Context: an optimization exercise on an open-source flow, tuned for small area. The choices shown serve that exercise and are no tape-out recipe. At most, simulation tests tie the RTL to the original design; equivalence was not proved. Some runs may be left out. An edit can pass the tests and still lose a function that they never use. No functional check of the RTL was part of runs 9 to 12. Power is estimated from default activity; no workload was simulated.

==> flow/design.v <==
module custom_clock (
    input clk,
    input rst,
    input [25:0] max_count,
    output reg slow_clk,
    output rise              
);
    reg [25:0] count;
    assign rise = (count == max_count) && !slow_clk;
    always @ (posedge clk) begin
        if (rst) begin
            count <= 0;
            slow_clk <= 0;
        end else begin
            count <= count + 1;
            if (count == max_count) begin
                slow_clk <= ~slow_clk;
                count <= 0;
            end
        end
    end
endmodule
module debouncer (
    input clk,
    input rst,
    input btn,
    output reg pulse
);
    localparam LOCKOUT = 200;
    reg btn_prev;
    reg [7:0] hold;
    always @ (posedge clk) begin
        if (rst) begin
            btn_prev <= 0;
            hold <= 0;
            pulse <= 0;
        end else begin
            btn_prev <= btn;
            pulse <= 0;
            if (hold != 0)
                hold <= hold - 1;
            else if (btn && !btn_prev) begin
                pulse <= 1;
                hold <= LOCKOUT;
            end
        end
    end
endmodule
module led_position(
    input clk,
    input rst,
    input start_flag,
    input move_en,
    output reg [3:0] position
);
    always @(posedge clk) begin
        if (rst) begin
            position <= 4'd0;
        end else if (move_en) begin
            if (!start_flag) begin
                position <= 4'd0;
            end else begin
                if (position == 4'd8)
                    position <= 4'd0;
                else
                    position <= position + 1;
            end
        end
    end
endmodule
module pos_decoder_9bit(
    input clk,
    input rst,
    input [3:0] pos,
    output reg [8:0] led
);
    always @(posedge clk) begin
        if (rst) led <= 9'b000000000;
        else
        case (pos)
            4'd0: led <= 9'b000000001;
            4'd1: led <= 9'b000000010;
            4'd2: led <= 9'b000000100;
            4'd3: led <= 9'b000001000;
            4'd4: led <= 9'b000010000;
            4'd5: led <= 9'b000100000;
            4'd6: led <= 9'b001000000;
            4'd7: led <= 9'b010000000;
            4'd8: led <= 9'b100000000;
            default: led <= 9'b000000000;
        endcase
    end
endmodule
module check_win(
    input clk,
    input rst,
    input reset_flag,
    input [17:0] grid_state,
    output reg is_win
    );
    always @ (posedge clk) begin
        if (rst || reset_flag) is_win <= 0;
        else begin
            if ((grid_state[17:16] == grid_state[11:10] && grid_state[11:10] == grid_state[5:4] && grid_state[17:16] != 0) ||
                (grid_state[15:14] == grid_state[9:8] && grid_state[9:8] == grid_state[3:2] && grid_state[15:14] != 0) ||
                (grid_state[13:12] == grid_state[7:6] && grid_state[7:6] == grid_state[1:0] && grid_state[13:12] != 0)) begin
                is_win <= 1;
            end
            else if ((grid_state[17:16] == grid_state[15:14] && grid_state[15:14] == grid_state[13:12] && grid_state[17:16] != 0) ||
                     (grid_state[11:10] == grid_state[9:8] && grid_state[9:8] == grid_state[7:6] && grid_state[11:10] != 0) ||
                     (grid_state[5:4] == grid_state[3:2] && grid_state[3:2] == grid_state[1:0] && grid_state[5:4] != 0)) begin
                is_win <= 1;
            end
            else if ((grid_state[17:16] == grid_state[9:8] && grid_state[9:8] == grid_state[1:0] && grid_state[17:16] != 0) ||
                     (grid_state[13:12] == grid_state[9:8] && grid_state[9:8] == grid_state[5:4] && grid_state[13:12] != 0)) begin
                is_win <= 1;
            end
            else begin is_win <= 0; end 
        end     
    end        
endmodule
module ai_max(input clk, input [8:0] x, input [8:0] o, output [3:0] Move);
    reg [3:0] temp1, move;
    function [3:0] n_moves(input [8:0] x, input [8:0] o);
    begin
        n_moves = (x[0]+x[1]+x[2]+x[3]+x[4]+x[5]+x[6]+x[7]+x[8])+(o[0]+o[1]+o[2]+o[3]+o[4]+o[5]+o[6]+o[7]+o[8]);
    end
    endfunction
    function [3:0] get_empty_move(input [8:0] board);
    begin
        if(!board[0]) get_empty_move = 0;
        else if(!board[1]) get_empty_move = 1;
        else if(!board[2]) get_empty_move = 2;
        else if(!board[3]) get_empty_move = 3;
        else if(!board[4]) get_empty_move = 4;
        else if(!board[5]) get_empty_move = 5;
        else if(!board[6]) get_empty_move = 6;
        else if(!board[7]) get_empty_move = 7;
        else if(!board[8]) get_empty_move = 8;
        else get_empty_move = 9;
    end
    endfunction
    function [3:0] get_winning_move(input [8:0] o, input [8:0] x);
    begin
        if(!x[0] && !o[0] && x[1] && x[2]) get_winning_move = 0;
        else if(!x[1] && !o[1] && x[0] && x[2]) get_winning_move = 1;
        else if(!x[2] && !o[2] && x[0] && x[1]) get_winning_move = 2;
        else if(!x[3] && !o[3] && x[4] && x[5]) get_winning_move = 3;
        else if(!x[4] && !o[4] && x[3] && x[5]) get_winning_move = 4;
        else if(!x[5] && !o[5] && x[3] && x[4]) get_winning_move = 5;
        else if(!x[6] && !o[6] && x[7] && x[8]) get_winning_move = 6;
        else if(!x[7] && !o[7] && x[6] && x[8]) get_winning_move = 7;
        else if(!x[8] && !o[8] && x[6] && x[7]) get_winning_move = 8;
        else if(!x[0] && !o[0] && x[3] && x[6]) get_winning_move = 0;
        else if(!x[3] && !o[3] && x[0] && x[6]) get_winning_move = 3;
        else if(!x[6] && !o[6] && x[0] && x[3]) get_winning_move = 6;
        else if(!x[1] && !o[1] && x[4] && x[7]) get_winning_move = 1;
        else if(!x[4] && !o[4] && x[1] && x[7]) get_winning_move = 4;
        else if(!x[7] && !o[7] && x[1] && x[4]) get_winning_move = 7;
        else if(!x[2] && !o[2] && x[5] && x[8]) get_winning_move = 2;
        else if(!x[5] && !o[5] && x[2] && x[8]) get_winning_move = 5;
        else if(!x[8] && !o[8] && x[2] && x[5]) get_winning_move = 8;
        else if(!x[0] && !o[0] && x[4] && x[8]) get_winning_move = 0;
        else if(!x[4] && !o[4] && x[0] && x[8]) get_winning_move = 4;
        else if(!x[8] && !o[8] && x[0] && x[4]) get_winning_move = 8;
        else if(!x[2] && !o[2] && x[4] && x[6]) get_winning_move = 2;
        else if(!x[4] && !o[4] && x[2] && x[6]) get_winning_move = 4;
        else if(!x[6] && !o[6] && x[2] && x[4]) get_winning_move = 6;
        else get_winning_move = 9;
    end
    endfunction
    function [3:0] create_fork(input [8:0] o, input [8:0] x);
        reg [3:0] i, fork_count;
        reg [3:0] candidate;
        reg [3:0] sim_x, sim_o;
        begin
            candidate = 9;
            for(i = 0; i < 9; i = i + 1) begin
                if(!o[i] && !x[i]) begin
                    fork_count = 0;
                    if(i < 3) begin
                        sim_x = ((i==0 ? 1 : x[0]) + (i==1 ? 1 : x[1]) + (i==2 ? 1 : x[2]));
                        sim_o = (o[0] + o[1] + o[2]);
                        if((sim_x == 2) && (sim_o == 0))
                            fork_count = fork_count + 1;
                    end else if(i < 6) begin
                        sim_x = ((i==3 ? 1 : x[3]) + (i==4 ? 1 : x[4]) + (i==5 ? 1 : x[5]));
                        sim_o = (o[3] + o[4] + o[5]);
                        if((sim_x == 2) && (sim_o == 0))
                            fork_count = fork_count + 1;
                    end else begin
                        sim_x = ((i==6 ? 1 : x[6]) + (i==7 ? 1 : x[7]) + (i==8 ? 1 : x[8]));
                        sim_o = (o[6] + o[7] + o[8]);
                        if((sim_x == 2) && (sim_o == 0))
                            fork_count = fork_count + 1;
                    end
                    if(i % 3 == 0) begin
                        sim_x = ((i==0 ? 1 : x[0]) + (i==3 ? 1 : x[3]) + (i==6 ? 1 : x[6]));
                        sim_o = (o[0] + o[3] + o[6]);
                        if((sim_x == 2) && (sim_o == 0))
                            fork_count = fork_count + 1;
                    end else if(i % 3 == 1) begin
                        sim_x = ((i==1 ? 1 : x[1]) + (i==4 ? 1 : x[4]) + (i==7 ? 1 : x[7]));
                        sim_o = (o[1] + o[4] + o[7]);
                        if((sim_x == 2) && (sim_o == 0))
                            fork_count = fork_count + 1;
                    end else if(i % 3 == 2) begin
                        sim_x = ((i==2 ? 1 : x[2]) + (i==5 ? 1 : x[5]) + (i==8 ? 1 : x[8]));
                        sim_o = (o[2] + o[5] + o[8]);
                        if((sim_x == 2) && (sim_o == 0))
                            fork_count = fork_count + 1;
                    end
                    if((i == 0) || (i == 4) || (i == 8)) begin
                        sim_x = ((i==0 ? 1 : x[0]) + (i==4 ? 1 : x[4]) + (i==8 ? 1 : x[8]));
                        sim_o = (o[0] + o[4] + o[8]);
                        if((sim_x == 2) && (sim_o == 0))
                            fork_count = fork_count + 1;
                    end
                    if((i == 2) || (i == 4) || (i == 6)) begin
                        sim_x = ((i==2 ? 1 : x[2]) + (i==4 ? 1 : x[4]) + (i==6 ? 1 : x[6]));
                        sim_o = (o[2] + o[4] + o[6]);
                        if((sim_x == 2) && (sim_o == 0))
                            fork_count = fork_count + 1;
                    end
                    if(fork_count >= 2)
                        candidate = i;
                end
            end
            create_fork = candidate;
        end
    endfunction
    function [3:0] prevent_fork(input [8:0] x, input [8:0] o);
        reg [3:0] i, fork_count;
        begin
            for(i = 0; i < 9; i = i + 1) begin
                if(!o[i]) begin
                    fork_count = 0;
                    if(!x[3*(i/3)] && !x[3*(i/3)+1] && !x[3*(i/3)+2])
                        fork_count = fork_count + 1;
                    if(!x[i%3] && !x[i%3+3] && !x[i%3+6])
                        fork_count = fork_count + 1;
                    if((i==0)||(i==2)||(i==4)||(i==6)||(i==8)) begin
                        if(!x[0] && !x[4] && !x[8])
                            fork_count = fork_count + 1;
                        if(!x[2] && !x[4] && !x[6])
                            fork_count = fork_count + 1;
                    end
                    if(fork_count > 1)
                        prevent_fork = i;
                end
            end
            prevent_fork = 9;
        end
    endfunction
    always @(*) begin
        temp1 = 9;
        case(n_moves(x,o))
            0: move = 4;
            1: move = (x[4] | o[4]) ? 0 : 4;
            2: begin
                if(o[4] | x[4]) begin
                    if(((x|o) & 9'b111_000_111) != 9'b000_000_000) begin
                        move = 3;
                    end 
                    else move = 1;
                end
                else move = 4;
            end
            3,4,5,6,7: begin
                temp1 = get_winning_move(o,x);
                if(temp1 != 9)
                    move = temp1;
                else begin
                    temp1 = get_winning_move(x,o);
                    if(temp1 != 9)
                        move = temp1;
                    else begin
                        temp1 = create_fork(o,x);
                        if(temp1 != 9)
                            move = temp1;
                        else begin
                            temp1 = create_fork(x,o);
                            if(temp1 != 9)
                                move = temp1;
                            else
                                move = get_empty_move(x|o);
                        end
                    end
                end
            end
            8: move = get_empty_move(x|o);
            default: move = get_empty_move(x|o);
        endcase
    end
    assign Move = move;
endmodule
module ai_medium (input clk, input [8:0] x, input [8:0] o, output [3:0] Move);
    reg [3:0] temp1, move;
    function [3:0] n_moves(input [8:0] x, input [8:0] o);
    begin
        n_moves = (x[0]+x[1]+x[2]+x[3]+x[4]+x[5]+x[6]+x[7]+x[8])+(o[0]+o[1]+o[2]+o[3]+o[4]+o[5]+o[6]+o[7]+o[8]);
    end
    endfunction
    function [3:0] get_empty_move(input [8:0] board);
    begin
        if(!board[0]) get_empty_move = 0;
        else if(!board[1]) get_empty_move = 1;
        else if(!board[2]) get_empty_move = 2;
        else if(!board[3]) get_empty_move = 3;
        else if(!board[4]) get_empty_move = 4;
        else if(!board[5]) get_empty_move = 5;
        else if(!board[6]) get_empty_move = 6;
        else if(!board[7]) get_empty_move = 7;
        else if(!board[8]) get_empty_move = 8;
        else get_empty_move = 9;
    end
    endfunction
    function [3:0] get_winning_move(input [8:0] o, input [8:0] x);
    begin
        if(!x[0] && !o[0] && x[1] && x[2]) get_winning_move = 0;
        else if(!x[1] && !o[1] && x[0] && x[2]) get_winning_move = 1;
        else if(!x[2] && !o[2] && x[0] && x[1]) get_winning_move = 2;
        else if(!x[3] && !o[3] && x[4] && x[5]) get_winning_move = 3;
        else if(!x[4] && !o[4] && x[3] && x[5]) get_winning_move = 4;
        else if(!x[5] && !o[5] && x[3] && x[4]) get_winning_move = 5;
        else if(!x[6] && !o[6] && x[7] && x[8]) get_winning_move = 6;
        else if(!x[7] && !o[7] && x[6] && x[8]) get_winning_move = 7;
        else if(!x[8] && !o[8] && x[6] && x[7]) get_winning_move = 8;
        else if(!x[0] && !o[0] && x[3] && x[6]) get_winning_move = 0;
        else if(!x[3] && !o[3] && x[0] && x[6]) get_winning_move = 3;
        else if(!x[6] && !o[6] && x[0] && x[3]) get_winning_move = 6;
        else if(!x[1] && !o[1] && x[4] && x[7]) get_winning_move = 1;
        else if(!x[4] && !o[4] && x[1] && x[7]) get_winning_move = 4;
        else if(!x[7] && !o[7] && x[1] && x[4]) get_winning_move = 7;
        else if(!x[2] && !o[2] && x[5] && x[8]) get_winning_move = 2;
        else if(!x[5] && !o[5] && x[2] && x[8]) get_winning_move = 5;
        else if(!x[8] && !o[8] && x[2] && x[5]) get_winning_move = 8;
        else if(!x[0] && !o[0] && x[4] && x[8]) get_winning_move = 0;
        else if(!x[4] && !o[4] && x[0] && x[8]) get_winning_move = 4;
        else if(!x[8] && !o[8] && x[0] && x[4]) get_winning_move = 8;
        else if(!x[2] && !o[2] && x[4] && x[6]) get_winning_move = 2;
        else if(!x[4] && !o[4] && x[2] && x[6]) get_winning_move = 4;
        else if(!x[6] && !o[6] && x[2] && x[4]) get_winning_move = 6;
        else get_winning_move = 9;
    end
    endfunction
    always @(*) begin
        temp1 = 9;
        case(n_moves(x,o))
            0: move = 4;
            1: move = (x[4] | o[4]) ? 0 : 4;
            2: begin
                if(o[4] | x[4]) begin
                    if(((x|o)  & 9'b111_000_111) != 9'b000_000_000) begin
                        move = 3;
                    end 
                    else move = 1;
                end
                else move = 4;
            end
            3,4,5,6,7: begin
                temp1 = get_winning_move(o,x);
                if(temp1 != 9)
                    move = temp1;
                else begin
                    temp1 = get_winning_move(x,o);
                    if(temp1 != 9)
                        move = temp1;
                    else begin
                        move = get_empty_move(x|o);
                        end
                    end
                end
            8: move = get_empty_move(x|o);
            default: move = get_empty_move(x|o);
        endcase
    end
    assign Move = move;
endmodule
module ai_intigrated(input clk, input rst, input start, input [17:0] board, input [1:0] level , input btnC, output  [17:0] out_board, output [8:0] mv);
reg[3:0] move, random_move;
wire [3:0] medium_move, max_move;
wire med_done, max_done;
 wire [8:0] o = { board[16], board[14], board[12], board[10],
                    board[8], board[6], board[4], board[2], board[0] };
   wire [8:0] x = { board[17], board[15], board[13], board[11],
                    board[9], board[7], board[5], board[3], board[1] };
ai_level_medium med(clk, board,start, medium_move, med_done);
ai_level_max max(clk, board,start, max_move, max_done);
assign mv = move;
reg [17:0] board2;
function [3:0] get_empty_move(input [8:0] board);
    begin
        if(!board[0]) get_empty_move = 0;
        else if(!board[3]) get_empty_move = 3;
        else if(!board[6]) get_empty_move = 6;
        else if(!board[1]) get_empty_move = 1;
        else if(!board[4]) get_empty_move = 4;
        else if(!board[7]) get_empty_move = 7;
        else if(!board[2]) get_empty_move = 2;
        else if(!board[5]) get_empty_move = 5;
        else if(!board[8]) get_empty_move = 8;
        else get_empty_move = 9;
    end
    endfunction
reg [3:0] random_next, move_next;
always@(posedge clk) begin
       if (rst) begin
           random_move <= 0;
           move <= 0;
           board2 <= 0;
       end else begin
       begin
       if(random_move > 7)
                   random_next = 0;
               else random_next = random_move + 1;
            case(level) 
                0: move_next = random_next;
                1: move_next = medium_move;
                2,3:  move_next = max_move;
            endcase
        end
        if((x|o) == 0)
            move_next = 4;
        random_move <= random_next;
        move <= move_next;
        board2 <= board | (2'b10 << (move_next * 2));
       end
    end
    assign out_board = board2;
endmodule 
module ai_level_max (
    input clk,
    input [17:0] board,
    input think,
    output  [3:0] move,  
    output animate
);
    wire [8:0] o = { board[16], board[14], board[12], board[10],
                     board[8], board[6], board[4], board[2], board[0] };
    wire [8:0] x = { board[17], board[15], board[13], board[11],
                     board[9], board[7], board[5], board[3], board[1] };
    reg [1:0] state;
    localparam IDLE        = 2'd0,
               ANIMATE     = 2'd1,
               OUTPUT_MOVE = 2'd2;
    reg [31:0] counter;
    parameter TWO_SEC_COUNT = 200_000_000; 
    reg think_prev;
    wire [3:0] ai_move;
    ai_max max (
        .clk(clk),
        .x(x),
        .o(o),
        .Move(move)
    );
    assign animate = 1;
endmodule
module ai_level_medium (
    input clk,
    input [17:0] board,
    input think,
    output  [3:0] move,  
    output animate
);
    wire [8:0] o = { board[16], board[14], board[12], board[10],
                     board[8], board[6], board[4], board[2], board[0] };
    wire [8:0] x = { board[17], board[15], board[13], board[11],
                     board[9], board[7], board[5], board[3], board[1] };
    reg [1:0] state;
    localparam IDLE        = 2'd0,
               ANIMATE     = 2'd1,
               OUTPUT_MOVE = 2'd2;
    reg [31:0] counter;
    parameter TWO_SEC_COUNT = 200_000_000; 
    reg think_prev;
    wire [3:0] ai_move;
    ai_medium ai_inst (
        .clk(clk),
        .x(x),
        .o(o),
        .Move(move)
    );
    assign animate = 1;
endmodule
module playerVSai(
    input clk,
    input rst,
    input btnC, btnReset,
    input reset_flag,
    input [1:0] ai_level,
    input [8:0] sw,
    output reg [8:0] led,
    output [17:0] grid_state_disp,
    output reg ai_waiting,  
    output reg [1:0] game_result
);
    localparam AI_THINK = 2_000;
    reg [1:0] player_icon;   
    reg [8:0] confirmed_leds;
    reg [8:0] selected_led;
    wire [8:0] valid_sw = sw & ~confirmed_leds;
    reg turn; 
    reg start_ai;
    reg [31:0] wait_count;   
    wire [8:0] mv;
    wire animate;
    reg [17:0] grid_state;
    wire [3:0] grid_box;
    wire [17:0] ai_grid_state;
    wire is_win;
    ai_intigrated ai_inst (clk, rst, start_ai, grid_state, ai_level, btnC, ai_grid_state, mv );
    check_win win (clk, rst, reset_flag, grid_state, is_win);
    wire clk40Hz, clk10Hz, blink_10hz;
    wire clk40Hz_rise, clk10Hz_rise, blink_10hz_rise;
    custom_clock clk_5hz (clk, rst, 25, clk40Hz, clk40Hz_rise);  
    custom_clock clk_10hz (clk, rst, 100, clk10Hz, clk10Hz_rise);  
    custom_clock clk_20hz (clk, rst, 50, blink_10hz, blink_10hz_rise);  
    wire [3:0] position;
    wire [8:0] running_led;
    led_position win_pos (clk, rst, is_win, clk40Hz_rise, position);
    pos_decoder_9bit win_decode (clk, rst, position, running_led);
    reg blink_toggle;
    wire [8:0] alt_blink_pattern = blink_toggle ? 9'b111100000 : 9'b000001111;
    always @(posedge clk) begin
        if (rst)
            blink_toggle <= 0;
        else if (clk10Hz_rise) begin
            if (game_result == 2'b11)
                blink_toggle <= ~blink_toggle;
            else
                blink_toggle <= 0;
        end
    end
    assign grid_state_disp = grid_state | ((selected_led != 0) ? 2'b11 << ((grid_box - 1) * 2) : 0);
    assign grid_box = (selected_led == 9'b000000001) ? 1 :
                      (selected_led == 9'b000000010) ? 2 :
                      (selected_led == 9'b000000100) ? 3 :
                      (selected_led == 9'b000001000) ? 4 :
                      (selected_led == 9'b000010000) ? 5 :
                      (selected_led == 9'b000100000) ? 6 :
                      (selected_led == 9'b001000000) ? 7 :
                      (selected_led == 9'b010000000) ? 8 :
                      (selected_led == 9'b100000000) ? 9 : 0;
    always @(posedge clk) begin
        if (rst) begin
            led <= 0;
            player_icon <= 2'b10;   
            confirmed_leds <= 0;
            selected_led <= 0;
            grid_state <= 0;
            game_result <= 0;
            turn <= 1;
            ai_waiting <= 0;
            start_ai <= 0;
            wait_count <= 0;
        end
        else if (reset_flag) begin
            led <= 0;
            player_icon <= 2'b10;
            confirmed_leds <= 0;
            selected_led <= 0;
            grid_state <= 0;
            game_result <= 0;
            turn <= 1;
            ai_waiting <= 0;
            start_ai <= 1;
            wait_count <= 0;
        end 
        else begin
            if (is_win) begin  
                game_result <= (player_icon == 2'b01) ? 2'b10 : 2'b01;
                turn <= (player_icon == 2'b01) ? 1 : 0;
            end else if (confirmed_leds == 9'b111111111) begin  
                game_result <= 2'b11;
            end else begin
                if (ai_waiting) begin
                    if (wait_count > 0) begin
                        wait_count <= wait_count - 1;
                        start_ai <= 0;
                    end
                    else begin
                        start_ai <= 1;
                    end
                end
                else begin
                    start_ai <= 0;
                end
                if (player_icon == 2'b01) begin
                    if (btnC && selected_led != 0 && grid_box != 0) begin
                        confirmed_leds <= confirmed_leds | selected_led;
                        grid_state <= grid_state | (2'b01 << ((grid_box - 1) * 2));
                        turn <= ~turn;
                        player_icon <= 2'b10;  
                        selected_led <= 0;
                        ai_waiting <= 1;
                        wait_count <= AI_THINK;
                    end 
                    else begin
                        selected_led <= valid_sw;
                    end
                end
                else if (player_icon == 2'b10 && start_ai == 1) begin
                    if(grid_state[mv * 2] | grid_state[mv* 2 + 1]) begin
                        ai_waiting <= 1;
                         wait_count <= 5;
                         start_ai <= 1;
                    end else begin
                    grid_state <= ai_grid_state;
                    confirmed_leds <= confirmed_leds | (1 << mv);
                    turn <= ~turn;
                    ai_waiting <= 0; 
                    player_icon <= 2'b01;  
                    end
                end
            end
             if (game_result == 2'b01) begin
                  led <= running_led;   
              end else if (game_result == 2'b10) begin
                  led <= {9{clk10Hz}};   
              end else if (game_result == 2'b11) begin
                  led <= alt_blink_pattern;   
              end else begin
                  led <= confirmed_leds | (blink_10hz ? selected_led : 0);  
              end                        
        end
    end
    assign animate = ai_waiting;
endmodule
module playerVSplayer(
    input clk,
    input rst,
    input btnC, btnReset,
    input reset_flag,
    input [8:0] sw,
    output reg [8:0] led,
    output [17:0] grid_state_disp,
    output reg turn,  
    output reg [1:0] game_result
);
    reg [1:0] player_icon;   
    reg [8:0] confirmed_leds;
    reg [8:0] selected_led;
    wire [8:0] valid_sw = sw & ~confirmed_leds;
    reg [17:0] grid_state;
    wire [3:0] grid_box;
    wire is_win;
    assign grid_state_disp = grid_state | ((selected_led != 0) ? 2'b11 << ((grid_box - 1) * 2) : 0);
    wire clk40Hz, clk10Hz, blink_10hz;
    wire clk40Hz_rise, clk10Hz_rise, blink_10hz_rise;
    custom_clock clk_5hz (clk, rst, 25, clk40Hz, clk40Hz_rise);  
    custom_clock clk_10hz (clk, rst, 100, clk10Hz, clk10Hz_rise);  
    custom_clock clk_20hz (clk, rst, 50, blink_10hz, blink_10hz_rise);  
    wire [3:0] position;
    wire [8:0] running_led;
    led_position win_pos (clk, rst, is_win, clk40Hz_rise, position);
    pos_decoder_9bit win_decode (clk, rst, position, running_led);
    reg blink_toggle;
    wire [8:0] alt_blink_pattern = blink_toggle ? 9'b111100000 : 9'b000001111;
    always @(posedge clk) begin
        if (rst)
            blink_toggle <= 0;
        else if (clk10Hz_rise) begin
            if (game_result == 2'b11)
                blink_toggle <= ~blink_toggle;
            else
                blink_toggle <= 0;
        end
    end
    check_win win (clk, rst, reset_flag, grid_state, is_win);
    assign grid_box = (selected_led == 9'b000000001) ? 1 :
                      (selected_led == 9'b000000010) ? 2 :
                      (selected_led == 9'b000000100) ? 3 :
                      (selected_led == 9'b000001000) ? 4 :
                      (selected_led == 9'b000010000) ? 5 :
                      (selected_led == 9'b000100000) ? 6 :
                      (selected_led == 9'b001000000) ? 7 :
                      (selected_led == 9'b010000000) ? 8 :
                      (selected_led == 9'b100000000) ? 9 : 0;
    always @(posedge clk) begin
        if (rst || reset_flag || btnReset) begin
            led <= 0;
            player_icon <= 2'b01;
            confirmed_leds <= 0;
            selected_led <= 0;
            grid_state <= 0;
            game_result <= 0;
            turn <= 0;
        end else begin
            if (is_win) begin  
                led <= running_led;
                game_result <= (player_icon == 2'b01) ? 2'b10: 2'b01;
                turn <= (player_icon == 2'b01) ? 0 : 1;
            end else if (confirmed_leds == 9'b111111111) begin  
                led <= alt_blink_pattern;
                game_result <= 2'b11;
            end else begin  
                if (btnC && selected_led != 0 && grid_box != 0) begin
                    confirmed_leds <= confirmed_leds | selected_led;
                    grid_state <= grid_state | (player_icon << ((grid_box - 1) * 2));
                    player_icon <= (player_icon == 2'b01) ? 2'b10 : 2'b01;  
                    turn <= ~turn;
                    selected_led <= 0;
                end else begin
                    selected_led <= valid_sw;
                end
                led <= confirmed_leds | (blink_10hz ? selected_led : 0);
            end
        end            
    end
endmodule
module handle_screen_state (
    input clk,
    input rst,
    input btnC, btnU, btnD, btnL, btnR,
    input [8:0] sw,
    input [1:0] pvp_game_status,
    input [1:0] pvp_game_status_final,
    input [1:0] ai_game_status,
    output reg [1:0] level_ai,
    output reg grid_reset_flag,
    output grid_reset_any,
    output reg general_reset,
    output reg [4:0] state
    );
    parameter HOME = 5'd0, MODE_SELECT_PVP = 5'd1, MODE_SELECT_AI = 5'd2, 
        PVP = 5'd3, PVP_RESULT = 5'd4, PVP_FINAL = 5'd7,
        AI = 5'd5, AI_RESULT = 5'd6;    
    localparam FIVE_SEC = 5_000, TEN_SEC = 10_000;
    wire deb_btnC, deb_btnU, deb_btnD, deb_btnL, deb_btnR;
    debouncer debounce_C (clk, rst, btnC, deb_btnC);
    debouncer debounce_U (clk, rst, btnU, deb_btnU);
    debouncer debounce_D (clk, rst, btnD, deb_btnD);
    debouncer debounce_L (clk, rst, btnL, deb_btnL);
    debouncer debounce_R (clk, rst, btnR, deb_btnR);
    reg [30:0] count;  
    assign grid_reset_any = grid_reset_flag ||
        (!rst && (state == HOME || state == MODE_SELECT_PVP || state == MODE_SELECT_AI ||
                  (state == PVP_RESULT && pvp_game_status_final == 2'b00 && count == FIVE_SEC) ||
                  ((state == PVP_FINAL || state == AI_RESULT) && count == TEN_SEC)));
    always @ (posedge clk) begin
        if (rst) begin
            state <= HOME;
            grid_reset_flag <= 0;
            general_reset <= 0;
            level_ai <= 0;
            count <= 0;
        end else if (state == HOME) begin
            general_reset <= 1;
            state <= ((deb_btnC) && sw == 0) ? MODE_SELECT_PVP : HOME;
                grid_reset_flag <= 1; 
                level_ai <= 0;
        end else if (state == MODE_SELECT_PVP) begin
            general_reset <= 1;
            state <= (deb_btnC && sw == 0) ? PVP :  
                (deb_btnL) ? HOME :  
                (deb_btnD) ? MODE_SELECT_AI : MODE_SELECT_PVP;
            grid_reset_flag <= 1;                
        end else if (state == MODE_SELECT_AI) begin
            general_reset <= 1;
            state <= (deb_btnC  && sw == 0) ? AI :  
                (deb_btnL) ? HOME :  
                (deb_btnU) ? MODE_SELECT_PVP : MODE_SELECT_AI;
            grid_reset_flag <= 1;                
        end else if (state == PVP) begin
            general_reset <= 0;
            state <= (deb_btnL) ? MODE_SELECT_PVP :  
                (pvp_game_status == 2'b00) ? PVP : PVP_RESULT;  
            grid_reset_flag <= 0;
        end else if (state == PVP_RESULT) begin
            general_reset <= 0;
            if (pvp_game_status_final != 00) state <= PVP_FINAL;
            else begin
                if (count == FIVE_SEC) begin
                    count <= 0;
                    state <= PVP;
                    grid_reset_flag <= 1;
                end else begin
                    count <= count + 1;
                end
            end
        end else if (state == PVP_FINAL) begin
            general_reset <= 0;
            if (count == TEN_SEC) begin
                count <= 0;
                state <= MODE_SELECT_PVP;  
                grid_reset_flag <= 1;
            end else begin
                count <= count + 1;
            end
        end else if (state == AI) begin
            general_reset <= 0;
            state <= (deb_btnL) ? MODE_SELECT_AI :  
                (ai_game_status == 2'b00) ? AI : AI_RESULT;  
            grid_reset_flag <= 0;
        end else if (state == AI_RESULT) begin
            general_reset <= 0;
            if (count == TEN_SEC) begin
                count <= 0;
                grid_reset_flag <= 1;
                if (ai_game_status == 2'b01) begin  
                    if (level_ai == 2'b10) begin  
                        level_ai <= 0;
                        state <= MODE_SELECT_AI;
                    end else begin
                        level_ai <= level_ai + 1;
                        state <= AI;
                    end
                end else if (ai_game_status == 2'b10) begin  
                    level_ai <= 0;
                    state <= AI;  
                end else if (ai_game_status == 2'b11) begin  
                    level_ai <= level_ai;
                    state <= AI;  
                end
            end else begin
                count <= count + 1;
            end
        end
    end
endmodule
module scoreboard(input clk, rst, reset, input [1:0] round_result, output reg [1:0] win_result, output reg [7:0] SEG, output reg [3:0] AN);
    parameter [7:0] symbol_o = 8'b10100011;
    parameter [7:0] symbol_x = 8'b10001001;
    wire clk500hz, clk500hz_rise;
    custom_clock segment_clock (clk, rst, 1, clk500hz, clk500hz_rise);
    reg round_done;
    reg [1:0] x_score, o_score;
    reg [1:0] prev_result;
    always @ (posedge clk) begin
        if (rst) begin
            prev_result <= 0;
            round_done <= 0;
        end else begin
            prev_result <= round_result;
            round_done <= (prev_result != round_result);
        end
        if (rst || reset) begin
            x_score <= 0;
            o_score <= 0;
        end else if (round_done) begin 
            if (round_result == 2'b01)  
                x_score <= x_score + 1;
            else if (round_result == 2'b10)  
                o_score <= o_score + 1;
        end
    end
    wire [7:0] x_score_seg, o_score_seg;
    decoder x_score_decode (clk, rst, {2'b00, x_score}, x_score_seg);
    decoder o_score_decode (clk, rst, {2'b00, o_score}, o_score_seg);
    reg [1:0] count;
    always @ (posedge clk) begin
        if (rst) begin
            count <= 0;
            SEG <= 0;
            AN <= 0;
        end else if (clk500hz_rise) begin
            count <= count + 1;
            if (count == 0) begin
                SEG <= symbol_o;
                AN <= 4'b0111;
            end
            if (count == 1) begin
                SEG <= o_score_seg & 8'b01111111;
                AN <= 4'b1011;
            end
            if (count == 2) begin
                SEG <= symbol_x;
                AN <= 4'b1101;
            end
            if (count == 3) begin
                SEG <= x_score_seg;
                AN <= 4'b1110;
            end
        end
    end
    always @ (posedge clk) begin
        if (rst) win_result <= 0;
        else if (x_score == 3) win_result <= 01;
        else if (o_score == 3) win_result <= 10;
        else win_result <= 00;
    end
endmodule
module timer(input clk, rst, hold, reset, output reg [7:0] SEG, output reg [3:0] AN);
    reg [3:0] AN_blk;
    wire clk500hz, clk2hz, clk1hz;
    wire clk500hz_rise, clk2hz_rise, clk1hz_rise;
    custom_clock segment_clock (clk, rst, 1, clk500hz, clk500hz_rise);
    custom_clock counter_clock (clk, rst, 500, clk1hz, clk1hz_rise);
    custom_clock blink_clock (clk, rst, 250, clk2hz, clk2hz_rise);
    wire [3:0] second, ten_second, minute, ten_minute;
    wire [7:0] digit1, digit2, digit3, digit4;
    count counter (clk, rst, clk1hz_rise, hold, reset, second, ten_second, minute, ten_minute);
    decoder seconds (clk, rst, second, digit1);
    decoder ten_seconds (clk, rst, ten_second, digit2);
    decoder minutes (clk, rst, minute, digit3);
    decoder ten_minutes (clk, rst, ten_minute, digit4);
    reg [1:0] count;
    always @ (posedge clk) begin
        if (rst)
            AN_blk <= 4'b0000;
        else if (clk2hz_rise) begin
            if (hold) AN_blk <= ~AN_blk;
            else AN_blk <= 4'b0000;
        end
    end
    always @ (posedge clk) begin
        if (rst) begin
            count <= 0;
            SEG <= 0;
            AN <= 0;
        end else if (clk500hz_rise) begin
            count <= count + 1;
            if (count == 0) begin
                SEG <= digit4;
                AN <= 4'b0111 | AN_blk;
            end
            if (count == 1) begin
                SEG <= digit3 & 8'b01111111;
                AN <= 4'b1011 | AN_blk;
            end
            if (count == 2) begin
                SEG <= digit2;
                AN <= 4'b1101 | AN_blk;
            end
            if (count == 3) begin
                SEG <= digit1;
                AN <= 4'b1110 | AN_blk;
            end
        end
    end
endmodule
module decoder(input clk, rst, input [3:0] number, output reg [7:0] segment);
    always @ (posedge clk) begin
        if (rst)
            segment <= 8'b00000000;
        else begin
        if (number == 0)
            segment <= 8'b11000000;
        if (number == 1)
            segment <= 8'b11111001;
        if (number == 2)
            segment <= 8'b10100100;
        if (number == 3)
            segment <= 8'b10110000;
        if (number == 4)
            segment <= 8'b10011001;
        if (number == 5)
            segment <= 8'b10010010;
        if (number == 6)
            segment <= 8'b10000010;
        if (number == 7)
            segment <= 8'b11111000;
        if (number == 8)
            segment <= 8'b10000000;
        if (number == 9)
            segment <= 8'b10010000;
        end
    end
endmodule
module count(input clk, rst, tick, hold, reset,
        output reg [3:0] second, ten_second, minute, ten_minute);
    always @ (posedge clk) begin
        if (rst || reset) begin
            second <= 0;
            ten_second <= 0;
            minute <= 0;
            ten_minute <= 0;
        end
        else if (tick) begin
        second <= second == 9 ? 0 : second + 1;
        if (hold) begin
            second <= second;
            ten_second <= ten_second;
            minute <= minute;
            ten_minute <= ten_minute;
        end
        else if (ten_minute == 9 && minute == 9 && 
                ten_second == 5 && second == 9) begin
            second <= 9;
            ten_second <= 5;
            minute <= 9;
            ten_minute <= 9;
        end
        else if (second == 9) begin
            ten_second <= ten_second == 5 ? 0 : ten_second + 1;
            if (ten_second == 5) begin
                minute <= minute == 9 ? 0 : minute + 1;
                if (minute == 9)
                    ten_minute <= ten_minute + 1;
            end
        end
        end
    end
endmodule
module Top_Module (
    input clk,
    input rst,
    input [8:0] sw, 
    input btnC, btnU, btnD, btnL, btnR,
    output reg [15:0] led,
    output reg [7:0] seg,
    output reg [3:0] an,
    output [4:0] screen_state,
    output reg [17:0] grid_state,
    output reg turn,
    output ai_waiting,
    output [1:0] game_status_pvp,
    output [1:0] game_status_pvp_final,
    output [1:0] game_status_ai,
    output [1:0] ai_level
    );
    wire grid_reset_flag, grid_reset_any;
    wire [8:0] led_pvp, led_ai;
    wire [3:0] an_pvp, an_ai;
    wire [7:0] seg_pvp, seg_ai;
    wire [17:0] grid_state_pvp, grid_state_ai;
    wire turn_pvp;
    wire general_reset;
    playerVSplayer pVpInput (clk, rst, btnC, btnR, grid_reset_any, sw, led_pvp, grid_state_pvp, turn_pvp, game_status_pvp);
    playerVSai pVaiInput (clk, rst, btnC, btnR, grid_reset_any, ai_level, sw, led_ai, grid_state_ai, ai_waiting, game_status_ai);
    handle_screen_state update_screen_state (clk, rst, btnC, btnU, btnD, btnL, btnR, sw[8:0], game_status_pvp, game_status_pvp_final, game_status_ai, ai_level, grid_reset_flag, grid_reset_any, general_reset, screen_state);  
    scoreboard pvp_score (clk, rst, general_reset, game_status_pvp, game_status_pvp_final, seg_pvp, an_pvp);
    reg ai_round_done, ai_timer_hold, ai_timer_reset;
    wire ai_timer_reset_any = ai_timer_reset || (!rst && (general_reset || grid_reset_flag));
    timer ai_timer (clk, rst, ai_timer_hold, ai_timer_reset_any, seg_ai, an_ai);
    reg [1:0] ai_prev_result;
    always @ (posedge clk) begin
        if (rst) begin
            ai_prev_result <= 0;
            ai_round_done <= 0;
            ai_timer_reset <= 0;
            ai_timer_hold <= 0;
        end else begin
        ai_prev_result <= game_status_ai;
        ai_round_done <= (ai_prev_result != game_status_ai);
        if (general_reset || grid_reset_flag) ai_timer_reset <= 1;
        else ai_timer_reset <= 0;
        if (game_status_ai != 2'b00) ai_timer_hold <= 1;
        else ai_timer_hold <= 0; 
        end
    end
        parameter HOME = 5'd0, MODE_SELECT_PVP = 5'd1, MODE_SELECT_AI = 5'd2, 
            PVP = 5'd3, PVP_RESULT = 5'd4, PVP_FINAL = 5'd7,
            AI = 5'd5, AI_RESULT = 5'd6;
        always @ (*) begin        
            led = 16'd0;
            an = 4'b1111;
            seg = 8'b11111111;
            grid_state = 18'd0;
            turn = 1'b0;
            if (screen_state == PVP || screen_state == PVP_RESULT || screen_state == PVP_FINAL) begin
                led[8:0] = led_pvp;
                an = an_pvp;
                seg = seg_pvp;
                grid_state = grid_state_pvp;
                turn = turn_pvp;
            end else if (screen_state == AI || screen_state == AI_RESULT) begin
                led[8:0] = led_ai;
                an = an_ai;
                seg = seg_ai;
                grid_state = grid_state_ai;
            end
        end
    endmodule
==> flow/run.sh <==
#!/bin/bash
# synth_recipe.tcl (not shown) runs the flow's synth.tcl, then flattens the netlist and writes it again
# the make line also repeats each setting of config.mk as NAME=value (left out here)
make -C /OpenROAD-flow-scripts/flow DESIGN_CONFIG=/design/flow/config.mk WORK_HOME=/design/flow/orfs CLKGATE_MAP_FILE= SYNTH_SCRIPT=/design/flow/synth_recipe.tcl finish
==> flow/config.mk <==
export PLATFORM = sky130hd
export DESIGN_NAME = Top_Module
export DESIGN_NICKNAME = Top_Module
export VERILOG_FILES = /design/flow/design.v
export SDC_FILE = /design/flow/constraint.sdc
export NUM_CORES = 8
export LEC_CHECK = 0
export CAP_MARGIN = 20
export CORE_MARGIN = 2
export CORE_UTILIZATION = 40
export PLACE_DENSITY = 0.6
export SLEW_MARGIN = 20
==> flow/constraint.sdc <==
create_clock -name core_clock -period 10.0 [get_ports {clk}]
set_input_delay 2.0000 -clock core_clock [delete_from_list [all_inputs] [get_ports {clk}]]
set_output_delay 2.0000 -clock core_clock [all_outputs]
set_load 0.01 [all_outputs]
### The metal 2 layer, run 1

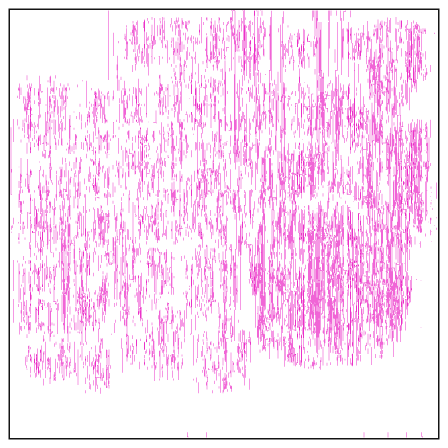
nets with wire on the layer: 3338
longest straight run: 84.5 microns
main direction: vertical
share of all routed wire: 43%
wire length on this layer: 37.6 mm

### Cell outlines without signal wires, run 1

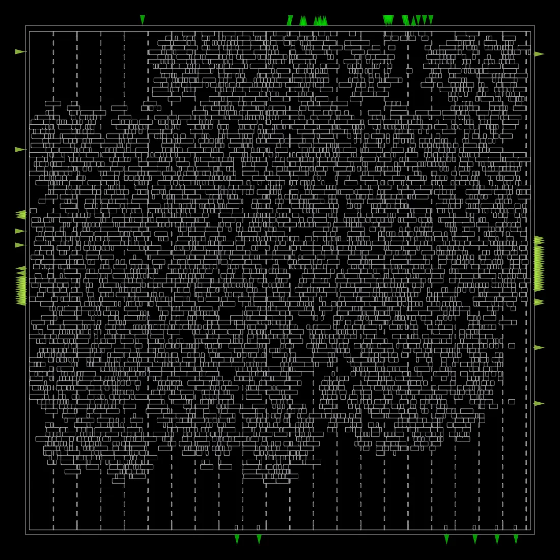
fraction of area in registers: 0.334
Rows: 107

### Pin map, run 1

Pins as bars across the die edge, other pins in grey.
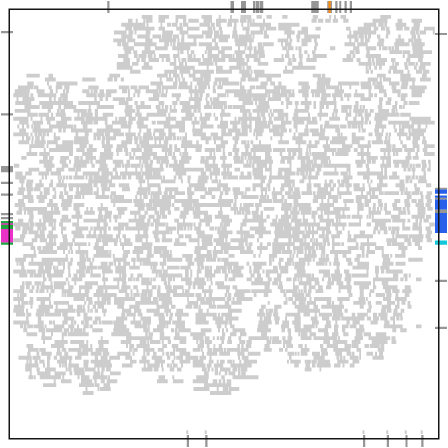
| port | colour | pins | direction | edge |
|---|---|---|---|---|
| an | green | 4 | output | west |
| btnC | orange | 1 | input | north |
| grid_state | blue | 18 | output | east |
| game_status_ai | cyan | 2 | output | east |
| seg | magenta | 8 | output | west |
all pins by edge: 27 east, 23 north, 21 west, 6 south

==> flow_metrics.env, run 1 <==
export IMPL_status="no timing/DRC/antenna violations"
export IMPL_cts_buffers=71
export IMPL_ff2ff_setup_slack_ns=3.53
export IMPL_critical_path_class="reg2reg"
export IMPL_crit_required_ns=10.51
export IMPL_vias=29100
export IMPL_drt_total_wl_microns=86900
export IMPL_fin_skew_ns=0.0265
export IMPL_wl_met1_microns=42400
export IMPL_netlist_area_sq_mm=0.0344
export IMPL_synthDistinctLibCells=108
export IMPL_fillers=8580
export IMPL_largest_class="multi-input gates"
export IMPL_grt_pass1_wl_microns=142000
export IMPL_synth_most_common_cell="nor2_1"
export IMPL_cts_htree_levels=3
export IMPL_ir_drop_mv=0.124
export IMPL_grt_busiest_layer="met2"
export IMPL_ff_latch_area_sq_mm=0.0128
export IMPL_placed_cell_area_sq_mm=0.0358
export IMPL_clock_latency_ns=0.61
export IMPL_startpoint_type="flip-flop"
export IMPL_drt_initial_drc_count=2098
export IMPL_multi_input_area_sq_mm=0.0200
export IMPL_synthDominantCellAreaShare=0.371
export IMPL_synth_top_family_by_area="simple AND/OR/NAND/NOR gates"
export IMPL_hold_start="pvp_score.x_score_decode.segment[4]"
export IMPL_yosys_mux_area_fraction=0.0113
export IMPL_seq_area_frac_synth=0.371
export IMPL_crit_path_start="pVaiInput.grid_state[5]"
export IMPL_cts_root_buffer_cell="clkbuf_16"
export IMPL_yosys_area_top_type="dfxtp_1"
export IMPL_setup_violations=0
export IMPL_die_area_sq_mm=0.0883
export IMPL_postCtsResizedCells=0
export IMPL_grt_use_total=0.191
export IMPL_synth_simple_area_share=0.282
export IMPL_worst_slew_pin_transition_ns=1.09
export IMPL_rr_worst_depth=21
export IMPL_grt_start_max_net_pins=77
export IMPL_grt_overflow=0
export IMPL_gp_congestion=0.945
export IMPL_holdCritPathClass="reg2reg"
export IMPL_grt_pass1_vias=27100
export IMPL_drv_cap=0
export IMPL_firstDrtPassIters=6
export IMPL_leakagePower_nw=14.3
export IMPL_bufAreaShareNonClock=0.0248
export IMPL_power_mw=5.98
export IMPL_die_x_microns=297
export IMPL_finalNonFillerCells=5394
export IMPL_hold_viol=0
export IMPL_avgSynthCellArea_sq_um=8.09
export IMPL_worstHoldEndpoint="pvp_score.x_score_decode.segment[4]"
export IMPL_dp_hpwl_microns=59900
export IMPL_num_nets_final=4369
export IMPL_met3_length_microns=4720
export IMPL_finalCritPeriodShare=0.647
export IMPL_synth_common_cells="nor2_1, dfxtp_1, nand2_1"
export IMPL_antenna_found_initial=0
export IMPL_endpoint_kind="flip-flop"
export IMPL_multi_input_gates=3220
export IMPL_cts_tree="done"
export IMPL_grtUsageMet3=0.0335
export IMPL_buffers=104
export IMPL_num_io_pins=77
export IMPL_maxSlewViolCount=0
export IMPL_synth_compound_area_frac=0.142
export IMPL_use_met2=0.299
export IMPL_synth_area_top_cells="dfxtp_1, nor2_1, xor2_1"
export IMPL_syn_inst=4249
export IMPL_dr_wl_met2_microns=37600
export IMPL_ant_nets=0
export IMPL_largest_register_ffs=32
export IMPL_viasPerCell=5.40
export IMPL_die_h_microns=297
export IMPL_synth_enable_flop_cells=0
export IMPL_ys_flop_type="dfxtp_1"
export IMPL_clkTransAtPathRegs_ns=0.06
export IMPL_inverters=164
export IMPL_numClockSinks=638
export IMPL_core_area_sq_mm=0.0851
export IMPL_drive_gt1_frac=0.0534
export IMPL_max_freq_mhz=155
export IMPL_r2r_start="pVaiInput.grid_state[5]"
export IMPL_async_flop_share=0
export IMPL_top_layer="met4"
export IMPL_start_util=0.404
export IMPL_regMostFlops="pVaiInput.wait_count"
export IMPL_dp_cells=5270
export IMPL_path_max_fanout=31
export IMPL_arrival_ns=6.97
export IMPL_grtUsageMet1=0.268
export IMPL_n_antenna_cell=2
export IMPL_drc=0
export IMPL_fin_crit_ns=6.47
export IMPL_synth_warnings=26
export IMPL_slew_headroom=0.271
export IMPL_synthToLayoutAreaGrowth_pct=11.2
export IMPL_wire_per_inst_microns=16.1
export IMPL_clk_path_buf_depth=3
export IMPL_post_cts_buffers=0
export IMPL_nWellTaps=1144
export IMPL_rsz0062_at_grt="no"
export IMPL_top_regs="pVaiInput.wait_count (32), update_screen_state.count (31)"
export IMPL_p_per_area_mw_per_mm2=156
export IMPL_postCtsHoldBufs=0
run 1: metrics by stage:
stage	setup slack (ns)	utilization
2_1_floorplan	3.74	-
3_3_place_gp	3.73	0.420
3_5_place_dp	3.70	0.420
4_1_cts	3.59	0.449
5_1_grt	3.17	0.449
6_report	3.53	0.449
run 1: layout by cell type (no fill, tap or decap), drive strengths merged, types with 87 or more instances in the layout:
master / count
a21oi: 268
and3: 87
clkbuf: 99
dfxtp: 638
ha: 127
inv: 166
nand2: 287
nand3: 181
nor2: 707
nor3: 154
nor4: 88
o21ai: 155
xnor2: 131
xor2: 197
run 1: critical path, cell delays in order, from the launching register on:
cell and delay (ns):
dfxtp_1 0.31, buf_4 0.34, inv_1 0.22, fa_1 0.55, fa_1 0.55, inv_1 0.05, fa_1 0.52, fa_1 0.56
inv_1 0.06, fa_1 0.46, inv_1 0.08, ha_1 0.22, a21o_1 0.18, a21oi_1 0.27, xor2_1 0.39, nand2b_1 0.26
and4b_1 0.37, a31oi_2 0.12, o32ai_4 0.25, nand2_2 0.08, or3_1 0.37, o22ai_1 0.16
run 1: power by group:
part	total (mW)	switching [mW]	internal (mW)
Combinational	0.531	0.309	0.222
Clock	2.72	1.08	1.64
Sequential	2.73	0.0873	2.64
--- run 2 (changed files replaced; the others as in run 1) ---
removed: flow/run.sh
==> flow/design.v <==
module ai_new(input [8:0] a, input [8:0] p, input fk, output [8:0] mv);
    wire [8:0] e = ~(a | p);
    wire [7:0] ma = {((a[2] & a[4]) | (a[2] & a[6]) | (a[4] & a[6])), ((a[0] & a[4]) | (a[0] & a[8]) | (a[4] & a[8])), ((a[2] & a[5]) | (a[2] & a[8]) | (a[5] & a[8])), ((a[1] & a[4]) | (a[1] & a[7]) | (a[4] & a[7])), ((a[0] & a[3]) | (a[0] & a[6]) | (a[3] & a[6])), ((a[6] & a[7]) | (a[6] & a[8]) | (a[7] & a[8])), ((a[3] & a[4]) | (a[3] & a[5]) | (a[4] & a[5])), ((a[0] & a[1]) | (a[0] & a[2]) | (a[1] & a[2]))};
    wire [7:0] mp = {((p[2] & p[4]) | (p[2] & p[6]) | (p[4] & p[6])), ((p[0] & p[4]) | (p[0] & p[8]) | (p[4] & p[8])), ((p[2] & p[5]) | (p[2] & p[8]) | (p[5] & p[8])), ((p[1] & p[4]) | (p[1] & p[7]) | (p[4] & p[7])), ((p[0] & p[3]) | (p[0] & p[6]) | (p[3] & p[6])), ((p[6] & p[7]) | (p[6] & p[8]) | (p[7] & p[8])), ((p[3] & p[4]) | (p[3] & p[5]) | (p[4] & p[5])), ((p[0] & p[1]) | (p[0] & p[2]) | (p[1] & p[2]))};
    wire [7:0] oa = {(a[2] | a[4] | a[6]), (a[0] | a[4] | a[8]), (a[2] | a[5] | a[8]), (a[1] | a[4] | a[7]), (a[0] | a[3] | a[6]), (a[6] | a[7] | a[8]), (a[3] | a[4] | a[5]), (a[0] | a[1] | a[2])};
    wire [7:0] op = {(p[2] | p[4] | p[6]), (p[0] | p[4] | p[8]), (p[2] | p[5] | p[8]), (p[1] | p[4] | p[7]), (p[0] | p[3] | p[6]), (p[6] | p[7] | p[8]), (p[3] | p[4] | p[5]), (p[0] | p[1] | p[2])};
    wire [7:0] wa = ma & ~op;           
    wire [7:0] wp = mp & ~oa;           
    wire [7:0] sa = oa & ~ma & ~op;     
    wire [7:0] sp = op & ~mp & ~oa;     
    function [8:0] forks;               
        input [7:0] s; input [8:0] e;
        begin
            forks[0] = e[0] & ((s[0] & s[3]) | (s[0] & s[6]) | (s[3] & s[6]));
            forks[1] = e[1] & s[0] & s[4];
            forks[2] = e[2] & ((s[0] & s[5]) | (s[0] & s[7]) | (s[5] & s[7]));
            forks[3] = e[3] & s[1] & s[3];
            forks[4] = e[4] & ((s[1]|s[4]) & (s[6]|s[7]) | (s[1]&s[4]) | (s[6]&s[7]));
            forks[5] = e[5] & s[1] & s[5];
            forks[6] = e[6] & ((s[2] & s[3]) | (s[2] & s[7]) | (s[3] & s[7]));
            forks[7] = e[7] & s[2] & s[4];
            forks[8] = e[8] & ((s[2] & s[5]) | (s[2] & s[6]) | (s[5] & s[6]));
        end
    endfunction
    function [8:0] first1;
        input [8:0] v; integer i; reg seen;
        begin
            seen = 0;
            for (i = 0; i < 9; i = i + 1) begin
                first1[i] = v[i] & ~seen; seen = seen | v[i];
            end
        end
    endfunction
    function [15:0] first16;
        input [15:0] v; integer i; reg seen;
        begin
            seen = 0;
            for (i = 0; i < 16; i = i + 1) begin
                first16[i] = v[i] & ~seen; seen = seen | v[i];
            end
        end
    endfunction
    wire [15:0] fl = first16({wp, wa});
    wire [7:0] f = fl[7:0] | fl[15:8];
    wire [8:0] wcell = e & {f[2]|f[5]|f[6], f[2]|f[4], f[2]|f[3]|f[7], f[1]|f[5], f[1]|f[4]|f[6]|f[7],
                            f[1]|f[3], f[0]|f[5]|f[7], f[0]|f[4], f[0]|f[3]|f[6]};
    function [17:0] last18;
        input [17:0] v; integer i; reg seen;
        begin
            seen = 0;
            for (i = 17; i >= 0; i = i - 1) begin
                last18[i] = v[i] & ~seen; seen = seen | v[i];
            end
        end
    endfunction
    wire [17:0] fsel = last18({forks(sa, e), forks(sp, e)});
    wire [8:0] fcell = fsel[17:9] | fsel[8:0];
    wire [2:0] ga = {|a[8:6], |a[5:3], |a[2:0]};
    wire few = ~(((a[0] & a[1]) | (a[0] & a[2]) | (a[1] & a[2])) | ((a[3] & a[4]) | (a[3] & a[5]) | (a[4] & a[5])) | ((a[6] & a[7]) | (a[6] & a[8]) | (a[7] & a[8])) | ((ga[0] & ga[1]) | (ga[0] & ga[2]) | (ga[1] & ga[2])));
    wire [8:0] opening = e[4] ? 9'b000010000 : (a[3] | a[5] | p[3] | p[5]) ? 9'b000000010 : 9'b000001000;
    assign mv = few ? opening :
                (|{wa, wp}) ? wcell :
                (fk && |fcell) ? fcell :
                first1(e);
endmodule
module Top_Module (
    input clk,
    input rst,
    input [8:0] sw,
    input btnC, btnU, btnD, btnL, btnR,
    output [15:0] led,
    output [7:0] seg,
    output [3:0] an,
    output [4:0] screen_state,
    output [17:0] grid_state,
    output turn,
    output ai_waiting,
    output [1:0] game_status_pvp,
    output [1:0] game_status_pvp_final,
    output [1:0] game_status_ai,
    output [1:0] ai_level
    );
    localparam HOME = 3'd0, MS_PVP = 3'd1, MS_AI = 3'd2, PVP = 3'd3,
               PVP_RESULT = 3'd4, PVP_FINAL = 3'd7, AI = 3'd5, AI_RESULT = 3'd6;
    reg [4:0] c25;  reg s25;
    reg [5:0] c50;  reg s50;
    reg [6:0] c100; reg s100;
    reg [7:0] c250; reg s250;
    reg [8:0] c500; reg s500;
    wire w25 = (c25 == 5'd0);
    wire w50 = (c50 == 6'd0);
    wire w100 = (c100 == 7'd0);
    wire w250 = (c250 == 8'd0);
    wire w500 = (c500 == 9'd0);
    wire rise25_d = (c25 == 5'd18) & s25;   
    wire rise100 = w100 & ~s100;
    wire rise250 = w250 & ~s250;
    wire tick_d = (c500 == 9'd388) & s500;  
    always @(posedge clk) begin
        c25 <= (rst | w25) ? 5'd18 : {c25[3:0], ~(c25[4] ^ c25[1])};
        c50 <= (rst | w50) ? 6'd50 : {c50[4:0], ~(c50[5] ^ c50[0])};
        c100 <= (rst | w100) ? 7'd5 : {c100[5:0], ~(c100[6] ^ c100[2])};
        c250 <= (rst | w250) ? 8'd18 : {c250[6:0], ~(c250[7] ^ c250[6] ^ c250[1] ^ c250[0])};
        c500 <= (rst | w500) ? 9'd388 : {c500[7:0], ~(c500[8] ^ c500[3])};
        if (rst) begin
            s25 <= 0; s50 <= 0; s100 <= 0; s250 <= 0; s500 <= 0;
        end else begin
            s25 <= s25 ^ w25; s50 <= s50 ^ w50; s100 <= s100 ^ w100;
            s250 <= s250 ^ w250; s500 <= s500 ^ w500;
        end
    end
    reg [1:0] jc, idx;
    wire seg_rise = (jc == 2'b00);
    wire [1:0] nidx = {idx[0], ~idx[1]};
    always @(posedge clk) begin
        jc <= rst ? 2'b10 : {jc[0], ~jc[1]};
        if (rst) idx <= 2'b10;
        else if (seg_rise) idx <= nidx;
    end
    wire idx0 = (idx == 2'b00), idx1 = (idx == 2'b01), idx2 = (idx == 2'b11), idx3 = (idx == 2'b10);
    wire deb_C, deb_U, deb_D, deb_L;
    debouncer dC (clk, rst, btnC, deb_C);
    debouncer dU (clk, rst, btnU, deb_U);
    debouncer dD (clk, rst, btnD, deb_D);
    debouncer dL (clk, rst, btnL, deb_L);
    localparam [13:0] CZ = 14'd3988, C5K = 14'd128, C10K = 14'd289;
    reg [2:0] state;
    reg grid_reset_flag, general_reset;
    reg [1:0] level;
    reg [13:0] count;
    reg [1:0] gr_p, gr_a;
    wire [1:0] win_result;
    wire sw0 = (sw == 9'd0);
    wire c5k = (count == C5K);
    wire c10k = (count == C10K);
    wire [13:0] count_step = {count[12:0], ~(count[13] ^ count[0])};
    wire grid_reset_any = grid_reset_flag ||
        (!rst && (state == HOME || state == MS_PVP || state == MS_AI ||
                  (state == PVP_RESULT && win_result == 2'b00 && c5k) ||
                  ((state == PVP_FINAL || state == AI_RESULT) && c10k)));
    reg [2:0] ns;
    always @(*) begin
        ns = state;
        if (rst) ns = HOME;
        else case (state)
            HOME:   ns = (deb_C && sw0) ? MS_PVP : HOME;
            MS_PVP: ns = (deb_C && sw0) ? PVP : deb_L ? HOME : deb_D ? MS_AI : MS_PVP;
            MS_AI:  ns = (deb_C && sw0) ? AI : deb_L ? HOME : deb_U ? MS_PVP : MS_AI;
            PVP:    ns = deb_L ? MS_PVP : (gr_p == 2'b00) ? PVP : PVP_RESULT;
            PVP_RESULT: ns = (win_result != 2'b00) ? PVP_FINAL : c5k ? PVP : PVP_RESULT;
            PVP_FINAL:  ns = c10k ? MS_PVP : PVP_FINAL;
            AI:     ns = deb_L ? MS_AI : (gr_a == 2'b00) ? AI : AI_RESULT;
            AI_RESULT: ns = (c10k && gr_a == 2'b01) ? ((level == 2'b10) ? MS_AI : AI) :
                            (c10k && gr_a[1]) ? AI : AI_RESULT;
            default: ns = state;
        endcase
    end
    always @(posedge clk) begin
        state <= ns;
        if (rst) begin
            grid_reset_flag <= 0;
            general_reset <= 0;
            level <= 0;
            count <= CZ;
        end else case (state)
            HOME: begin
                general_reset <= 1; grid_reset_flag <= 1; level <= 0;
            end
            MS_PVP, MS_AI: begin
                general_reset <= 1; grid_reset_flag <= 1;
            end
            PVP, AI: begin
                general_reset <= 0; grid_reset_flag <= 0;
            end
            PVP_RESULT: begin
                general_reset <= 0;
                if (win_result == 2'b00) begin
                    if (c5k) begin count <= CZ; grid_reset_flag <= 1; end
                    else count <= count_step;
                end
            end
            PVP_FINAL: begin
                general_reset <= 0;
                if (c10k) begin count <= CZ; grid_reset_flag <= 1; end
                else count <= count_step;
            end
            AI_RESULT: begin
                general_reset <= 0;
                if (c10k) begin
                    count <= CZ; grid_reset_flag <= 1;
                    if (gr_a == 2'b01) level <= (level == 2'b10) ? 2'b00 : level + 2'd1;
                    else if (gr_a == 2'b10) level <= 0;
                end else count <= count_step;
            end
        endcase
    end
    function [17:0] spread;    
        input [8:0] m;
        input [1:0] v;
        integer k;
        begin
            for (k = 0; k < 9; k = k + 1) spread[2*k +: 2] = m[k] ? v : 2'b00;
        end
    endfunction
    function haswin;
        input [8:0] a;
        begin
            haswin = (a[0]&a[1]&a[2]) | (a[3]&a[4]&a[5]) | (a[6]&a[7]&a[8]) |
                     (a[0]&a[3]&a[6]) | (a[1]&a[4]&a[7]) | (a[2]&a[5]&a[8]) |
                     (a[0]&a[4]&a[8]) | (a[2]&a[4]&a[6]);
        end
    endfunction
    function onehot9;          
        input [8:0] v;
        reg [2:0] any, many;
        begin
            any = {|v[8:6], |v[5:3], |v[2:0]};
            many = {(v[8]&v[7]) | (v[8]&v[6]) | (v[7]&v[6]),
                    (v[5]&v[4]) | (v[5]&v[3]) | (v[4]&v[3]),
                    (v[2]&v[1]) | (v[2]&v[0]) | (v[1]&v[0])};
            onehot9 = (|any) & ~(|many) & ~((any[0]&any[1]) | (any[0]&any[2]) | (any[1]&any[2]));
        end
    endfunction
    localparam [3:0] P0 = 4'd6, P8 = 4'd0;
    function [3:0] pstep;
        input [3:0] p;
        pstep = {p[2:0], ~(p[3] ^ p[2])};
    endfunction
    function [8:0] pdec;      
        input [3:0] p;
        begin
            pdec[0] = (p == 4'd6);
            pdec[1] = (p == 4'd12);
            pdec[2] = (p == 4'd9);
            pdec[3] = (p == 4'd2);
            pdec[4] = (p == 4'd5);
            pdec[5] = (p == 4'd10);
            pdec[6] = (p == 4'd4);
            pdec[7] = (p == 4'd8);
            pdec[8] = (p == 4'd0);
        end
    endfunction
    reg [17:0] grid_p;
    reg [8:0] sel_p;
    reg turn_p;           
    reg win_p;
    reg blink_p;
    reg [3:0] pos_p;      
    reg win_pd;
    wire [8:0] xs_p = {grid_p[16], grid_p[14], grid_p[12], grid_p[10], grid_p[8], grid_p[6], grid_p[4], grid_p[2], grid_p[0]};
    wire [8:0] os_p = {grid_p[17], grid_p[15], grid_p[13], grid_p[11], grid_p[9], grid_p[7], grid_p[5], grid_p[3], grid_p[1]};
    wire [8:0] conf_p = xs_p | os_p;
    wire oh_p = onehot9(sel_p);
    wire full_p = &conf_p;
    wire rst_gp = rst || grid_reset_any || btnR;
    always @(posedge clk) begin
        if (rst_gp) begin
            grid_p <= 0; sel_p <= 0; gr_p <= 0; turn_p <= 0;
        end else if (win_p) begin
            gr_p <= turn_p ? 2'b01 : 2'b10;
        end else if (full_p) begin
            gr_p <= 2'b11;
        end else if (btnC && oh_p) begin
            grid_p <= grid_p | spread(sel_p, turn_p ? 2'b10 : 2'b01);
            turn_p <= ~turn_p;
            sel_p <= 0;
        end else begin
            sel_p <= sw & ~conf_p;
        end
        if (rst || grid_reset_any) win_p <= 0;
        else win_p <= haswin(xs_p) | haswin(os_p);
        win_pd <= win_p;
        if (rise25_d) pos_p <= (!win_pd || pos_p == P8) ? P0 : pstep(pos_p);
        if (rise100) blink_p <= (gr_p == 2'b11) ? ~blink_p : 1'b0;
    end
    localparam [10:0] WC2000 = 11'd1838, WC5 = 11'd1984;
    reg [17:0] grid_a;
    reg [8:0] sel_a;
    reg ai_turn;          
    reg aw, start_ai;
    reg [10:0] wc;
    reg win_a;
    reg blink_a;
    reg [3:0] pos_a;
    reg win_ad;
    reg [3:0] rnd;        
    wire [8:0] ps_a = {grid_a[16], grid_a[14], grid_a[12], grid_a[10], grid_a[8], grid_a[6], grid_a[4], grid_a[2], grid_a[0]};
    wire [8:0] as_a = {grid_a[17], grid_a[15], grid_a[13], grid_a[11], grid_a[9], grid_a[7], grid_a[5], grid_a[3], grid_a[1]};
    wire [8:0] conf_a = ps_a | as_a;
    wire oh_a = onehot9(sel_a);
    wire full_a = &conf_a;
    wire [8:0] rnd_oh = pdec(rnd);
    wire [8:0] ai_oh;
    ai_new ai_move (as_a, ps_a, level[1], ai_oh);
    wire lvl0 = (level == 2'd0);
    wire [8:0] mv_oh = (lvl0 && conf_a != 9'd0) ? rnd_oh : ai_oh;
    wire mv_taken = lvl0 && |(conf_a & rnd_oh);
    wire rst_ga = rst || grid_reset_any;
    always @(posedge clk) begin
        rnd <= (rst || rnd == P8) ? P0 : pstep(rnd);
        if (rst_ga) begin
            grid_a <= 0; sel_a <= 0; gr_a <= 0; ai_turn <= 1; aw <= 0;    
            start_ai <= !rst;
        end else if (win_a) begin
            gr_a <= ai_turn ? 2'b01 : 2'b10;
        end else if (full_a) begin
            gr_a <= 2'b11;
        end else begin
            if (aw) begin
                if (wc != 0) begin wc <= {wc[9:0], ~(wc[10] ^ wc[1])}; start_ai <= 0; end
                else start_ai <= 1;
            end else start_ai <= 0;
            if (!ai_turn) begin
                if (btnC && oh_a) begin
                    grid_a <= grid_a | spread(sel_a, 2'b01);
                    ai_turn <= 1;
                    sel_a <= 0;
                    aw <= 1;
                    wc <= WC2000;
                end else sel_a <= sw & ~conf_a;
            end else if (start_ai) begin
                if (mv_taken) begin
                    aw <= 1; wc <= WC5; start_ai <= 1;
                end else begin
                    grid_a <= grid_a | spread(mv_oh, 2'b10);
                    aw <= 0;
                    ai_turn <= 0;
                end
            end
        end
        if (rst_ga) win_a <= 0;
        else win_a <= haswin(ps_a) | haswin(as_a);
        win_ad <= win_a;
        if (rise25_d) pos_a <= (!win_ad || pos_a == P8) ? P0 : pstep(pos_a);
        if (rise100) blink_a <= (gr_a == 2'b11) ? ~blink_a : 1'b0;
    end
    wire ns_pvp = (ns == PVP) || (ns == PVP_RESULT) || (ns == PVP_FINAL);
    wire ns_ai = (ns == AI) || (ns == AI_RESULT);
    wire l_zero = ~(ns_pvp | ns_ai) | grid_reset_any | (~ns_ai & btnR);
    wire l_run = ns_ai ? (gr_a == 2'b01) : win_p;
    wire l_all = ns_ai & (gr_a == 2'b10);
    wire l_alt = ns_ai ? (gr_a == 2'b11) : full_p;
    wire [3:0] l_pos = ns_ai ? pos_a : pos_p;
    wire l_blink = ns_ai ? blink_a : blink_p;
    wire [8:0] l_conf = ns_ai ? conf_a : conf_p;
    wire [8:0] l_sel = ns_ai ? sel_a : sel_p;
    reg [8:0] led_r;
    always @(posedge clk)
        led_r <= l_zero ? 9'd0 :
                 l_run ? pdec(l_pos) :
                 l_all ? {9{s100}} :
                 l_alt ? (l_blink ? 9'b111100000 : 9'b000001111) :
                 l_conf | (s50 ? l_sel : 9'd0);
    reg [1:0] prev_p;
    reg round_done;
    reg [1:0] xsc, osc;      
    reg [1:0] xsd, osd;      
    reg [1:0] cap_s;         
    always @(posedge clk) begin
        prev_p <= gr_p;
        round_done <= (prev_p != gr_p);
        if (rst || general_reset) begin
            xsc <= 0; osc <= 0;
        end else if (round_done) begin
            if (gr_p == 2'b01) xsc <= xsc + 2'd1;
            else if (gr_p == 2'b10) osc <= osc + 2'd1;
        end
        if (rst) begin xsd <= 0; osd <= 0; end
        else begin xsd <= xsc; osd <= osc; end
        if (seg_rise) cap_s <= nidx[1] ? xsd : osd;
    end
    assign win_result = (xsd == 2'd3) ? 2'b01 : (osd == 2'd3) ? 2'b10 : 2'b00;
    localparam [3:0] DZ = 4'd11, D5 = 4'd5, D9 = 4'd0;
    function [3:0] dstep;
        input [3:0] d;
        dstep = {d[2:0], ~(d[3] ^ d[2])};
    endfunction
    reg tr;           
    reg rq;           
    reg hold, hold_d;
    reg blk, blk_cap;
    reg [3:0] t_s, t_ts, t_m, t_tm;
    reg [3:0] cap_t;
    always @(posedge clk) begin
        tr <= !rst && (general_reset || grid_reset_flag);
        rq <= rst || tr;
        hold <= !rst && (gr_a != 2'b00);
        hold_d <= hold;
        if (rst) blk <= 0;
        else if (rise250) blk <= hold ? ~blk : 1'b0;
        if (rq || tr) begin
            t_s <= DZ; t_ts <= DZ; t_m <= DZ; t_tm <= DZ;
        end else if (tick_d && !hold_d &&
                     !(t_tm == D9 && t_m == D9 && t_ts == D5 && t_s == D9)) begin
            t_s <= (t_s == D9) ? DZ : dstep(t_s);
            if (t_s == D9) begin
                t_ts <= (t_ts == D5) ? DZ : dstep(t_ts);
                if (t_ts == D5) begin
                    t_m <= (t_m == D9) ? DZ : dstep(t_m);
                    if (t_m == D9) t_tm <= dstep(t_tm);
                end
            end
        end
        if (seg_rise) begin
            case (nidx)
                2'b00: cap_t <= t_tm;
                2'b01: cap_t <= t_m;
                2'b11: cap_t <= t_ts;
                default: cap_t <= t_s;
            endcase
            blk_cap <= blk;
        end
    end
    function [6:0] seg7;
        input [3:0] n;
        reg [9:0] d;
        integer k;
        begin
            d[0] = (n == 4'd11);
            d[1] = (n == 4'd6);
            d[2] = (n == 4'd12);
            d[3] = (n == 4'd9);
            d[4] = (n == 4'd2);
            d[5] = (n == 4'd5);
            d[6] = (n == 4'd10);
            d[7] = (n == 4'd4);
            d[8] = (n == 4'd8);
            d[9] = (n == 4'd0);
            seg7[0] = d[1] | d[4];
            seg7[1] = d[5] | d[6];
            seg7[2] = d[2];
            seg7[3] = d[1] | d[4] | d[7];
            seg7[4] = d[1] | d[3] | d[4] | d[5] | d[7] | d[9];
            seg7[5] = d[1] | d[2] | d[3] | d[7];
            seg7[6] = d[0] | d[1] | d[7];
        end
    endfunction
    function [6:0] seg7s;      
        input [1:0] n;
        reg [3:0] d;
        begin
            d = {n == 2'd3, n == 2'd2, n == 2'd1, n == 2'd0};
            seg7s[0] = d[1];
            seg7s[1] = 1'b0;
            seg7s[2] = d[2];
            seg7s[3] = d[1];
            seg7s[4] = d[1] | d[3];
            seg7s[5] = d[1] | d[2] | d[3];
            seg7s[6] = d[0] | d[1];
        end
    endfunction
    wire scr_pvp = (state == PVP) || (state == PVP_RESULT) || (state == PVP_FINAL);
    wire scr_ai = (state == AI) || (state == AI_RESULT);
    wire [7:0] seg_p = idx0 ? 8'b10100011 :
                       idx2 ? 8'b10001001 :
                       {idx3, seg7s(cap_s)};
    wire [7:0] seg_a = {~idx1, seg7(cap_t)};
    wire [3:0] an_pat = {~idx0, ~idx1, ~idx2, ~idx3};
    assign seg = scr_pvp ? seg_p : scr_ai ? seg_a : 8'hff;
    assign an = an_pat | {4{~(scr_pvp | scr_ai) | (scr_ai & blk_cap)}};
    assign led = {7'd0, led_r};
    assign screen_state = {2'b00, state};
    assign grid_state = scr_pvp ? (grid_p | (oh_p ? spread(sel_p, 2'b11) : 18'd0)) :
                        scr_ai ? (grid_a | (oh_a ? spread(sel_a, 2'b11) : 18'd0)) : 18'd0;
    assign turn = scr_pvp & turn_p;
    assign ai_waiting = aw;
    assign game_status_pvp = gr_p;
    assign game_status_pvp_final = win_result;
    assign game_status_ai = gr_a;
    assign ai_level = level;
endmodule
module debouncer (
    input clk,
    input rst,
    input btn,
    output pulse
);
    localparam [7:0] LOAD = 8'd130;
    reg btn_prev;
    reg [7:0] hold;
    assign pulse = (hold == LOAD);    
    always @(posedge clk) begin
        if (rst) begin
            btn_prev <= 0; hold <= 0;
        end else begin
            btn_prev <= btn;
            if (hold != 0) hold <= {hold[6:0], ~(hold[7] ^ hold[4])};
            else if (btn && !btn_prev) hold <= LOAD;
        end
    end
endmodule
==> flow/flow/run.sh <==
#!/bin/bash
# Layout flow: the standard flow (standard.sh) with
#  - port buffers of the smallest buffer cell,
#  - clock tree synthesis with small clusters of clkbuf_4 and no dummy loads.
# Each tool's output goes to a log file in this folder.
set -euo pipefail
W=$PWD
cp -r "$FLOW_HOME/scripts" "$W/scripts"
cp "$W/flow/abc_area.script" "$W/scripts/abc_area.script"
bash standard.sh SCRIPTS_DIR="$W/scripts" ABC_AREA=1 \
  BUFFER_PORTS_ARGS="-buffer_cell sky130_fd_sc_hd__buf_1" \
  CTS_ARGS="-sink_clustering_enable -repair_clock_nets -dont_use_dummy_load -buf_list sky130_fd_sc_hd__clkbuf_4 -sink_clustering_size 8 -sink_clustering_max_diameter 40" \
  finish > standard.log 2>&1
==> flow/flow/abc_area.script <==
strash
&get -n
&deepsyn -T 60
&put
&get -n
&st
&dch -f
&nf -a -F 8 -A 4 -p
&put
topo
stime -c
==> flow/standard.sh <==
#!/bin/bash
# synth_recipe.tcl (not shown) runs the flow's synth.tcl, then flattens the netlist and writes it again
# the make line also repeats each setting of config.mk as NAME=value (left out here)
make -C /OpenROAD-flow-scripts/flow DESIGN_CONFIG=/design/flow/config.mk WORK_HOME=/design/flow/orfs CLKGATE_MAP_FILE= SYNTH_SCRIPT=/design/flow/synth_recipe.tcl "${@:-finish}"
==> flow/config.mk <==
export PLATFORM = sky130hd
export DESIGN_NAME = Top_Module
export DESIGN_NICKNAME = Top_Module
export VERILOG_FILES = /design/flow/design.v
export SDC_FILE = /design/flow/constraint.sdc
export NUM_CORES = 8
export LEC_CHECK = 0
export CAP_MARGIN = 20
export CORE_MARGIN = 2
export CORE_UTILIZATION = 60
export PLACE_DENSITY = 0.7
export SLEW_MARGIN = 20
### Cell outlines without signal wires, run 2

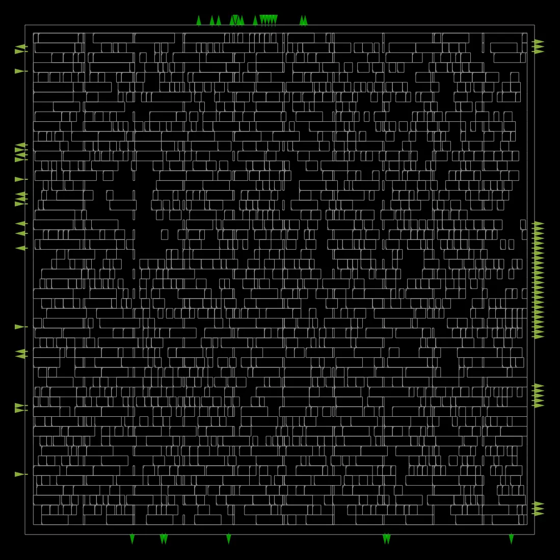
num sequential: 240
Fill cells: 1676
tap cells: 234

### Pin map, run 2

Pins as bars across the die edge, other pins in grey.
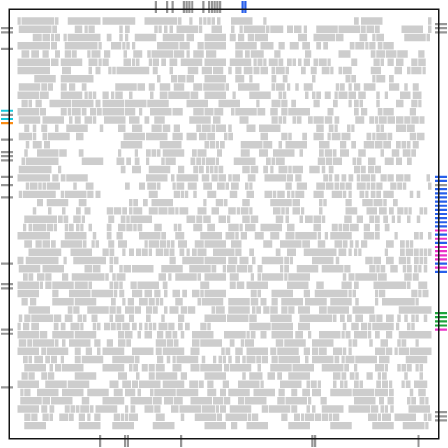
| port | colour | pins | direction | edge |
|---|---|---|---|---|
| grid_state | blue | 18 | output | 16 east, 2 north |
| btnC | orange | 1 | input | west |
| game_status_ai | cyan | 2 | output | west |
| seg | magenta | 8 | output | east |
| an | green | 4 | output | east |
all pins by edge: 35 east, 20 west, 15 north, 7 south

==> run 2 against run 1 <==
Synthesized area fell by 67%; sequential cell count fell by 398; core utilization rose by 20 points; power fell by 73%; worst hold slack got worse by 0.12 ns; largest cell class unchanged; highest routed layer unchanged.
==> flow_metrics.env, run 2 <==
export IMPL_status="no timing/DRC/antenna violations"
export IMPL_dp_cells=1584
export IMPL_p_seq_frac=0.643
export IMPL_ff2ff_setup_slack_ns=4.81
export IMPL_met3_length_microns=3240
export IMPL_synthDistinctLibCells=69
export IMPL_final_common_cell="dfxtp_1"
export IMPL_path_max_fanout=26
export IMPL_cpMostUsedCell="buf_4"
export IMPL_critPathTopFamily="flip-flops"
export IMPL_rows=50
export IMPL_power_mw=1.60
export IMPL_synth_warnings=3
export IMPL_drive_gt1_frac=0.0382
export IMPL_core_area_sq_mm=0.0186
export IMPL_clock_latency_ns=0.65
export IMPL_ant_nets=0
export IMPL_finalCritPeriodShare=0.532
export IMPL_p_per_area_mw_per_mm2=132
export IMPL_avgSynthCellArea_sq_um=8.84
export IMPL_synthDominantCellAreaShare=0.375
export IMPL_cp_depth=9
export IMPL_dr_wl_met2_microns=13500
export IMPL_dp_hpwl_microns=23200
export IMPL_crit_path_start="state[2]"
export IMPL_pg_seq_mw=1.03
export IMPL_drt_initial_drc_count=1033
export IMPL_clk_path_buf_depth=3
export IMPL_syn_inst=1274
export IMPL_critical_path_class="reg2out"
export IMPL_start_util=0.606
export IMPL_p_clk_frac=0.298
export IMPL_multi_input_area_sq_mm=0.00595
export IMPL_placed_cell_area_sq_mm=0.0118
export IMPL_gp_congestion=0.960
export IMPL_grtUsageMet1=0.439
export IMPL_crit_buf_inv=3
export IMPL_leakagePower_nw=4.22
export IMPL_grt_start_max_net_pins=60
export IMPL_rr_worst_depth=15
export IMPL_mostFrequentLayoutCells="dfxtp_1, nor2_1, nand2_1"
export IMPL_p_comb_frac=0.059
export IMPL_cts_buffers=38
export IMPL_arrival_ns=3.32
export IMPL_hold_viol=0
export IMPL_top_layer="met4"
export IMPL_synthToLayoutAreaGrowth_pct=7.89
export IMPL_ys_flop_type="dfxtp_1"
export IMPL_grt_overflow=0
export IMPL_drv_cap=0
export IMPL_internal_power_mw=1.22
export IMPL_pg_clk_mw=0.479
export IMPL_maxSlewViolCount=0
export IMPL_synth_common_cells="dfxtp_1, nor2_1, nand2_1"
export IMPL_path_cells="nand2b_1 -> o21ai_2 -> buf_4 -> nor2b_1 -> buf_4 -> and2_0 -> a22oi_1 -> nand2_1 -> buf_1"
export IMPL_post_cts_buffers=0
export IMPL_cts_root_buffer_cell="clkbuf_4"
export IMPL_wl_met1_microns=14000
export IMPL_wire_per_inst_microns=19.8
export IMPL_dp_slack_ns=4.43
export IMPL_synth_most_common_cell="dfxtp_1"
export IMPL_max_freq_mhz=188
export IMPL_fin_crit_ns=5.32
export IMPL_rsz0062_at_grt="no"
export IMPL_synth_enable_flop_cells=29
export IMPL_num_nets_final=1418
export IMPL_cts_tree="done"
export IMPL_grt_busiest_layer="met2"
export IMPL_use_met2=0.481
export IMPL_die_x_microns=141
export IMPL_viasPerCell=6.41
export IMPL_r2r_start="grid_a[13]"
export IMPL_netSwitchingFraction=0.238
export IMPL_holdCritPathClass="reg2reg"
export IMPL_drt_total_wl_microns=32100
export IMPL_antenna_found_initial=1
export IMPL_finalNonFillerCells=1623
export IMPL_endpoint_kind="primary output"
export IMPL_postCtsHoldBufs=0
export IMPL_clkTransAtPathRegs_ns=0.08
export IMPL_top_regs="grid_a (18), grid_p (18), count (14)"
## run 2: cell count changes after synthesis, sizes merged, moves of 173 or more
cell    delta
a21oi    -200
clkbuf   -173
dfxtp    -427
nor2     -565
xor2     -186
## run 2: final cells by class
cell class                      count  share of cell area
Tap cell                          234              0.0241
Antenna cell                        1            0.000206
Timing Repair Buffer               78              0.0278
Multi-Input combinational cell    983               0.490
Clock buffer                       38              0.0235
Inverter                           49              0.0151
Sequential cell                   240               0.420
## run 2: kinds of logic (layout without fill, tap and decap cells)
kind of cell / count (synthesis) / in the layout / share of synthesized area
xor gates and xnor gates: 19 / 19 / 0.0148
adders and majority gates: 24 / 24 / 0.0240
buffers and inverters: 59 / 165 / 0.0230
and+or+nand+nor: 569 / 569 / 0.257
AOI/OAI and AO/OA: 357 / 357 / 0.224
DFF: 240 / 240 / 0.453
muxes: 5 / 5 / 0.00467
other: 1 / 10 / 0.000333
## run 2: worst min path at each step
stage               startpoint      to  slack, ns  cells past startpoint
floorplan                 hold  hold_d       0.33                      0
global placement          hold  hold_d       0.37                      0
detailed placement        hold  hold_d       0.37                      0
CTS                       hold  hold_d       0.34                      0
global route              hold  hold_d       0.36                      0
finish                    hold  hold_d       0.34                      0
==> run 3, diff against run 2 <==
--- a/flow/flow/run.sh
+++ b/flow/flow/run.sh
@@ -1,4 +1,6 @@
 #!/bin/bash
 # Layout flow: the standard flow (standard.sh) with
+#  - an area-oriented ABC mapping script (flow/abc_area.script) in a private
+#    copy of the ORFS scripts; registers are mapped before ABC, as usual,
 #  - port buffers of the smallest buffer cell,
 #  - clock tree synthesis with small clusters of clkbuf_4 and no dummy loads.
==> flow/flow/abc_area.script (replaced) <==
strash
balance
rewrite
refactor
balance
rewrite
rewrite -z
balance
refactor -z
rewrite -z
balance
dch -f
map -a
topo
stime -c
### Close-up of the layout, run 3

Bar = 20 microns. Window x 48 to 98, y 77 to 127 microns. Cells in grey, sequential cells in the stronger grey; small squares are vias.
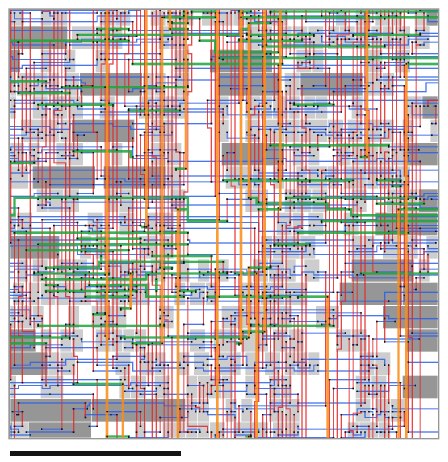
| layer | colour |
|---|---|
| M1 | blue |
| M2 | red |
| M3 | green |
| M4 | orange |
netlist names of flops here include: led_r (5), grid_p (4), sel_a (4)
sequential cells in the window: 22
most frequent: o21ai_0 (50), nand2_1 (47), a21oi_1 (40)
cells with their middle in the window: 276

### The routed nets, run 3

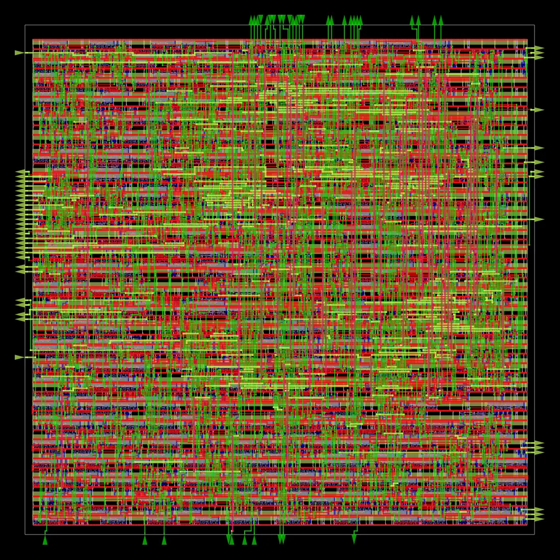
Vias: 12300
top layer in use: met4
met3 wire len: 2670 microns
Met2 Routed Length: 16400 microns
All-Layer GR Usage: 0.332

==> run 3 against run 2 <==
Combinational power rose by 88%; die area rose by 6.8%; core utilization rose by 0.55 points; critical endpoint is now led_r[0]; largest power group unchanged.
==> flow_metrics.env, run 3 <==
export IMPL_synth_area_top_cells="dfxtp_1, clkinv_1, nor2_1"
export IMPL_rr_worst_depth=26
export IMPL_mostFrequentLayoutCells="clkinv_1, nor2_1, dfxtp_1"
export IMPL_clock_latency_ns=0.63
export IMPL_fin_crit_ns=5.56
export IMPL_hold_start="hold"
export IMPL_status="no timing/DRC/antenna violations"
export IMPL_wl_met1_microns=14700
export IMPL_endpoint_kind="flip-flop"
export IMPL_crit_required_ns=10.49
export IMPL_netSwitchingFraction=0.270
export IMPL_timing_final_ws_setup_ns=4.44
export IMPL_grt_start_max_net_pins=71
export IMPL_syn_inst=1709
export IMPL_ant_nets=0
export IMPL_use_met2=0.536
export IMPL_fillers=1835
export IMPL_seq_area_frac_synth=0.423
export IMPL_clkTransAtPathRegs_ns=0.08
export IMPL_drive_gt1_frac=0.0402
export IMPL_grtUsageMet1=0.414
export IMPL_worst_slew_pin_transition_ns=1.09
export IMPL_arrival_ns=6.05
export IMPL_viasPerCell=5.88
export IMPL_wire_per_inst_microns=17.3
export IMPL_synth_most_common_cell="clkinv_1"
export IMPL_crit_buf_inv=4
export IMPL_yosys_area_top_type="dfxtp_1"
export IMPL_min_path_cells=0
export IMPL_synth_top_family_by_area="simple AND/OR/NAND/NOR gates"
export IMPL_grt_overflow=0
export IMPL_dp_cells=2044
export IMPL_path_max_fanout=26
export IMPL_pg_clk_mw=0.493
export IMPL_async_flop_share=0
export IMPL_synthToLayoutAreaGrowth_pct=7.24
export IMPL_clk_path_buf_depth=3
export IMPL_critPathTopFamily="simple AND/OR/NAND/NOR gates"
export IMPL_slowest_delay_ns=0.56
export IMPL_synth_common_cells="clkinv_1, nor2_1, dfxtp_1"
export IMPL_synth_xor_area_frac=0.00509
export IMPL_hold_viol=0
export IMPL_die_area_sq_mm=0.0212
export IMPL_finalNonFillerCells=2084
export IMPL_worstHoldEndpoint="hold_d"
export IMPL_gp_congestion=1.03
export IMPL_firstDrtPassIters=5
export IMPL_switchingPower_mw=0.468
export IMPL_setup_violations=0
export IMPL_cts_buffers=39
export IMPL_top_regs="grid_a (18), grid_p (18), count (14)"
export IMPL_drt_initial_drc_count=891
export IMPL_p_comb_frac=0.102
export IMPL_grt_pass1_vias=11300
export IMPL_synthDistinctLibCells=44
export IMPL_start_util=0.615
export IMPL_postCtsResizedCells=0
export IMPL_internal_power_mw=1.27
export IMPL_antenna_found_initial=1
export IMPL_core_area_sq_mm=0.0196
export IMPL_dp_slack_ns=3.97
export IMPL_slew_headroom=0.269
export IMPL_drc=0
export IMPL_cts_htree_levels=2
export IMPL_grt_busiest_layer="met2"
export IMPL_finalCritPeriodShare=0.556
export IMPL_avgSynthCellArea_sq_um=7.04
export IMPL_holdCritPathClass="reg2reg"
[run 3: cell types whose count changed after synthesis, moves of 15 or more]
cell / change
nor2b_1: -77
or2_2: +17
nor2_1: +151
o21ai_0: +71
nand3_1: +74
clkinv_1: +252
o22a_1: -16
a32o_1: -19
or3_1: -15
nand2_1: +64
nor3b_1: -15
a22o_1: -31
a21oi_1: +94
nand2b_1: -31
[run 3: cell type report]
cell class / instances / area share
Sequential cell: 240 / 0.395
Inverter: 301 / 0.0875
Timing Repair Buffer: 72 / 0.0225
Tap cell: 265 / 0.0257
Antenna cell: 1 / 0.000194
Multi-Input combinational cell: 1166 / 0.447
Clock buffer: 39 / 0.0227
[run 3: how the worst max path moves through the flow]
stage          slack, ns       end   from  cells after the start
2_1_floorplan       4.92  led_r[0]  sw[5]                     17
3_3_place_gp        4.12  led_r[5]    rst                     15
3_5_place_dp        3.97  led_r[0]    rst                     14
4_1_cts             4.58  led_r[0]    rst                     14
5_1_grt             3.96  led_r[0]  sw[5]                     18
6_report            4.44  led_r[0]  sw[5]                     18
[run 3: per-stage QoR]
step,power (mW),utilization
finish,1.74,0.659
global route,1.82,0.659
CTS,1.74,0.659
detailed placement,1.26,0.644
global placement,1.26,0.644
floorplan,1.21,-
==> run 4, diff against run 3 <==
--- a/flow/design.v
+++ b/flow/design.v
@@ -134,4 +134,6 @@
     wire c5k = (count == C5K);
     wire c10k = (count == C10K);
+    wire scr_pvp = (state == PVP) || (state == PVP_RESULT) || (state == PVP_FINAL);
+    wire scr_ai = (state == AI) || (state == AI_RESULT);
     wire [13:0] count_step = {count[12:0], ~(count[13] ^ count[0])};
     wire grid_reset_any = grid_reset_flag ||
@@ -274,5 +276,5 @@
         if (rise100) blink_p <= (gr_p == 2'b11) ? ~blink_p : 1'b0;
     end
-    localparam [10:0] WC2000 = 11'd1838, WC5 = 11'd1984;
+    localparam [10:0] WC2000 = 11'd1838;
     reg [17:0] grid_a;
     reg [8:0] sel_a;
@@ -321,5 +323,5 @@
             end else if (start_ai) begin
                 if (mv_taken) begin
-                    aw <= 1; wc <= WC5; start_ai <= 1;
+                    aw <= 1; start_ai <= 1;
                 end else begin
                     grid_a <= grid_a | spread(mv_oh, 2'b10);
@@ -335,7 +337,7 @@
         if (rise100) blink_a <= (gr_a == 2'b11) ? ~blink_a : 1'b0;
     end
-    wire ns_pvp = (ns == PVP) || (ns == PVP_RESULT) || (ns == PVP_FINAL);
-    wire ns_ai = (ns == AI) || (ns == AI_RESULT);
-    wire l_zero = ~(ns_pvp | ns_ai) | grid_reset_any | (~ns_ai & btnR);
+    wire ns_ai = scr_ai;
+    wire l_zero = rst | ~(scr_pvp | scr_ai) | grid_reset_any | (scr_pvp & btnR) |
+                  (deb_L & (state == PVP || state == AI));
     wire l_run = ns_ai ? (gr_a == 2'b01) : win_p;
     wire l_all = ns_ai & (gr_a == 2'b10);
@@ -450,6 +452,4 @@
         end
     endfunction
-    wire scr_pvp = (state == PVP) || (state == PVP_RESULT) || (state == PVP_FINAL);
-    wire scr_ai = (state == AI) || (state == AI_RESULT);
     wire [7:0] seg_p = idx0 ? 8'b10100011 :
                        idx2 ? 8'b10001001 :
--- a/flow/flow/run.sh
+++ b/flow/flow/run.sh
@@ -1,6 +1,4 @@
 #!/bin/bash
 # Layout flow: the standard flow (standard.sh) with
-#  - an area-oriented ABC mapping script (flow/abc_area.script) in a private
-#    copy of the ORFS scripts; registers are mapped before ABC, as usual,
 #  - port buffers of the smallest buffer cell,
 #  - clock tree synthesis with small clusters of clkbuf_4 and no dummy loads.
==> flow/flow/abc_area.script (replaced) <==
strash
&get -n
&deepsyn -T 60
&put
&get -n
&st
&dch -f
&nf -a -F 8 -A 4 -p
&put
topo
stime -c
### The routed nets, run 4

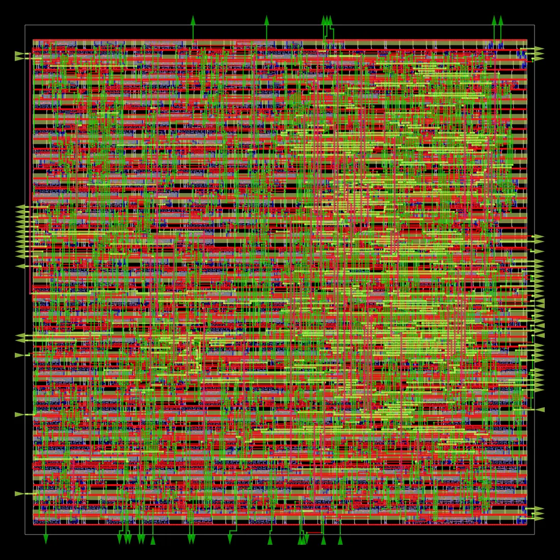
wire per inst: 20.2 microns
Met2 Routed Length: 13600 microns

### Close-up of the layout, run 4

Bar = 20 microns. Window x 45 to 95, y 73 to 123 microns. Cells in grey, sequential cells in the stronger grey; small squares are vias.
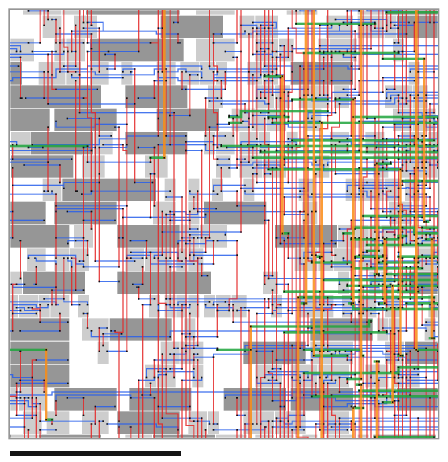
| layer | colour |
|---|---|
| M3 | green |
| M2 | red |
| M1 | blue |
| M4 | orange |
cells with their middle in the window: 184
sequential cells in the window: 34
netlist names of flops here include: grid_a (8), c50 (5), c500 (4)
most frequent: nor2_1 (31), dfxtp_1 (30), o21ai_0 (15)

==> run 4 against run 3 <==
Power shrank 7.3%; final area decreased by 7.5%; sequential power shrank 4%; worst hold slack improved by 0.021 ns; non-clock buffer count down 2; global-route usage fell by 1.3 points; clock-buffer cell count fell by 1; via count shrank 15%; core utilization is 0.11 points higher; register-to-register slack worse by 0.28 ns; combinational power shrank about 50%; synthesized cell count down 28%; critical path type is now reg2out.
==> flow_metrics.env, run 4 <==
export IMPL_status="no timing/DRC/antenna violations"
export IMPL_crit_path_start="state[2]"
export IMPL_grt_overflow=0
export IMPL_critical_path_class="reg2out"
export IMPL_drc=0
export IMPL_cts_root_buffer_cell="clkbuf_4"
export IMPL_path_max_fanout=26
export IMPL_synth_most_common_cell="dfxtp_1"
export IMPL_cts_tree="done"
export IMPL_synth_warnings=3
export IMPL_switchingPower_mw=0.388
export IMPL_inverters=51
export IMPL_top_regs="grid_a (18), grid_p (18), count (14)"
export IMPL_cp_depth=8
export IMPL_die_x_microns=140
export IMPL_gp_congestion=0.974
export IMPL_syn_inst=1239
export IMPL_bufAreaShareNonClock=0.0233
export IMPL_clk_path_buf_depth=3
export IMPL_num_nets_final=1375
export IMPL_postCtsHoldBufs=0
export IMPL_pg_clk_mw=0.488
export IMPL_viasPerCell=6.62
export IMPL_vias=10400
export IMPL_met3_length_microns=3260
export IMPL_grtUsageMet1=0.435
export IMPL_largest_class="multi-input gates"
export IMPL_fin_skew_ns=0.0802
export IMPL_cts_htree_levels=2
export IMPL_endpoint_kind="primary output"
export IMPL_rows=49
export IMPL_r2r_start="grid_a[16]"
export IMPL_comb_power_mw=0.0882
export IMPL_ff_latch_area_sq_mm=0.00509
export IMPL_final_common_cell="dfxtp_1"
export IMPL_synthDominantCellAreaShare=0.380
export IMPL_clkTransAtPathRegs_ns=0.08
export IMPL_cpMaxStageDelayCell="nand2_1"
export IMPL_netlist_area_sq_mm=0.0111
export IMPL_critPathTopFamily="simple AND/OR/NAND/NOR gates"
export IMPL_nFlopsAndLatches=240
export IMPL_synth_common_cells="dfxtp_1, nor2_1, nand2_1"
export IMPL_clkCellAreaFrac=0.0239
export IMPL_min_path_cells=0
export IMPL_power_leader="registers"
export IMPL_drive_gt1_frac=0.0357
export IMPL_num_io_pins=77
export IMPL_rr_worst_depth=13
export IMPL_p_comb_frac=0.055
export IMPL_mostFrequentLayoutCells="dfxtp_1, nor2_1, nand2_1"
export IMPL_startpoint_type="flip-flop"
export IMPL_firstDrtPassIters=28
export IMPL_seq_area_frac_synth=0.458
export IMPL_leakagePower_nw=4.02
export IMPL_fin_crit_ns=6.26
export IMPL_multi_input_area_sq_mm=0.00580
export IMPL_internal_power_mw=1.22
export IMPL_antenna_found_initial=1
export IMPL_n_antenna_cell=1
export IMPL_post_cts_buffers=0
export IMPL_synthToLayoutAreaGrowth_pct=7.37
export IMPL_use_met2=0.486
export IMPL_grt_pass1_wl_microns=50500
export IMPL_start_util=0.615
export IMPL_synth_enable_flop_cells=29
export IMPL_avgSynthCellArea_sq_um=8.97
export IMPL_ir_drop_mv=0.124
export IMPL_wl_met1_microns=13500
export IMPL_worstHoldEndpoint="hold_d"
export IMPL_sh_seq_area=0.427
export IMPL_arrival_ns=4.26
export IMPL_grt_pass1_vias=9618
export IMPL_top_layer="met4"
export IMPL_fillers=1561
export IMPL_max_freq_mhz=160
export IMPL_drt_initial_drc_count=1185
## run 4: cell types whose count changed after synthesis, moves of 32 or more
cell	delta
o21ai_0	-75
nand2_1	-91
nand3_1	-74
a21oi_1	-77
a22o_1	+32
nor2b_1	+60
nor2_1	-142
clkinv_1	-250
## run 4: per-stage QoR
stage                util  instances  hold WS (ns)  worst slack (ns)  power [mW]
CTS                 0.659       1574         0.394              3.75        1.62
finish              0.660       1575         0.399              3.74        1.61
floorplan               -       1247         0.331              5.22        1.12
detailed placement  0.644       1536         0.389              4.45        1.14
global route        0.660       1575         0.384              3.63        1.67
global placement    0.644       1536         0.390              4.54        1.14
## run 4: kinds of logic (layout without fill, tap and decap cells)
| logic type | after synthesis | after routing | share of synthesized area |
|---|---|---|---|
| AOI/OAI and AO/OA | 353 | 353 | 0.223 |
| xor gates and xnor gates | 17 | 17 | 0.0134 |
| adders and majority gates | 22 | 22 | 0.0225 |
| buffers and inverters | 61 | 159 | 0.0240 |
| DFF | 240 | 240 | 0.458 |
| muxes | 7 | 7 | 0.0110 |
| other | 1 | 10 | 0.000337 |
| and+or+nand+nor | 538 | 538 | 0.248 |
==> run 5, diff against run 4 <==
--- a/flow/design.v
+++ b/flow/design.v
@@ -1,66 +1,35 @@
 module ai_new(input [8:0] a, input [8:0] p, input fk, output [8:0] mv);
-    wire [8:0] e = ~(a | p);
-    wire [7:0] ma = {((a[2] & a[4]) | (a[2] & a[6]) | (a[4] & a[6])), ((a[0] & a[4]) | (a[0] & a[8]) | (a[4] & a[8])), ((a[2] & a[5]) | (a[2] & a[8]) | (a[5] & a[8])), ((a[1] & a[4]) | (a[1] & a[7]) | (a[4] & a[7])), ((a[0] & a[3]) | (a[0] & a[6]) | (a[3] & a[6])), ((a[6] & a[7]) | (a[6] & a[8]) | (a[7] & a[8])), ((a[3] & a[4]) | (a[3] & a[5]) | (a[4] & a[5])), ((a[0] & a[1]) | (a[0] & a[2]) | (a[1] & a[2]))};
-    wire [7:0] mp = {((p[2] & p[4]) | (p[2] & p[6]) | (p[4] & p[6])), ((p[0] & p[4]) | (p[0] & p[8]) | (p[4] & p[8])), ((p[2] & p[5]) | (p[2] & p[8]) | (p[5] & p[8])), ((p[1] & p[4]) | (p[1] & p[7]) | (p[4] & p[7])), ((p[0] & p[3]) | (p[0] & p[6]) | (p[3] & p[6])), ((p[6] & p[7]) | (p[6] & p[8]) | (p[7] & p[8])), ((p[3] & p[4]) | (p[3] & p[5]) | (p[4] & p[5])), ((p[0] & p[1]) | (p[0] & p[2]) | (p[1] & p[2]))};
-    wire [7:0] oa = {(a[2] | a[4] | a[6]), (a[0] | a[4] | a[8]), (a[2] | a[5] | a[8]), (a[1] | a[4] | a[7]), (a[0] | a[3] | a[6]), (a[6] | a[7] | a[8]), (a[3] | a[4] | a[5]), (a[0] | a[1] | a[2])};
-    wire [7:0] op = {(p[2] | p[4] | p[6]), (p[0] | p[4] | p[8]), (p[2] | p[5] | p[8]), (p[1] | p[4] | p[7]), (p[0] | p[3] | p[6]), (p[6] | p[7] | p[8]), (p[3] | p[4] | p[5]), (p[0] | p[1] | p[2])};
-    wire [7:0] wa = ma & ~op;           
-    wire [7:0] wp = mp & ~oa;           
-    wire [7:0] sa = oa & ~ma & ~op;     
-    wire [7:0] sp = op & ~mp & ~oa;     
-    function [8:0] forks;               
-        input [7:0] s; input [8:0] e;
-        begin
-            forks[0] = e[0] & ((s[0] & s[3]) | (s[0] & s[6]) | (s[3] & s[6]));
-            forks[1] = e[1] & s[0] & s[4];
-            forks[2] = e[2] & ((s[0] & s[5]) | (s[0] & s[7]) | (s[5] & s[7]));
-            forks[3] = e[3] & s[1] & s[3];
-            forks[4] = e[4] & ((s[1]|s[4]) & (s[6]|s[7]) | (s[1]&s[4]) | (s[6]&s[7]));
-            forks[5] = e[5] & s[1] & s[5];
-            forks[6] = e[6] & ((s[2] & s[3]) | (s[2] & s[7]) | (s[3] & s[7]));
-            forks[7] = e[7] & s[2] & s[4];
-            forks[8] = e[8] & ((s[2] & s[5]) | (s[2] & s[6]) | (s[5] & s[6]));
-        end
-    endfunction
-    function [8:0] first1;
-        input [8:0] v; integer i; reg seen;
-        begin
-            seen = 0;
-            for (i = 0; i < 9; i = i + 1) begin
-                first1[i] = v[i] & ~seen; seen = seen | v[i];
-            end
-        end
-    endfunction
-    function [15:0] first16;
-        input [15:0] v; integer i; reg seen;
-        begin
-            seen = 0;
-            for (i = 0; i < 16; i = i + 1) begin
-                first16[i] = v[i] & ~seen; seen = seen | v[i];
-            end
-        end
-    endfunction
-    wire [15:0] fl = first16({wp, wa});
-    wire [7:0] f = fl[7:0] | fl[15:8];
-    wire [8:0] wcell = e & {f[2]|f[5]|f[6], f[2]|f[4], f[2]|f[3]|f[7], f[1]|f[5], f[1]|f[4]|f[6]|f[7],
-                            f[1]|f[3], f[0]|f[5]|f[7], f[0]|f[4], f[0]|f[3]|f[6]};
-    function [17:0] last18;
-        input [17:0] v; integer i; reg seen;
-        begin
-            seen = 0;
-            for (i = 17; i >= 0; i = i - 1) begin
-                last18[i] = v[i] & ~seen; seen = seen | v[i];
-            end
-        end
-    endfunction
-    wire [17:0] fsel = last18({forks(sa, e), forks(sp, e)});
-    wire [8:0] fcell = fsel[17:9] | fsel[8:0];
-    wire [2:0] ga = {|a[8:6], |a[5:3], |a[2:0]};
-    wire few = ~(((a[0] & a[1]) | (a[0] & a[2]) | (a[1] & a[2])) | ((a[3] & a[4]) | (a[3] & a[5]) | (a[4] & a[5])) | ((a[6] & a[7]) | (a[6] & a[8]) | (a[7] & a[8])) | ((ga[0] & ga[1]) | (ga[0] & ga[2]) | (ga[1] & ga[2])));
-    wire [8:0] opening = e[4] ? 9'b000010000 : (a[3] | a[5] | p[3] | p[5]) ? 9'b000000010 : 9'b000001000;
-    assign mv = few ? opening :
-                (|{wa, wp}) ? wcell :
-                (fk && |fcell) ? fcell :
-                first1(e);
+    wire [3:0] mb;
+    assign mb[0] = (~a[1] & a[4] & ~p[5]) |
+        (~a[2] & p[0] & ~p[7] & ~fk) |
+        (~a[3] & a[4] & ~p[7]) |
+        (~a[1] & a[8] & p[0]) |
+        (p[0] & p[6] & ~p[7]) |
+        (~a[7] & p[6] & p[8]);
+    assign mb[1] = (a[1] & p[0] & ~p[6]) |
+        (a[1] & ~p[7]) |
+        (a[3] & ~a[6] & ~p[2] & p[5] & ~p[6] & fk) |
+        (a[3] & ~a[6] & ~a[7] & p[5] & p[8]) |
+        (a[0] & a[7]) |
+        (~a[3] & a[4] & ~p[3] & ~p[5]) |
+        (a[1] & ~a[2] & fk) |
+        (a[0] & ~a[3] & ~p[2]) |
+        (a[6] & p[0]) |
+        (a[0] & ~a[1] & ~p[6]);
+    assign mb[2] = (a[1] & ~p[7]) |
+        (a[2] & a[3] & ~p[6]) |
+        (~a[4]) |
+        (a[3] & ~p[5]) |
+        (~a[0] & a[1] & p[2]) |
+        (a[0] & ~a[1] & ~p[6]) |
+        (~a[7] & p[6] & p[8]) |
+        (a[2] & p[0] & ~p[6]) |
+        (a[3] & ~a[6] & ~p[0] & ~p[2] & ~p[6] & ~p[8] & fk);
+    assign mb[3] = (a[0] & ~a[3] & p[2]) |
+        (a[1] & a[2] & a[3] & ~p[8]) |
+        (~a[0] & ~a[1] & ~a[6] & ~a[8] & p[2] & p[5]) |
+        (a[0] & ~a[1] & p[6] & ~p[8]) |
+        (~a[2] & a[3] & ~a[8] & p[5] & p[6] & fk);
+    assign mv = 9'd1 << mb;
 endmodule
 module Top_Module (
--- a/flow/flow/run.sh
+++ b/flow/flow/run.sh
@@ -1,4 +1,6 @@
 #!/bin/bash
 # Layout flow: the standard flow (standard.sh) with
+#  - no adder extraction before ABC (ADDER_MAP_FILE empty), so ABC also
+#    optimises the few adders,
 #  - port buffers of the smallest buffer cell,
 #  - clock tree synthesis with small clusters of clkbuf_4 and no dummy loads.
@@ -9,4 +11,5 @@
 cp "$W/flow/abc_area.script" "$W/scripts/abc_area.script"
 bash standard.sh SCRIPTS_DIR="$W/scripts" ABC_AREA=1 \
+  ADDER_MAP_FILE= \
   BUFFER_PORTS_ARGS="-buffer_cell sky130_fd_sc_hd__buf_1" \
   CTS_ARGS="-sink_clustering_enable -repair_clock_nets -dont_use_dummy_load -buf_list sky130_fd_sc_hd__clkbuf_4 -sink_clustering_size 8 -sink_clustering_max_diameter 40" \
### Cell outlines without signal wires, run 5

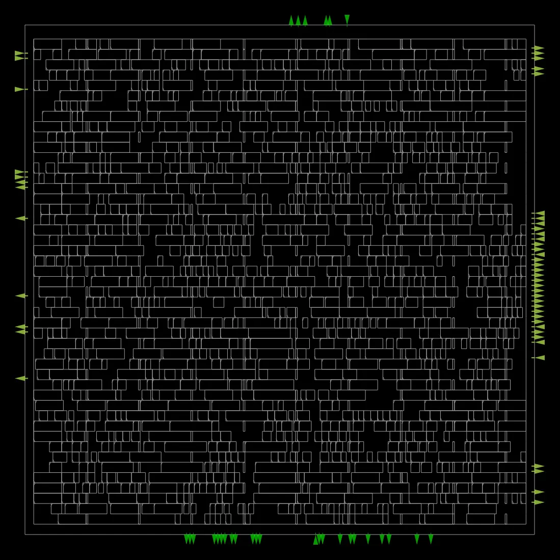
Fill cells: 1452
tap cells: 220
Core ar.: 0.0166 sq mm

### Close-up of the layout, run 5

Bar = 20 microns. Window x 42 to 92, y 69 to 119 microns. Cells in grey, sequential cells in the stronger grey; small squares are vias.
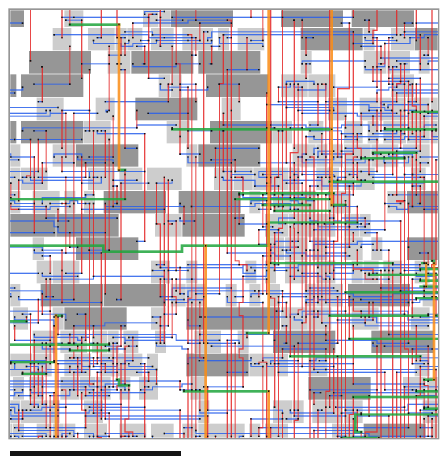
| layer | colour |
|---|---|
| M4 | orange |
| M1 | blue |
| M3 | green |
| M2 | red |
most frequent: dfxtp_1 (29), nor2_1 (24), nand2_1 (17)
sequential cells in the window: 30
cells with their middle in the window: 192
netlist names of flops here include: count (7), dC.hold (4), rnd (4)

==> run 5 against run 4 <==
Clock power fell by 1%; synthesized area fell by 8.5%; die area fell by 8.2%; non-clock buffer count rose by 3; sequential power barely moved; via count fell by 15%; clock-buffer cell count did not move; global-route usage fell by 3.3 points; first-iteration DRC count fell by 15%; combinational power rose by 2%; largest cell class is now registers.
==> flow_metrics.env, run 5 <==
export IMPL_cts_root_buffer_cell="clkbuf_4"
export IMPL_ys_flop_type="dfxtp_1"
export IMPL_drt_total_wl_microns=26200
export IMPL_finalNonFillerCells=1399
export IMPL_vias=8900
export IMPL_slew_headroom=0.260
export IMPL_postCtsHoldBufs=0
export IMPL_die_area_sq_mm=0.0180
export IMPL_ant_nets=0
export IMPL_switchingPower_mw=0.383
export IMPL_fin_skew_ns=0.0390
export IMPL_clock_latency_ns=0.62
export IMPL_critPathTopFamily="simple AND/OR/NAND/NOR gates"
export IMPL_rr_worst_depth=7
export IMPL_rows=47
export IMPL_netSwitchingFraction=0.239
export IMPL_synthDominantCellAreaShare=0.415
export IMPL_drive_gt1_frac=0.0433
export IMPL_status="no timing/DRC/antenna violations"
export IMPL_wl_met1_microns=11500
export IMPL_worstHoldEndpoint="hold_d"
export IMPL_startpoint_type="flip-flop"
export IMPL_p_comb_frac=0.056
export IMPL_crit_required_ns=8.00
export IMPL_placed_cell_area_sq_mm=0.0107
export IMPL_drv_cap=0
export IMPL_rsz0062_at_grt="no"
export IMPL_fin_crit_ns=5.28
export IMPL_p_seq_frac=0.644
export IMPL_synth_xor_area_frac=0.0189
export IMPL_path_cells="nor2_1 -> nand2_1 -> nand2_1 -> and2_0 -> a22o_1 -> a221o_1 -> buf_1"
export IMPL_netlist_area_sq_mm=0.0102
export IMPL_yosys_mux_area_fraction=0.0122
export IMPL_synth_area_top_cells="dfxtp_1, edfxtp_1, nor2_1"
export IMPL_cp_depth=7
export IMPL_final_common_cell="dfxtp_1"
export IMPL_r2r_start="count[10]"
export IMPL_dp_hpwl_microns=18600
export IMPL_grt_busiest_layer="met2"
export IMPL_grt_pass1_vias=8161
export IMPL_crit_buf_inv=1
export IMPL_crit_path_start="state[0]"
export IMPL_power_mw=1.60
export IMPL_synth_enable_flop_cells=29
export IMPL_endpoint="grid_state[6]"
export IMPL_grt_pass1_wl_microns=41700
export IMPL_cpMostUsedCell="nand2_1"
export IMPL_hold_ws_ns=0.375
export IMPL_met3_length_microns=2000
export IMPL_top_layer="met4"
export IMPL_numClockSinks=240
export IMPL_yosys_area_top_type="dfxtp_1"
export IMPL_synth_top_family_by_area="compound AO/OA/AOI/OAI gates"
export IMPL_finalCritPeriodShare=0.528
export IMPL_clkTransAtPathRegs_ns=0.09
export IMPL_maxSlewViolCount=0
export IMPL_arrival_ns=3.28
export IMPL_internal_power_mw=1.22
export IMPL_leakagePower_nw=3.75
export IMPL_worst_slew_pin_transition_ns=1.11
export IMPL_ff_latch_area_sq_mm=0.00509
export IMPL_min_path_cells=0
export IMPL_synthDistinctLibCells=62
## run 5: changes by cell type in the layout (fill, tap and decap cells not counted), moves of 9 or more
cell and change:
ha_1 -12, a221o_1 -11, nor3_1 -21, o22ai_1 +9, a21oi_1 -30, a22oi_1 +27
maj3_1 -9, a31oi_1 -10, or3_1 -14, o21ai_0 -15, clkinv_1 -13, nor2_1 -49
## run 5: cell type report
cell class / count / area share
sequential: 240 / 0.463
timing repair buffer: 73 / 0.0271
multi-input combinational: 789 / 0.446
tap: 220 / 0.0250
antenna: 1 / 0.000227
inverter: 38 / 0.0130
clock buffer: 38 / 0.0259
## run 5: power groups by stage
stage / combinational (mW) / sequential (mW) / clock (mW)
5_1_grt: 0.101 / 1.04 / 0.537
3_5_place_dp: 0.0900 / 1.06 / 0
6_report: 0.0901 / 1.03 / 0.481
2_1_floorplan: 0.0687 / 1.05 / 0
3_3_place_gp: 0.0894 / 1.05 / 0
4_1_cts: 0.0904 / 1.03 / 0.494
## run 5: cells by family after synthesis
| family | after synthesis |
|---|---|
| simple gates | 436 |
| compound gates | 314 |
| flops | 240 |
| buf+inv | 48 |
| xor+xnor | 22 |
| mux | 7 |
| fa+ha+maj | 1 |
| other cells | 1 |
==> run 6, diff against run 5 <==
--- a/flow/design.v
+++ b/flow/design.v
@@ -93,5 +93,5 @@
     debouncer dD (clk, rst, btnD, deb_D);
     debouncer dL (clk, rst, btnL, deb_L);
-    localparam [13:0] CZ = 14'd3988, C5K = 14'd128, C10K = 14'd289;
+    localparam [13:0] CZ = 14'd15957, C5K = 14'd1392, C10K = 14'd0, C10K1 = 14'd1;
     reg [2:0] state;
     reg grid_reset_flag, general_reset;
@@ -102,12 +102,13 @@
     wire sw0 = (sw == 9'd0);
     wire c5k = (count == C5K);
-    wire c10k = (count == C10K);
+    wire c10k = (count == C10K);       
+    wire c10k1 = (count == C10K1);     
     wire scr_pvp = (state == PVP) || (state == PVP_RESULT) || (state == PVP_FINAL);
     wire scr_ai = (state == AI) || (state == AI_RESULT);
-    wire [13:0] count_step = {count[12:0], ~(count[13] ^ count[0])};
+    wire [13:0] count_step = {count[12:0], ~(count[13] ^ count[12])};
     wire grid_reset_any = grid_reset_flag ||
         (!rst && (state == HOME || state == MS_PVP || state == MS_AI ||
                   (state == PVP_RESULT && win_result == 2'b00 && c5k) ||
-                  ((state == PVP_FINAL || state == AI_RESULT) && c10k)));
+                  (state == PVP_FINAL && c10k1) || (state == AI_RESULT && c10k)));
     reg [2:0] ns;
     always @(*) begin
@@ -120,5 +121,5 @@
             PVP:    ns = deb_L ? MS_PVP : (gr_p == 2'b00) ? PVP : PVP_RESULT;
             PVP_RESULT: ns = (win_result != 2'b00) ? PVP_FINAL : c5k ? PVP : PVP_RESULT;
-            PVP_FINAL:  ns = c10k ? MS_PVP : PVP_FINAL;
+            PVP_FINAL:  ns = c10k1 ? MS_PVP : PVP_FINAL;
             AI:     ns = deb_L ? MS_AI : (gr_a == 2'b00) ? AI : AI_RESULT;
             AI_RESULT: ns = (c10k && gr_a == 2'b01) ? ((level == 2'b10) ? MS_AI : AI) :
@@ -129,9 +130,11 @@
     always @(posedge clk) begin
         state <= ns;
+        count <= (!rst && ((state == PVP_RESULT && !(win_result == 2'b00 && c5k)) ||
+                           (state == PVP_FINAL && !c10k1) ||
+                           (state == AI_RESULT && !c10k))) ? count_step : CZ;
         if (rst) begin
             grid_reset_flag <= 0;
             general_reset <= 0;
             level <= 0;
-            count <= CZ;
         end else case (state)
             HOME: begin
@@ -146,21 +149,17 @@
             PVP_RESULT: begin
                 general_reset <= 0;
-                if (win_result == 2'b00) begin
-                    if (c5k) begin count <= CZ; grid_reset_flag <= 1; end
-                    else count <= count_step;
-                end
+                if (win_result == 2'b00 && c5k) grid_reset_flag <= 1;
             end
             PVP_FINAL: begin
                 general_reset <= 0;
-                if (c10k) begin count <= CZ; grid_reset_flag <= 1; end
-                else count <= count_step;
+                if (c10k1) grid_reset_flag <= 1;
             end
             AI_RESULT: begin
                 general_reset <= 0;
                 if (c10k) begin
-                    count <= CZ; grid_reset_flag <= 1;
+                    grid_reset_flag <= 1;
                     if (gr_a == 2'b01) level <= (level == 2'b10) ? 2'b00 : level + 2'd1;
                     else if (gr_a == 2'b10) level <= 0;
-                end else count <= count_step;
+                end
             end
         endcase
@@ -278,8 +277,5 @@
             gr_a <= 2'b11;
         end else begin
-            if (aw) begin
-                if (wc != 0) begin wc <= {wc[9:0], ~(wc[10] ^ wc[1])}; start_ai <= 0; end
-                else start_ai <= 1;
-            end else start_ai <= 0;
+            start_ai <= aw && (wc == 0);
             if (!ai_turn) begin
                 if (btnC && oh_a) begin
@@ -288,5 +284,4 @@
                     sel_a <= 0;
                     aw <= 1;
-                    wc <= WC2000;
                 end else sel_a <= sw & ~conf_a;
             end else if (start_ai) begin
@@ -300,4 +295,5 @@
             end
         end
+        wc <= (!rst_ga && !win_a && !full_a && !ai_turn && btnC && oh_a) ? WC2000 : {wc[9:0], ~(wc[10] ^ wc[1])};
         if (rst_ga) win_a <= 0;
         else win_a <= haswin(ps_a) | haswin(as_a);
==> flow/flow/abc_area.script (replaced) <==
strash
&get -n
&deepsyn -J 200 -T 900
&put
&get -n
&st
&dch -f
&nf -a -F 8 -A 4 -p
&put
topo
stime -c
### The metal 2 layer, run 6

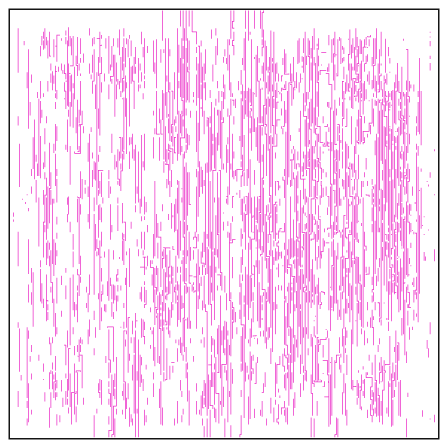
share of all routed wire: 46%
wire length on this layer: 11800 microns
nets with wire on the layer: 1000

### Close-up of the layout, run 6

Bar = 20 microns. Window x 41 to 91, y 68 to 118 microns. Cells in grey, sequential cells in the stronger grey; small squares are vias.
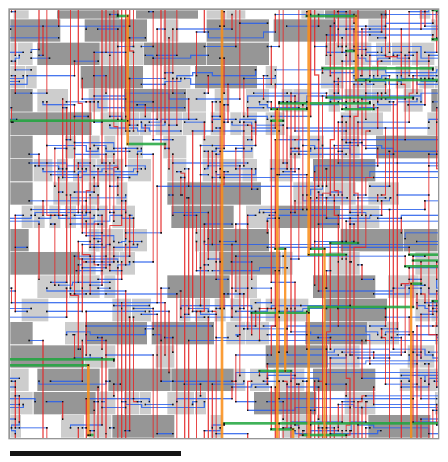
| layer | colour |
|---|---|
| M1 | blue |
| M2 | red |
| M4 | orange |
| M3 | green |
most frequent: dfxtp_1 (33), nor2_1 (17), nand2_1 (17)
netlist names of flops here include: sel_a (9), c50 (6), wc (6)
cells with their middle in the window: 176
sequential cells in the window: 37

==> run 6 against run 5 <==
Combinational power is 3.1% lower; via count is 2.6% lower; still clean; synthesized area is 2.8% lower; largest power group unchanged; routed wire length is 1.2% lower; clock power is 1% lower.
==> flow_metrics.env, run 6 <==
export IMPL_critPathTopFamily="simple AND/OR/NAND/NOR gates"
export IMPL_cts_buffers=37
export IMPL_viasPerCell=6.24
export IMPL_clk_path_buf_depth=3
export IMPL_dp_hpwl_microns=18100
export IMPL_power_mw=1.59
export IMPL_ant_nets=0
export IMPL_grt_overflow=0
export IMPL_avgSynthCellArea_sq_um=9.30
export IMPL_holdCritPathClass="reg2reg"
export IMPL_max_freq_mhz=190
export IMPL_start_util=0.618
export IMPL_yosys_area_top_type="dfxtp_1"
export IMPL_crit_buf_inv=2
export IMPL_cpMostUsedCell="and2_0"
export IMPL_die_area_sq_mm=0.0175
export IMPL_cp_depth=8
export IMPL_num_io_pins=77
export IMPL_crit_required_ns=8.00
export IMPL_top_regs="grid_a (18), grid_p (18), count (14)"
export IMPL_rows=46
export IMPL_p_per_area_mw_per_mm2=148
export IMPL_synth_common_cells="dfxtp_1, nor2_1, nand2_1"
export IMPL_ys_flop_type="dfxtp_1"
export IMPL_maxSlewViolCount=0
export IMPL_wl_met1_microns=11400
export IMPL_grt_use_total=0.293
export IMPL_wire_per_inst_microns=18.7
export IMPL_dp_cells=1351
export IMPL_postCtsResizedCells=0
export IMPL_endpoint_kind="primary output"
export IMPL_synth_area_top_cells="dfxtp_1, edfxtp_1, nor2_1"
export IMPL_synthDominantCellAreaShare=0.449
export IMPL_num_nets_final=1190
export IMPL_drc=0
export IMPL_synth_most_common_cell="dfxtp_1"
export IMPL_numClockSinks=240
export IMPL_ir_drop_mv=0.136
export IMPL_placed_cell_area_sq_mm=0.0104
export IMPL_grt_start_max_net_pins=67
export IMPL_leakagePower_nw=3.63
export IMPL_grtUsageMet1=0.398
export IMPL_grtUsageMet3=0.0550
export IMPL_grt_pass1_vias=8001
export IMPL_top_layer="met4"
export IMPL_min_path_cells=0
export IMPL_path_max_fanout=29
export IMPL_cts_tree="done"
export IMPL_synth_warnings=2
export IMPL_syn_inst=1063
export IMPL_synthDistinctLibCells=63
export IMPL_fin_skew_ns=0.0414
export IMPL_vias=8665
export IMPL_finalCritPeriodShare=0.527
export IMPL_dr_wl_met2_microns=11800
export IMPL_drv_cap=0
export IMPL_clock_latency_ns=0.62
export IMPL_drt_initial_drc_count=920
export IMPL_critical_path_class="reg2out"
export IMPL_cts_root_buffer_cell="clkbuf_4"
export IMPL_netlist_area_sq_mm=0.00989
export IMPL_finalNonFillerCells=1389
export IMPL_drt_total_wl_microns=25900
export IMPL_drive_gt1_frac=0.0444
export IMPL_core_area_sq_mm=0.0160
export IMPL_worst_slew_pin_transition_ns=1.08
export IMPL_antenna_found_initial=1
export IMPL_cts_htree_levels=2
export IMPL_die_h_microns=132
export IMPL_slowest_delay_ns=0.58
export IMPL_setup_violations=0
export IMPL_slew_headroom=0.271
export IMPL_hold_ws_ns=0.363
export IMPL_async_flop_share=0
export IMPL_timing_final_ws_setup_ns=4.73
export IMPL_cpMaxStageDelayCell="dfxtp_1"
export IMPL_fin_crit_ns=5.27
export IMPL_post_cts_buffers=0
export IMPL_synth_enable_flop_cells=18
export IMPL_startpoint_type="flip-flop"
export IMPL_gp_congestion=0.927
export IMPL_arrival_ns=3.27
export IMPL_hold_viol=0
export IMPL_clkTransAtPathRegs_ns=0.09
export IMPL_final_common_cell="dfxtp_1"
export IMPL_rsz0062_at_grt="no"
export IMPL_use_met2=0.462
export IMPL_grt_busiest_layer="met2"
export IMPL_met3_length_microns=1920
export IMPL_path_cells="xor2_1 -> and2_0 -> buf_4 -> and2_0 -> nor2_1 -> a21oi_1 -> a221o_1 -> buf_1"
export IMPL_seq_area_frac_synth=0.504
export IMPL_dp_slack_ns=5.32
export IMPL_synthToLayoutAreaGrowth_pct=8.40
export IMPL_grt_pass1_wl_microns=41500
export IMPL_rr_worst_depth=8
export IMPL_final_core_util=0.670
export IMPL_firstDrtPassIters=6
export IMPL_status="no timing/DRC/antenna violations"
run 6: power breakdown:
| part | total, mW | switching (mW) | leakage, nW | internal [mW] |
|---|---|---|---|---|
| clock | 0.476 | 0.305 | 0.170 | 0.171 |
| combinational | 0.0873 | 0.0494 | 1.50 | 0.0378 |
| sequential | 1.03 | 0.0266 | 1.96 | 1.00 |
run 6: area by class of cell:
| type | instances | area (sq um) |
|---|---|---|
| sequential | 240 | 4980 |
| antenna | 1 | 2.50 |
| fill | 1446 | 5280 |
| timing repair buffer | 74 | 308 |
| multi-input combinational | 785 | 4740 |
| inverter | 36 | 135 |
| tap | 216 | 270 |
| clock buffer | 37 | 278 |
run 6: final timing paths:
path	startpoint	endpoint	slack (ns)
worst max register to register	count[2]	led_r[3]	6.45
worst min register to register	hold	hold_d	0.36
worst max-delay path	state[0]	grid_state[13]	4.73
worst min-delay path	hold	hold_d	0.36
run 6: kinds of logic after synthesis:
family | share of synthesized area
and+or+nand+nor | 0.242
AOI/OAI and AO/OA | 0.199
DFF | 0.504
buffers and inverters | 0.0213
xor gates and xnor gates | 0.0213
muxes | 0.0114
adders and majority gates | 0.00101
other | 0.000379
==> run 7, diff against run 6 <==
--- a/flow/flow/run.sh
+++ b/flow/flow/run.sh
@@ -3,4 +3,5 @@
 #  - no adder extraction before ABC (ADDER_MAP_FILE empty), so ABC also
 #    optimises the few adders,
+#  - one tie cell for all constant outputs (no tie fanout repair),
 #  - port buffers of the smallest buffer cell,
 #  - clock tree synthesis with small clusters of clkbuf_4 and no dummy loads.
@@ -11,5 +12,5 @@
 cp "$W/flow/abc_area.script" "$W/scripts/abc_area.script"
 bash standard.sh SCRIPTS_DIR="$W/scripts" ABC_AREA=1 \
-  ADDER_MAP_FILE= \
+  ADDER_MAP_FILE= SKIP_REPAIR_TIE_FANOUT=1 \
   BUFFER_PORTS_ARGS="-buffer_cell sky130_fd_sc_hd__buf_1" \
   CTS_ARGS="-sink_clustering_enable -repair_clock_nets -dont_use_dummy_load -buf_list sky130_fd_sc_hd__clkbuf_4 -sink_clustering_size 8 -sink_clustering_max_diameter 40" \
### Sequential cells grouped by signal name, run 7

Bar = 50 microns.
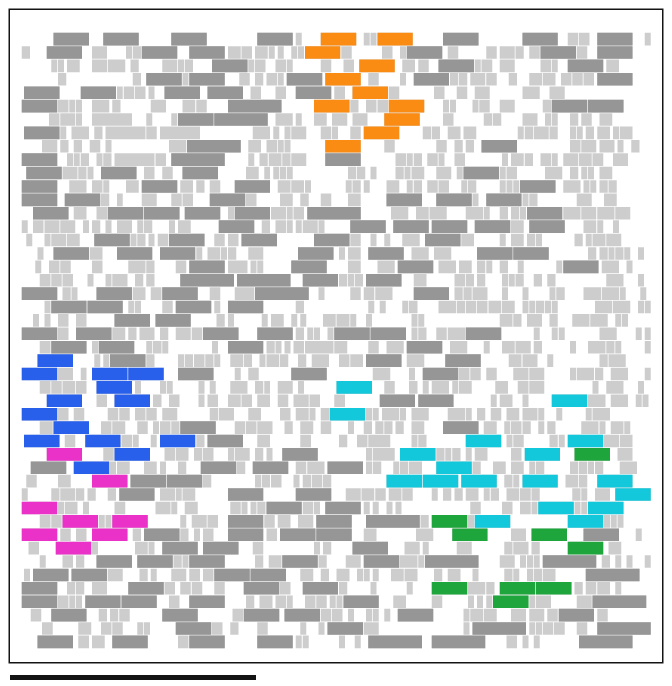
| name in the netlist | colour | placed flops | where |
|---|---|---|---|
| dU.hold | magenta | 8 | south-west |
| grid_p | cyan | 18 | south-east |
| led_r | green | 9 | south-east |
| count | blue | 14 | west |
| wc | orange | 11 | north |
not coloured: 180

### The metal 2 layer, run 7

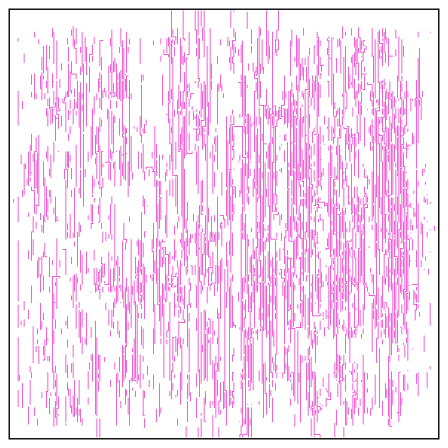
share of all routed wire: 44%
main direction: vertical
nets with wire on the layer: 995
longest straight run: 49.0 microns

==> run 7 against run 6 <==
Non-clock buffer count is 1 higher; power is 0.51% higher; sequential cell count stayed put; worst hold slack improved by 0.020 ns; via count grew 0.81%; sequential share of layout area up 0.087 points; synthesized area stayed put; die area did not move; register-to-register slack got worse by 0.15 ns; largest cell class unchanged.
==> flow_metrics.env, run 7 <==
export IMPL_p_per_area_mw_per_mm2=149
export IMPL_status="no timing/DRC/antenna violations"
export IMPL_synth_fa_ha_area_frac=0.00101
export IMPL_avgSynthCellArea_sq_um=9.30
export IMPL_grt_pass1_wl_microns=41500
export IMPL_synth_compound_area_frac=0.199
export IMPL_syn_inst=1063
export IMPL_synth_enable_flop_cells=18
export IMPL_synth_simple_area_share=0.242
export IMPL_internal_power_mw=1.21
export IMPL_critical_path_class="reg2out"
export IMPL_r2r_start="count[1]"
export IMPL_synth_warnings=2
export IMPL_num_nets_final=1184
export IMPL_grt_busiest_layer="met2"
export IMPL_synthToLayoutAreaGrowth_pct=8.20
export IMPL_finalNonFillerCells=1383
export IMPL_dp_cells=1343
export IMPL_hold_start="hold"
export IMPL_fillers=1435
export IMPL_netlist_area_sq_mm=0.00989
export IMPL_placed_cell_area_sq_mm=0.0104
export IMPL_p_comb_frac=0.055
export IMPL_top_layer="met4"
export IMPL_startpoint_type="flip-flop"
export IMPL_finalCritPeriodShare=0.525
export IMPL_synth_common_cells="dfxtp_1, nor2_1, nand2_1"
export IMPL_slew_headroom=0.290
export IMPL_firstDrtPassIters=9
export IMPL_ant_nets=0
export IMPL_cpMaxStageDelayCell="dfxtp_1"
export IMPL_holdCritPathClass="reg2reg"
export IMPL_hold_viol=0
export IMPL_num_io_pins=77
export IMPL_max_freq_mhz=191
export IMPL_power_mw=1.60
export IMPL_start_util=0.618
export IMPL_dp_slack_ns=5.45
export IMPL_cts_root_buffer_cell="clkbuf_4"
export IMPL_yosys_area_top_type="dfxtp_1"
export IMPL_cpMostUsedCell="nand2_1"
export IMPL_rsz0062_at_grt="no"
export IMPL_cp_depth=6
export IMPL_ys_flop_type="dfxtp_1"
export IMPL_fin_skew_ns=0.0826
export IMPL_seq_area_frac_synth=0.504
export IMPL_mostFrequentLayoutCells="dfxtp_1, nor2_1, nand2_1"
export IMPL_endpoint="grid_state[11]"
export IMPL_arrival_ns=3.25
export IMPL_drt_total_wl_microns=26100
export IMPL_slowest_delay_ns=0.64
export IMPL_setup_violations=0
export IMPL_wl_met1_microns=11400
export IMPL_drt_initial_drc_count=911
export IMPL_critPathTopFamily="simple AND/OR/NAND/NOR gates"
export IMPL_viasPerCell=6.32
export IMPL_min_path_cells=0
export IMPL_die_area_sq_mm=0.0175
export IMPL_synth_xor_area_frac=0.0213
export IMPL_p_seq_frac=0.643
export IMPL_synthDistinctLibCells=63
export IMPL_final_common_cell="dfxtp_1"
export IMPL_switchingPower_mw=0.385
export IMPL_rows=46
export IMPL_r2r_end="led_r[0]"
export IMPL_synthDominantCellAreaShare=0.449
export IMPL_dp_hpwl_microns=18300
export IMPL_clock_latency_ns=0.65
export IMPL_drv_cap=0
export IMPL_ff2ff_setup_slack_ns=6.30
export IMPL_clkTransAtPathRegs_ns=0.09
export IMPL_crit_required_ns=8.00
export IMPL_wire_per_inst_microns=18.9
export IMPL_timing_final_ws_setup_ns=4.75
export IMPL_p_clk_frac=0.302
export IMPL_grtUsageMet1=0.398
export IMPL_die_h_microns=132
## run 7: power groups by stage
stage / Sequential (mW) / Clock, mW / Combinational, mW
after detailed placement: 1.05 / 0 / 0.0878
after CTS: 1.03 / 0.497 / 0.0881
final: 1.03 / 0.483 / 0.0875
after global placement: 1.05 / 0 / 0.0850
after global routing: 1.03 / 0.533 / 0.0995
after floorplan: 1.04 / 0 / 0.0661
## run 7: layout make-up
type | count | area (sq um) | area share
flip-flops and latches | 240 | 4980 | 0.466
clock buffers | 38 | 285 | 0.0267
well taps | 216 | 270 | 0.0253
diodes | 1 | 2.50 | 0.000234
repair buffers | 75 | 310 | 0.0290
multi-input cells | 777 | 4710 | 0.440
inverters | 36 | 135 | 0.0126
## run 7: logic make-up (layout without fill, tap and decap cells)
logic type,after synthesis,after routing
AOI/OAI and AO/OA,281,281
xor gates and xnor gates,24,24
muxes,6,6
DFF,240,240
buffers and inverters,46,149
other,1,2
adders and majority gates,1,1
and+or+nand+nor,464,464
## run 7: how the worst min path moves through the flow
stage	slack [ns]	end
floorplan	0.32	hold_d
global placement	0.37	hold_d
detailed placement	0.36	hold_d
CTS	0.38	hold_d
global route	0.39	hold_d
finish	0.38	hold_d
==> run 8, diff against run 7 <==
--- a/flow/flow/run.sh
+++ b/flow/flow/run.sh
@@ -3,5 +3,6 @@
 #  - no adder extraction before ABC (ADDER_MAP_FILE empty), so ABC also
 #    optimises the few adders,
-#  - one tie cell for all constant outputs (no tie fanout repair),
+#  - one tie cell for all constant outputs (no tie fanout repair) and no
+#    synthesis buffers on pass-through outputs (the port buffers follow),
 #  - port buffers of the smallest buffer cell,
 #  - clock tree synthesis with small clusters of clkbuf_4 and no dummy loads.
@@ -12,5 +13,5 @@
 cp "$W/flow/abc_area.script" "$W/scripts/abc_area.script"
 bash standard.sh SCRIPTS_DIR="$W/scripts" ABC_AREA=1 \
-  ADDER_MAP_FILE= SKIP_REPAIR_TIE_FANOUT=1 \
+  ADDER_MAP_FILE= SKIP_REPAIR_TIE_FANOUT=1 SYNTH_INSBUF=0 \
   BUFFER_PORTS_ARGS="-buffer_cell sky130_fd_sc_hd__buf_1" \
   CTS_ARGS="-sink_clustering_enable -repair_clock_nets -dont_use_dummy_load -buf_list sky130_fd_sc_hd__clkbuf_4 -sink_clustering_size 8 -sink_clustering_max_diameter 40" \
### Close-up of the layout, run 8

Bar = 20 microns. Window x 41 to 91, y 67 to 117 microns. Cells in grey, sequential cells in the stronger grey; small squares are vias.
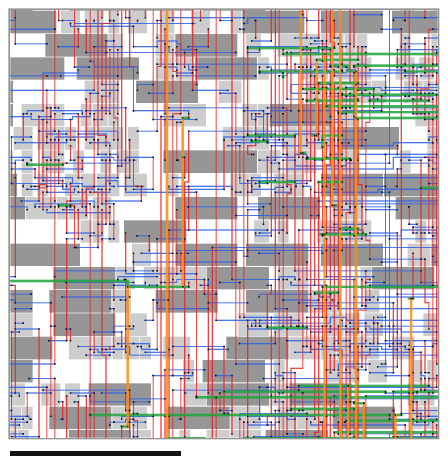
| layer | colour |
|---|---|
| M4 | orange |
| M2 | red |
| M1 | blue |
| M3 | green |
netlist names of flops here include: sel_a (9), c50 (6), wc (5)
sequential cells in the window: 38
most frequent: dfxtp_1 (35), nor2_1 (18), nand2_1 (17)
cells with their middle in the window: 179

### Sequential cells grouped by signal name, run 8

Bar = 50 microns.
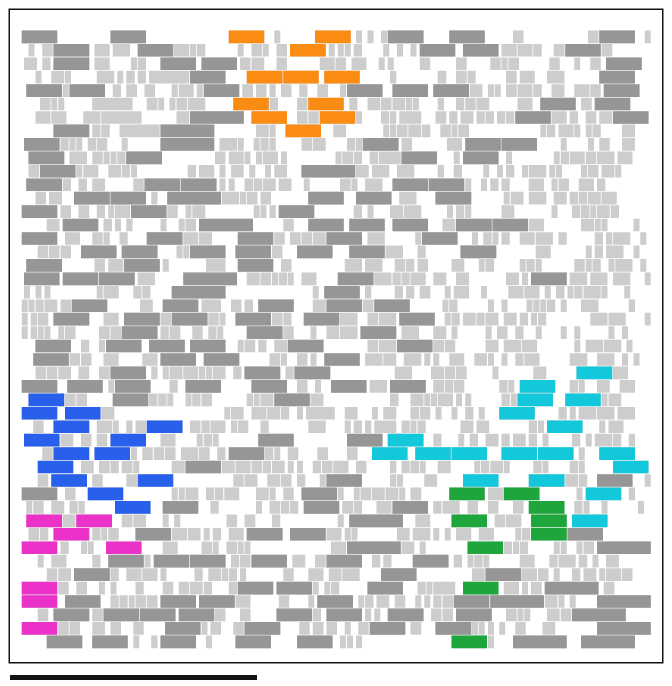
| name in the netlist | colour | placed flops |
|---|---|---|
| led_r | green | 9 |
| dU.hold | magenta | 8 |
| grid_p | cyan | 18 |
| count | blue | 14 |
| wc | orange | 11 |

==> run 8 against run 7 <==
Sequential cell count unchanged; clock-buffer cell count stayed put; non-clock buffer count decreased by 2; setup slack got worse by 0.048 ns; critical endpoint is now grid_state[9]; final cell count fell by 0.14%; core utilization is 0.25 points higher.
==> flow_metrics.env, run 8 <==
export IMPL_status="no timing/DRC/antenna violations"
export IMPL_clock_latency_ns=0.64
export IMPL_cts_buffers=38
export IMPL_num_nets_final=1182
export IMPL_dp_hpwl_microns=18000
export IMPL_inverters=36
export IMPL_n_antenna_cell=1
export IMPL_p_seq_frac=0.643
export IMPL_pg_clk_mw=0.483
export IMPL_synth_most_common_cell="dfxtp_1"
export IMPL_die_h_microns=132
export IMPL_comb_power_mw=0.0881
export IMPL_worst_slew_pin_transition_ns=1.14
export IMPL_firstDrtPassIters=7
export IMPL_buffers=73
export IMPL_viasPerCell=6.31
export IMPL_p_per_area_mw_per_mm2=149
export IMPL_multi_input_area_share=0.441
export IMPL_path_cells="xor2_1 -> nor2_1 -> buf_4 -> and2_0 -> a22o_1 -> a21oi_1 -> o21ai_0 -> buf_1"
export IMPL_met3_length_microns=2130
export IMPL_rows=46
export IMPL_grtUsageMet3=0.0538
export IMPL_drv_cap=0
export IMPL_holdCritPathClass="reg2reg"
export IMPL_start_util=0.616
export IMPL_path_max_fanout=22
export IMPL_internal_power_mw=1.21
export IMPL_sh_seq_area=0.466
export IMPL_top_regs="grid_a (18), grid_p (18), count (14)"
export IMPL_drt_initial_drc_count=837
export IMPL_grtUsageMet1=0.403
export IMPL_switchingPower_mw=0.385
export IMPL_placed_cell_area_sq_mm=0.0104
export IMPL_max_freq_mhz=189
export IMPL_postCtsResizedCells=0
export IMPL_slowest_delay_ns=0.61
export IMPL_pg_seq_mw=1.03
export IMPL_finalCritPeriodShare=0.529
export IMPL_drc=0
export IMPL_finalNonFillerCells=1381
export IMPL_critical_path_class="reg2out"
export IMPL_synth_enable_flop_cells=18
export IMPL_grt_busiest_layer="met2"
export IMPL_nWellTaps=216
export IMPL_nFlopsAndLatches=240
export IMPL_clkCellAreaFrac=0.0267
export IMPL_num_io_pins=77
export IMPL_crit_buf_inv=2
export IMPL_cts_tree="done"
export IMPL_p_clk_frac=0.302
export IMPL_antenna_found_initial=1
export IMPL_final_common_cell="dfxtp_1"
export IMPL_leakagePower_nw=3.60
export IMPL_top_layer="met4"
export IMPL_ir_drop_mv=0.124
export IMPL_synth_warnings=2
export IMPL_avgSynthCellArea_sq_um=9.32
export IMPL_grt_pass1_vias=8181
export IMPL_ff_latch_area_sq_mm=0.00498
export IMPL_fillers=1411
export IMPL_postCtsHoldBufs=0
export IMPL_ys_flop_type="dfxtp_1"
export IMPL_hold_viol=0
export IMPL_bufAreaShareNonClock=0.0281
export IMPL_slew_headroom=0.237
export IMPL_syn_inst=1053
export IMPL_seq_area_frac_synth=0.508
export IMPL_yosys_area_top_type="dfxtp_1"
export IMPL_use_met2=0.457
export IMPL_clkTransAtPathRegs_ns=0.09
export IMPL_synthDistinctLibCells=62
export IMPL_maxSlewViolCount=0
export IMPL_startpoint_type="flip-flop"
export IMPL_netlist_area_sq_mm=0.00982
export IMPL_mostFrequentLayoutCells="dfxtp_1, nor2_1, nand2_1"
export IMPL_largest_class="registers"
export IMPL_cts_root_buffer_cell="clkbuf_4"
export IMPL_gp_congestion=0.921
export IMPL_clk_path_buf_depth=3
export IMPL_post_cts_buffers=0
export IMPL_wl_met1_microns=11000
export IMPL_setup_violations=0
export IMPL_grt_use_total=0.296
[run 8: through the flow]
stage	setup WS (ns)	utilization	hold slack, ns	power, mW
after global placement	5.23	0.652	0.344	1.13
after CTS	4.77	0.670	0.361	1.61
after floorplan	5.14	-	0.323	1.11
final	4.71	0.671	0.358	1.60
after detailed placement	5.18	0.653	0.347	1.14
after global routing	4.49	0.671	0.372	1.67
[run 8: final timing paths]
check / from / end / slack [ns] / cells after the start
setup / recovery: state[0] / grid_state[9] / 4.71 / 8
hold / removal: hold / hold_d / 0.36 / 0
setup reg to reg: count[1] / led_r[3] / 6.33 / 8
hold reg to reg: hold / hold_d / 0.36 / 0
[run 8: cell families (layout without fill, tap and decap cells)]
family                     Yosys count  in the layout  share of synthesized area
and+or+nand+nor                    464            464                      0.243
AOI/OAI and AO/OA                  281            281                      0.201
DFF                                240            240                      0.508
buffers and inverters               36            147                     0.0138
xor gates and xnor gates            24             24                     0.0214
muxes                                6              6                     0.0115
adders and majority gates            1              1                    0.00102
other                                1              2                   0.000382
==> run 9, diff against run 8 <==
--- a/flow/design.v
+++ b/flow/design.v
@@ -1,35 +1,96 @@
 module ai_new(input [8:0] a, input [8:0] p, input fk, output [8:0] mv);
-    wire [3:0] mb;
-    assign mb[0] = (~a[1] & a[4] & ~p[5]) |
-        (~a[2] & p[0] & ~p[7] & ~fk) |
-        (~a[3] & a[4] & ~p[7]) |
-        (~a[1] & a[8] & p[0]) |
-        (p[0] & p[6] & ~p[7]) |
-        (~a[7] & p[6] & p[8]);
-    assign mb[1] = (a[1] & p[0] & ~p[6]) |
-        (a[1] & ~p[7]) |
-        (a[3] & ~a[6] & ~p[2] & p[5] & ~p[6] & fk) |
-        (a[3] & ~a[6] & ~a[7] & p[5] & p[8]) |
-        (a[0] & a[7]) |
-        (~a[3] & a[4] & ~p[3] & ~p[5]) |
-        (a[1] & ~a[2] & fk) |
-        (a[0] & ~a[3] & ~p[2]) |
-        (a[6] & p[0]) |
-        (a[0] & ~a[1] & ~p[6]);
-    assign mb[2] = (a[1] & ~p[7]) |
-        (a[2] & a[3] & ~p[6]) |
-        (~a[4]) |
-        (a[3] & ~p[5]) |
-        (~a[0] & a[1] & p[2]) |
-        (a[0] & ~a[1] & ~p[6]) |
-        (~a[7] & p[6] & p[8]) |
-        (a[2] & p[0] & ~p[6]) |
-        (a[3] & ~a[6] & ~p[0] & ~p[2] & ~p[6] & ~p[8] & fk);
-    assign mb[3] = (a[0] & ~a[3] & p[2]) |
-        (a[1] & a[2] & a[3] & ~p[8]) |
-        (~a[0] & ~a[1] & ~a[6] & ~a[8] & p[2] & p[5]) |
-        (a[0] & ~a[1] & p[6] & ~p[8]) |
-        (~a[2] & a[3] & ~a[8] & p[5] & p[6] & fk);
-    assign mv = 9'd1 << mb;
+    wire [8:0] e = ~(a | p);
+    function [7:0] two;  
+        input [8:0] m; input [8:0] n;
+        begin
+            two[0] = (m[0]&m[1]&~n[2]) | (m[0]&m[2]&~n[1]) | (m[1]&m[2]&~n[0]);
+            two[1] = (m[3]&m[4]&~n[5]) | (m[3]&m[5]&~n[4]) | (m[4]&m[5]&~n[3]);
+            two[2] = (m[6]&m[7]&~n[8]) | (m[6]&m[8]&~n[7]) | (m[7]&m[8]&~n[6]);
+            two[3] = (m[0]&m[3]&~n[6]) | (m[0]&m[6]&~n[3]) | (m[3]&m[6]&~n[0]);
+            two[4] = (m[1]&m[4]&~n[7]) | (m[1]&m[7]&~n[4]) | (m[4]&m[7]&~n[1]);
+            two[5] = (m[2]&m[5]&~n[8]) | (m[2]&m[8]&~n[5]) | (m[5]&m[8]&~n[2]);
+            two[6] = (m[0]&m[4]&~n[8]) | (m[0]&m[8]&~n[4]) | (m[4]&m[8]&~n[0]);
+            two[7] = (m[2]&m[4]&~n[6]) | (m[2]&m[6]&~n[4]) | (m[4]&m[6]&~n[2]);
+        end
+    endfunction
+    function [7:0] one;  
+        input [8:0] m; input [8:0] n;
+        begin
+            one[0] = ~(n[0]|n[1]|n[2]) & (m[0]^m[1]^m[2]) & ~(m[0]&m[1]&m[2]);
+            one[1] = ~(n[3]|n[4]|n[5]) & (m[3]^m[4]^m[5]) & ~(m[3]&m[4]&m[5]);
+            one[2] = ~(n[6]|n[7]|n[8]) & (m[6]^m[7]^m[8]) & ~(m[6]&m[7]&m[8]);
+            one[3] = ~(n[0]|n[3]|n[6]) & (m[0]^m[3]^m[6]) & ~(m[0]&m[3]&m[6]);
+            one[4] = ~(n[1]|n[4]|n[7]) & (m[1]^m[4]^m[7]) & ~(m[1]&m[4]&m[7]);
+            one[5] = ~(n[2]|n[5]|n[8]) & (m[2]^m[5]^m[8]) & ~(m[2]&m[5]&m[8]);
+            one[6] = ~(n[0]|n[4]|n[8]) & (m[0]^m[4]^m[8]) & ~(m[0]&m[4]&m[8]);
+            one[7] = ~(n[2]|n[4]|n[6]) & (m[2]^m[4]^m[6]) & ~(m[2]&m[4]&m[6]);
+        end
+    endfunction
+    function [8:0] wincell;
+        input [7:0] l; input [8:0] e;
+        reg [7:0] f;
+        begin
+            f[0] = l[0];
+            f[1] = l[1] & ~l[0];
+            f[2] = l[2] & ~|l[1:0];
+            f[3] = l[3] & ~|l[2:0];
+            f[4] = l[4] & ~|l[3:0];
+            f[5] = l[5] & ~|l[4:0];
+            f[6] = l[6] & ~|l[5:0];
+            f[7] = l[7] & ~|l[6:0];
+            wincell[0] = e[0] & (f[0]|f[3]|f[6]);
+            wincell[1] = e[1] & (f[0]|f[4]);
+            wincell[2] = e[2] & (f[0]|f[5]|f[7]);
+            wincell[3] = e[3] & (f[1]|f[3]);
+            wincell[4] = e[4] & (f[1]|f[4]|f[6]|f[7]);
+            wincell[5] = e[5] & (f[1]|f[5]);
+            wincell[6] = e[6] & (f[2]|f[3]|f[7]);
+            wincell[7] = e[7] & (f[2]|f[4]);
+            wincell[8] = e[8] & (f[2]|f[5]|f[6]);
+        end
+    endfunction
+    function [8:0] forks;
+        input [7:0] s; input [8:0] e;
+        begin
+            forks[0] = e[0] & ((s[0]&s[3]) | (s[0]&s[6]) | (s[3]&s[6]));
+            forks[1] = e[1] & s[0] & s[4];
+            forks[2] = e[2] & ((s[0]&s[5]) | (s[0]&s[7]) | (s[5]&s[7]));
+            forks[3] = e[3] & s[1] & s[3];
+            forks[4] = e[4] & ((s[1]&s[4]) | (s[1]&s[6]) | (s[1]&s[7]) | (s[4]&s[6]) | (s[4]&s[7]) | (s[6]&s[7]));
+            forks[5] = e[5] & s[1] & s[5];
+            forks[6] = e[6] & ((s[2]&s[3]) | (s[2]&s[7]) | (s[3]&s[7]));
+            forks[7] = e[7] & s[2] & s[4];
+            forks[8] = e[8] & ((s[2]&s[5]) | (s[2]&s[6]) | (s[5]&s[6]));
+        end
+    endfunction
+    function [8:0] last1;
+        input [8:0] v; integer i; reg seen;
+        begin
+            seen = 0;
+            for (i = 8; i >= 0; i = i - 1) begin
+                last1[i] = v[i] & ~seen; seen = seen | v[i];
+            end
+        end
+    endfunction
+    function [8:0] first1;
+        input [8:0] v; integer i; reg seen;
+        begin
+            seen = 0;
+            for (i = 0; i < 9; i = i + 1) begin
+                first1[i] = v[i] & ~seen; seen = seen | v[i];
+            end
+        end
+    endfunction
+    wire [7:0] wa = two(a, p), wp = two(p, a);
+    wire [8:0] fa = forks(one(a, p), e), fp = forks(one(p, a), e);
+    wire few = ((a & (a - 9'd1)) == 9'd0);    
+    wire [8:0] opening = e[4] ? 9'b000010000 :
+                         ((~e & 9'b111000111) != 0) ? 9'b000001000 : 9'b000000010;
+    assign mv = few ? opening :
+                (|wa) ? wincell(wa, e) :
+                (|wp) ? wincell(wp, e) :
+                (fk && |fa) ? last1(fa) :
+                (fk && |fp) ? last1(fp) :
+                first1(e);
 endmodule
 module Top_Module (
@@ -93,5 +154,5 @@
     debouncer dD (clk, rst, btnD, deb_D);
     debouncer dL (clk, rst, btnL, deb_L);
-    localparam [13:0] CZ = 14'd15957, C5K = 14'd1392, C10K = 14'd0, C10K1 = 14'd1;
+    localparam [13:0] CZ = 14'd3988, C5K = 14'd128, C10K = 14'd289;
     reg [2:0] state;
     reg grid_reset_flag, general_reset;
@@ -102,13 +163,10 @@
     wire sw0 = (sw == 9'd0);
     wire c5k = (count == C5K);
-    wire c10k = (count == C10K);       
-    wire c10k1 = (count == C10K1);     
-    wire scr_pvp = (state == PVP) || (state == PVP_RESULT) || (state == PVP_FINAL);
-    wire scr_ai = (state == AI) || (state == AI_RESULT);
-    wire [13:0] count_step = {count[12:0], ~(count[13] ^ count[12])};
+    wire c10k = (count == C10K);
+    wire [13:0] count_step = {count[12:0], ~(count[13] ^ count[0])};
     wire grid_reset_any = grid_reset_flag ||
         (!rst && (state == HOME || state == MS_PVP || state == MS_AI ||
                   (state == PVP_RESULT && win_result == 2'b00 && c5k) ||
-                  (state == PVP_FINAL && c10k1) || (state == AI_RESULT && c10k)));
+                  ((state == PVP_FINAL || state == AI_RESULT) && c10k)));
     reg [2:0] ns;
     always @(*) begin
@@ -121,5 +179,5 @@
             PVP:    ns = deb_L ? MS_PVP : (gr_p == 2'b00) ? PVP : PVP_RESULT;
             PVP_RESULT: ns = (win_result != 2'b00) ? PVP_FINAL : c5k ? PVP : PVP_RESULT;
-            PVP_FINAL:  ns = c10k1 ? MS_PVP : PVP_FINAL;
+            PVP_FINAL:  ns = c10k ? MS_PVP : PVP_FINAL;
             AI:     ns = deb_L ? MS_AI : (gr_a == 2'b00) ? AI : AI_RESULT;
             AI_RESULT: ns = (c10k && gr_a == 2'b01) ? ((level == 2'b10) ? MS_AI : AI) :
@@ -130,11 +188,9 @@
     always @(posedge clk) begin
         state <= ns;
-        count <= (!rst && ((state == PVP_RESULT && !(win_result == 2'b00 && c5k)) ||
-                           (state == PVP_FINAL && !c10k1) ||
-                           (state == AI_RESULT && !c10k))) ? count_step : CZ;
         if (rst) begin
             grid_reset_flag <= 0;
             general_reset <= 0;
             level <= 0;
+            count <= CZ;
         end else case (state)
             HOME: begin
@@ -149,17 +205,21 @@
             PVP_RESULT: begin
                 general_reset <= 0;
-                if (win_result == 2'b00 && c5k) grid_reset_flag <= 1;
+                if (win_result == 2'b00) begin
+                    if (c5k) begin count <= CZ; grid_reset_flag <= 1; end
+                    else count <= count_step;
+                end
             end
             PVP_FINAL: begin
                 general_reset <= 0;
-                if (c10k1) grid_reset_flag <= 1;
+                if (c10k) begin count <= CZ; grid_reset_flag <= 1; end
+                else count <= count_step;
             end
             AI_RESULT: begin
                 general_reset <= 0;
                 if (c10k) begin
-                    grid_reset_flag <= 1;
+                    count <= CZ; grid_reset_flag <= 1;
                     if (gr_a == 2'b01) level <= (level == 2'b10) ? 2'b00 : level + 2'd1;
                     else if (gr_a == 2'b10) level <= 0;
-                end
+                end else count <= count_step;
             end
         endcase
@@ -242,7 +302,8 @@
         win_pd <= win_p;
         if (rise25_d) pos_p <= (!win_pd || pos_p == P8) ? P0 : pstep(pos_p);
-        if (rise100) blink_p <= (gr_p == 2'b11) ? ~blink_p : 1'b0;
+        if (rst) blink_p <= 0;
+        else if (rise100) blink_p <= (gr_p == 2'b11) ? ~blink_p : 1'b0;
     end
-    localparam [10:0] WC2000 = 11'd1838;
+    localparam [10:0] WC2000 = 11'd1838, WC5 = 11'd1984;
     reg [17:0] grid_a;
     reg [8:0] sel_a;
@@ -270,5 +331,5 @@
         rnd <= (rst || rnd == P8) ? P0 : pstep(rnd);
         if (rst_ga) begin
-            grid_a <= 0; sel_a <= 0; gr_a <= 0; ai_turn <= 1; aw <= 0;    
+            grid_a <= 0; sel_a <= 0; gr_a <= 0; ai_turn <= 1; aw <= 0; wc <= 0;
             start_ai <= !rst;
         end else if (win_a) begin
@@ -277,5 +338,8 @@
             gr_a <= 2'b11;
         end else begin
-            start_ai <= aw && (wc == 0);
+            if (aw) begin
+                if (wc != 0) begin wc <= {wc[9:0], ~(wc[10] ^ wc[1])}; start_ai <= 0; end
+                else start_ai <= 1;
+            end else start_ai <= 0;
             if (!ai_turn) begin
                 if (btnC && oh_a) begin
@@ -284,8 +348,9 @@
                     sel_a <= 0;
                     aw <= 1;
+                    wc <= WC2000;
                 end else sel_a <= sw & ~conf_a;
             end else if (start_ai) begin
                 if (mv_taken) begin
-                    aw <= 1; start_ai <= 1;
+                    aw <= 1; wc <= WC5; start_ai <= 1;
                 end else begin
                     grid_a <= grid_a | spread(mv_oh, 2'b10);
@@ -295,14 +360,14 @@
             end
         end
-        wc <= (!rst_ga && !win_a && !full_a && !ai_turn && btnC && oh_a) ? WC2000 : {wc[9:0], ~(wc[10] ^ wc[1])};
         if (rst_ga) win_a <= 0;
         else win_a <= haswin(ps_a) | haswin(as_a);
         win_ad <= win_a;
         if (rise25_d) pos_a <= (!win_ad || pos_a == P8) ? P0 : pstep(pos_a);
-        if (rise100) blink_a <= (gr_a == 2'b11) ? ~blink_a : 1'b0;
+        if (rst) blink_a <= 0;
+        else if (rise100) blink_a <= (gr_a == 2'b11) ? ~blink_a : 1'b0;
     end
-    wire ns_ai = scr_ai;
-    wire l_zero = rst | ~(scr_pvp | scr_ai) | grid_reset_any | (scr_pvp & btnR) |
-                  (deb_L & (state == PVP || state == AI));
+    wire ns_pvp = (ns == PVP) || (ns == PVP_RESULT) || (ns == PVP_FINAL);
+    wire ns_ai = (ns == AI) || (ns == AI_RESULT);
+    wire l_zero = ~(ns_pvp | ns_ai) | grid_reset_any | (~ns_ai & btnR);
     wire l_run = ns_ai ? (gr_a == 2'b01) : win_p;
     wire l_all = ns_ai & (gr_a == 2'b10);
@@ -325,6 +390,10 @@
     reg [1:0] cap_s;         
     always @(posedge clk) begin
-        prev_p <= gr_p;
-        round_done <= (prev_p != gr_p);
+        if (rst) begin
+            prev_p <= 0; round_done <= 0;
+        end else begin
+            prev_p <= gr_p;
+            round_done <= (prev_p != gr_p);
+        end
         if (rst || general_reset) begin
             xsc <= 0; osc <= 0;
@@ -417,4 +486,6 @@
         end
     endfunction
+    wire scr_pvp = (state == PVP) || (state == PVP_RESULT) || (state == PVP_FINAL);
+    wire scr_ai = (state == AI) || (state == AI_RESULT);
     wire [7:0] seg_p = idx0 ? 8'b10100011 :
                        idx2 ? 8'b10001001 :
==> flow/run.sh (new file) <==
#!/bin/bash
# synth_recipe.tcl (not shown) runs the flow's synth.tcl, then flattens the netlist and writes it again
# the make line also repeats each setting of config.mk as NAME=value (left out here)
make -C /OpenROAD-flow-scripts/flow DESIGN_CONFIG=/design/flow/config.mk WORK_HOME=/design/flow/orfs CLKGATE_MAP_FILE= SYNTH_SCRIPT=/design/flow/synth_recipe.tcl finish
--- a/flow/config.mk
+++ b/flow/config.mk
@@ -8,5 +8,5 @@
 export CAP_MARGIN = 20
 export CORE_MARGIN = 2
-export CORE_UTILIZATION = 60
-export PLACE_DENSITY = 0.7
+export CORE_UTILIZATION = 40
+export PLACE_DENSITY = 0.6
 export SLEW_MARGIN = 20
removed: flow/flow/run.sh
removed: flow/flow/abc_area.script
removed: flow/standard.sh
### Close-up of the layout, run 9

Bar = 20 microns. Window x 68 to 118, y 106 to 156 microns. Cells in grey, sequential cells in the stronger grey; small squares are vias.
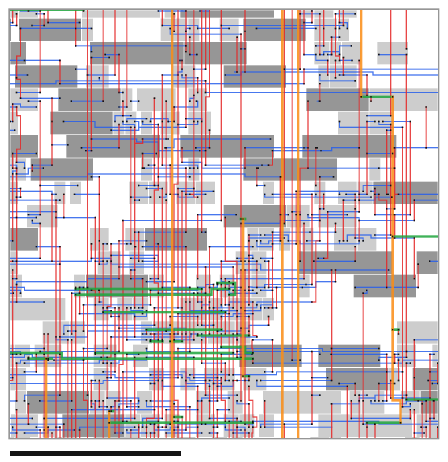
| layer | colour |
|---|---|
| M2 | red |
| M4 | orange |
| M1 | blue |
| M3 | green |
most frequent: dfxtp_1 (18), a21oi_1 (16), nor2_1 (15)
sequential cells in the window: 25
cells with their middle in the window: 145
netlist names of flops here include: led_r (6), pos_a (4), pos_p (3)

### Pin map, run 9

Pins as bars across the die edge, other pins in grey.
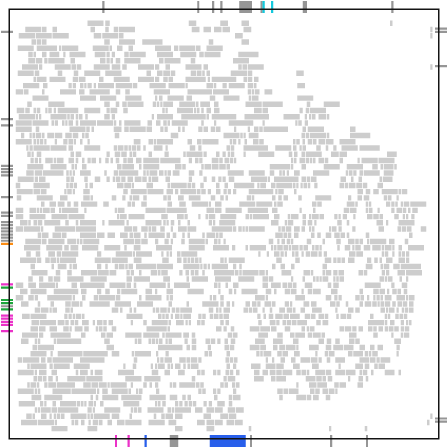
| port | colour | pins | direction | edge |
|---|---|---|---|---|
| game_status_ai | cyan | 2 | output | north |
| seg | magenta | 8 | output | 6 west, 2 south |
| an | green | 4 | output | west |
| grid_state | blue | 18 | output | south |
| btnC | orange | 1 | input | west |
all pins by edge: 29 west, 27 south, 16 north, 5 east

==> run 9 against run 8 <==
Critical path depth is 3 higher; non-clock buffer count is 15 higher; worst hold slack worse by 0.0024 ns; clock skew is 0.046 ns lower; fmax is 5.0% lower; via count is 45% higher; clock-buffer cell count stayed put; synthesized area is 36% higher; setup slack worse by 0.28 ns; register-to-register slack worse by 1.1 ns; first-iteration DRC count is 38% higher; critical path type is now in2reg; largest cell class is now multi-input gates.
==> flow_metrics.env, run 9 <==
export IMPL_die_x_microns=187
export IMPL_crit_required_ns=10.41
export IMPL_die_area_sq_mm=0.0348
export IMPL_internal_power_mw=1.68
export IMPL_clk_path_buf_depth=3
export IMPL_netlist_area_sq_mm=0.0133
export IMPL_rr_worst_depth=12
export IMPL_synth_warnings=3
export IMPL_dp_cells=2116
export IMPL_critPathTopFamily="simple AND/OR/NAND/NOR gates"
export IMPL_pg_seq_mw=1.05
export IMPL_synthToLayoutAreaGrowth_pct=14.2
export IMPL_n_antenna_cell=0
export IMPL_status="no timing/DRC/antenna violations"
export IMPL_ant_nets=0
export IMPL_power_mw=2.23
export IMPL_synth_common_cells="dfxtp_1, nor2_1, a21oi_1"
export IMPL_dp_hpwl_microns=30600
export IMPL_slew_headroom=0.322
export IMPL_die_h_microns=187
export IMPL_firstDrtPassIters=8
export IMPL_critical_path_class="in2reg"
export IMPL_ys_flop_type="dfxtp_1"
export IMPL_clkTransAtPathRegs_ns=0.06
export IMPL_avgSynthCellArea_sq_um=7.96
export IMPL_top_regs="grid_a (18), grid_p (18), count (14)"
export IMPL_r2r_end="grid_a[7]"
export IMPL_path_max_fanout=26
export IMPL_timing_final_ws_setup_ns=4.43
export IMPL_endpoint_kind="flip-flop"
export IMPL_synthDistinctLibCells=79
export IMPL_startpoint_type="input port"
export IMPL_r2r_start="grid_a[9]"
export IMPL_post_cts_buffers=0
export IMPL_fillers=3247
export IMPL_fin_skew_ns=0.0419
export IMPL_p_comb_frac=0.079
export IMPL_synth_xor_area_frac=0.0177
export IMPL_synth_fa_ha_area_frac=0.0525
export IMPL_core_area_sq_mm=0.0327
export IMPL_numClockSinks=240
export IMPL_comb_power_mw=0.177
export IMPL_synthDominantCellAreaShare=0.336
export IMPL_synth_simple_area_share=0.267
export IMPL_cts_tree="done"
export IMPL_synth_top_family_by_area="simple AND/OR/NAND/NOR gates"
export IMPL_finalNonFillerCells=2166
export IMPL_p_seq_frac=0.472
export IMPL_final_common_cell="dfxtp_1"
export IMPL_num_io_pins=77
export IMPL_drt_initial_drc_count=1154
run 9: final cells by class:
type	instances	area, sq um	share of cell area
Clock buffer	38	768	0.0504
Clock inverter	12	141	0.00927
Inverter	60	225	0.0148
Multi-Input combinational cell	1286	7770	0.510
Sequential cell	240	4960	0.326
Tap cell	442	553	0.0363
Timing Repair Buffer	88	823	0.0540
run 9: worst max path at each step:
stage	to	cells after the start
after detailed placement	led_r[6]	11
after global routing	grid_state[2]	9
after CTS	led_r[6]	11
after global placement	led_r[6]	11
final	led_r[6]	11
after floorplan	led_r[6]	11
run 9: kinds of logic after synthesis:
family / after synthesis
compound gates: 468
xor+xnor: 27
fa+ha+maj: 58
buf+inv: 159
flops: 240
mux: 21
other cells: 1
simple gates: 703
run 9: layer usage:
metal / GRT usage / up-vias / share of wire / wire length [microns]
li1: - / 6067 / - / -
met1: 0.304 / 5929 / 0.43 / 18200
met2: 0.387 / 539 / 0.46 / 19200
met3: 0.0427 / 111 / 0.072 / 3050
met4: 0.0867 / 2 / 0.040 / 1680
met5: 0 / - / 0.00031 / 13
==> run 10, diff against run 9 <==
--- a/flow/config.mk
+++ b/flow/config.mk
@@ -8,5 +8,7 @@
 export CAP_MARGIN = 20
 export CORE_MARGIN = 2
-export CORE_UTILIZATION = 40
-export PLACE_DENSITY = 0.6
+export CORE_UTILIZATION = 70
+export CTS_BUF_LIST = sky130_fd_sc_hd__clkbuf_4
+export CTS_CLUSTER_SIZE = 30
+export PLACE_DENSITY = 0.8
 export SLEW_MARGIN = 20
### Cell outlines without signal wires, run 10

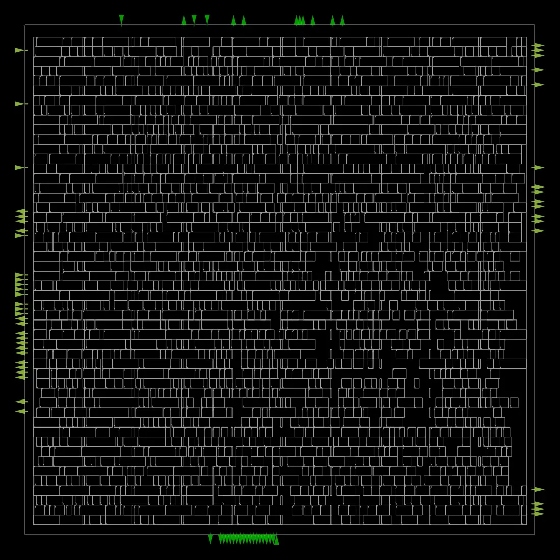
Util after Layout: 0.788
non-filler cells, final: 1999

### The routed nets, run 10

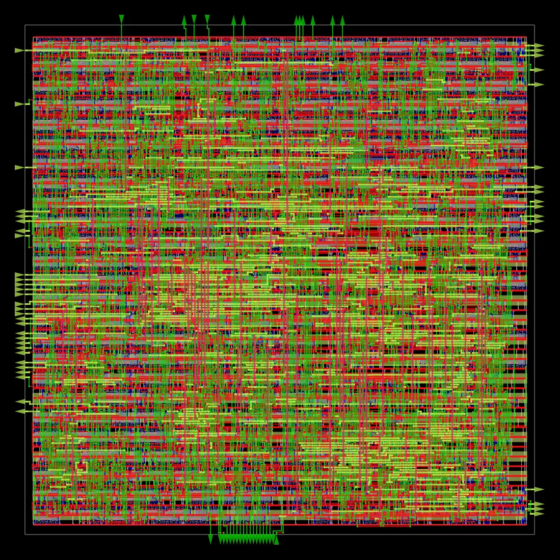
Vias: 13500
wire per inst: 20.7 microns

==> run 10 against run 9 <==
Sequential cell count unchanged; largest cell class unchanged; highest routed layer is now met4; critical path depth fell by 2; register-to-register slack worse by 0.03 ns; clock skew down 0.017 ns.
==> flow_metrics.env, run 10 <==
export IMPL_status="no timing/DRC/antenna violations"
export IMPL_p_seq_frac=0.520
export IMPL_grt_start_max_net_pins=72
export IMPL_drv_cap=0
export IMPL_finalCritPeriodShare=0.569
export IMPL_path_max_fanout=16
export IMPL_grt_pass1_vias=12700
export IMPL_path_cells="nor3_1 -> nand2_1 -> nor4_1 -> a21oi_1 -> a2111oi_2 -> buf_4 -> a21oi_1 -> o22ai_1 -> clkdlybuf4s50_1"
export IMPL_cts_buffers=58
export IMPL_netSwitchingFraction=0.268
export IMPL_num_io_pins=77
export IMPL_synth_enable_flop_cells=16
export IMPL_drt_total_wl_microns=41300
export IMPL_wl_met1_microns=15700
export IMPL_cts_root_buffer_cell="clkbuf_4"
export IMPL_clock_latency_ns=0.71
export IMPL_pg_seq_mw=1.06
export IMPL_leakagePower_nw=5.49
export IMPL_num_nets_final=1790
export IMPL_clk_path_buf_depth=3
export IMPL_slowest_delay_ns=0.59
export IMPL_drive_gt1_frac=0.0777
export IMPL_grtUsageMet3=0.0993
export IMPL_pg_clk_mw=0.792
export IMPL_startpoint_type="flip-flop"
export IMPL_postCtsResizedCells=0
export IMPL_numClockSinks=240
export IMPL_drt_initial_drc_count=1956
export IMPL_critical_path_class="reg2out"
export IMPL_ff_latch_area_sq_mm=0.00496
export IMPL_synthDominantCellAreaShare=0.336
export IMPL_core_area_sq_mm=0.0187
export IMPL_postCtsHoldBufs=0
export IMPL_gp_congestion=0.989
export IMPL_p_per_area_mw_per_mm2=138
export IMPL_hold_ws_ns=0.363
export IMPL_met3_length_microns=4740
export IMPL_dp_cells=1900
export IMPL_internal_power_mw=1.49
export IMPL_worst_slew_pin_transition_ns=1.01
export IMPL_start_util=0.714
export IMPL_dp_slack_ns=3.90
export IMPL_setup_violations=0
export IMPL_comb_power_mw=0.185
export IMPL_die_h_microns=142
export IMPL_synth_area_top_cells="dfxtp_1, a21oi_1, nor2_1"
export IMPL_multi_input_area_sq_mm=0.00778
export IMPL_slew_headroom=0.322
export IMPL_grtUsageMet1=0.505
export IMPL_dp_hpwl_microns=29200
export IMPL_yosys_area_top_type="dfxtp_1"
export IMPL_holdCritPathClass="reg2reg"
export IMPL_seq_area_frac_synth=0.372
export IMPL_top_layer="met4"
export IMPL_p_clk_frac=0.389
export IMPL_p_comb_frac=0.091
export IMPL_fillers=1350
export IMPL_power_leader="registers"
export IMPL_maxSlewViolCount=0
export IMPL_grt_overflow=0
export IMPL_drc=0
export IMPL_grt_use_total=0.404
export IMPL_fin_skew_ns=0.0254
export IMPL_crit_required_ns=8.00
export IMPL_switchingPower_mw=0.545
export IMPL_synth_most_common_cell="dfxtp_1"
export IMPL_ys_flop_type="dfxtp_1"
export IMPL_hold_viol=0
export IMPL_viasPerCell=6.74
==> run 10: cell families after synthesis <==
family,count (synthesis),share of synthesized area
AO/OA/AOI/OAI,468,0.222
XOR/XNOR,27,0.0177
adder cells (fa/ha/maj),58,0.0525
buffers and inverters,159,0.0479
flip-flops,240,0.372
multiplexers,21,0.0205
other,1,0.000281
AND/OR/NAND/NOR,703,0.267
==> run 10: path summary, 6_finish.rpt <==
check / start / to / slack [ns] / cells after the start
worst max-delay path: sel_p[8] / grid_state[8] / 4.31 / 9
worst min-delay path: hold / hold_d / 0.36 / 0
worst max register to register: grid_a[9] / grid_a[7] / 5.16 / 12
worst min register to register: hold / hold_d / 0.36 / 0
==> run 10: area by class of cell <==
cell class,instances,area share
multi-input combinational,1286,0.528
timing repair buffer,80,0.0518
clock buffer,81,0.0413
tap,234,0.0199
antenna,1,0.000170
sequential,240,0.337
inverter,60,0.0153
clock inverter,17,0.00662
==> run 10: worst max-delay path, delay by kind of cell, from the launching register on <==
family	cells	cell delay, ns
buf+inv	2	0.88
compound gates	4	0.81
flops	1	0.46
simple gates	3	0.84
==> run 11: a larger rewrite; changed files in full <==
==> flow/design.v <==
module ai_max(input clk, input [8:0] x, input [8:0] o, output [3:0] Move);
    reg [3:0] temp1, move;
    function [3:0] n_moves(input [8:0] x, input [8:0] o);
    begin
        n_moves = (x[0]+x[1]+x[2]+x[3]+x[4]+x[5]+x[6]+x[7]+x[8])+(o[0]+o[1]+o[2]+o[3]+o[4]+o[5]+o[6]+o[7]+o[8]);
    end
    endfunction
    function [3:0] get_empty_move(input [8:0] board);
    begin
        if(!board[0]) get_empty_move = 0;
        else if(!board[1]) get_empty_move = 1;
        else if(!board[2]) get_empty_move = 2;
        else if(!board[3]) get_empty_move = 3;
        else if(!board[4]) get_empty_move = 4;
        else if(!board[5]) get_empty_move = 5;
        else if(!board[6]) get_empty_move = 6;
        else if(!board[7]) get_empty_move = 7;
        else if(!board[8]) get_empty_move = 8;
        else get_empty_move = 9;
    end
    endfunction
    function [3:0] get_winning_move(input [8:0] o, input [8:0] x);
    begin
        if(!x[0] && !o[0] && x[1] && x[2]) get_winning_move = 0;
        else if(!x[1] && !o[1] && x[0] && x[2]) get_winning_move = 1;
        else if(!x[2] && !o[2] && x[0] && x[1]) get_winning_move = 2;
        else if(!x[3] && !o[3] && x[4] && x[5]) get_winning_move = 3;
        else if(!x[4] && !o[4] && x[3] && x[5]) get_winning_move = 4;
        else if(!x[5] && !o[5] && x[3] && x[4]) get_winning_move = 5;
        else if(!x[6] && !o[6] && x[7] && x[8]) get_winning_move = 6;
        else if(!x[7] && !o[7] && x[6] && x[8]) get_winning_move = 7;
        else if(!x[8] && !o[8] && x[6] && x[7]) get_winning_move = 8;
        else if(!x[0] && !o[0] && x[3] && x[6]) get_winning_move = 0;
        else if(!x[3] && !o[3] && x[0] && x[6]) get_winning_move = 3;
        else if(!x[6] && !o[6] && x[0] && x[3]) get_winning_move = 6;
        else if(!x[1] && !o[1] && x[4] && x[7]) get_winning_move = 1;
        else if(!x[4] && !o[4] && x[1] && x[7]) get_winning_move = 4;
        else if(!x[7] && !o[7] && x[1] && x[4]) get_winning_move = 7;
        else if(!x[2] && !o[2] && x[5] && x[8]) get_winning_move = 2;
        else if(!x[5] && !o[5] && x[2] && x[8]) get_winning_move = 5;
        else if(!x[8] && !o[8] && x[2] && x[5]) get_winning_move = 8;
        else if(!x[0] && !o[0] && x[4] && x[8]) get_winning_move = 0;
        else if(!x[4] && !o[4] && x[0] && x[8]) get_winning_move = 4;
        else if(!x[8] && !o[8] && x[0] && x[4]) get_winning_move = 8;
        else if(!x[2] && !o[2] && x[4] && x[6]) get_winning_move = 2;
        else if(!x[4] && !o[4] && x[2] && x[6]) get_winning_move = 4;
        else if(!x[6] && !o[6] && x[2] && x[4]) get_winning_move = 6;
        else get_winning_move = 9;
    end
    endfunction
    function [3:0] create_fork(input [8:0] o, input [8:0] x);
        reg [3:0] i, fork_count;
        reg [3:0] candidate;
        reg [3:0] sim_x, sim_o;
        begin
            candidate = 9;
            for(i = 0; i < 9; i = i + 1) begin
                if(!o[i] && !x[i]) begin
                    fork_count = 0;
                    if(i < 3) begin
                        sim_x = ((i==0 ? 1 : x[0]) + (i==1 ? 1 : x[1]) + (i==2 ? 1 : x[2]));
                        sim_o = (o[0] + o[1] + o[2]);
                        if((sim_x == 2) && (sim_o == 0))
                            fork_count = fork_count + 1;
                    end else if(i < 6) begin
                        sim_x = ((i==3 ? 1 : x[3]) + (i==4 ? 1 : x[4]) + (i==5 ? 1 : x[5]));
                        sim_o = (o[3] + o[4] + o[5]);
                        if((sim_x == 2) && (sim_o == 0))
                            fork_count = fork_count + 1;
                    end else begin
                        sim_x = ((i==6 ? 1 : x[6]) + (i==7 ? 1 : x[7]) + (i==8 ? 1 : x[8]));
                        sim_o = (o[6] + o[7] + o[8]);
                        if((sim_x == 2) && (sim_o == 0))
                            fork_count = fork_count + 1;
                    end
                    if(i % 3 == 0) begin
                        sim_x = ((i==0 ? 1 : x[0]) + (i==3 ? 1 : x[3]) + (i==6 ? 1 : x[6]));
                        sim_o = (o[0] + o[3] + o[6]);
                        if((sim_x == 2) && (sim_o == 0))
                            fork_count = fork_count + 1;
                    end else if(i % 3 == 1) begin
                        sim_x = ((i==1 ? 1 : x[1]) + (i==4 ? 1 : x[4]) + (i==7 ? 1 : x[7]));
                        sim_o = (o[1] + o[4] + o[7]);
                        if((sim_x == 2) && (sim_o == 0))
                            fork_count = fork_count + 1;
                    end else if(i % 3 == 2) begin
                        sim_x = ((i==2 ? 1 : x[2]) + (i==5 ? 1 : x[5]) + (i==8 ? 1 : x[8]));
                        sim_o = (o[2] + o[5] + o[8]);
                        if((sim_x == 2) && (sim_o == 0))
                            fork_count = fork_count + 1;
                    end
                    if((i == 0) || (i == 4) || (i == 8)) begin
                        sim_x = ((i==0 ? 1 : x[0]) + (i==4 ? 1 : x[4]) + (i==8 ? 1 : x[8]));
                        sim_o = (o[0] + o[4] + o[8]);
                        if((sim_x == 2) && (sim_o == 0))
                            fork_count = fork_count + 1;
                    end
                    if((i == 2) || (i == 4) || (i == 6)) begin
                        sim_x = ((i==2 ? 1 : x[2]) + (i==4 ? 1 : x[4]) + (i==6 ? 1 : x[6]));
                        sim_o = (o[2] + o[4] + o[6]);
                        if((sim_x == 2) && (sim_o == 0))
                            fork_count = fork_count + 1;
                    end
                    if(fork_count >= 2)
                        candidate = i;
                end
            end
            create_fork = candidate;
        end
    endfunction
    function [3:0] prevent_fork(input [8:0] x, input [8:0] o);
        reg [3:0] i, fork_count;
        begin
            for(i = 0; i < 9; i = i + 1) begin
                if(!o[i]) begin
                    fork_count = 0;
                    if(!x[3*(i/3)] && !x[3*(i/3)+1] && !x[3*(i/3)+2])
                        fork_count = fork_count + 1;
                    if(!x[i%3] && !x[i%3+3] && !x[i%3+6])
                        fork_count = fork_count + 1;
                    if((i==0)||(i==2)||(i==4)||(i==6)||(i==8)) begin
                        if(!x[0] && !x[4] && !x[8])
                            fork_count = fork_count + 1;
                        if(!x[2] && !x[4] && !x[6])
                            fork_count = fork_count + 1;
                    end
                    if(fork_count > 1)
                        prevent_fork = i;
                end
            end
            prevent_fork = 9;
        end
    endfunction
    always @(*) begin
        temp1 = 9;
        case(n_moves(x,o))
            0: move = 4;
            1: move = (x[4] | o[4]) ? 0 : 4;
            2: begin
                if(o[4] | x[4]) begin
                    if(((x|o) & 9'b111_000_111) != 9'b000_000_000) begin
                        move = 3;
                    end 
                    else move = 1;
                end
                else move = 4;
            end
            3,4,5,6,7: begin
                temp1 = get_winning_move(o,x);
                if(temp1 != 9)
                    move = temp1;
                else begin
                    temp1 = get_winning_move(x,o);
                    if(temp1 != 9)
                        move = temp1;
                    else begin
                        temp1 = create_fork(o,x);
                        if(temp1 != 9)
                            move = temp1;
                        else begin
                            temp1 = create_fork(x,o);
                            if(temp1 != 9)
                                move = temp1;
                            else
                                move = get_empty_move(x|o);
                        end
                    end
                end
            end
            8: move = get_empty_move(x|o);
            default: move = get_empty_move(x|o);
        endcase
    end
    assign Move = move;
endmodule
module ai_medium (input clk, input [8:0] x, input [8:0] o, output [3:0] Move);
    reg [3:0] temp1, move;
    function [3:0] n_moves(input [8:0] x, input [8:0] o);
    begin
        n_moves = (x[0]+x[1]+x[2]+x[3]+x[4]+x[5]+x[6]+x[7]+x[8])+(o[0]+o[1]+o[2]+o[3]+o[4]+o[5]+o[6]+o[7]+o[8]);
    end
    endfunction
    function [3:0] get_empty_move(input [8:0] board);
    begin
        if(!board[0]) get_empty_move = 0;
        else if(!board[1]) get_empty_move = 1;
        else if(!board[2]) get_empty_move = 2;
        else if(!board[3]) get_empty_move = 3;
        else if(!board[4]) get_empty_move = 4;
        else if(!board[5]) get_empty_move = 5;
        else if(!board[6]) get_empty_move = 6;
        else if(!board[7]) get_empty_move = 7;
        else if(!board[8]) get_empty_move = 8;
        else get_empty_move = 9;
    end
    endfunction
    function [3:0] get_winning_move(input [8:0] o, input [8:0] x);
    begin
        if(!x[0] && !o[0] && x[1] && x[2]) get_winning_move = 0;
        else if(!x[1] && !o[1] && x[0] && x[2]) get_winning_move = 1;
        else if(!x[2] && !o[2] && x[0] && x[1]) get_winning_move = 2;
        else if(!x[3] && !o[3] && x[4] && x[5]) get_winning_move = 3;
        else if(!x[4] && !o[4] && x[3] && x[5]) get_winning_move = 4;
        else if(!x[5] && !o[5] && x[3] && x[4]) get_winning_move = 5;
        else if(!x[6] && !o[6] && x[7] && x[8]) get_winning_move = 6;
        else if(!x[7] && !o[7] && x[6] && x[8]) get_winning_move = 7;
        else if(!x[8] && !o[8] && x[6] && x[7]) get_winning_move = 8;
        else if(!x[0] && !o[0] && x[3] && x[6]) get_winning_move = 0;
        else if(!x[3] && !o[3] && x[0] && x[6]) get_winning_move = 3;
        else if(!x[6] && !o[6] && x[0] && x[3]) get_winning_move = 6;
        else if(!x[1] && !o[1] && x[4] && x[7]) get_winning_move = 1;
        else if(!x[4] && !o[4] && x[1] && x[7]) get_winning_move = 4;
        else if(!x[7] && !o[7] && x[1] && x[4]) get_winning_move = 7;
        else if(!x[2] && !o[2] && x[5] && x[8]) get_winning_move = 2;
        else if(!x[5] && !o[5] && x[2] && x[8]) get_winning_move = 5;
        else if(!x[8] && !o[8] && x[2] && x[5]) get_winning_move = 8;
        else if(!x[0] && !o[0] && x[4] && x[8]) get_winning_move = 0;
        else if(!x[4] && !o[4] && x[0] && x[8]) get_winning_move = 4;
        else if(!x[8] && !o[8] && x[0] && x[4]) get_winning_move = 8;
        else if(!x[2] && !o[2] && x[4] && x[6]) get_winning_move = 2;
        else if(!x[4] && !o[4] && x[2] && x[6]) get_winning_move = 4;
        else if(!x[6] && !o[6] && x[2] && x[4]) get_winning_move = 6;
        else get_winning_move = 9;
    end
    endfunction
    always @(*) begin
        temp1 = 9;
        case(n_moves(x,o))
            0: move = 4;
            1: move = (x[4] | o[4]) ? 0 : 4;
            2: begin
                if(o[4] | x[4]) begin
                    if(((x|o)  & 9'b111_000_111) != 9'b000_000_000) begin
                        move = 3;
                    end 
                    else move = 1;
                end
                else move = 4;
            end
            3,4,5,6,7: begin
                temp1 = get_winning_move(o,x);
                if(temp1 != 9)
                    move = temp1;
                else begin
                    temp1 = get_winning_move(x,o);
                    if(temp1 != 9)
                        move = temp1;
                    else begin
                        move = get_empty_move(x|o);
                        end
                    end
                end
            8: move = get_empty_move(x|o);
            default: move = get_empty_move(x|o);
        endcase
    end
    assign Move = move;
endmodule
module Top_Module (
    input clk,
    input rst,
    input [8:0] sw,
    input btnC, btnU, btnD, btnL, btnR,
    output [15:0] led,
    output [7:0] seg,
    output [3:0] an,
    output [4:0] screen_state,
    output [17:0] grid_state,
    output turn,
    output ai_waiting,
    output [1:0] game_status_pvp,
    output [1:0] game_status_pvp_final,
    output [1:0] game_status_ai,
    output [1:0] ai_level
    );
    localparam HOME = 3'd0, MS_PVP = 3'd1, MS_AI = 3'd2, PVP = 3'd3,
               PVP_RESULT = 3'd4, PVP_FINAL = 3'd7, AI = 3'd5, AI_RESULT = 3'd6;
    reg [4:0] c25;  reg s25;
    reg [5:0] c50;  reg s50;
    reg [6:0] c100; reg s100;
    reg [7:0] c250; reg s250;
    reg [8:0] c500; reg s500;
    wire w25 = (c25 == 5'd25);
    wire w50 = (c50 == 6'd50);
    wire w100 = (c100 == 7'd100);
    wire w250 = (c250 == 8'd250);
    wire w500 = (c500 == 9'd500);
    wire rise25 = w25 & ~s25;
    wire rise100 = w100 & ~s100;
    wire rise250 = w250 & ~s250;
    wire tick_d = (c500 == 9'd0) & s500;    
    always @(posedge clk) begin
        if (rst) begin
            c25 <= 0; s25 <= 0; c50 <= 0; s50 <= 0; c100 <= 0; s100 <= 0;
            c250 <= 0; s250 <= 0; c500 <= 0; s500 <= 0;
        end else begin
            c25 <= w25 ? 5'd0 : c25 + 5'd1;    s25 <= s25 ^ w25;
            c50 <= w50 ? 6'd0 : c50 + 6'd1;    s50 <= s50 ^ w50;
            c100 <= w100 ? 7'd0 : c100 + 7'd1; s100 <= s100 ^ w100;
            c250 <= w250 ? 8'd0 : c250 + 8'd1; s250 <= s250 ^ w250;
            c500 <= w500 ? 9'd0 : c500 + 9'd1; s500 <= s500 ^ w500;
        end
    end
    reg [3:0] ph;
    always @(posedge clk) ph <= rst ? 4'd14 : ph + 4'd1;
    wire seg_rise = (ph[1:0] == 2'b11);
    wire [1:0] idx = ph[3:2];
    wire [1:0] nidx = ph[3:2] + 2'd1;
    wire deb_C, deb_U, deb_D, deb_L;
    debouncer dC (clk, rst, btnC, deb_C);
    debouncer dU (clk, rst, btnU, deb_U);
    debouncer dD (clk, rst, btnD, deb_D);
    debouncer dL (clk, rst, btnL, deb_L);
    reg [2:0] state;
    reg grid_reset_flag, general_reset;
    reg [1:0] level;
    reg [13:0] count;
    reg [1:0] gr_p, gr_a;
    wire [1:0] win_result;
    wire sw0 = (sw == 9'd0);
    wire c5k = (count == 14'd5000);
    wire c10k = (count == 14'd10000);
    wire grid_reset_any = grid_reset_flag ||
        (!rst && (state == HOME || state == MS_PVP || state == MS_AI ||
                  (state == PVP_RESULT && win_result == 2'b00 && c5k) ||
                  ((state == PVP_FINAL || state == AI_RESULT) && c10k)));
    reg [2:0] ns;
    always @(*) begin
        ns = state;
        if (rst) ns = HOME;
        else case (state)
            HOME:   ns = (deb_C && sw0) ? MS_PVP : HOME;
            MS_PVP: ns = (deb_C && sw0) ? PVP : deb_L ? HOME : deb_D ? MS_AI : MS_PVP;
            MS_AI:  ns = (deb_C && sw0) ? AI : deb_L ? HOME : deb_U ? MS_PVP : MS_AI;
            PVP:    ns = deb_L ? MS_PVP : (gr_p == 2'b00) ? PVP : PVP_RESULT;
            PVP_RESULT: ns = (win_result != 2'b00) ? PVP_FINAL : c5k ? PVP : PVP_RESULT;
            PVP_FINAL:  ns = c10k ? MS_PVP : PVP_FINAL;
            AI:     ns = deb_L ? MS_AI : (gr_a == 2'b00) ? AI : AI_RESULT;
            AI_RESULT: ns = (c10k && gr_a == 2'b01) ? ((level == 2'b10) ? MS_AI : AI) :
                            (c10k && gr_a[1]) ? AI : AI_RESULT;
            default: ns = state;
        endcase
    end
    always @(posedge clk) begin
        state <= ns;
        if (rst) begin
            grid_reset_flag <= 0;
            general_reset <= 0;
            level <= 0;
            count <= 0;
        end else case (state)
            HOME: begin
                general_reset <= 1; grid_reset_flag <= 1; level <= 0;
            end
            MS_PVP, MS_AI: begin
                general_reset <= 1; grid_reset_flag <= 1;
            end
            PVP, AI: begin
                general_reset <= 0; grid_reset_flag <= 0;
            end
            PVP_RESULT: begin
                general_reset <= 0;
                if (win_result == 2'b00) begin
                    if (c5k) begin count <= 0; grid_reset_flag <= 1; end
                    else count <= count + 14'd1;
                end
            end
            PVP_FINAL: begin
                general_reset <= 0;
                if (c10k) begin count <= 0; grid_reset_flag <= 1; end
                else count <= count + 14'd1;
            end
            AI_RESULT: begin
                general_reset <= 0;
                if (c10k) begin
                    count <= 0; grid_reset_flag <= 1;
                    if (gr_a == 2'b01) level <= (level == 2'b10) ? 2'b00 : level + 2'd1;
                    else if (gr_a == 2'b10) level <= 0;
                end else count <= count + 14'd1;
            end
        endcase
    end
    reg [17:0] grid_p;
    reg [8:0] sel_p;
    reg turn_p;           
    reg win_p;
    reg blink_p;
    reg [3:0] pos_p;
    reg [8:0] run_p;
    wire [8:0] xs_p = {grid_p[16], grid_p[14], grid_p[12], grid_p[10], grid_p[8], grid_p[6], grid_p[4], grid_p[2], grid_p[0]};
    wire [8:0] os_p = {grid_p[17], grid_p[15], grid_p[13], grid_p[11], grid_p[9], grid_p[7], grid_p[5], grid_p[3], grid_p[1]};
    wire [8:0] conf_p = xs_p | os_p;
    wire oh_p = (sel_p != 0) && ((sel_p & (sel_p - 9'd1)) == 0);
    wire full_p = (conf_p == 9'h1ff);
    function [17:0] spread;    
        input [8:0] m;
        input [1:0] v;
        integer k;
        begin
            for (k = 0; k < 9; k = k + 1) spread[2*k +: 2] = m[k] ? v : 2'b00;
        end
    endfunction
    function haswin;
        input [8:0] a;
        begin
            haswin = (a[0]&a[1]&a[2]) | (a[3]&a[4]&a[5]) | (a[6]&a[7]&a[8]) |
                     (a[0]&a[3]&a[6]) | (a[1]&a[4]&a[7]) | (a[2]&a[5]&a[8]) |
                     (a[0]&a[4]&a[8]) | (a[2]&a[4]&a[6]);
        end
    endfunction
    function [8:0] dec9;
        input [3:0] p;
        begin
            dec9 = (p <= 4'd8) ? (9'd1 << p) : 9'd0;
        end
    endfunction
    wire rst_gp = rst || grid_reset_any || btnR;
    always @(posedge clk) begin
        if (rst_gp) begin
            grid_p <= 0; sel_p <= 0; gr_p <= 0; turn_p <= 0;
        end else if (win_p) begin
            gr_p <= turn_p ? 2'b01 : 2'b10;
        end else if (full_p) begin
            gr_p <= 2'b11;
        end else if (btnC && oh_p) begin
            grid_p <= grid_p | spread(sel_p, turn_p ? 2'b10 : 2'b01);
            turn_p <= ~turn_p;
            sel_p <= 0;
        end else begin
            sel_p <= sw & ~conf_p;
        end
        if (rst || grid_reset_any) win_p <= 0;
        else win_p <= haswin(xs_p) | haswin(os_p);
        if (rst) pos_p <= 0;
        else if (rise25) pos_p <= (!win_p || pos_p == 4'd8) ? 4'd0 : pos_p + 4'd1;
        run_p <= rst ? 9'd0 : dec9(pos_p);
        if (rst) blink_p <= 0;
        else if (rise100) blink_p <= (gr_p == 2'b11) ? ~blink_p : 1'b0;
    end
    wire [8:0] led_p_next = rst_gp ? 9'd0 :
                            win_p ? run_p :
                            full_p ? (blink_p ? 9'b111100000 : 9'b000001111) :
                            conf_p | (s50 ? sel_p : 9'd0);
    wire [17:0] disp_p = grid_p | (oh_p ? spread(sel_p, 2'b11) : 18'd0);
    reg [17:0] grid_a;
    reg [8:0] sel_a;
    reg ai_turn;          
    reg aw, start_ai;
    reg [10:0] wc;
    reg win_a;
    reg blink_a;
    reg [3:0] pos_a;
    reg [8:0] run_a;
    reg [3:0] rnd;
    wire [8:0] ps_a = {grid_a[16], grid_a[14], grid_a[12], grid_a[10], grid_a[8], grid_a[6], grid_a[4], grid_a[2], grid_a[0]};
    wire [8:0] as_a = {grid_a[17], grid_a[15], grid_a[13], grid_a[11], grid_a[9], grid_a[7], grid_a[5], grid_a[3], grid_a[1]};
    wire [8:0] conf_a = ps_a | as_a;
    wire oh_a = (sel_a != 0) && ((sel_a & (sel_a - 9'd1)) == 0);
    wire full_a = (conf_a == 9'h1ff);
    wire [3:0] med_move, max_move;
    ai_medium med (clk, as_a, ps_a, med_move);
    ai_max mx (clk, as_a, ps_a, max_move);
    wire [3:0] mv = (conf_a == 9'd0) ? 4'd4 :
                    (level == 2'd0) ? rnd :
                    (level == 2'd1) ? med_move : max_move;
    wire [8:0] mv_oh = 9'd1 << mv;
    wire mv_taken = |(conf_a & mv_oh);
    always @(posedge clk) begin
        if (rst) rnd <= 0;
        else rnd <= (rnd > 4'd7) ? 4'd0 : rnd + 4'd1;
        if (rst || grid_reset_any) begin
            grid_a <= 0; sel_a <= 0; gr_a <= 0; ai_turn <= 1; aw <= 0; wc <= 0;
            start_ai <= !rst;
        end else if (win_a) begin
            gr_a <= ai_turn ? 2'b01 : 2'b10;
        end else if (full_a) begin
            gr_a <= 2'b11;
        end else begin
            if (aw) begin
                if (wc != 0) begin wc <= wc - 11'd1; start_ai <= 0; end
                else start_ai <= 1;
            end else start_ai <= 0;
            if (!ai_turn) begin
                if (btnC && oh_a) begin
                    grid_a <= grid_a | spread(sel_a, 2'b01);
                    ai_turn <= 1;
                    sel_a <= 0;
                    aw <= 1;
                    wc <= 11'd2000;
                end else sel_a <= sw & ~conf_a;
            end else if (start_ai) begin
                if (mv_taken) begin
                    aw <= 1; wc <= 11'd5; start_ai <= 1;
                end else begin
                    grid_a <= grid_a | spread(mv_oh, 2'b10);
                    aw <= 0;
                    ai_turn <= 0;
                end
            end
        end
        if (rst || grid_reset_any) win_a <= 0;
        else win_a <= haswin(ps_a) | haswin(as_a);
        if (rst) pos_a <= 0;
        else if (rise25) pos_a <= (!win_a || pos_a == 4'd8) ? 4'd0 : pos_a + 4'd1;
        run_a <= rst ? 9'd0 : dec9(pos_a);
        if (rst) blink_a <= 0;
        else if (rise100) blink_a <= (gr_a == 2'b11) ? ~blink_a : 1'b0;
    end
    wire [8:0] led_a_next = (rst || grid_reset_any) ? 9'd0 :
                            (gr_a == 2'b01) ? run_a :
                            (gr_a == 2'b10) ? {9{s100}} :
                            (gr_a == 2'b11) ? (blink_a ? 9'b111100000 : 9'b000001111) :
                            conf_a | (s50 ? sel_a : 9'd0);
    wire [17:0] disp_a = grid_a | (oh_a ? spread(sel_a, 2'b11) : 18'd0);
    wire ns_pvp = (ns == PVP) || (ns == PVP_RESULT) || (ns == PVP_FINAL);
    wire ns_ai = (ns == AI) || (ns == AI_RESULT);
    reg [8:0] led_r;
    always @(posedge clk)
        led_r <= ns_pvp ? led_p_next : ns_ai ? led_a_next : 9'd0;
    reg [1:0] prev_p;
    reg round_done;
    reg [1:0] xsc, osc;      
    reg [1:0] xsd, osd;      
    reg [1:0] cap_s;         
    always @(posedge clk) begin
        if (rst) begin
            prev_p <= 0; round_done <= 0;
        end else begin
            prev_p <= gr_p;
            round_done <= (prev_p != gr_p);
        end
        if (rst || general_reset) begin
            xsc <= 0; osc <= 0;
        end else if (round_done) begin
            if (gr_p == 2'b01) xsc <= xsc + 2'd1;
            else if (gr_p == 2'b10) osc <= osc + 2'd1;
        end
        if (rst) begin xsd <= 0; osd <= 0; end
        else begin xsd <= xsc; osd <= osc; end
        if (seg_rise) cap_s <= nidx[1] ? xsd : osd;
    end
    assign win_result = (xsd == 2'd3) ? 2'b01 : (osd == 2'd3) ? 2'b10 : 2'b00;
    reg tr;           
    reg rq;           
    reg hold, hold_d;
    reg blk, blk_cap;
    reg [3:0] t_s, t_m, t_tm;
    reg [2:0] t_ts;
    reg [3:0] cap_t;
    always @(posedge clk) begin
        tr <= !rst && (general_reset || grid_reset_flag);
        rq <= rst || tr;
        hold <= !rst && (gr_a != 2'b00);
        hold_d <= hold;
        if (rst) blk <= 0;
        else if (rise250) blk <= hold ? ~blk : 1'b0;
        if (rq || tr) begin
            t_s <= 0; t_ts <= 0; t_m <= 0; t_tm <= 0;
        end else if (tick_d && !hold_d) begin
            if (t_tm == 4'd9 && t_m == 4'd9 && t_ts == 3'd5 && t_s == 4'd9) begin
            end else begin
                t_s <= (t_s == 4'd9) ? 4'd0 : t_s + 4'd1;
                if (t_s == 4'd9) begin
                    t_ts <= (t_ts == 3'd5) ? 3'd0 : t_ts + 3'd1;
                    if (t_ts == 3'd5) begin
                        t_m <= (t_m == 4'd9) ? 4'd0 : t_m + 4'd1;
                        if (t_m == 4'd9) t_tm <= t_tm + 4'd1;
                    end
                end
            end
        end
        if (seg_rise) begin
            case (nidx)
                2'd0: cap_t <= t_tm;
                2'd1: cap_t <= t_m;
                2'd2: cap_t <= {1'b0, t_ts};
                default: cap_t <= t_s;
            endcase
            blk_cap <= blk;
        end
    end
    function [6:0] seg7;
        input [3:0] n;
        begin
            case (n)
                4'd0: seg7 = 7'b1000000;
                4'd1: seg7 = 7'b1111001;
                4'd2: seg7 = 7'b0100100;
                4'd3: seg7 = 7'b0110000;
                4'd4: seg7 = 7'b0011001;
                4'd5: seg7 = 7'b0010010;
                4'd6: seg7 = 7'b0000010;
                4'd7: seg7 = 7'b1111000;
                4'd8: seg7 = 7'b0000000;
                default: seg7 = 7'b0010000;
            endcase
        end
    endfunction
    wire scr_pvp = (state == PVP) || (state == PVP_RESULT) || (state == PVP_FINAL);
    wire scr_ai = (state == AI) || (state == AI_RESULT);
    wire [7:0] seg_p = (idx == 2'd0) ? 8'b10100011 :
                       (idx == 2'd2) ? 8'b10001001 :
                       {idx == 2'd3, seg7({2'b00, cap_s})};
    wire [7:0] seg_a = {idx != 2'd1, seg7(cap_t)};
    wire [3:0] an_pat = ~(4'b1000 >> idx);
    assign seg = scr_pvp ? seg_p : scr_ai ? seg_a : 8'hff;
    assign an = an_pat | {4{~(scr_pvp | scr_ai) | (scr_ai & blk_cap)}};
    assign led = {7'd0, led_r};
    assign screen_state = {2'b00, state};
    assign grid_state = scr_pvp ? disp_p : scr_ai ? disp_a : 18'd0;
    assign turn = scr_pvp & turn_p;
    assign ai_waiting = aw;
    assign game_status_pvp = gr_p;
    assign game_status_pvp_final = win_result;
    assign game_status_ai = gr_a;
    assign ai_level = level;
endmodule
module debouncer (
    input clk,
    input rst,
    input btn,
    output reg pulse
);
    reg btn_prev;
    reg [7:0] hold;
    always @(posedge clk) begin
        if (rst) begin
            btn_prev <= 0; hold <= 0; pulse <= 0;
        end else begin
            btn_prev <= btn;
            pulse <= 0;
            if (hold != 0) hold <= hold - 8'd1;
            else if (btn && !btn_prev) begin
                pulse <= 1;
                hold <= 8'd200;
            end
        end
    end
endmodule
==> flow/config.mk <==
export PLATFORM = sky130hd
export DESIGN_NAME = Top_Module
export DESIGN_NICKNAME = Top_Module
export VERILOG_FILES = /design/flow/design.v
export SDC_FILE = /design/flow/constraint.sdc
export NUM_CORES = 8
export LEC_CHECK = 0
export CAP_MARGIN = 20
export CORE_MARGIN = 2
export CORE_UTILIZATION = 40
export PLACE_DENSITY = 0.6
export SLEW_MARGIN = 20
### The routed nets, run 11

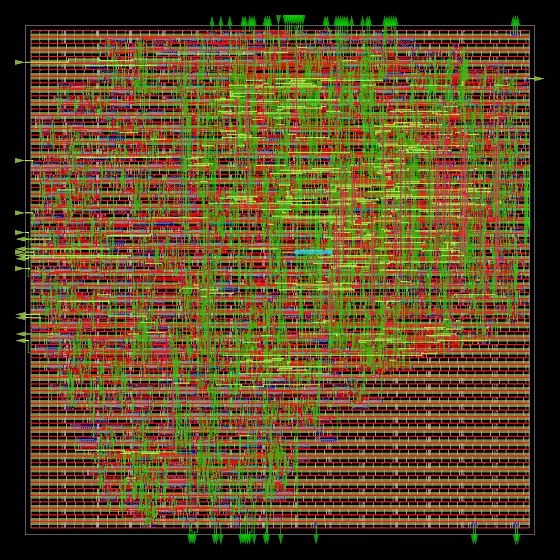
met1 wire length: 21700 microns
Met2 Routed Length: 24300 microns
wire per inst: 18.8 microns
All-Layer GR Usage: 0.225
Vias: 15700

### Clock distribution, run 11

Bar = 50 microns.
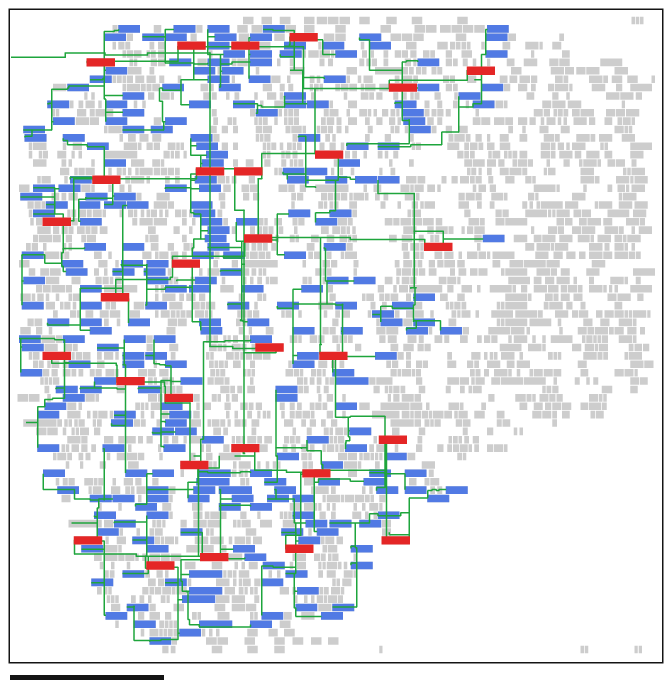
[clock wires] green | length: 3520 microns
[clock-net drivers] red | count: 29
[flip-flops] blue | count: 266
routed clock nets: 30

==> run 11 against run 10 <==
Via count increased by 17%; global-route usage decreased by 18 points; worst hold slack got worse by 0.0067 ns; core utilization decreased by 33 points; routed wire length increased by 24%; sequential share of layout area decreased by 5.8 points; largest cell class unchanged; final cell count increased by 36%; sequential power increased by 13%; non-clock buffer count increased by 15; critical path depth increased by 13; sequential cell count increased by 26.
==> flow_metrics.env, run 11 <==
export IMPL_finalCritPeriodShare=0.732
export IMPL_maxSlewViolCount=0
export IMPL_antenna_found_initial=1
export IMPL_mostFrequentLayoutCells="nor2_1, dfxtp_1, a21oi_1"
export IMPL_synth_fa_ha_area_frac=0.122
export IMPL_path_cells="inv_1 -> fa_1 -> inv_1 -> ha_1 -> ha_1 -> inv_1 -> fa_1 -> fa_1 -> inv_1 -> ha_1 -> a21o_1 -> a21oi_1 -> xnor2_1 -> nor3_1 -> nor4b_1 -> or4bb_1 -> or3_1 -> a31oi_1 -> nor2b_1 -> a2bb2oi_2 -> nand3_1 -> o32ai_1"
export IMPL_p_clk_frac=0.442
export IMPL_drv_cap=0
export IMPL_yosys_mux_area_fraction=0.00916
export IMPL_switchingPower_mw=0.724
export IMPL_hold_ws_ns=0.357
export IMPL_r2r_end="wc[1]"
export IMPL_drive_gt1_frac=0.0602
export IMPL_die_x_microns=211
export IMPL_netSwitchingFraction=0.259
export IMPL_cts_tree="done"
export IMPL_post_cts_buffers=0
export IMPL_postCtsHoldBufs=0
export IMPL_pg_clk_mw=1.24
export IMPL_met3_length_microns=3080
export IMPL_async_flop_share=0
export IMPL_grt_pass1_wl_microns=81100
export IMPL_synth_xor_area_frac=0.0554
export IMPL_cts_root_buffer_cell="clkbuf_16"
export IMPL_dp_slack_ns=2.90
export IMPL_slew_headroom=0.247
export IMPL_cts_htree_levels=1
export IMPL_gp_congestion=0.996
export IMPL_synth_top_family_by_area="simple AND/OR/NAND/NOR gates"
export IMPL_synthDistinctLibCells=90
export IMPL_synth_compound_area_frac=0.186
export IMPL_grtUsageMet1=0.285
export IMPL_grtUsageMet3=0.0297
export IMPL_status="no timing/DRC/antenna violations"
export IMPL_num_io_pins=77
export IMPL_worstHoldEndpoint="hold_d"
export IMPL_drt_initial_drc_count=1201
export IMPL_rsz0062_at_grt="no"
export IMPL_timing_final_ws_setup_ns=2.68
export IMPL_finalNonFillerCells=2721
export IMPL_min_path_cells=0
export IMPL_rows=76
export IMPL_die_h_microns=211
export IMPL_synth_warnings=4
export IMPL_die_area_sq_mm=0.0447
export IMPL_clk_path_buf_depth=3
export IMPL_power_leader="the clock network"
export IMPL_power_mw=2.80
export IMPL_syn_inst=2155
export IMPL_setup_violations=0
export IMPL_p_per_area_mw_per_mm2=145
export IMPL_n_antenna_cell=0
export IMPL_critPathTopFamily="adder cells"
export IMPL_grt_pass1_vias=15000
export IMPL_ant_nets=0
export IMPL_final_common_cell="nor2_1"
export IMPL_dp_cells=2668
export IMPL_crit_required_ns=10.47
export IMPL_grt_busiest_layer="met2"
export IMPL_r2r_start="grid_a[3]"
export IMPL_synth_most_common_cell="nor2_1"
export IMPL_synth_area_top_cells="dfxtp_1, ha_1, nor2_1"
export IMPL_hold_start="hold"
export IMPL_placed_cell_area_sq_mm=0.0182
export IMPL_holdCritPathClass="reg2reg"
export IMPL_cpMaxStageDelayCell="dfxtp_1"
export IMPL_arrival_ns=7.78
export IMPL_critical_path_class="reg2reg"
export IMPL_clkTransAtPathRegs_ns=0.07
export IMPL_yosys_area_top_type="dfxtp_1"
export IMPL_grt_start_max_net_pins=68
export IMPL_p_seq_frac=0.427
export IMPL_rr_worst_depth=22
export IMPL_startpoint_type="flip-flop"
export IMPL_synthDominantCellAreaShare=0.300
export IMPL_fin_crit_ns=7.32
export IMPL_core_area_sq_mm=0.0428
export IMPL_max_freq_mhz=137
export IMPL_cts_buffers=29
export IMPL_ff2ff_setup_slack_ns=2.68
export IMPL_grt_overflow=0
export IMPL_use_met2=0.382
export IMPL_clock_latency_ns=0.59
export IMPL_comb_power_mw=0.367
export IMPL_start_util=0.402
export IMPL_viasPerCell=5.78
export IMPL_path_max_fanout=19
export IMPL_endpoint_kind="flip-flop"
export IMPL_top_layer="met5"
export IMPL_synth_simple_area_share=0.254
export IMPL_dp_hpwl_microns=37100
export IMPL_top_regs="grid_a (18), grid_p (18), count (14)"
export IMPL_worst_slew_pin_transition_ns=1.13
export IMPL_synth_common_cells="nor2_1, dfxtp_1, a21oi_1"
export IMPL_drt_total_wl_microns=51200
export IMPL_postCtsResizedCells=0
export IMPL_seq_area_frac_synth=0.314
export IMPL_internal_power_mw=2.08
export IMPL_numClockSinks=266
export IMPL_num_nets_final=2320
export IMPL_synth_enable_flop_cells=8
export IMPL_synthToLayoutAreaGrowth_pct=12.5
export IMPL_drc=0
export IMPL_hold_viol=0
export IMPL_firstDrtPassIters=8
-- run 11: cell types whose count changed in the layout (fill, tap and decap cells not counted), moves of 41 or more --
cell      previous run  this run
o21ai_0            105        64
clkbuf_4            81         0
nor2b_1             81        23
inv_1               57       118
ha_1                48       125
xor2_1              14        55
xnor2_1             13        54
nor2_1             181       283
-- run 11: how the worst max path moves through the flow --
stage	startpoint	end	slack [ns]	cells after the start
3_3_place_gp	grid_a[3]	wc[1]	3.02	22
2_1_floorplan	grid_a[5]	grid_a[15]	3.49	25
4_1_cts	grid_a[3]	wc[1]	2.82	22
6_report	grid_a[3]	wc[1]	2.68	22
5_1_grt	grid_a[3]	wc[1]	2.36	23
3_5_place_dp	grid_a[3]	wc[1]	2.90	22
-- run 11: layout make-up --
| cell class | instances | area (sq um) |
|---|---|---|
| Tap cell | 546 | 683 |
| Clock inverter | 19 | 323 |
| Multi-Input combinational cell | 1643 | 10800 |
| Sequential cell | 266 | 5410 |
| Fill cell | 4231 | 23400 |
| Timing Repair Buffer | 95 | 878 |
| Clock buffer | 34 | 796 |
| Inverter | 118 | 443 |
==> run 12, diff against run 11 <==
--- a/flow/config.mk
+++ b/flow/config.mk
@@ -6,7 +6,8 @@
 export NUM_CORES = 8
 export LEC_CHECK = 0
+export ABC_AREA = 1
 export CAP_MARGIN = 20
 export CORE_MARGIN = 2
-export CORE_UTILIZATION = 40
-export PLACE_DENSITY = 0.6
+export CORE_UTILIZATION = 70
+export PLACE_DENSITY = 0.8
 export SLEW_MARGIN = 20
### Clock distribution, run 12

Bar = 50 microns.
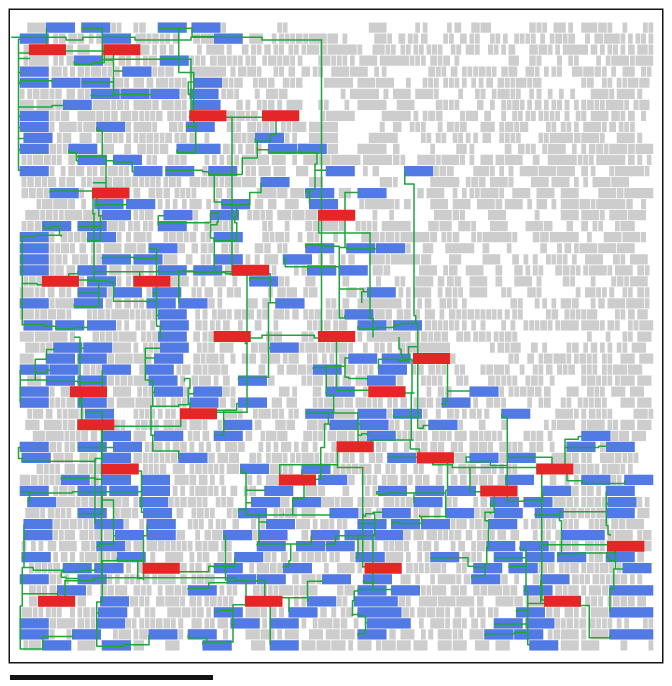
[clock-net drivers] red | count: 28
[flip-flops] blue | count: 266
[clock wires] green | length: 3030 microns
flops lie: all over the die

### Pin map, run 12

Pins as bars across the die edge, other pins in grey.
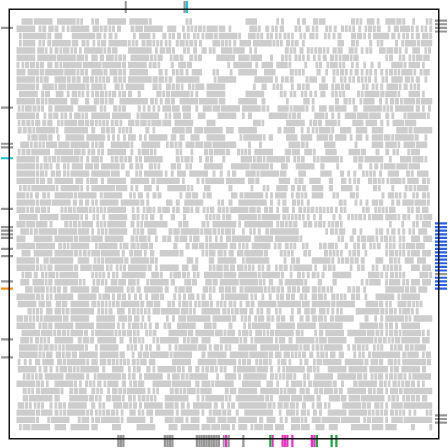
| port | colour | pins | direction | edge |
|---|---|---|---|---|
| btnC | orange | 1 | input | west |
| seg | magenta | 8 | output | south |
| an | green | 4 | output | south |
| game_status_ai | cyan | 2 | output | 1 west, 1 north |
| grid_state | blue | 18 | output | east |

==> run 12 against run 11 <==
Still clean on timing, DRC and antenna; register-to-register slack better by 0.89 ns; sequential power about the same; critical path depth up 9; die area down 42%.
==> flow_metrics.env, run 12 <==
export IMPL_status="no timing/DRC/antenna violations"
export IMPL_synth_simple_area_share=0.283
export IMPL_critical_path_class="reg2reg"
export IMPL_placed_cell_area_sq_mm=0.0180
export IMPL_start_util=0.709
export IMPL_syn_inst=2500
export IMPL_r2r_start="grid_a[5]"
export IMPL_cts_tree="done"
export IMPL_drt_initial_drc_count=1881
export IMPL_drive_gt1_frac=0.0513
export IMPL_synthDistinctLibCells=64
export IMPL_die_h_microns=161
export IMPL_grt_start_max_net_pins=62
export IMPL_synth_common_cells="nand2_1, inv_1, nor2_1"
export IMPL_rows=57
export IMPL_grt_pass1_vias=16000
export IMPL_finalCritPeriodShare=0.643
export IMPL_rsz0062_at_grt="no"
export IMPL_min_path_cells=0
export IMPL_async_flop_share=0
export IMPL_power_mw=2.65
export IMPL_drt_total_wl_microns=50400
export IMPL_fin_skew_ns=0.0289
export IMPL_grtUsageMet3=0.0873
export IMPL_timing_final_ws_setup_ns=3.57
export IMPL_hold_ws_ns=0.363
export IMPL_netlist_area_sq_mm=0.0172
export IMPL_grt_busiest_layer="met2"
export IMPL_clk_path_buf_depth=3
export IMPL_synth_most_common_cell="nand2_1"
export IMPL_crit_buf_inv=9
export IMPL_avgSynthCellArea_sq_um=6.88
export IMPL_path_max_fanout=17
export IMPL_grt_overflow=0
export IMPL_numClockSinks=266
export IMPL_fillers=1757
export IMPL_final_core_util=0.784
export IMPL_critPathTopFamily="adder cells"
export IMPL_cp_depth=31
export IMPL_worstHoldEndpoint="hold_d"
export IMPL_synth_area_top_cells="dfxtp_1, nand2_1, ha_1"
export IMPL_dp_hpwl_microns=37300
export IMPL_synth_fa_ha_area_frac=0.121
export IMPL_die_x_microns=161
export IMPL_use_met2=0.617
==> run 12: cell types whose count changed after synthesis, sizes merged, moves of 41 or more <==
| cell | previous run | this run |
|---|---|---|
| clkbuf | 94 | 35 |
| nand3 | 65 | 106 |
| inv | 118 | 394 |
| nand2 | 142 | 485 |
| nand2b | 45 | 0 |
| nor2 | 286 | 351 |
| o21ai | 68 | 143 |
| xnor2 | 54 | 13 |
==> run 12: final cells by class <==
type                    instances  area (sq um)  share of cell area
flip-flops and latches        266          5410               0.284
well taps                     324           405              0.0213
inverters                     399          1500              0.0788
repair buffers                 80           763              0.0401
clock buffers                  40           827              0.0435
clock inverters                11           139             0.00730
multi-input cells            1775          9980               0.525
==> run 12: where the power goes <==
part / switching (mW) / leakage [nW] / internal (mW) / total, mW
Combinational: 0.246 / 5.85 / 0.135 / 0.381
Sequential: 0.0545 / 2.17 / 1.14 / 1.20
Clock: 0.438 / 0.470 / 0.630 / 1.07
Total: 0.739 / 8.50 / 1.91 / 2.65
==> run 12: kinds of logic after synthesis <==
logic type      after synthesis
fa+ha+maj                   151
simple gates               1124
other cells                   1
flops                       266
compound gates              460
buf+inv                     467
mux                           1
xor+xnor                     30

==> notes/layouts.md <==
Pictures saved along the way, in no particular order.

The routed nets.
image #1
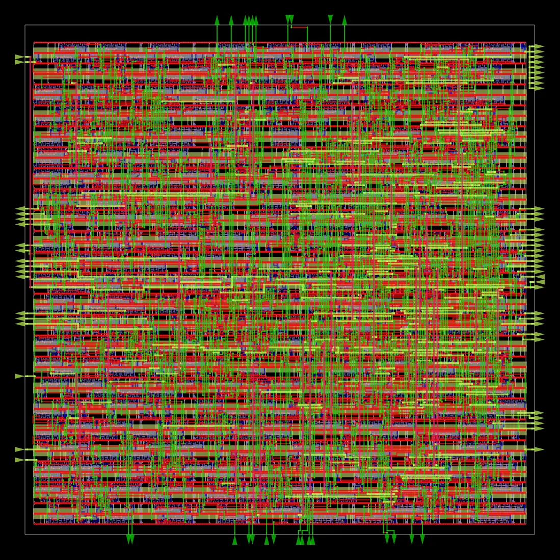
image #2
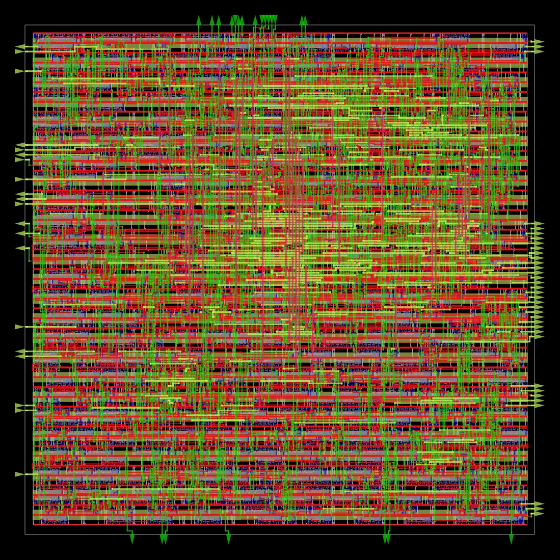
image #3
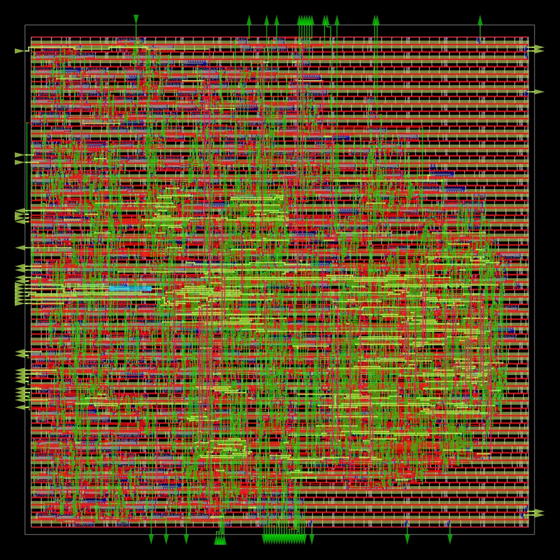
image #4
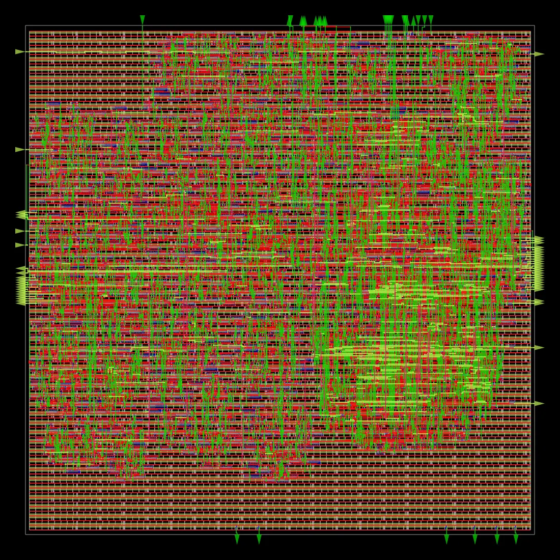
image #5
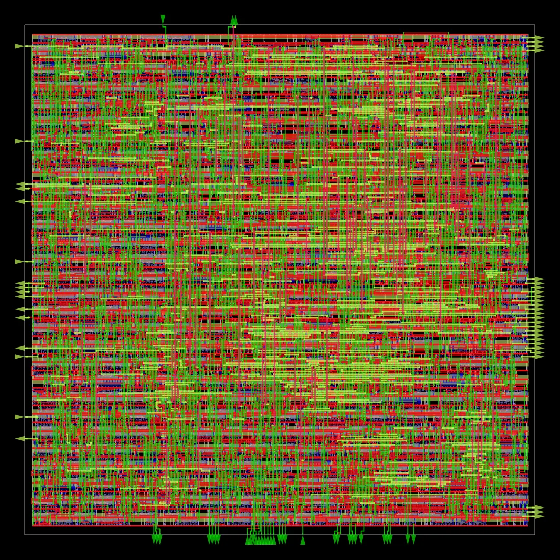
image #6
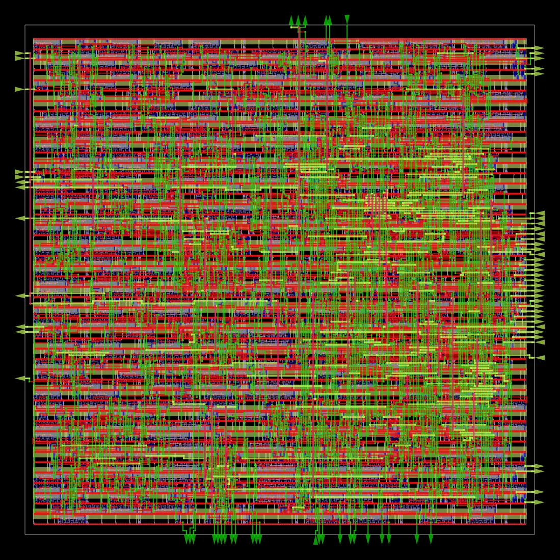
run 7 -> image #1
run 12 -> image #5
run 1 -> image #4
run 5 -> image #6
run 9 -> image #3
run 2 -> image #2
- most wire: image #4


==> notes/layouts.md <==
Pictures saved along the way, in no particular order.

Cell outlines without signal wires.
picture 1
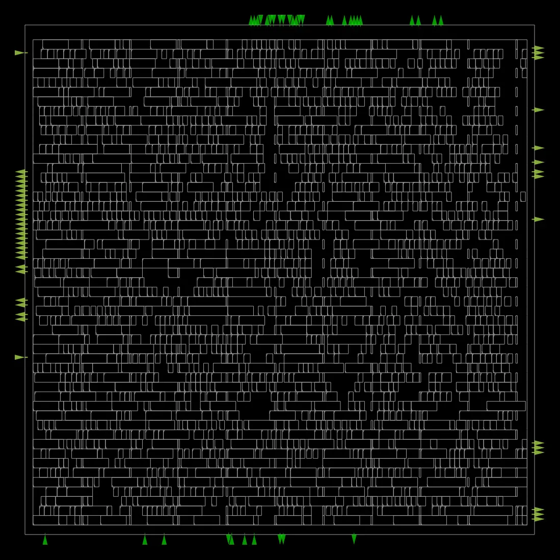
picture 2
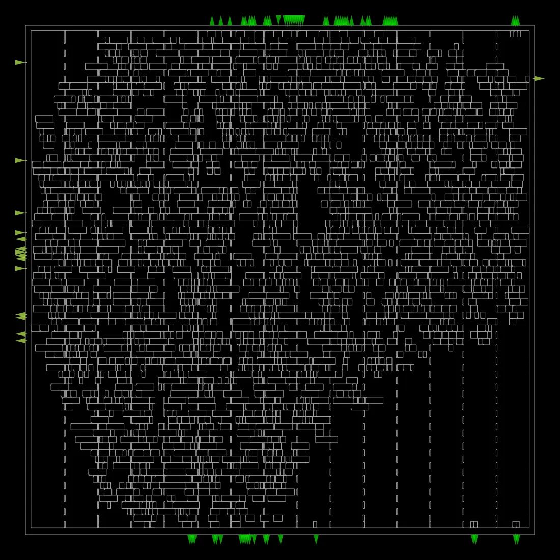
picture 3
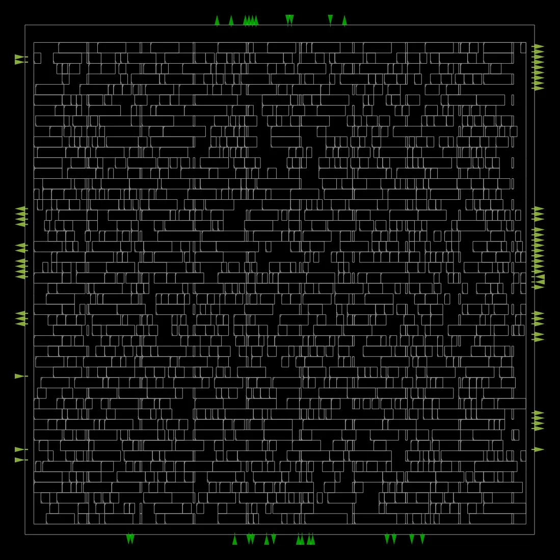
picture 4
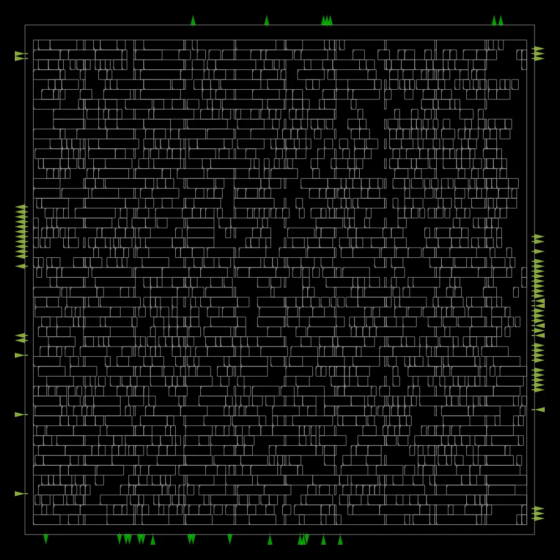
picture 5
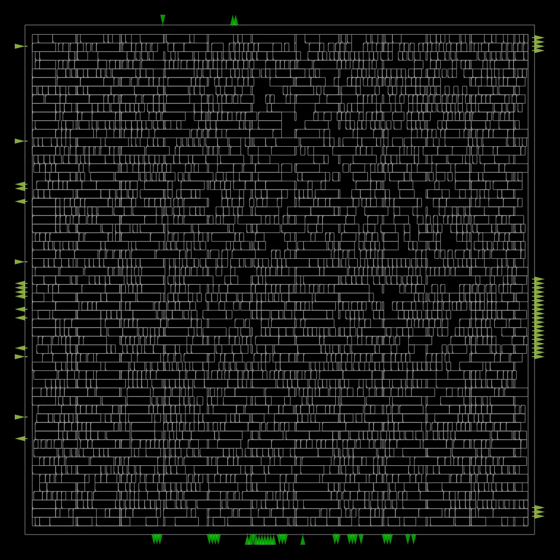
picture 6
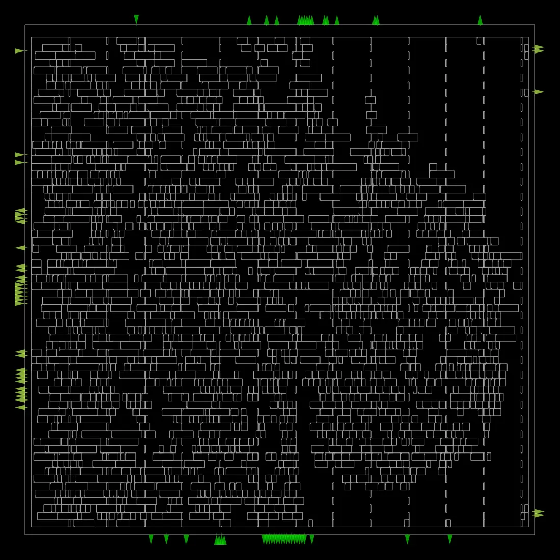
- run 12 = picture 5
- run 9 = picture 6
- run 11 = picture 2
- run 4 = picture 4
- run 3 = picture 1
- run 7 = picture 3
The one with the highest utilization is picture 5.

-- what the ideal ports hide --
How much do the figures lean on ideal ports? The routed layouts below were timed once more, with nothing changed but the port constraints.
Step 1 (the two cells are an assumption about what drives the block):
set clk [get_ports {clk}]
set_driving_cell -lib_cell sky130_fd_sc_hd__clkbuf_16 $clk
set_driving_cell -lib_cell sky130_fd_sc_hd__buf_2 [delete_from_list [all_inputs] $clk]
Step 2 also shifts input and output timing later by t, the mid clock arrival at the registers, as if the neighbouring blocks saw the same clock.
Slacks: ideal / step 1 / step 2; pairs: ideal / step 1.
| run | t, ns | slack for setup (ns) | clock arrival spread, ns | slew at the worst register clock pin (ns) | worst slew at a driven data input, ns |
|---|---|---|---|---|---|
| run 1 | 0.663 | 3.534 / 3.534 / 3.534 | 0.029 / 0.029 | 0.06 / 0.06 | 0.09 |
| run 2 | 0.645 | 4.677 / 4.634 / 4.358 | 0.103 / 0.103 | 0.10 / 0.10 | 0.06 |
| run 3 | 0.645 | 4.440 / 4.464 / 3.820 | 0.068 / 0.069 | 0.09 / 0.09 | 0.05 |
| run 4 | 0.643 | 3.737 / 3.699 / 4.342 | 0.080 / 0.080 | 0.09 / 0.09 | 0.04 |
| run 5 | 0.634 | 4.719 / 4.682 / 5.316 | 0.047 / 0.048 | 0.10 / 0.10 | 0.04 |
| run 6 | 0.641 | 4.729 / 4.688 / 5.283 | 0.041 / 0.041 | 0.09 / 0.09 | 0.03 |
| run 7 | 0.644 | 4.754 / 4.717 / 5.361 | 0.083 / 0.082 | 0.09 / 0.09 | 0.03 |
| run 8 | 0.635 | 4.706 / 4.666 / 5.088 | 0.088 / 0.088 | 0.09 / 0.09 | 0.03 |
| run 9 | 0.600 | 4.430 / 4.426 / 3.826 | 0.042 / 0.042 | 0.06 / 0.06 | 0.07 |
| run 10 | 0.734 | 4.307 / 4.265 / 3.773 | 0.027 / 0.027 | 0.08 / 0.08 | 0.05 |
| run 11 | 0.625 | 2.681 / 2.681 / 2.681 | 0.037 / 0.036 | 0.07 / 0.07 | 0.05 |
| run 12 | 0.602 | 3.573 / 3.573 / 3.573 | 0.032 / 0.032 | 0.07 / 0.07 | 0.05 |
After both steps setup and hold are still met in every run listed. For run 3, which loses most, drivers alone change the setup slack by +0.024 ns; drivers and shift together by -0.620 ns.
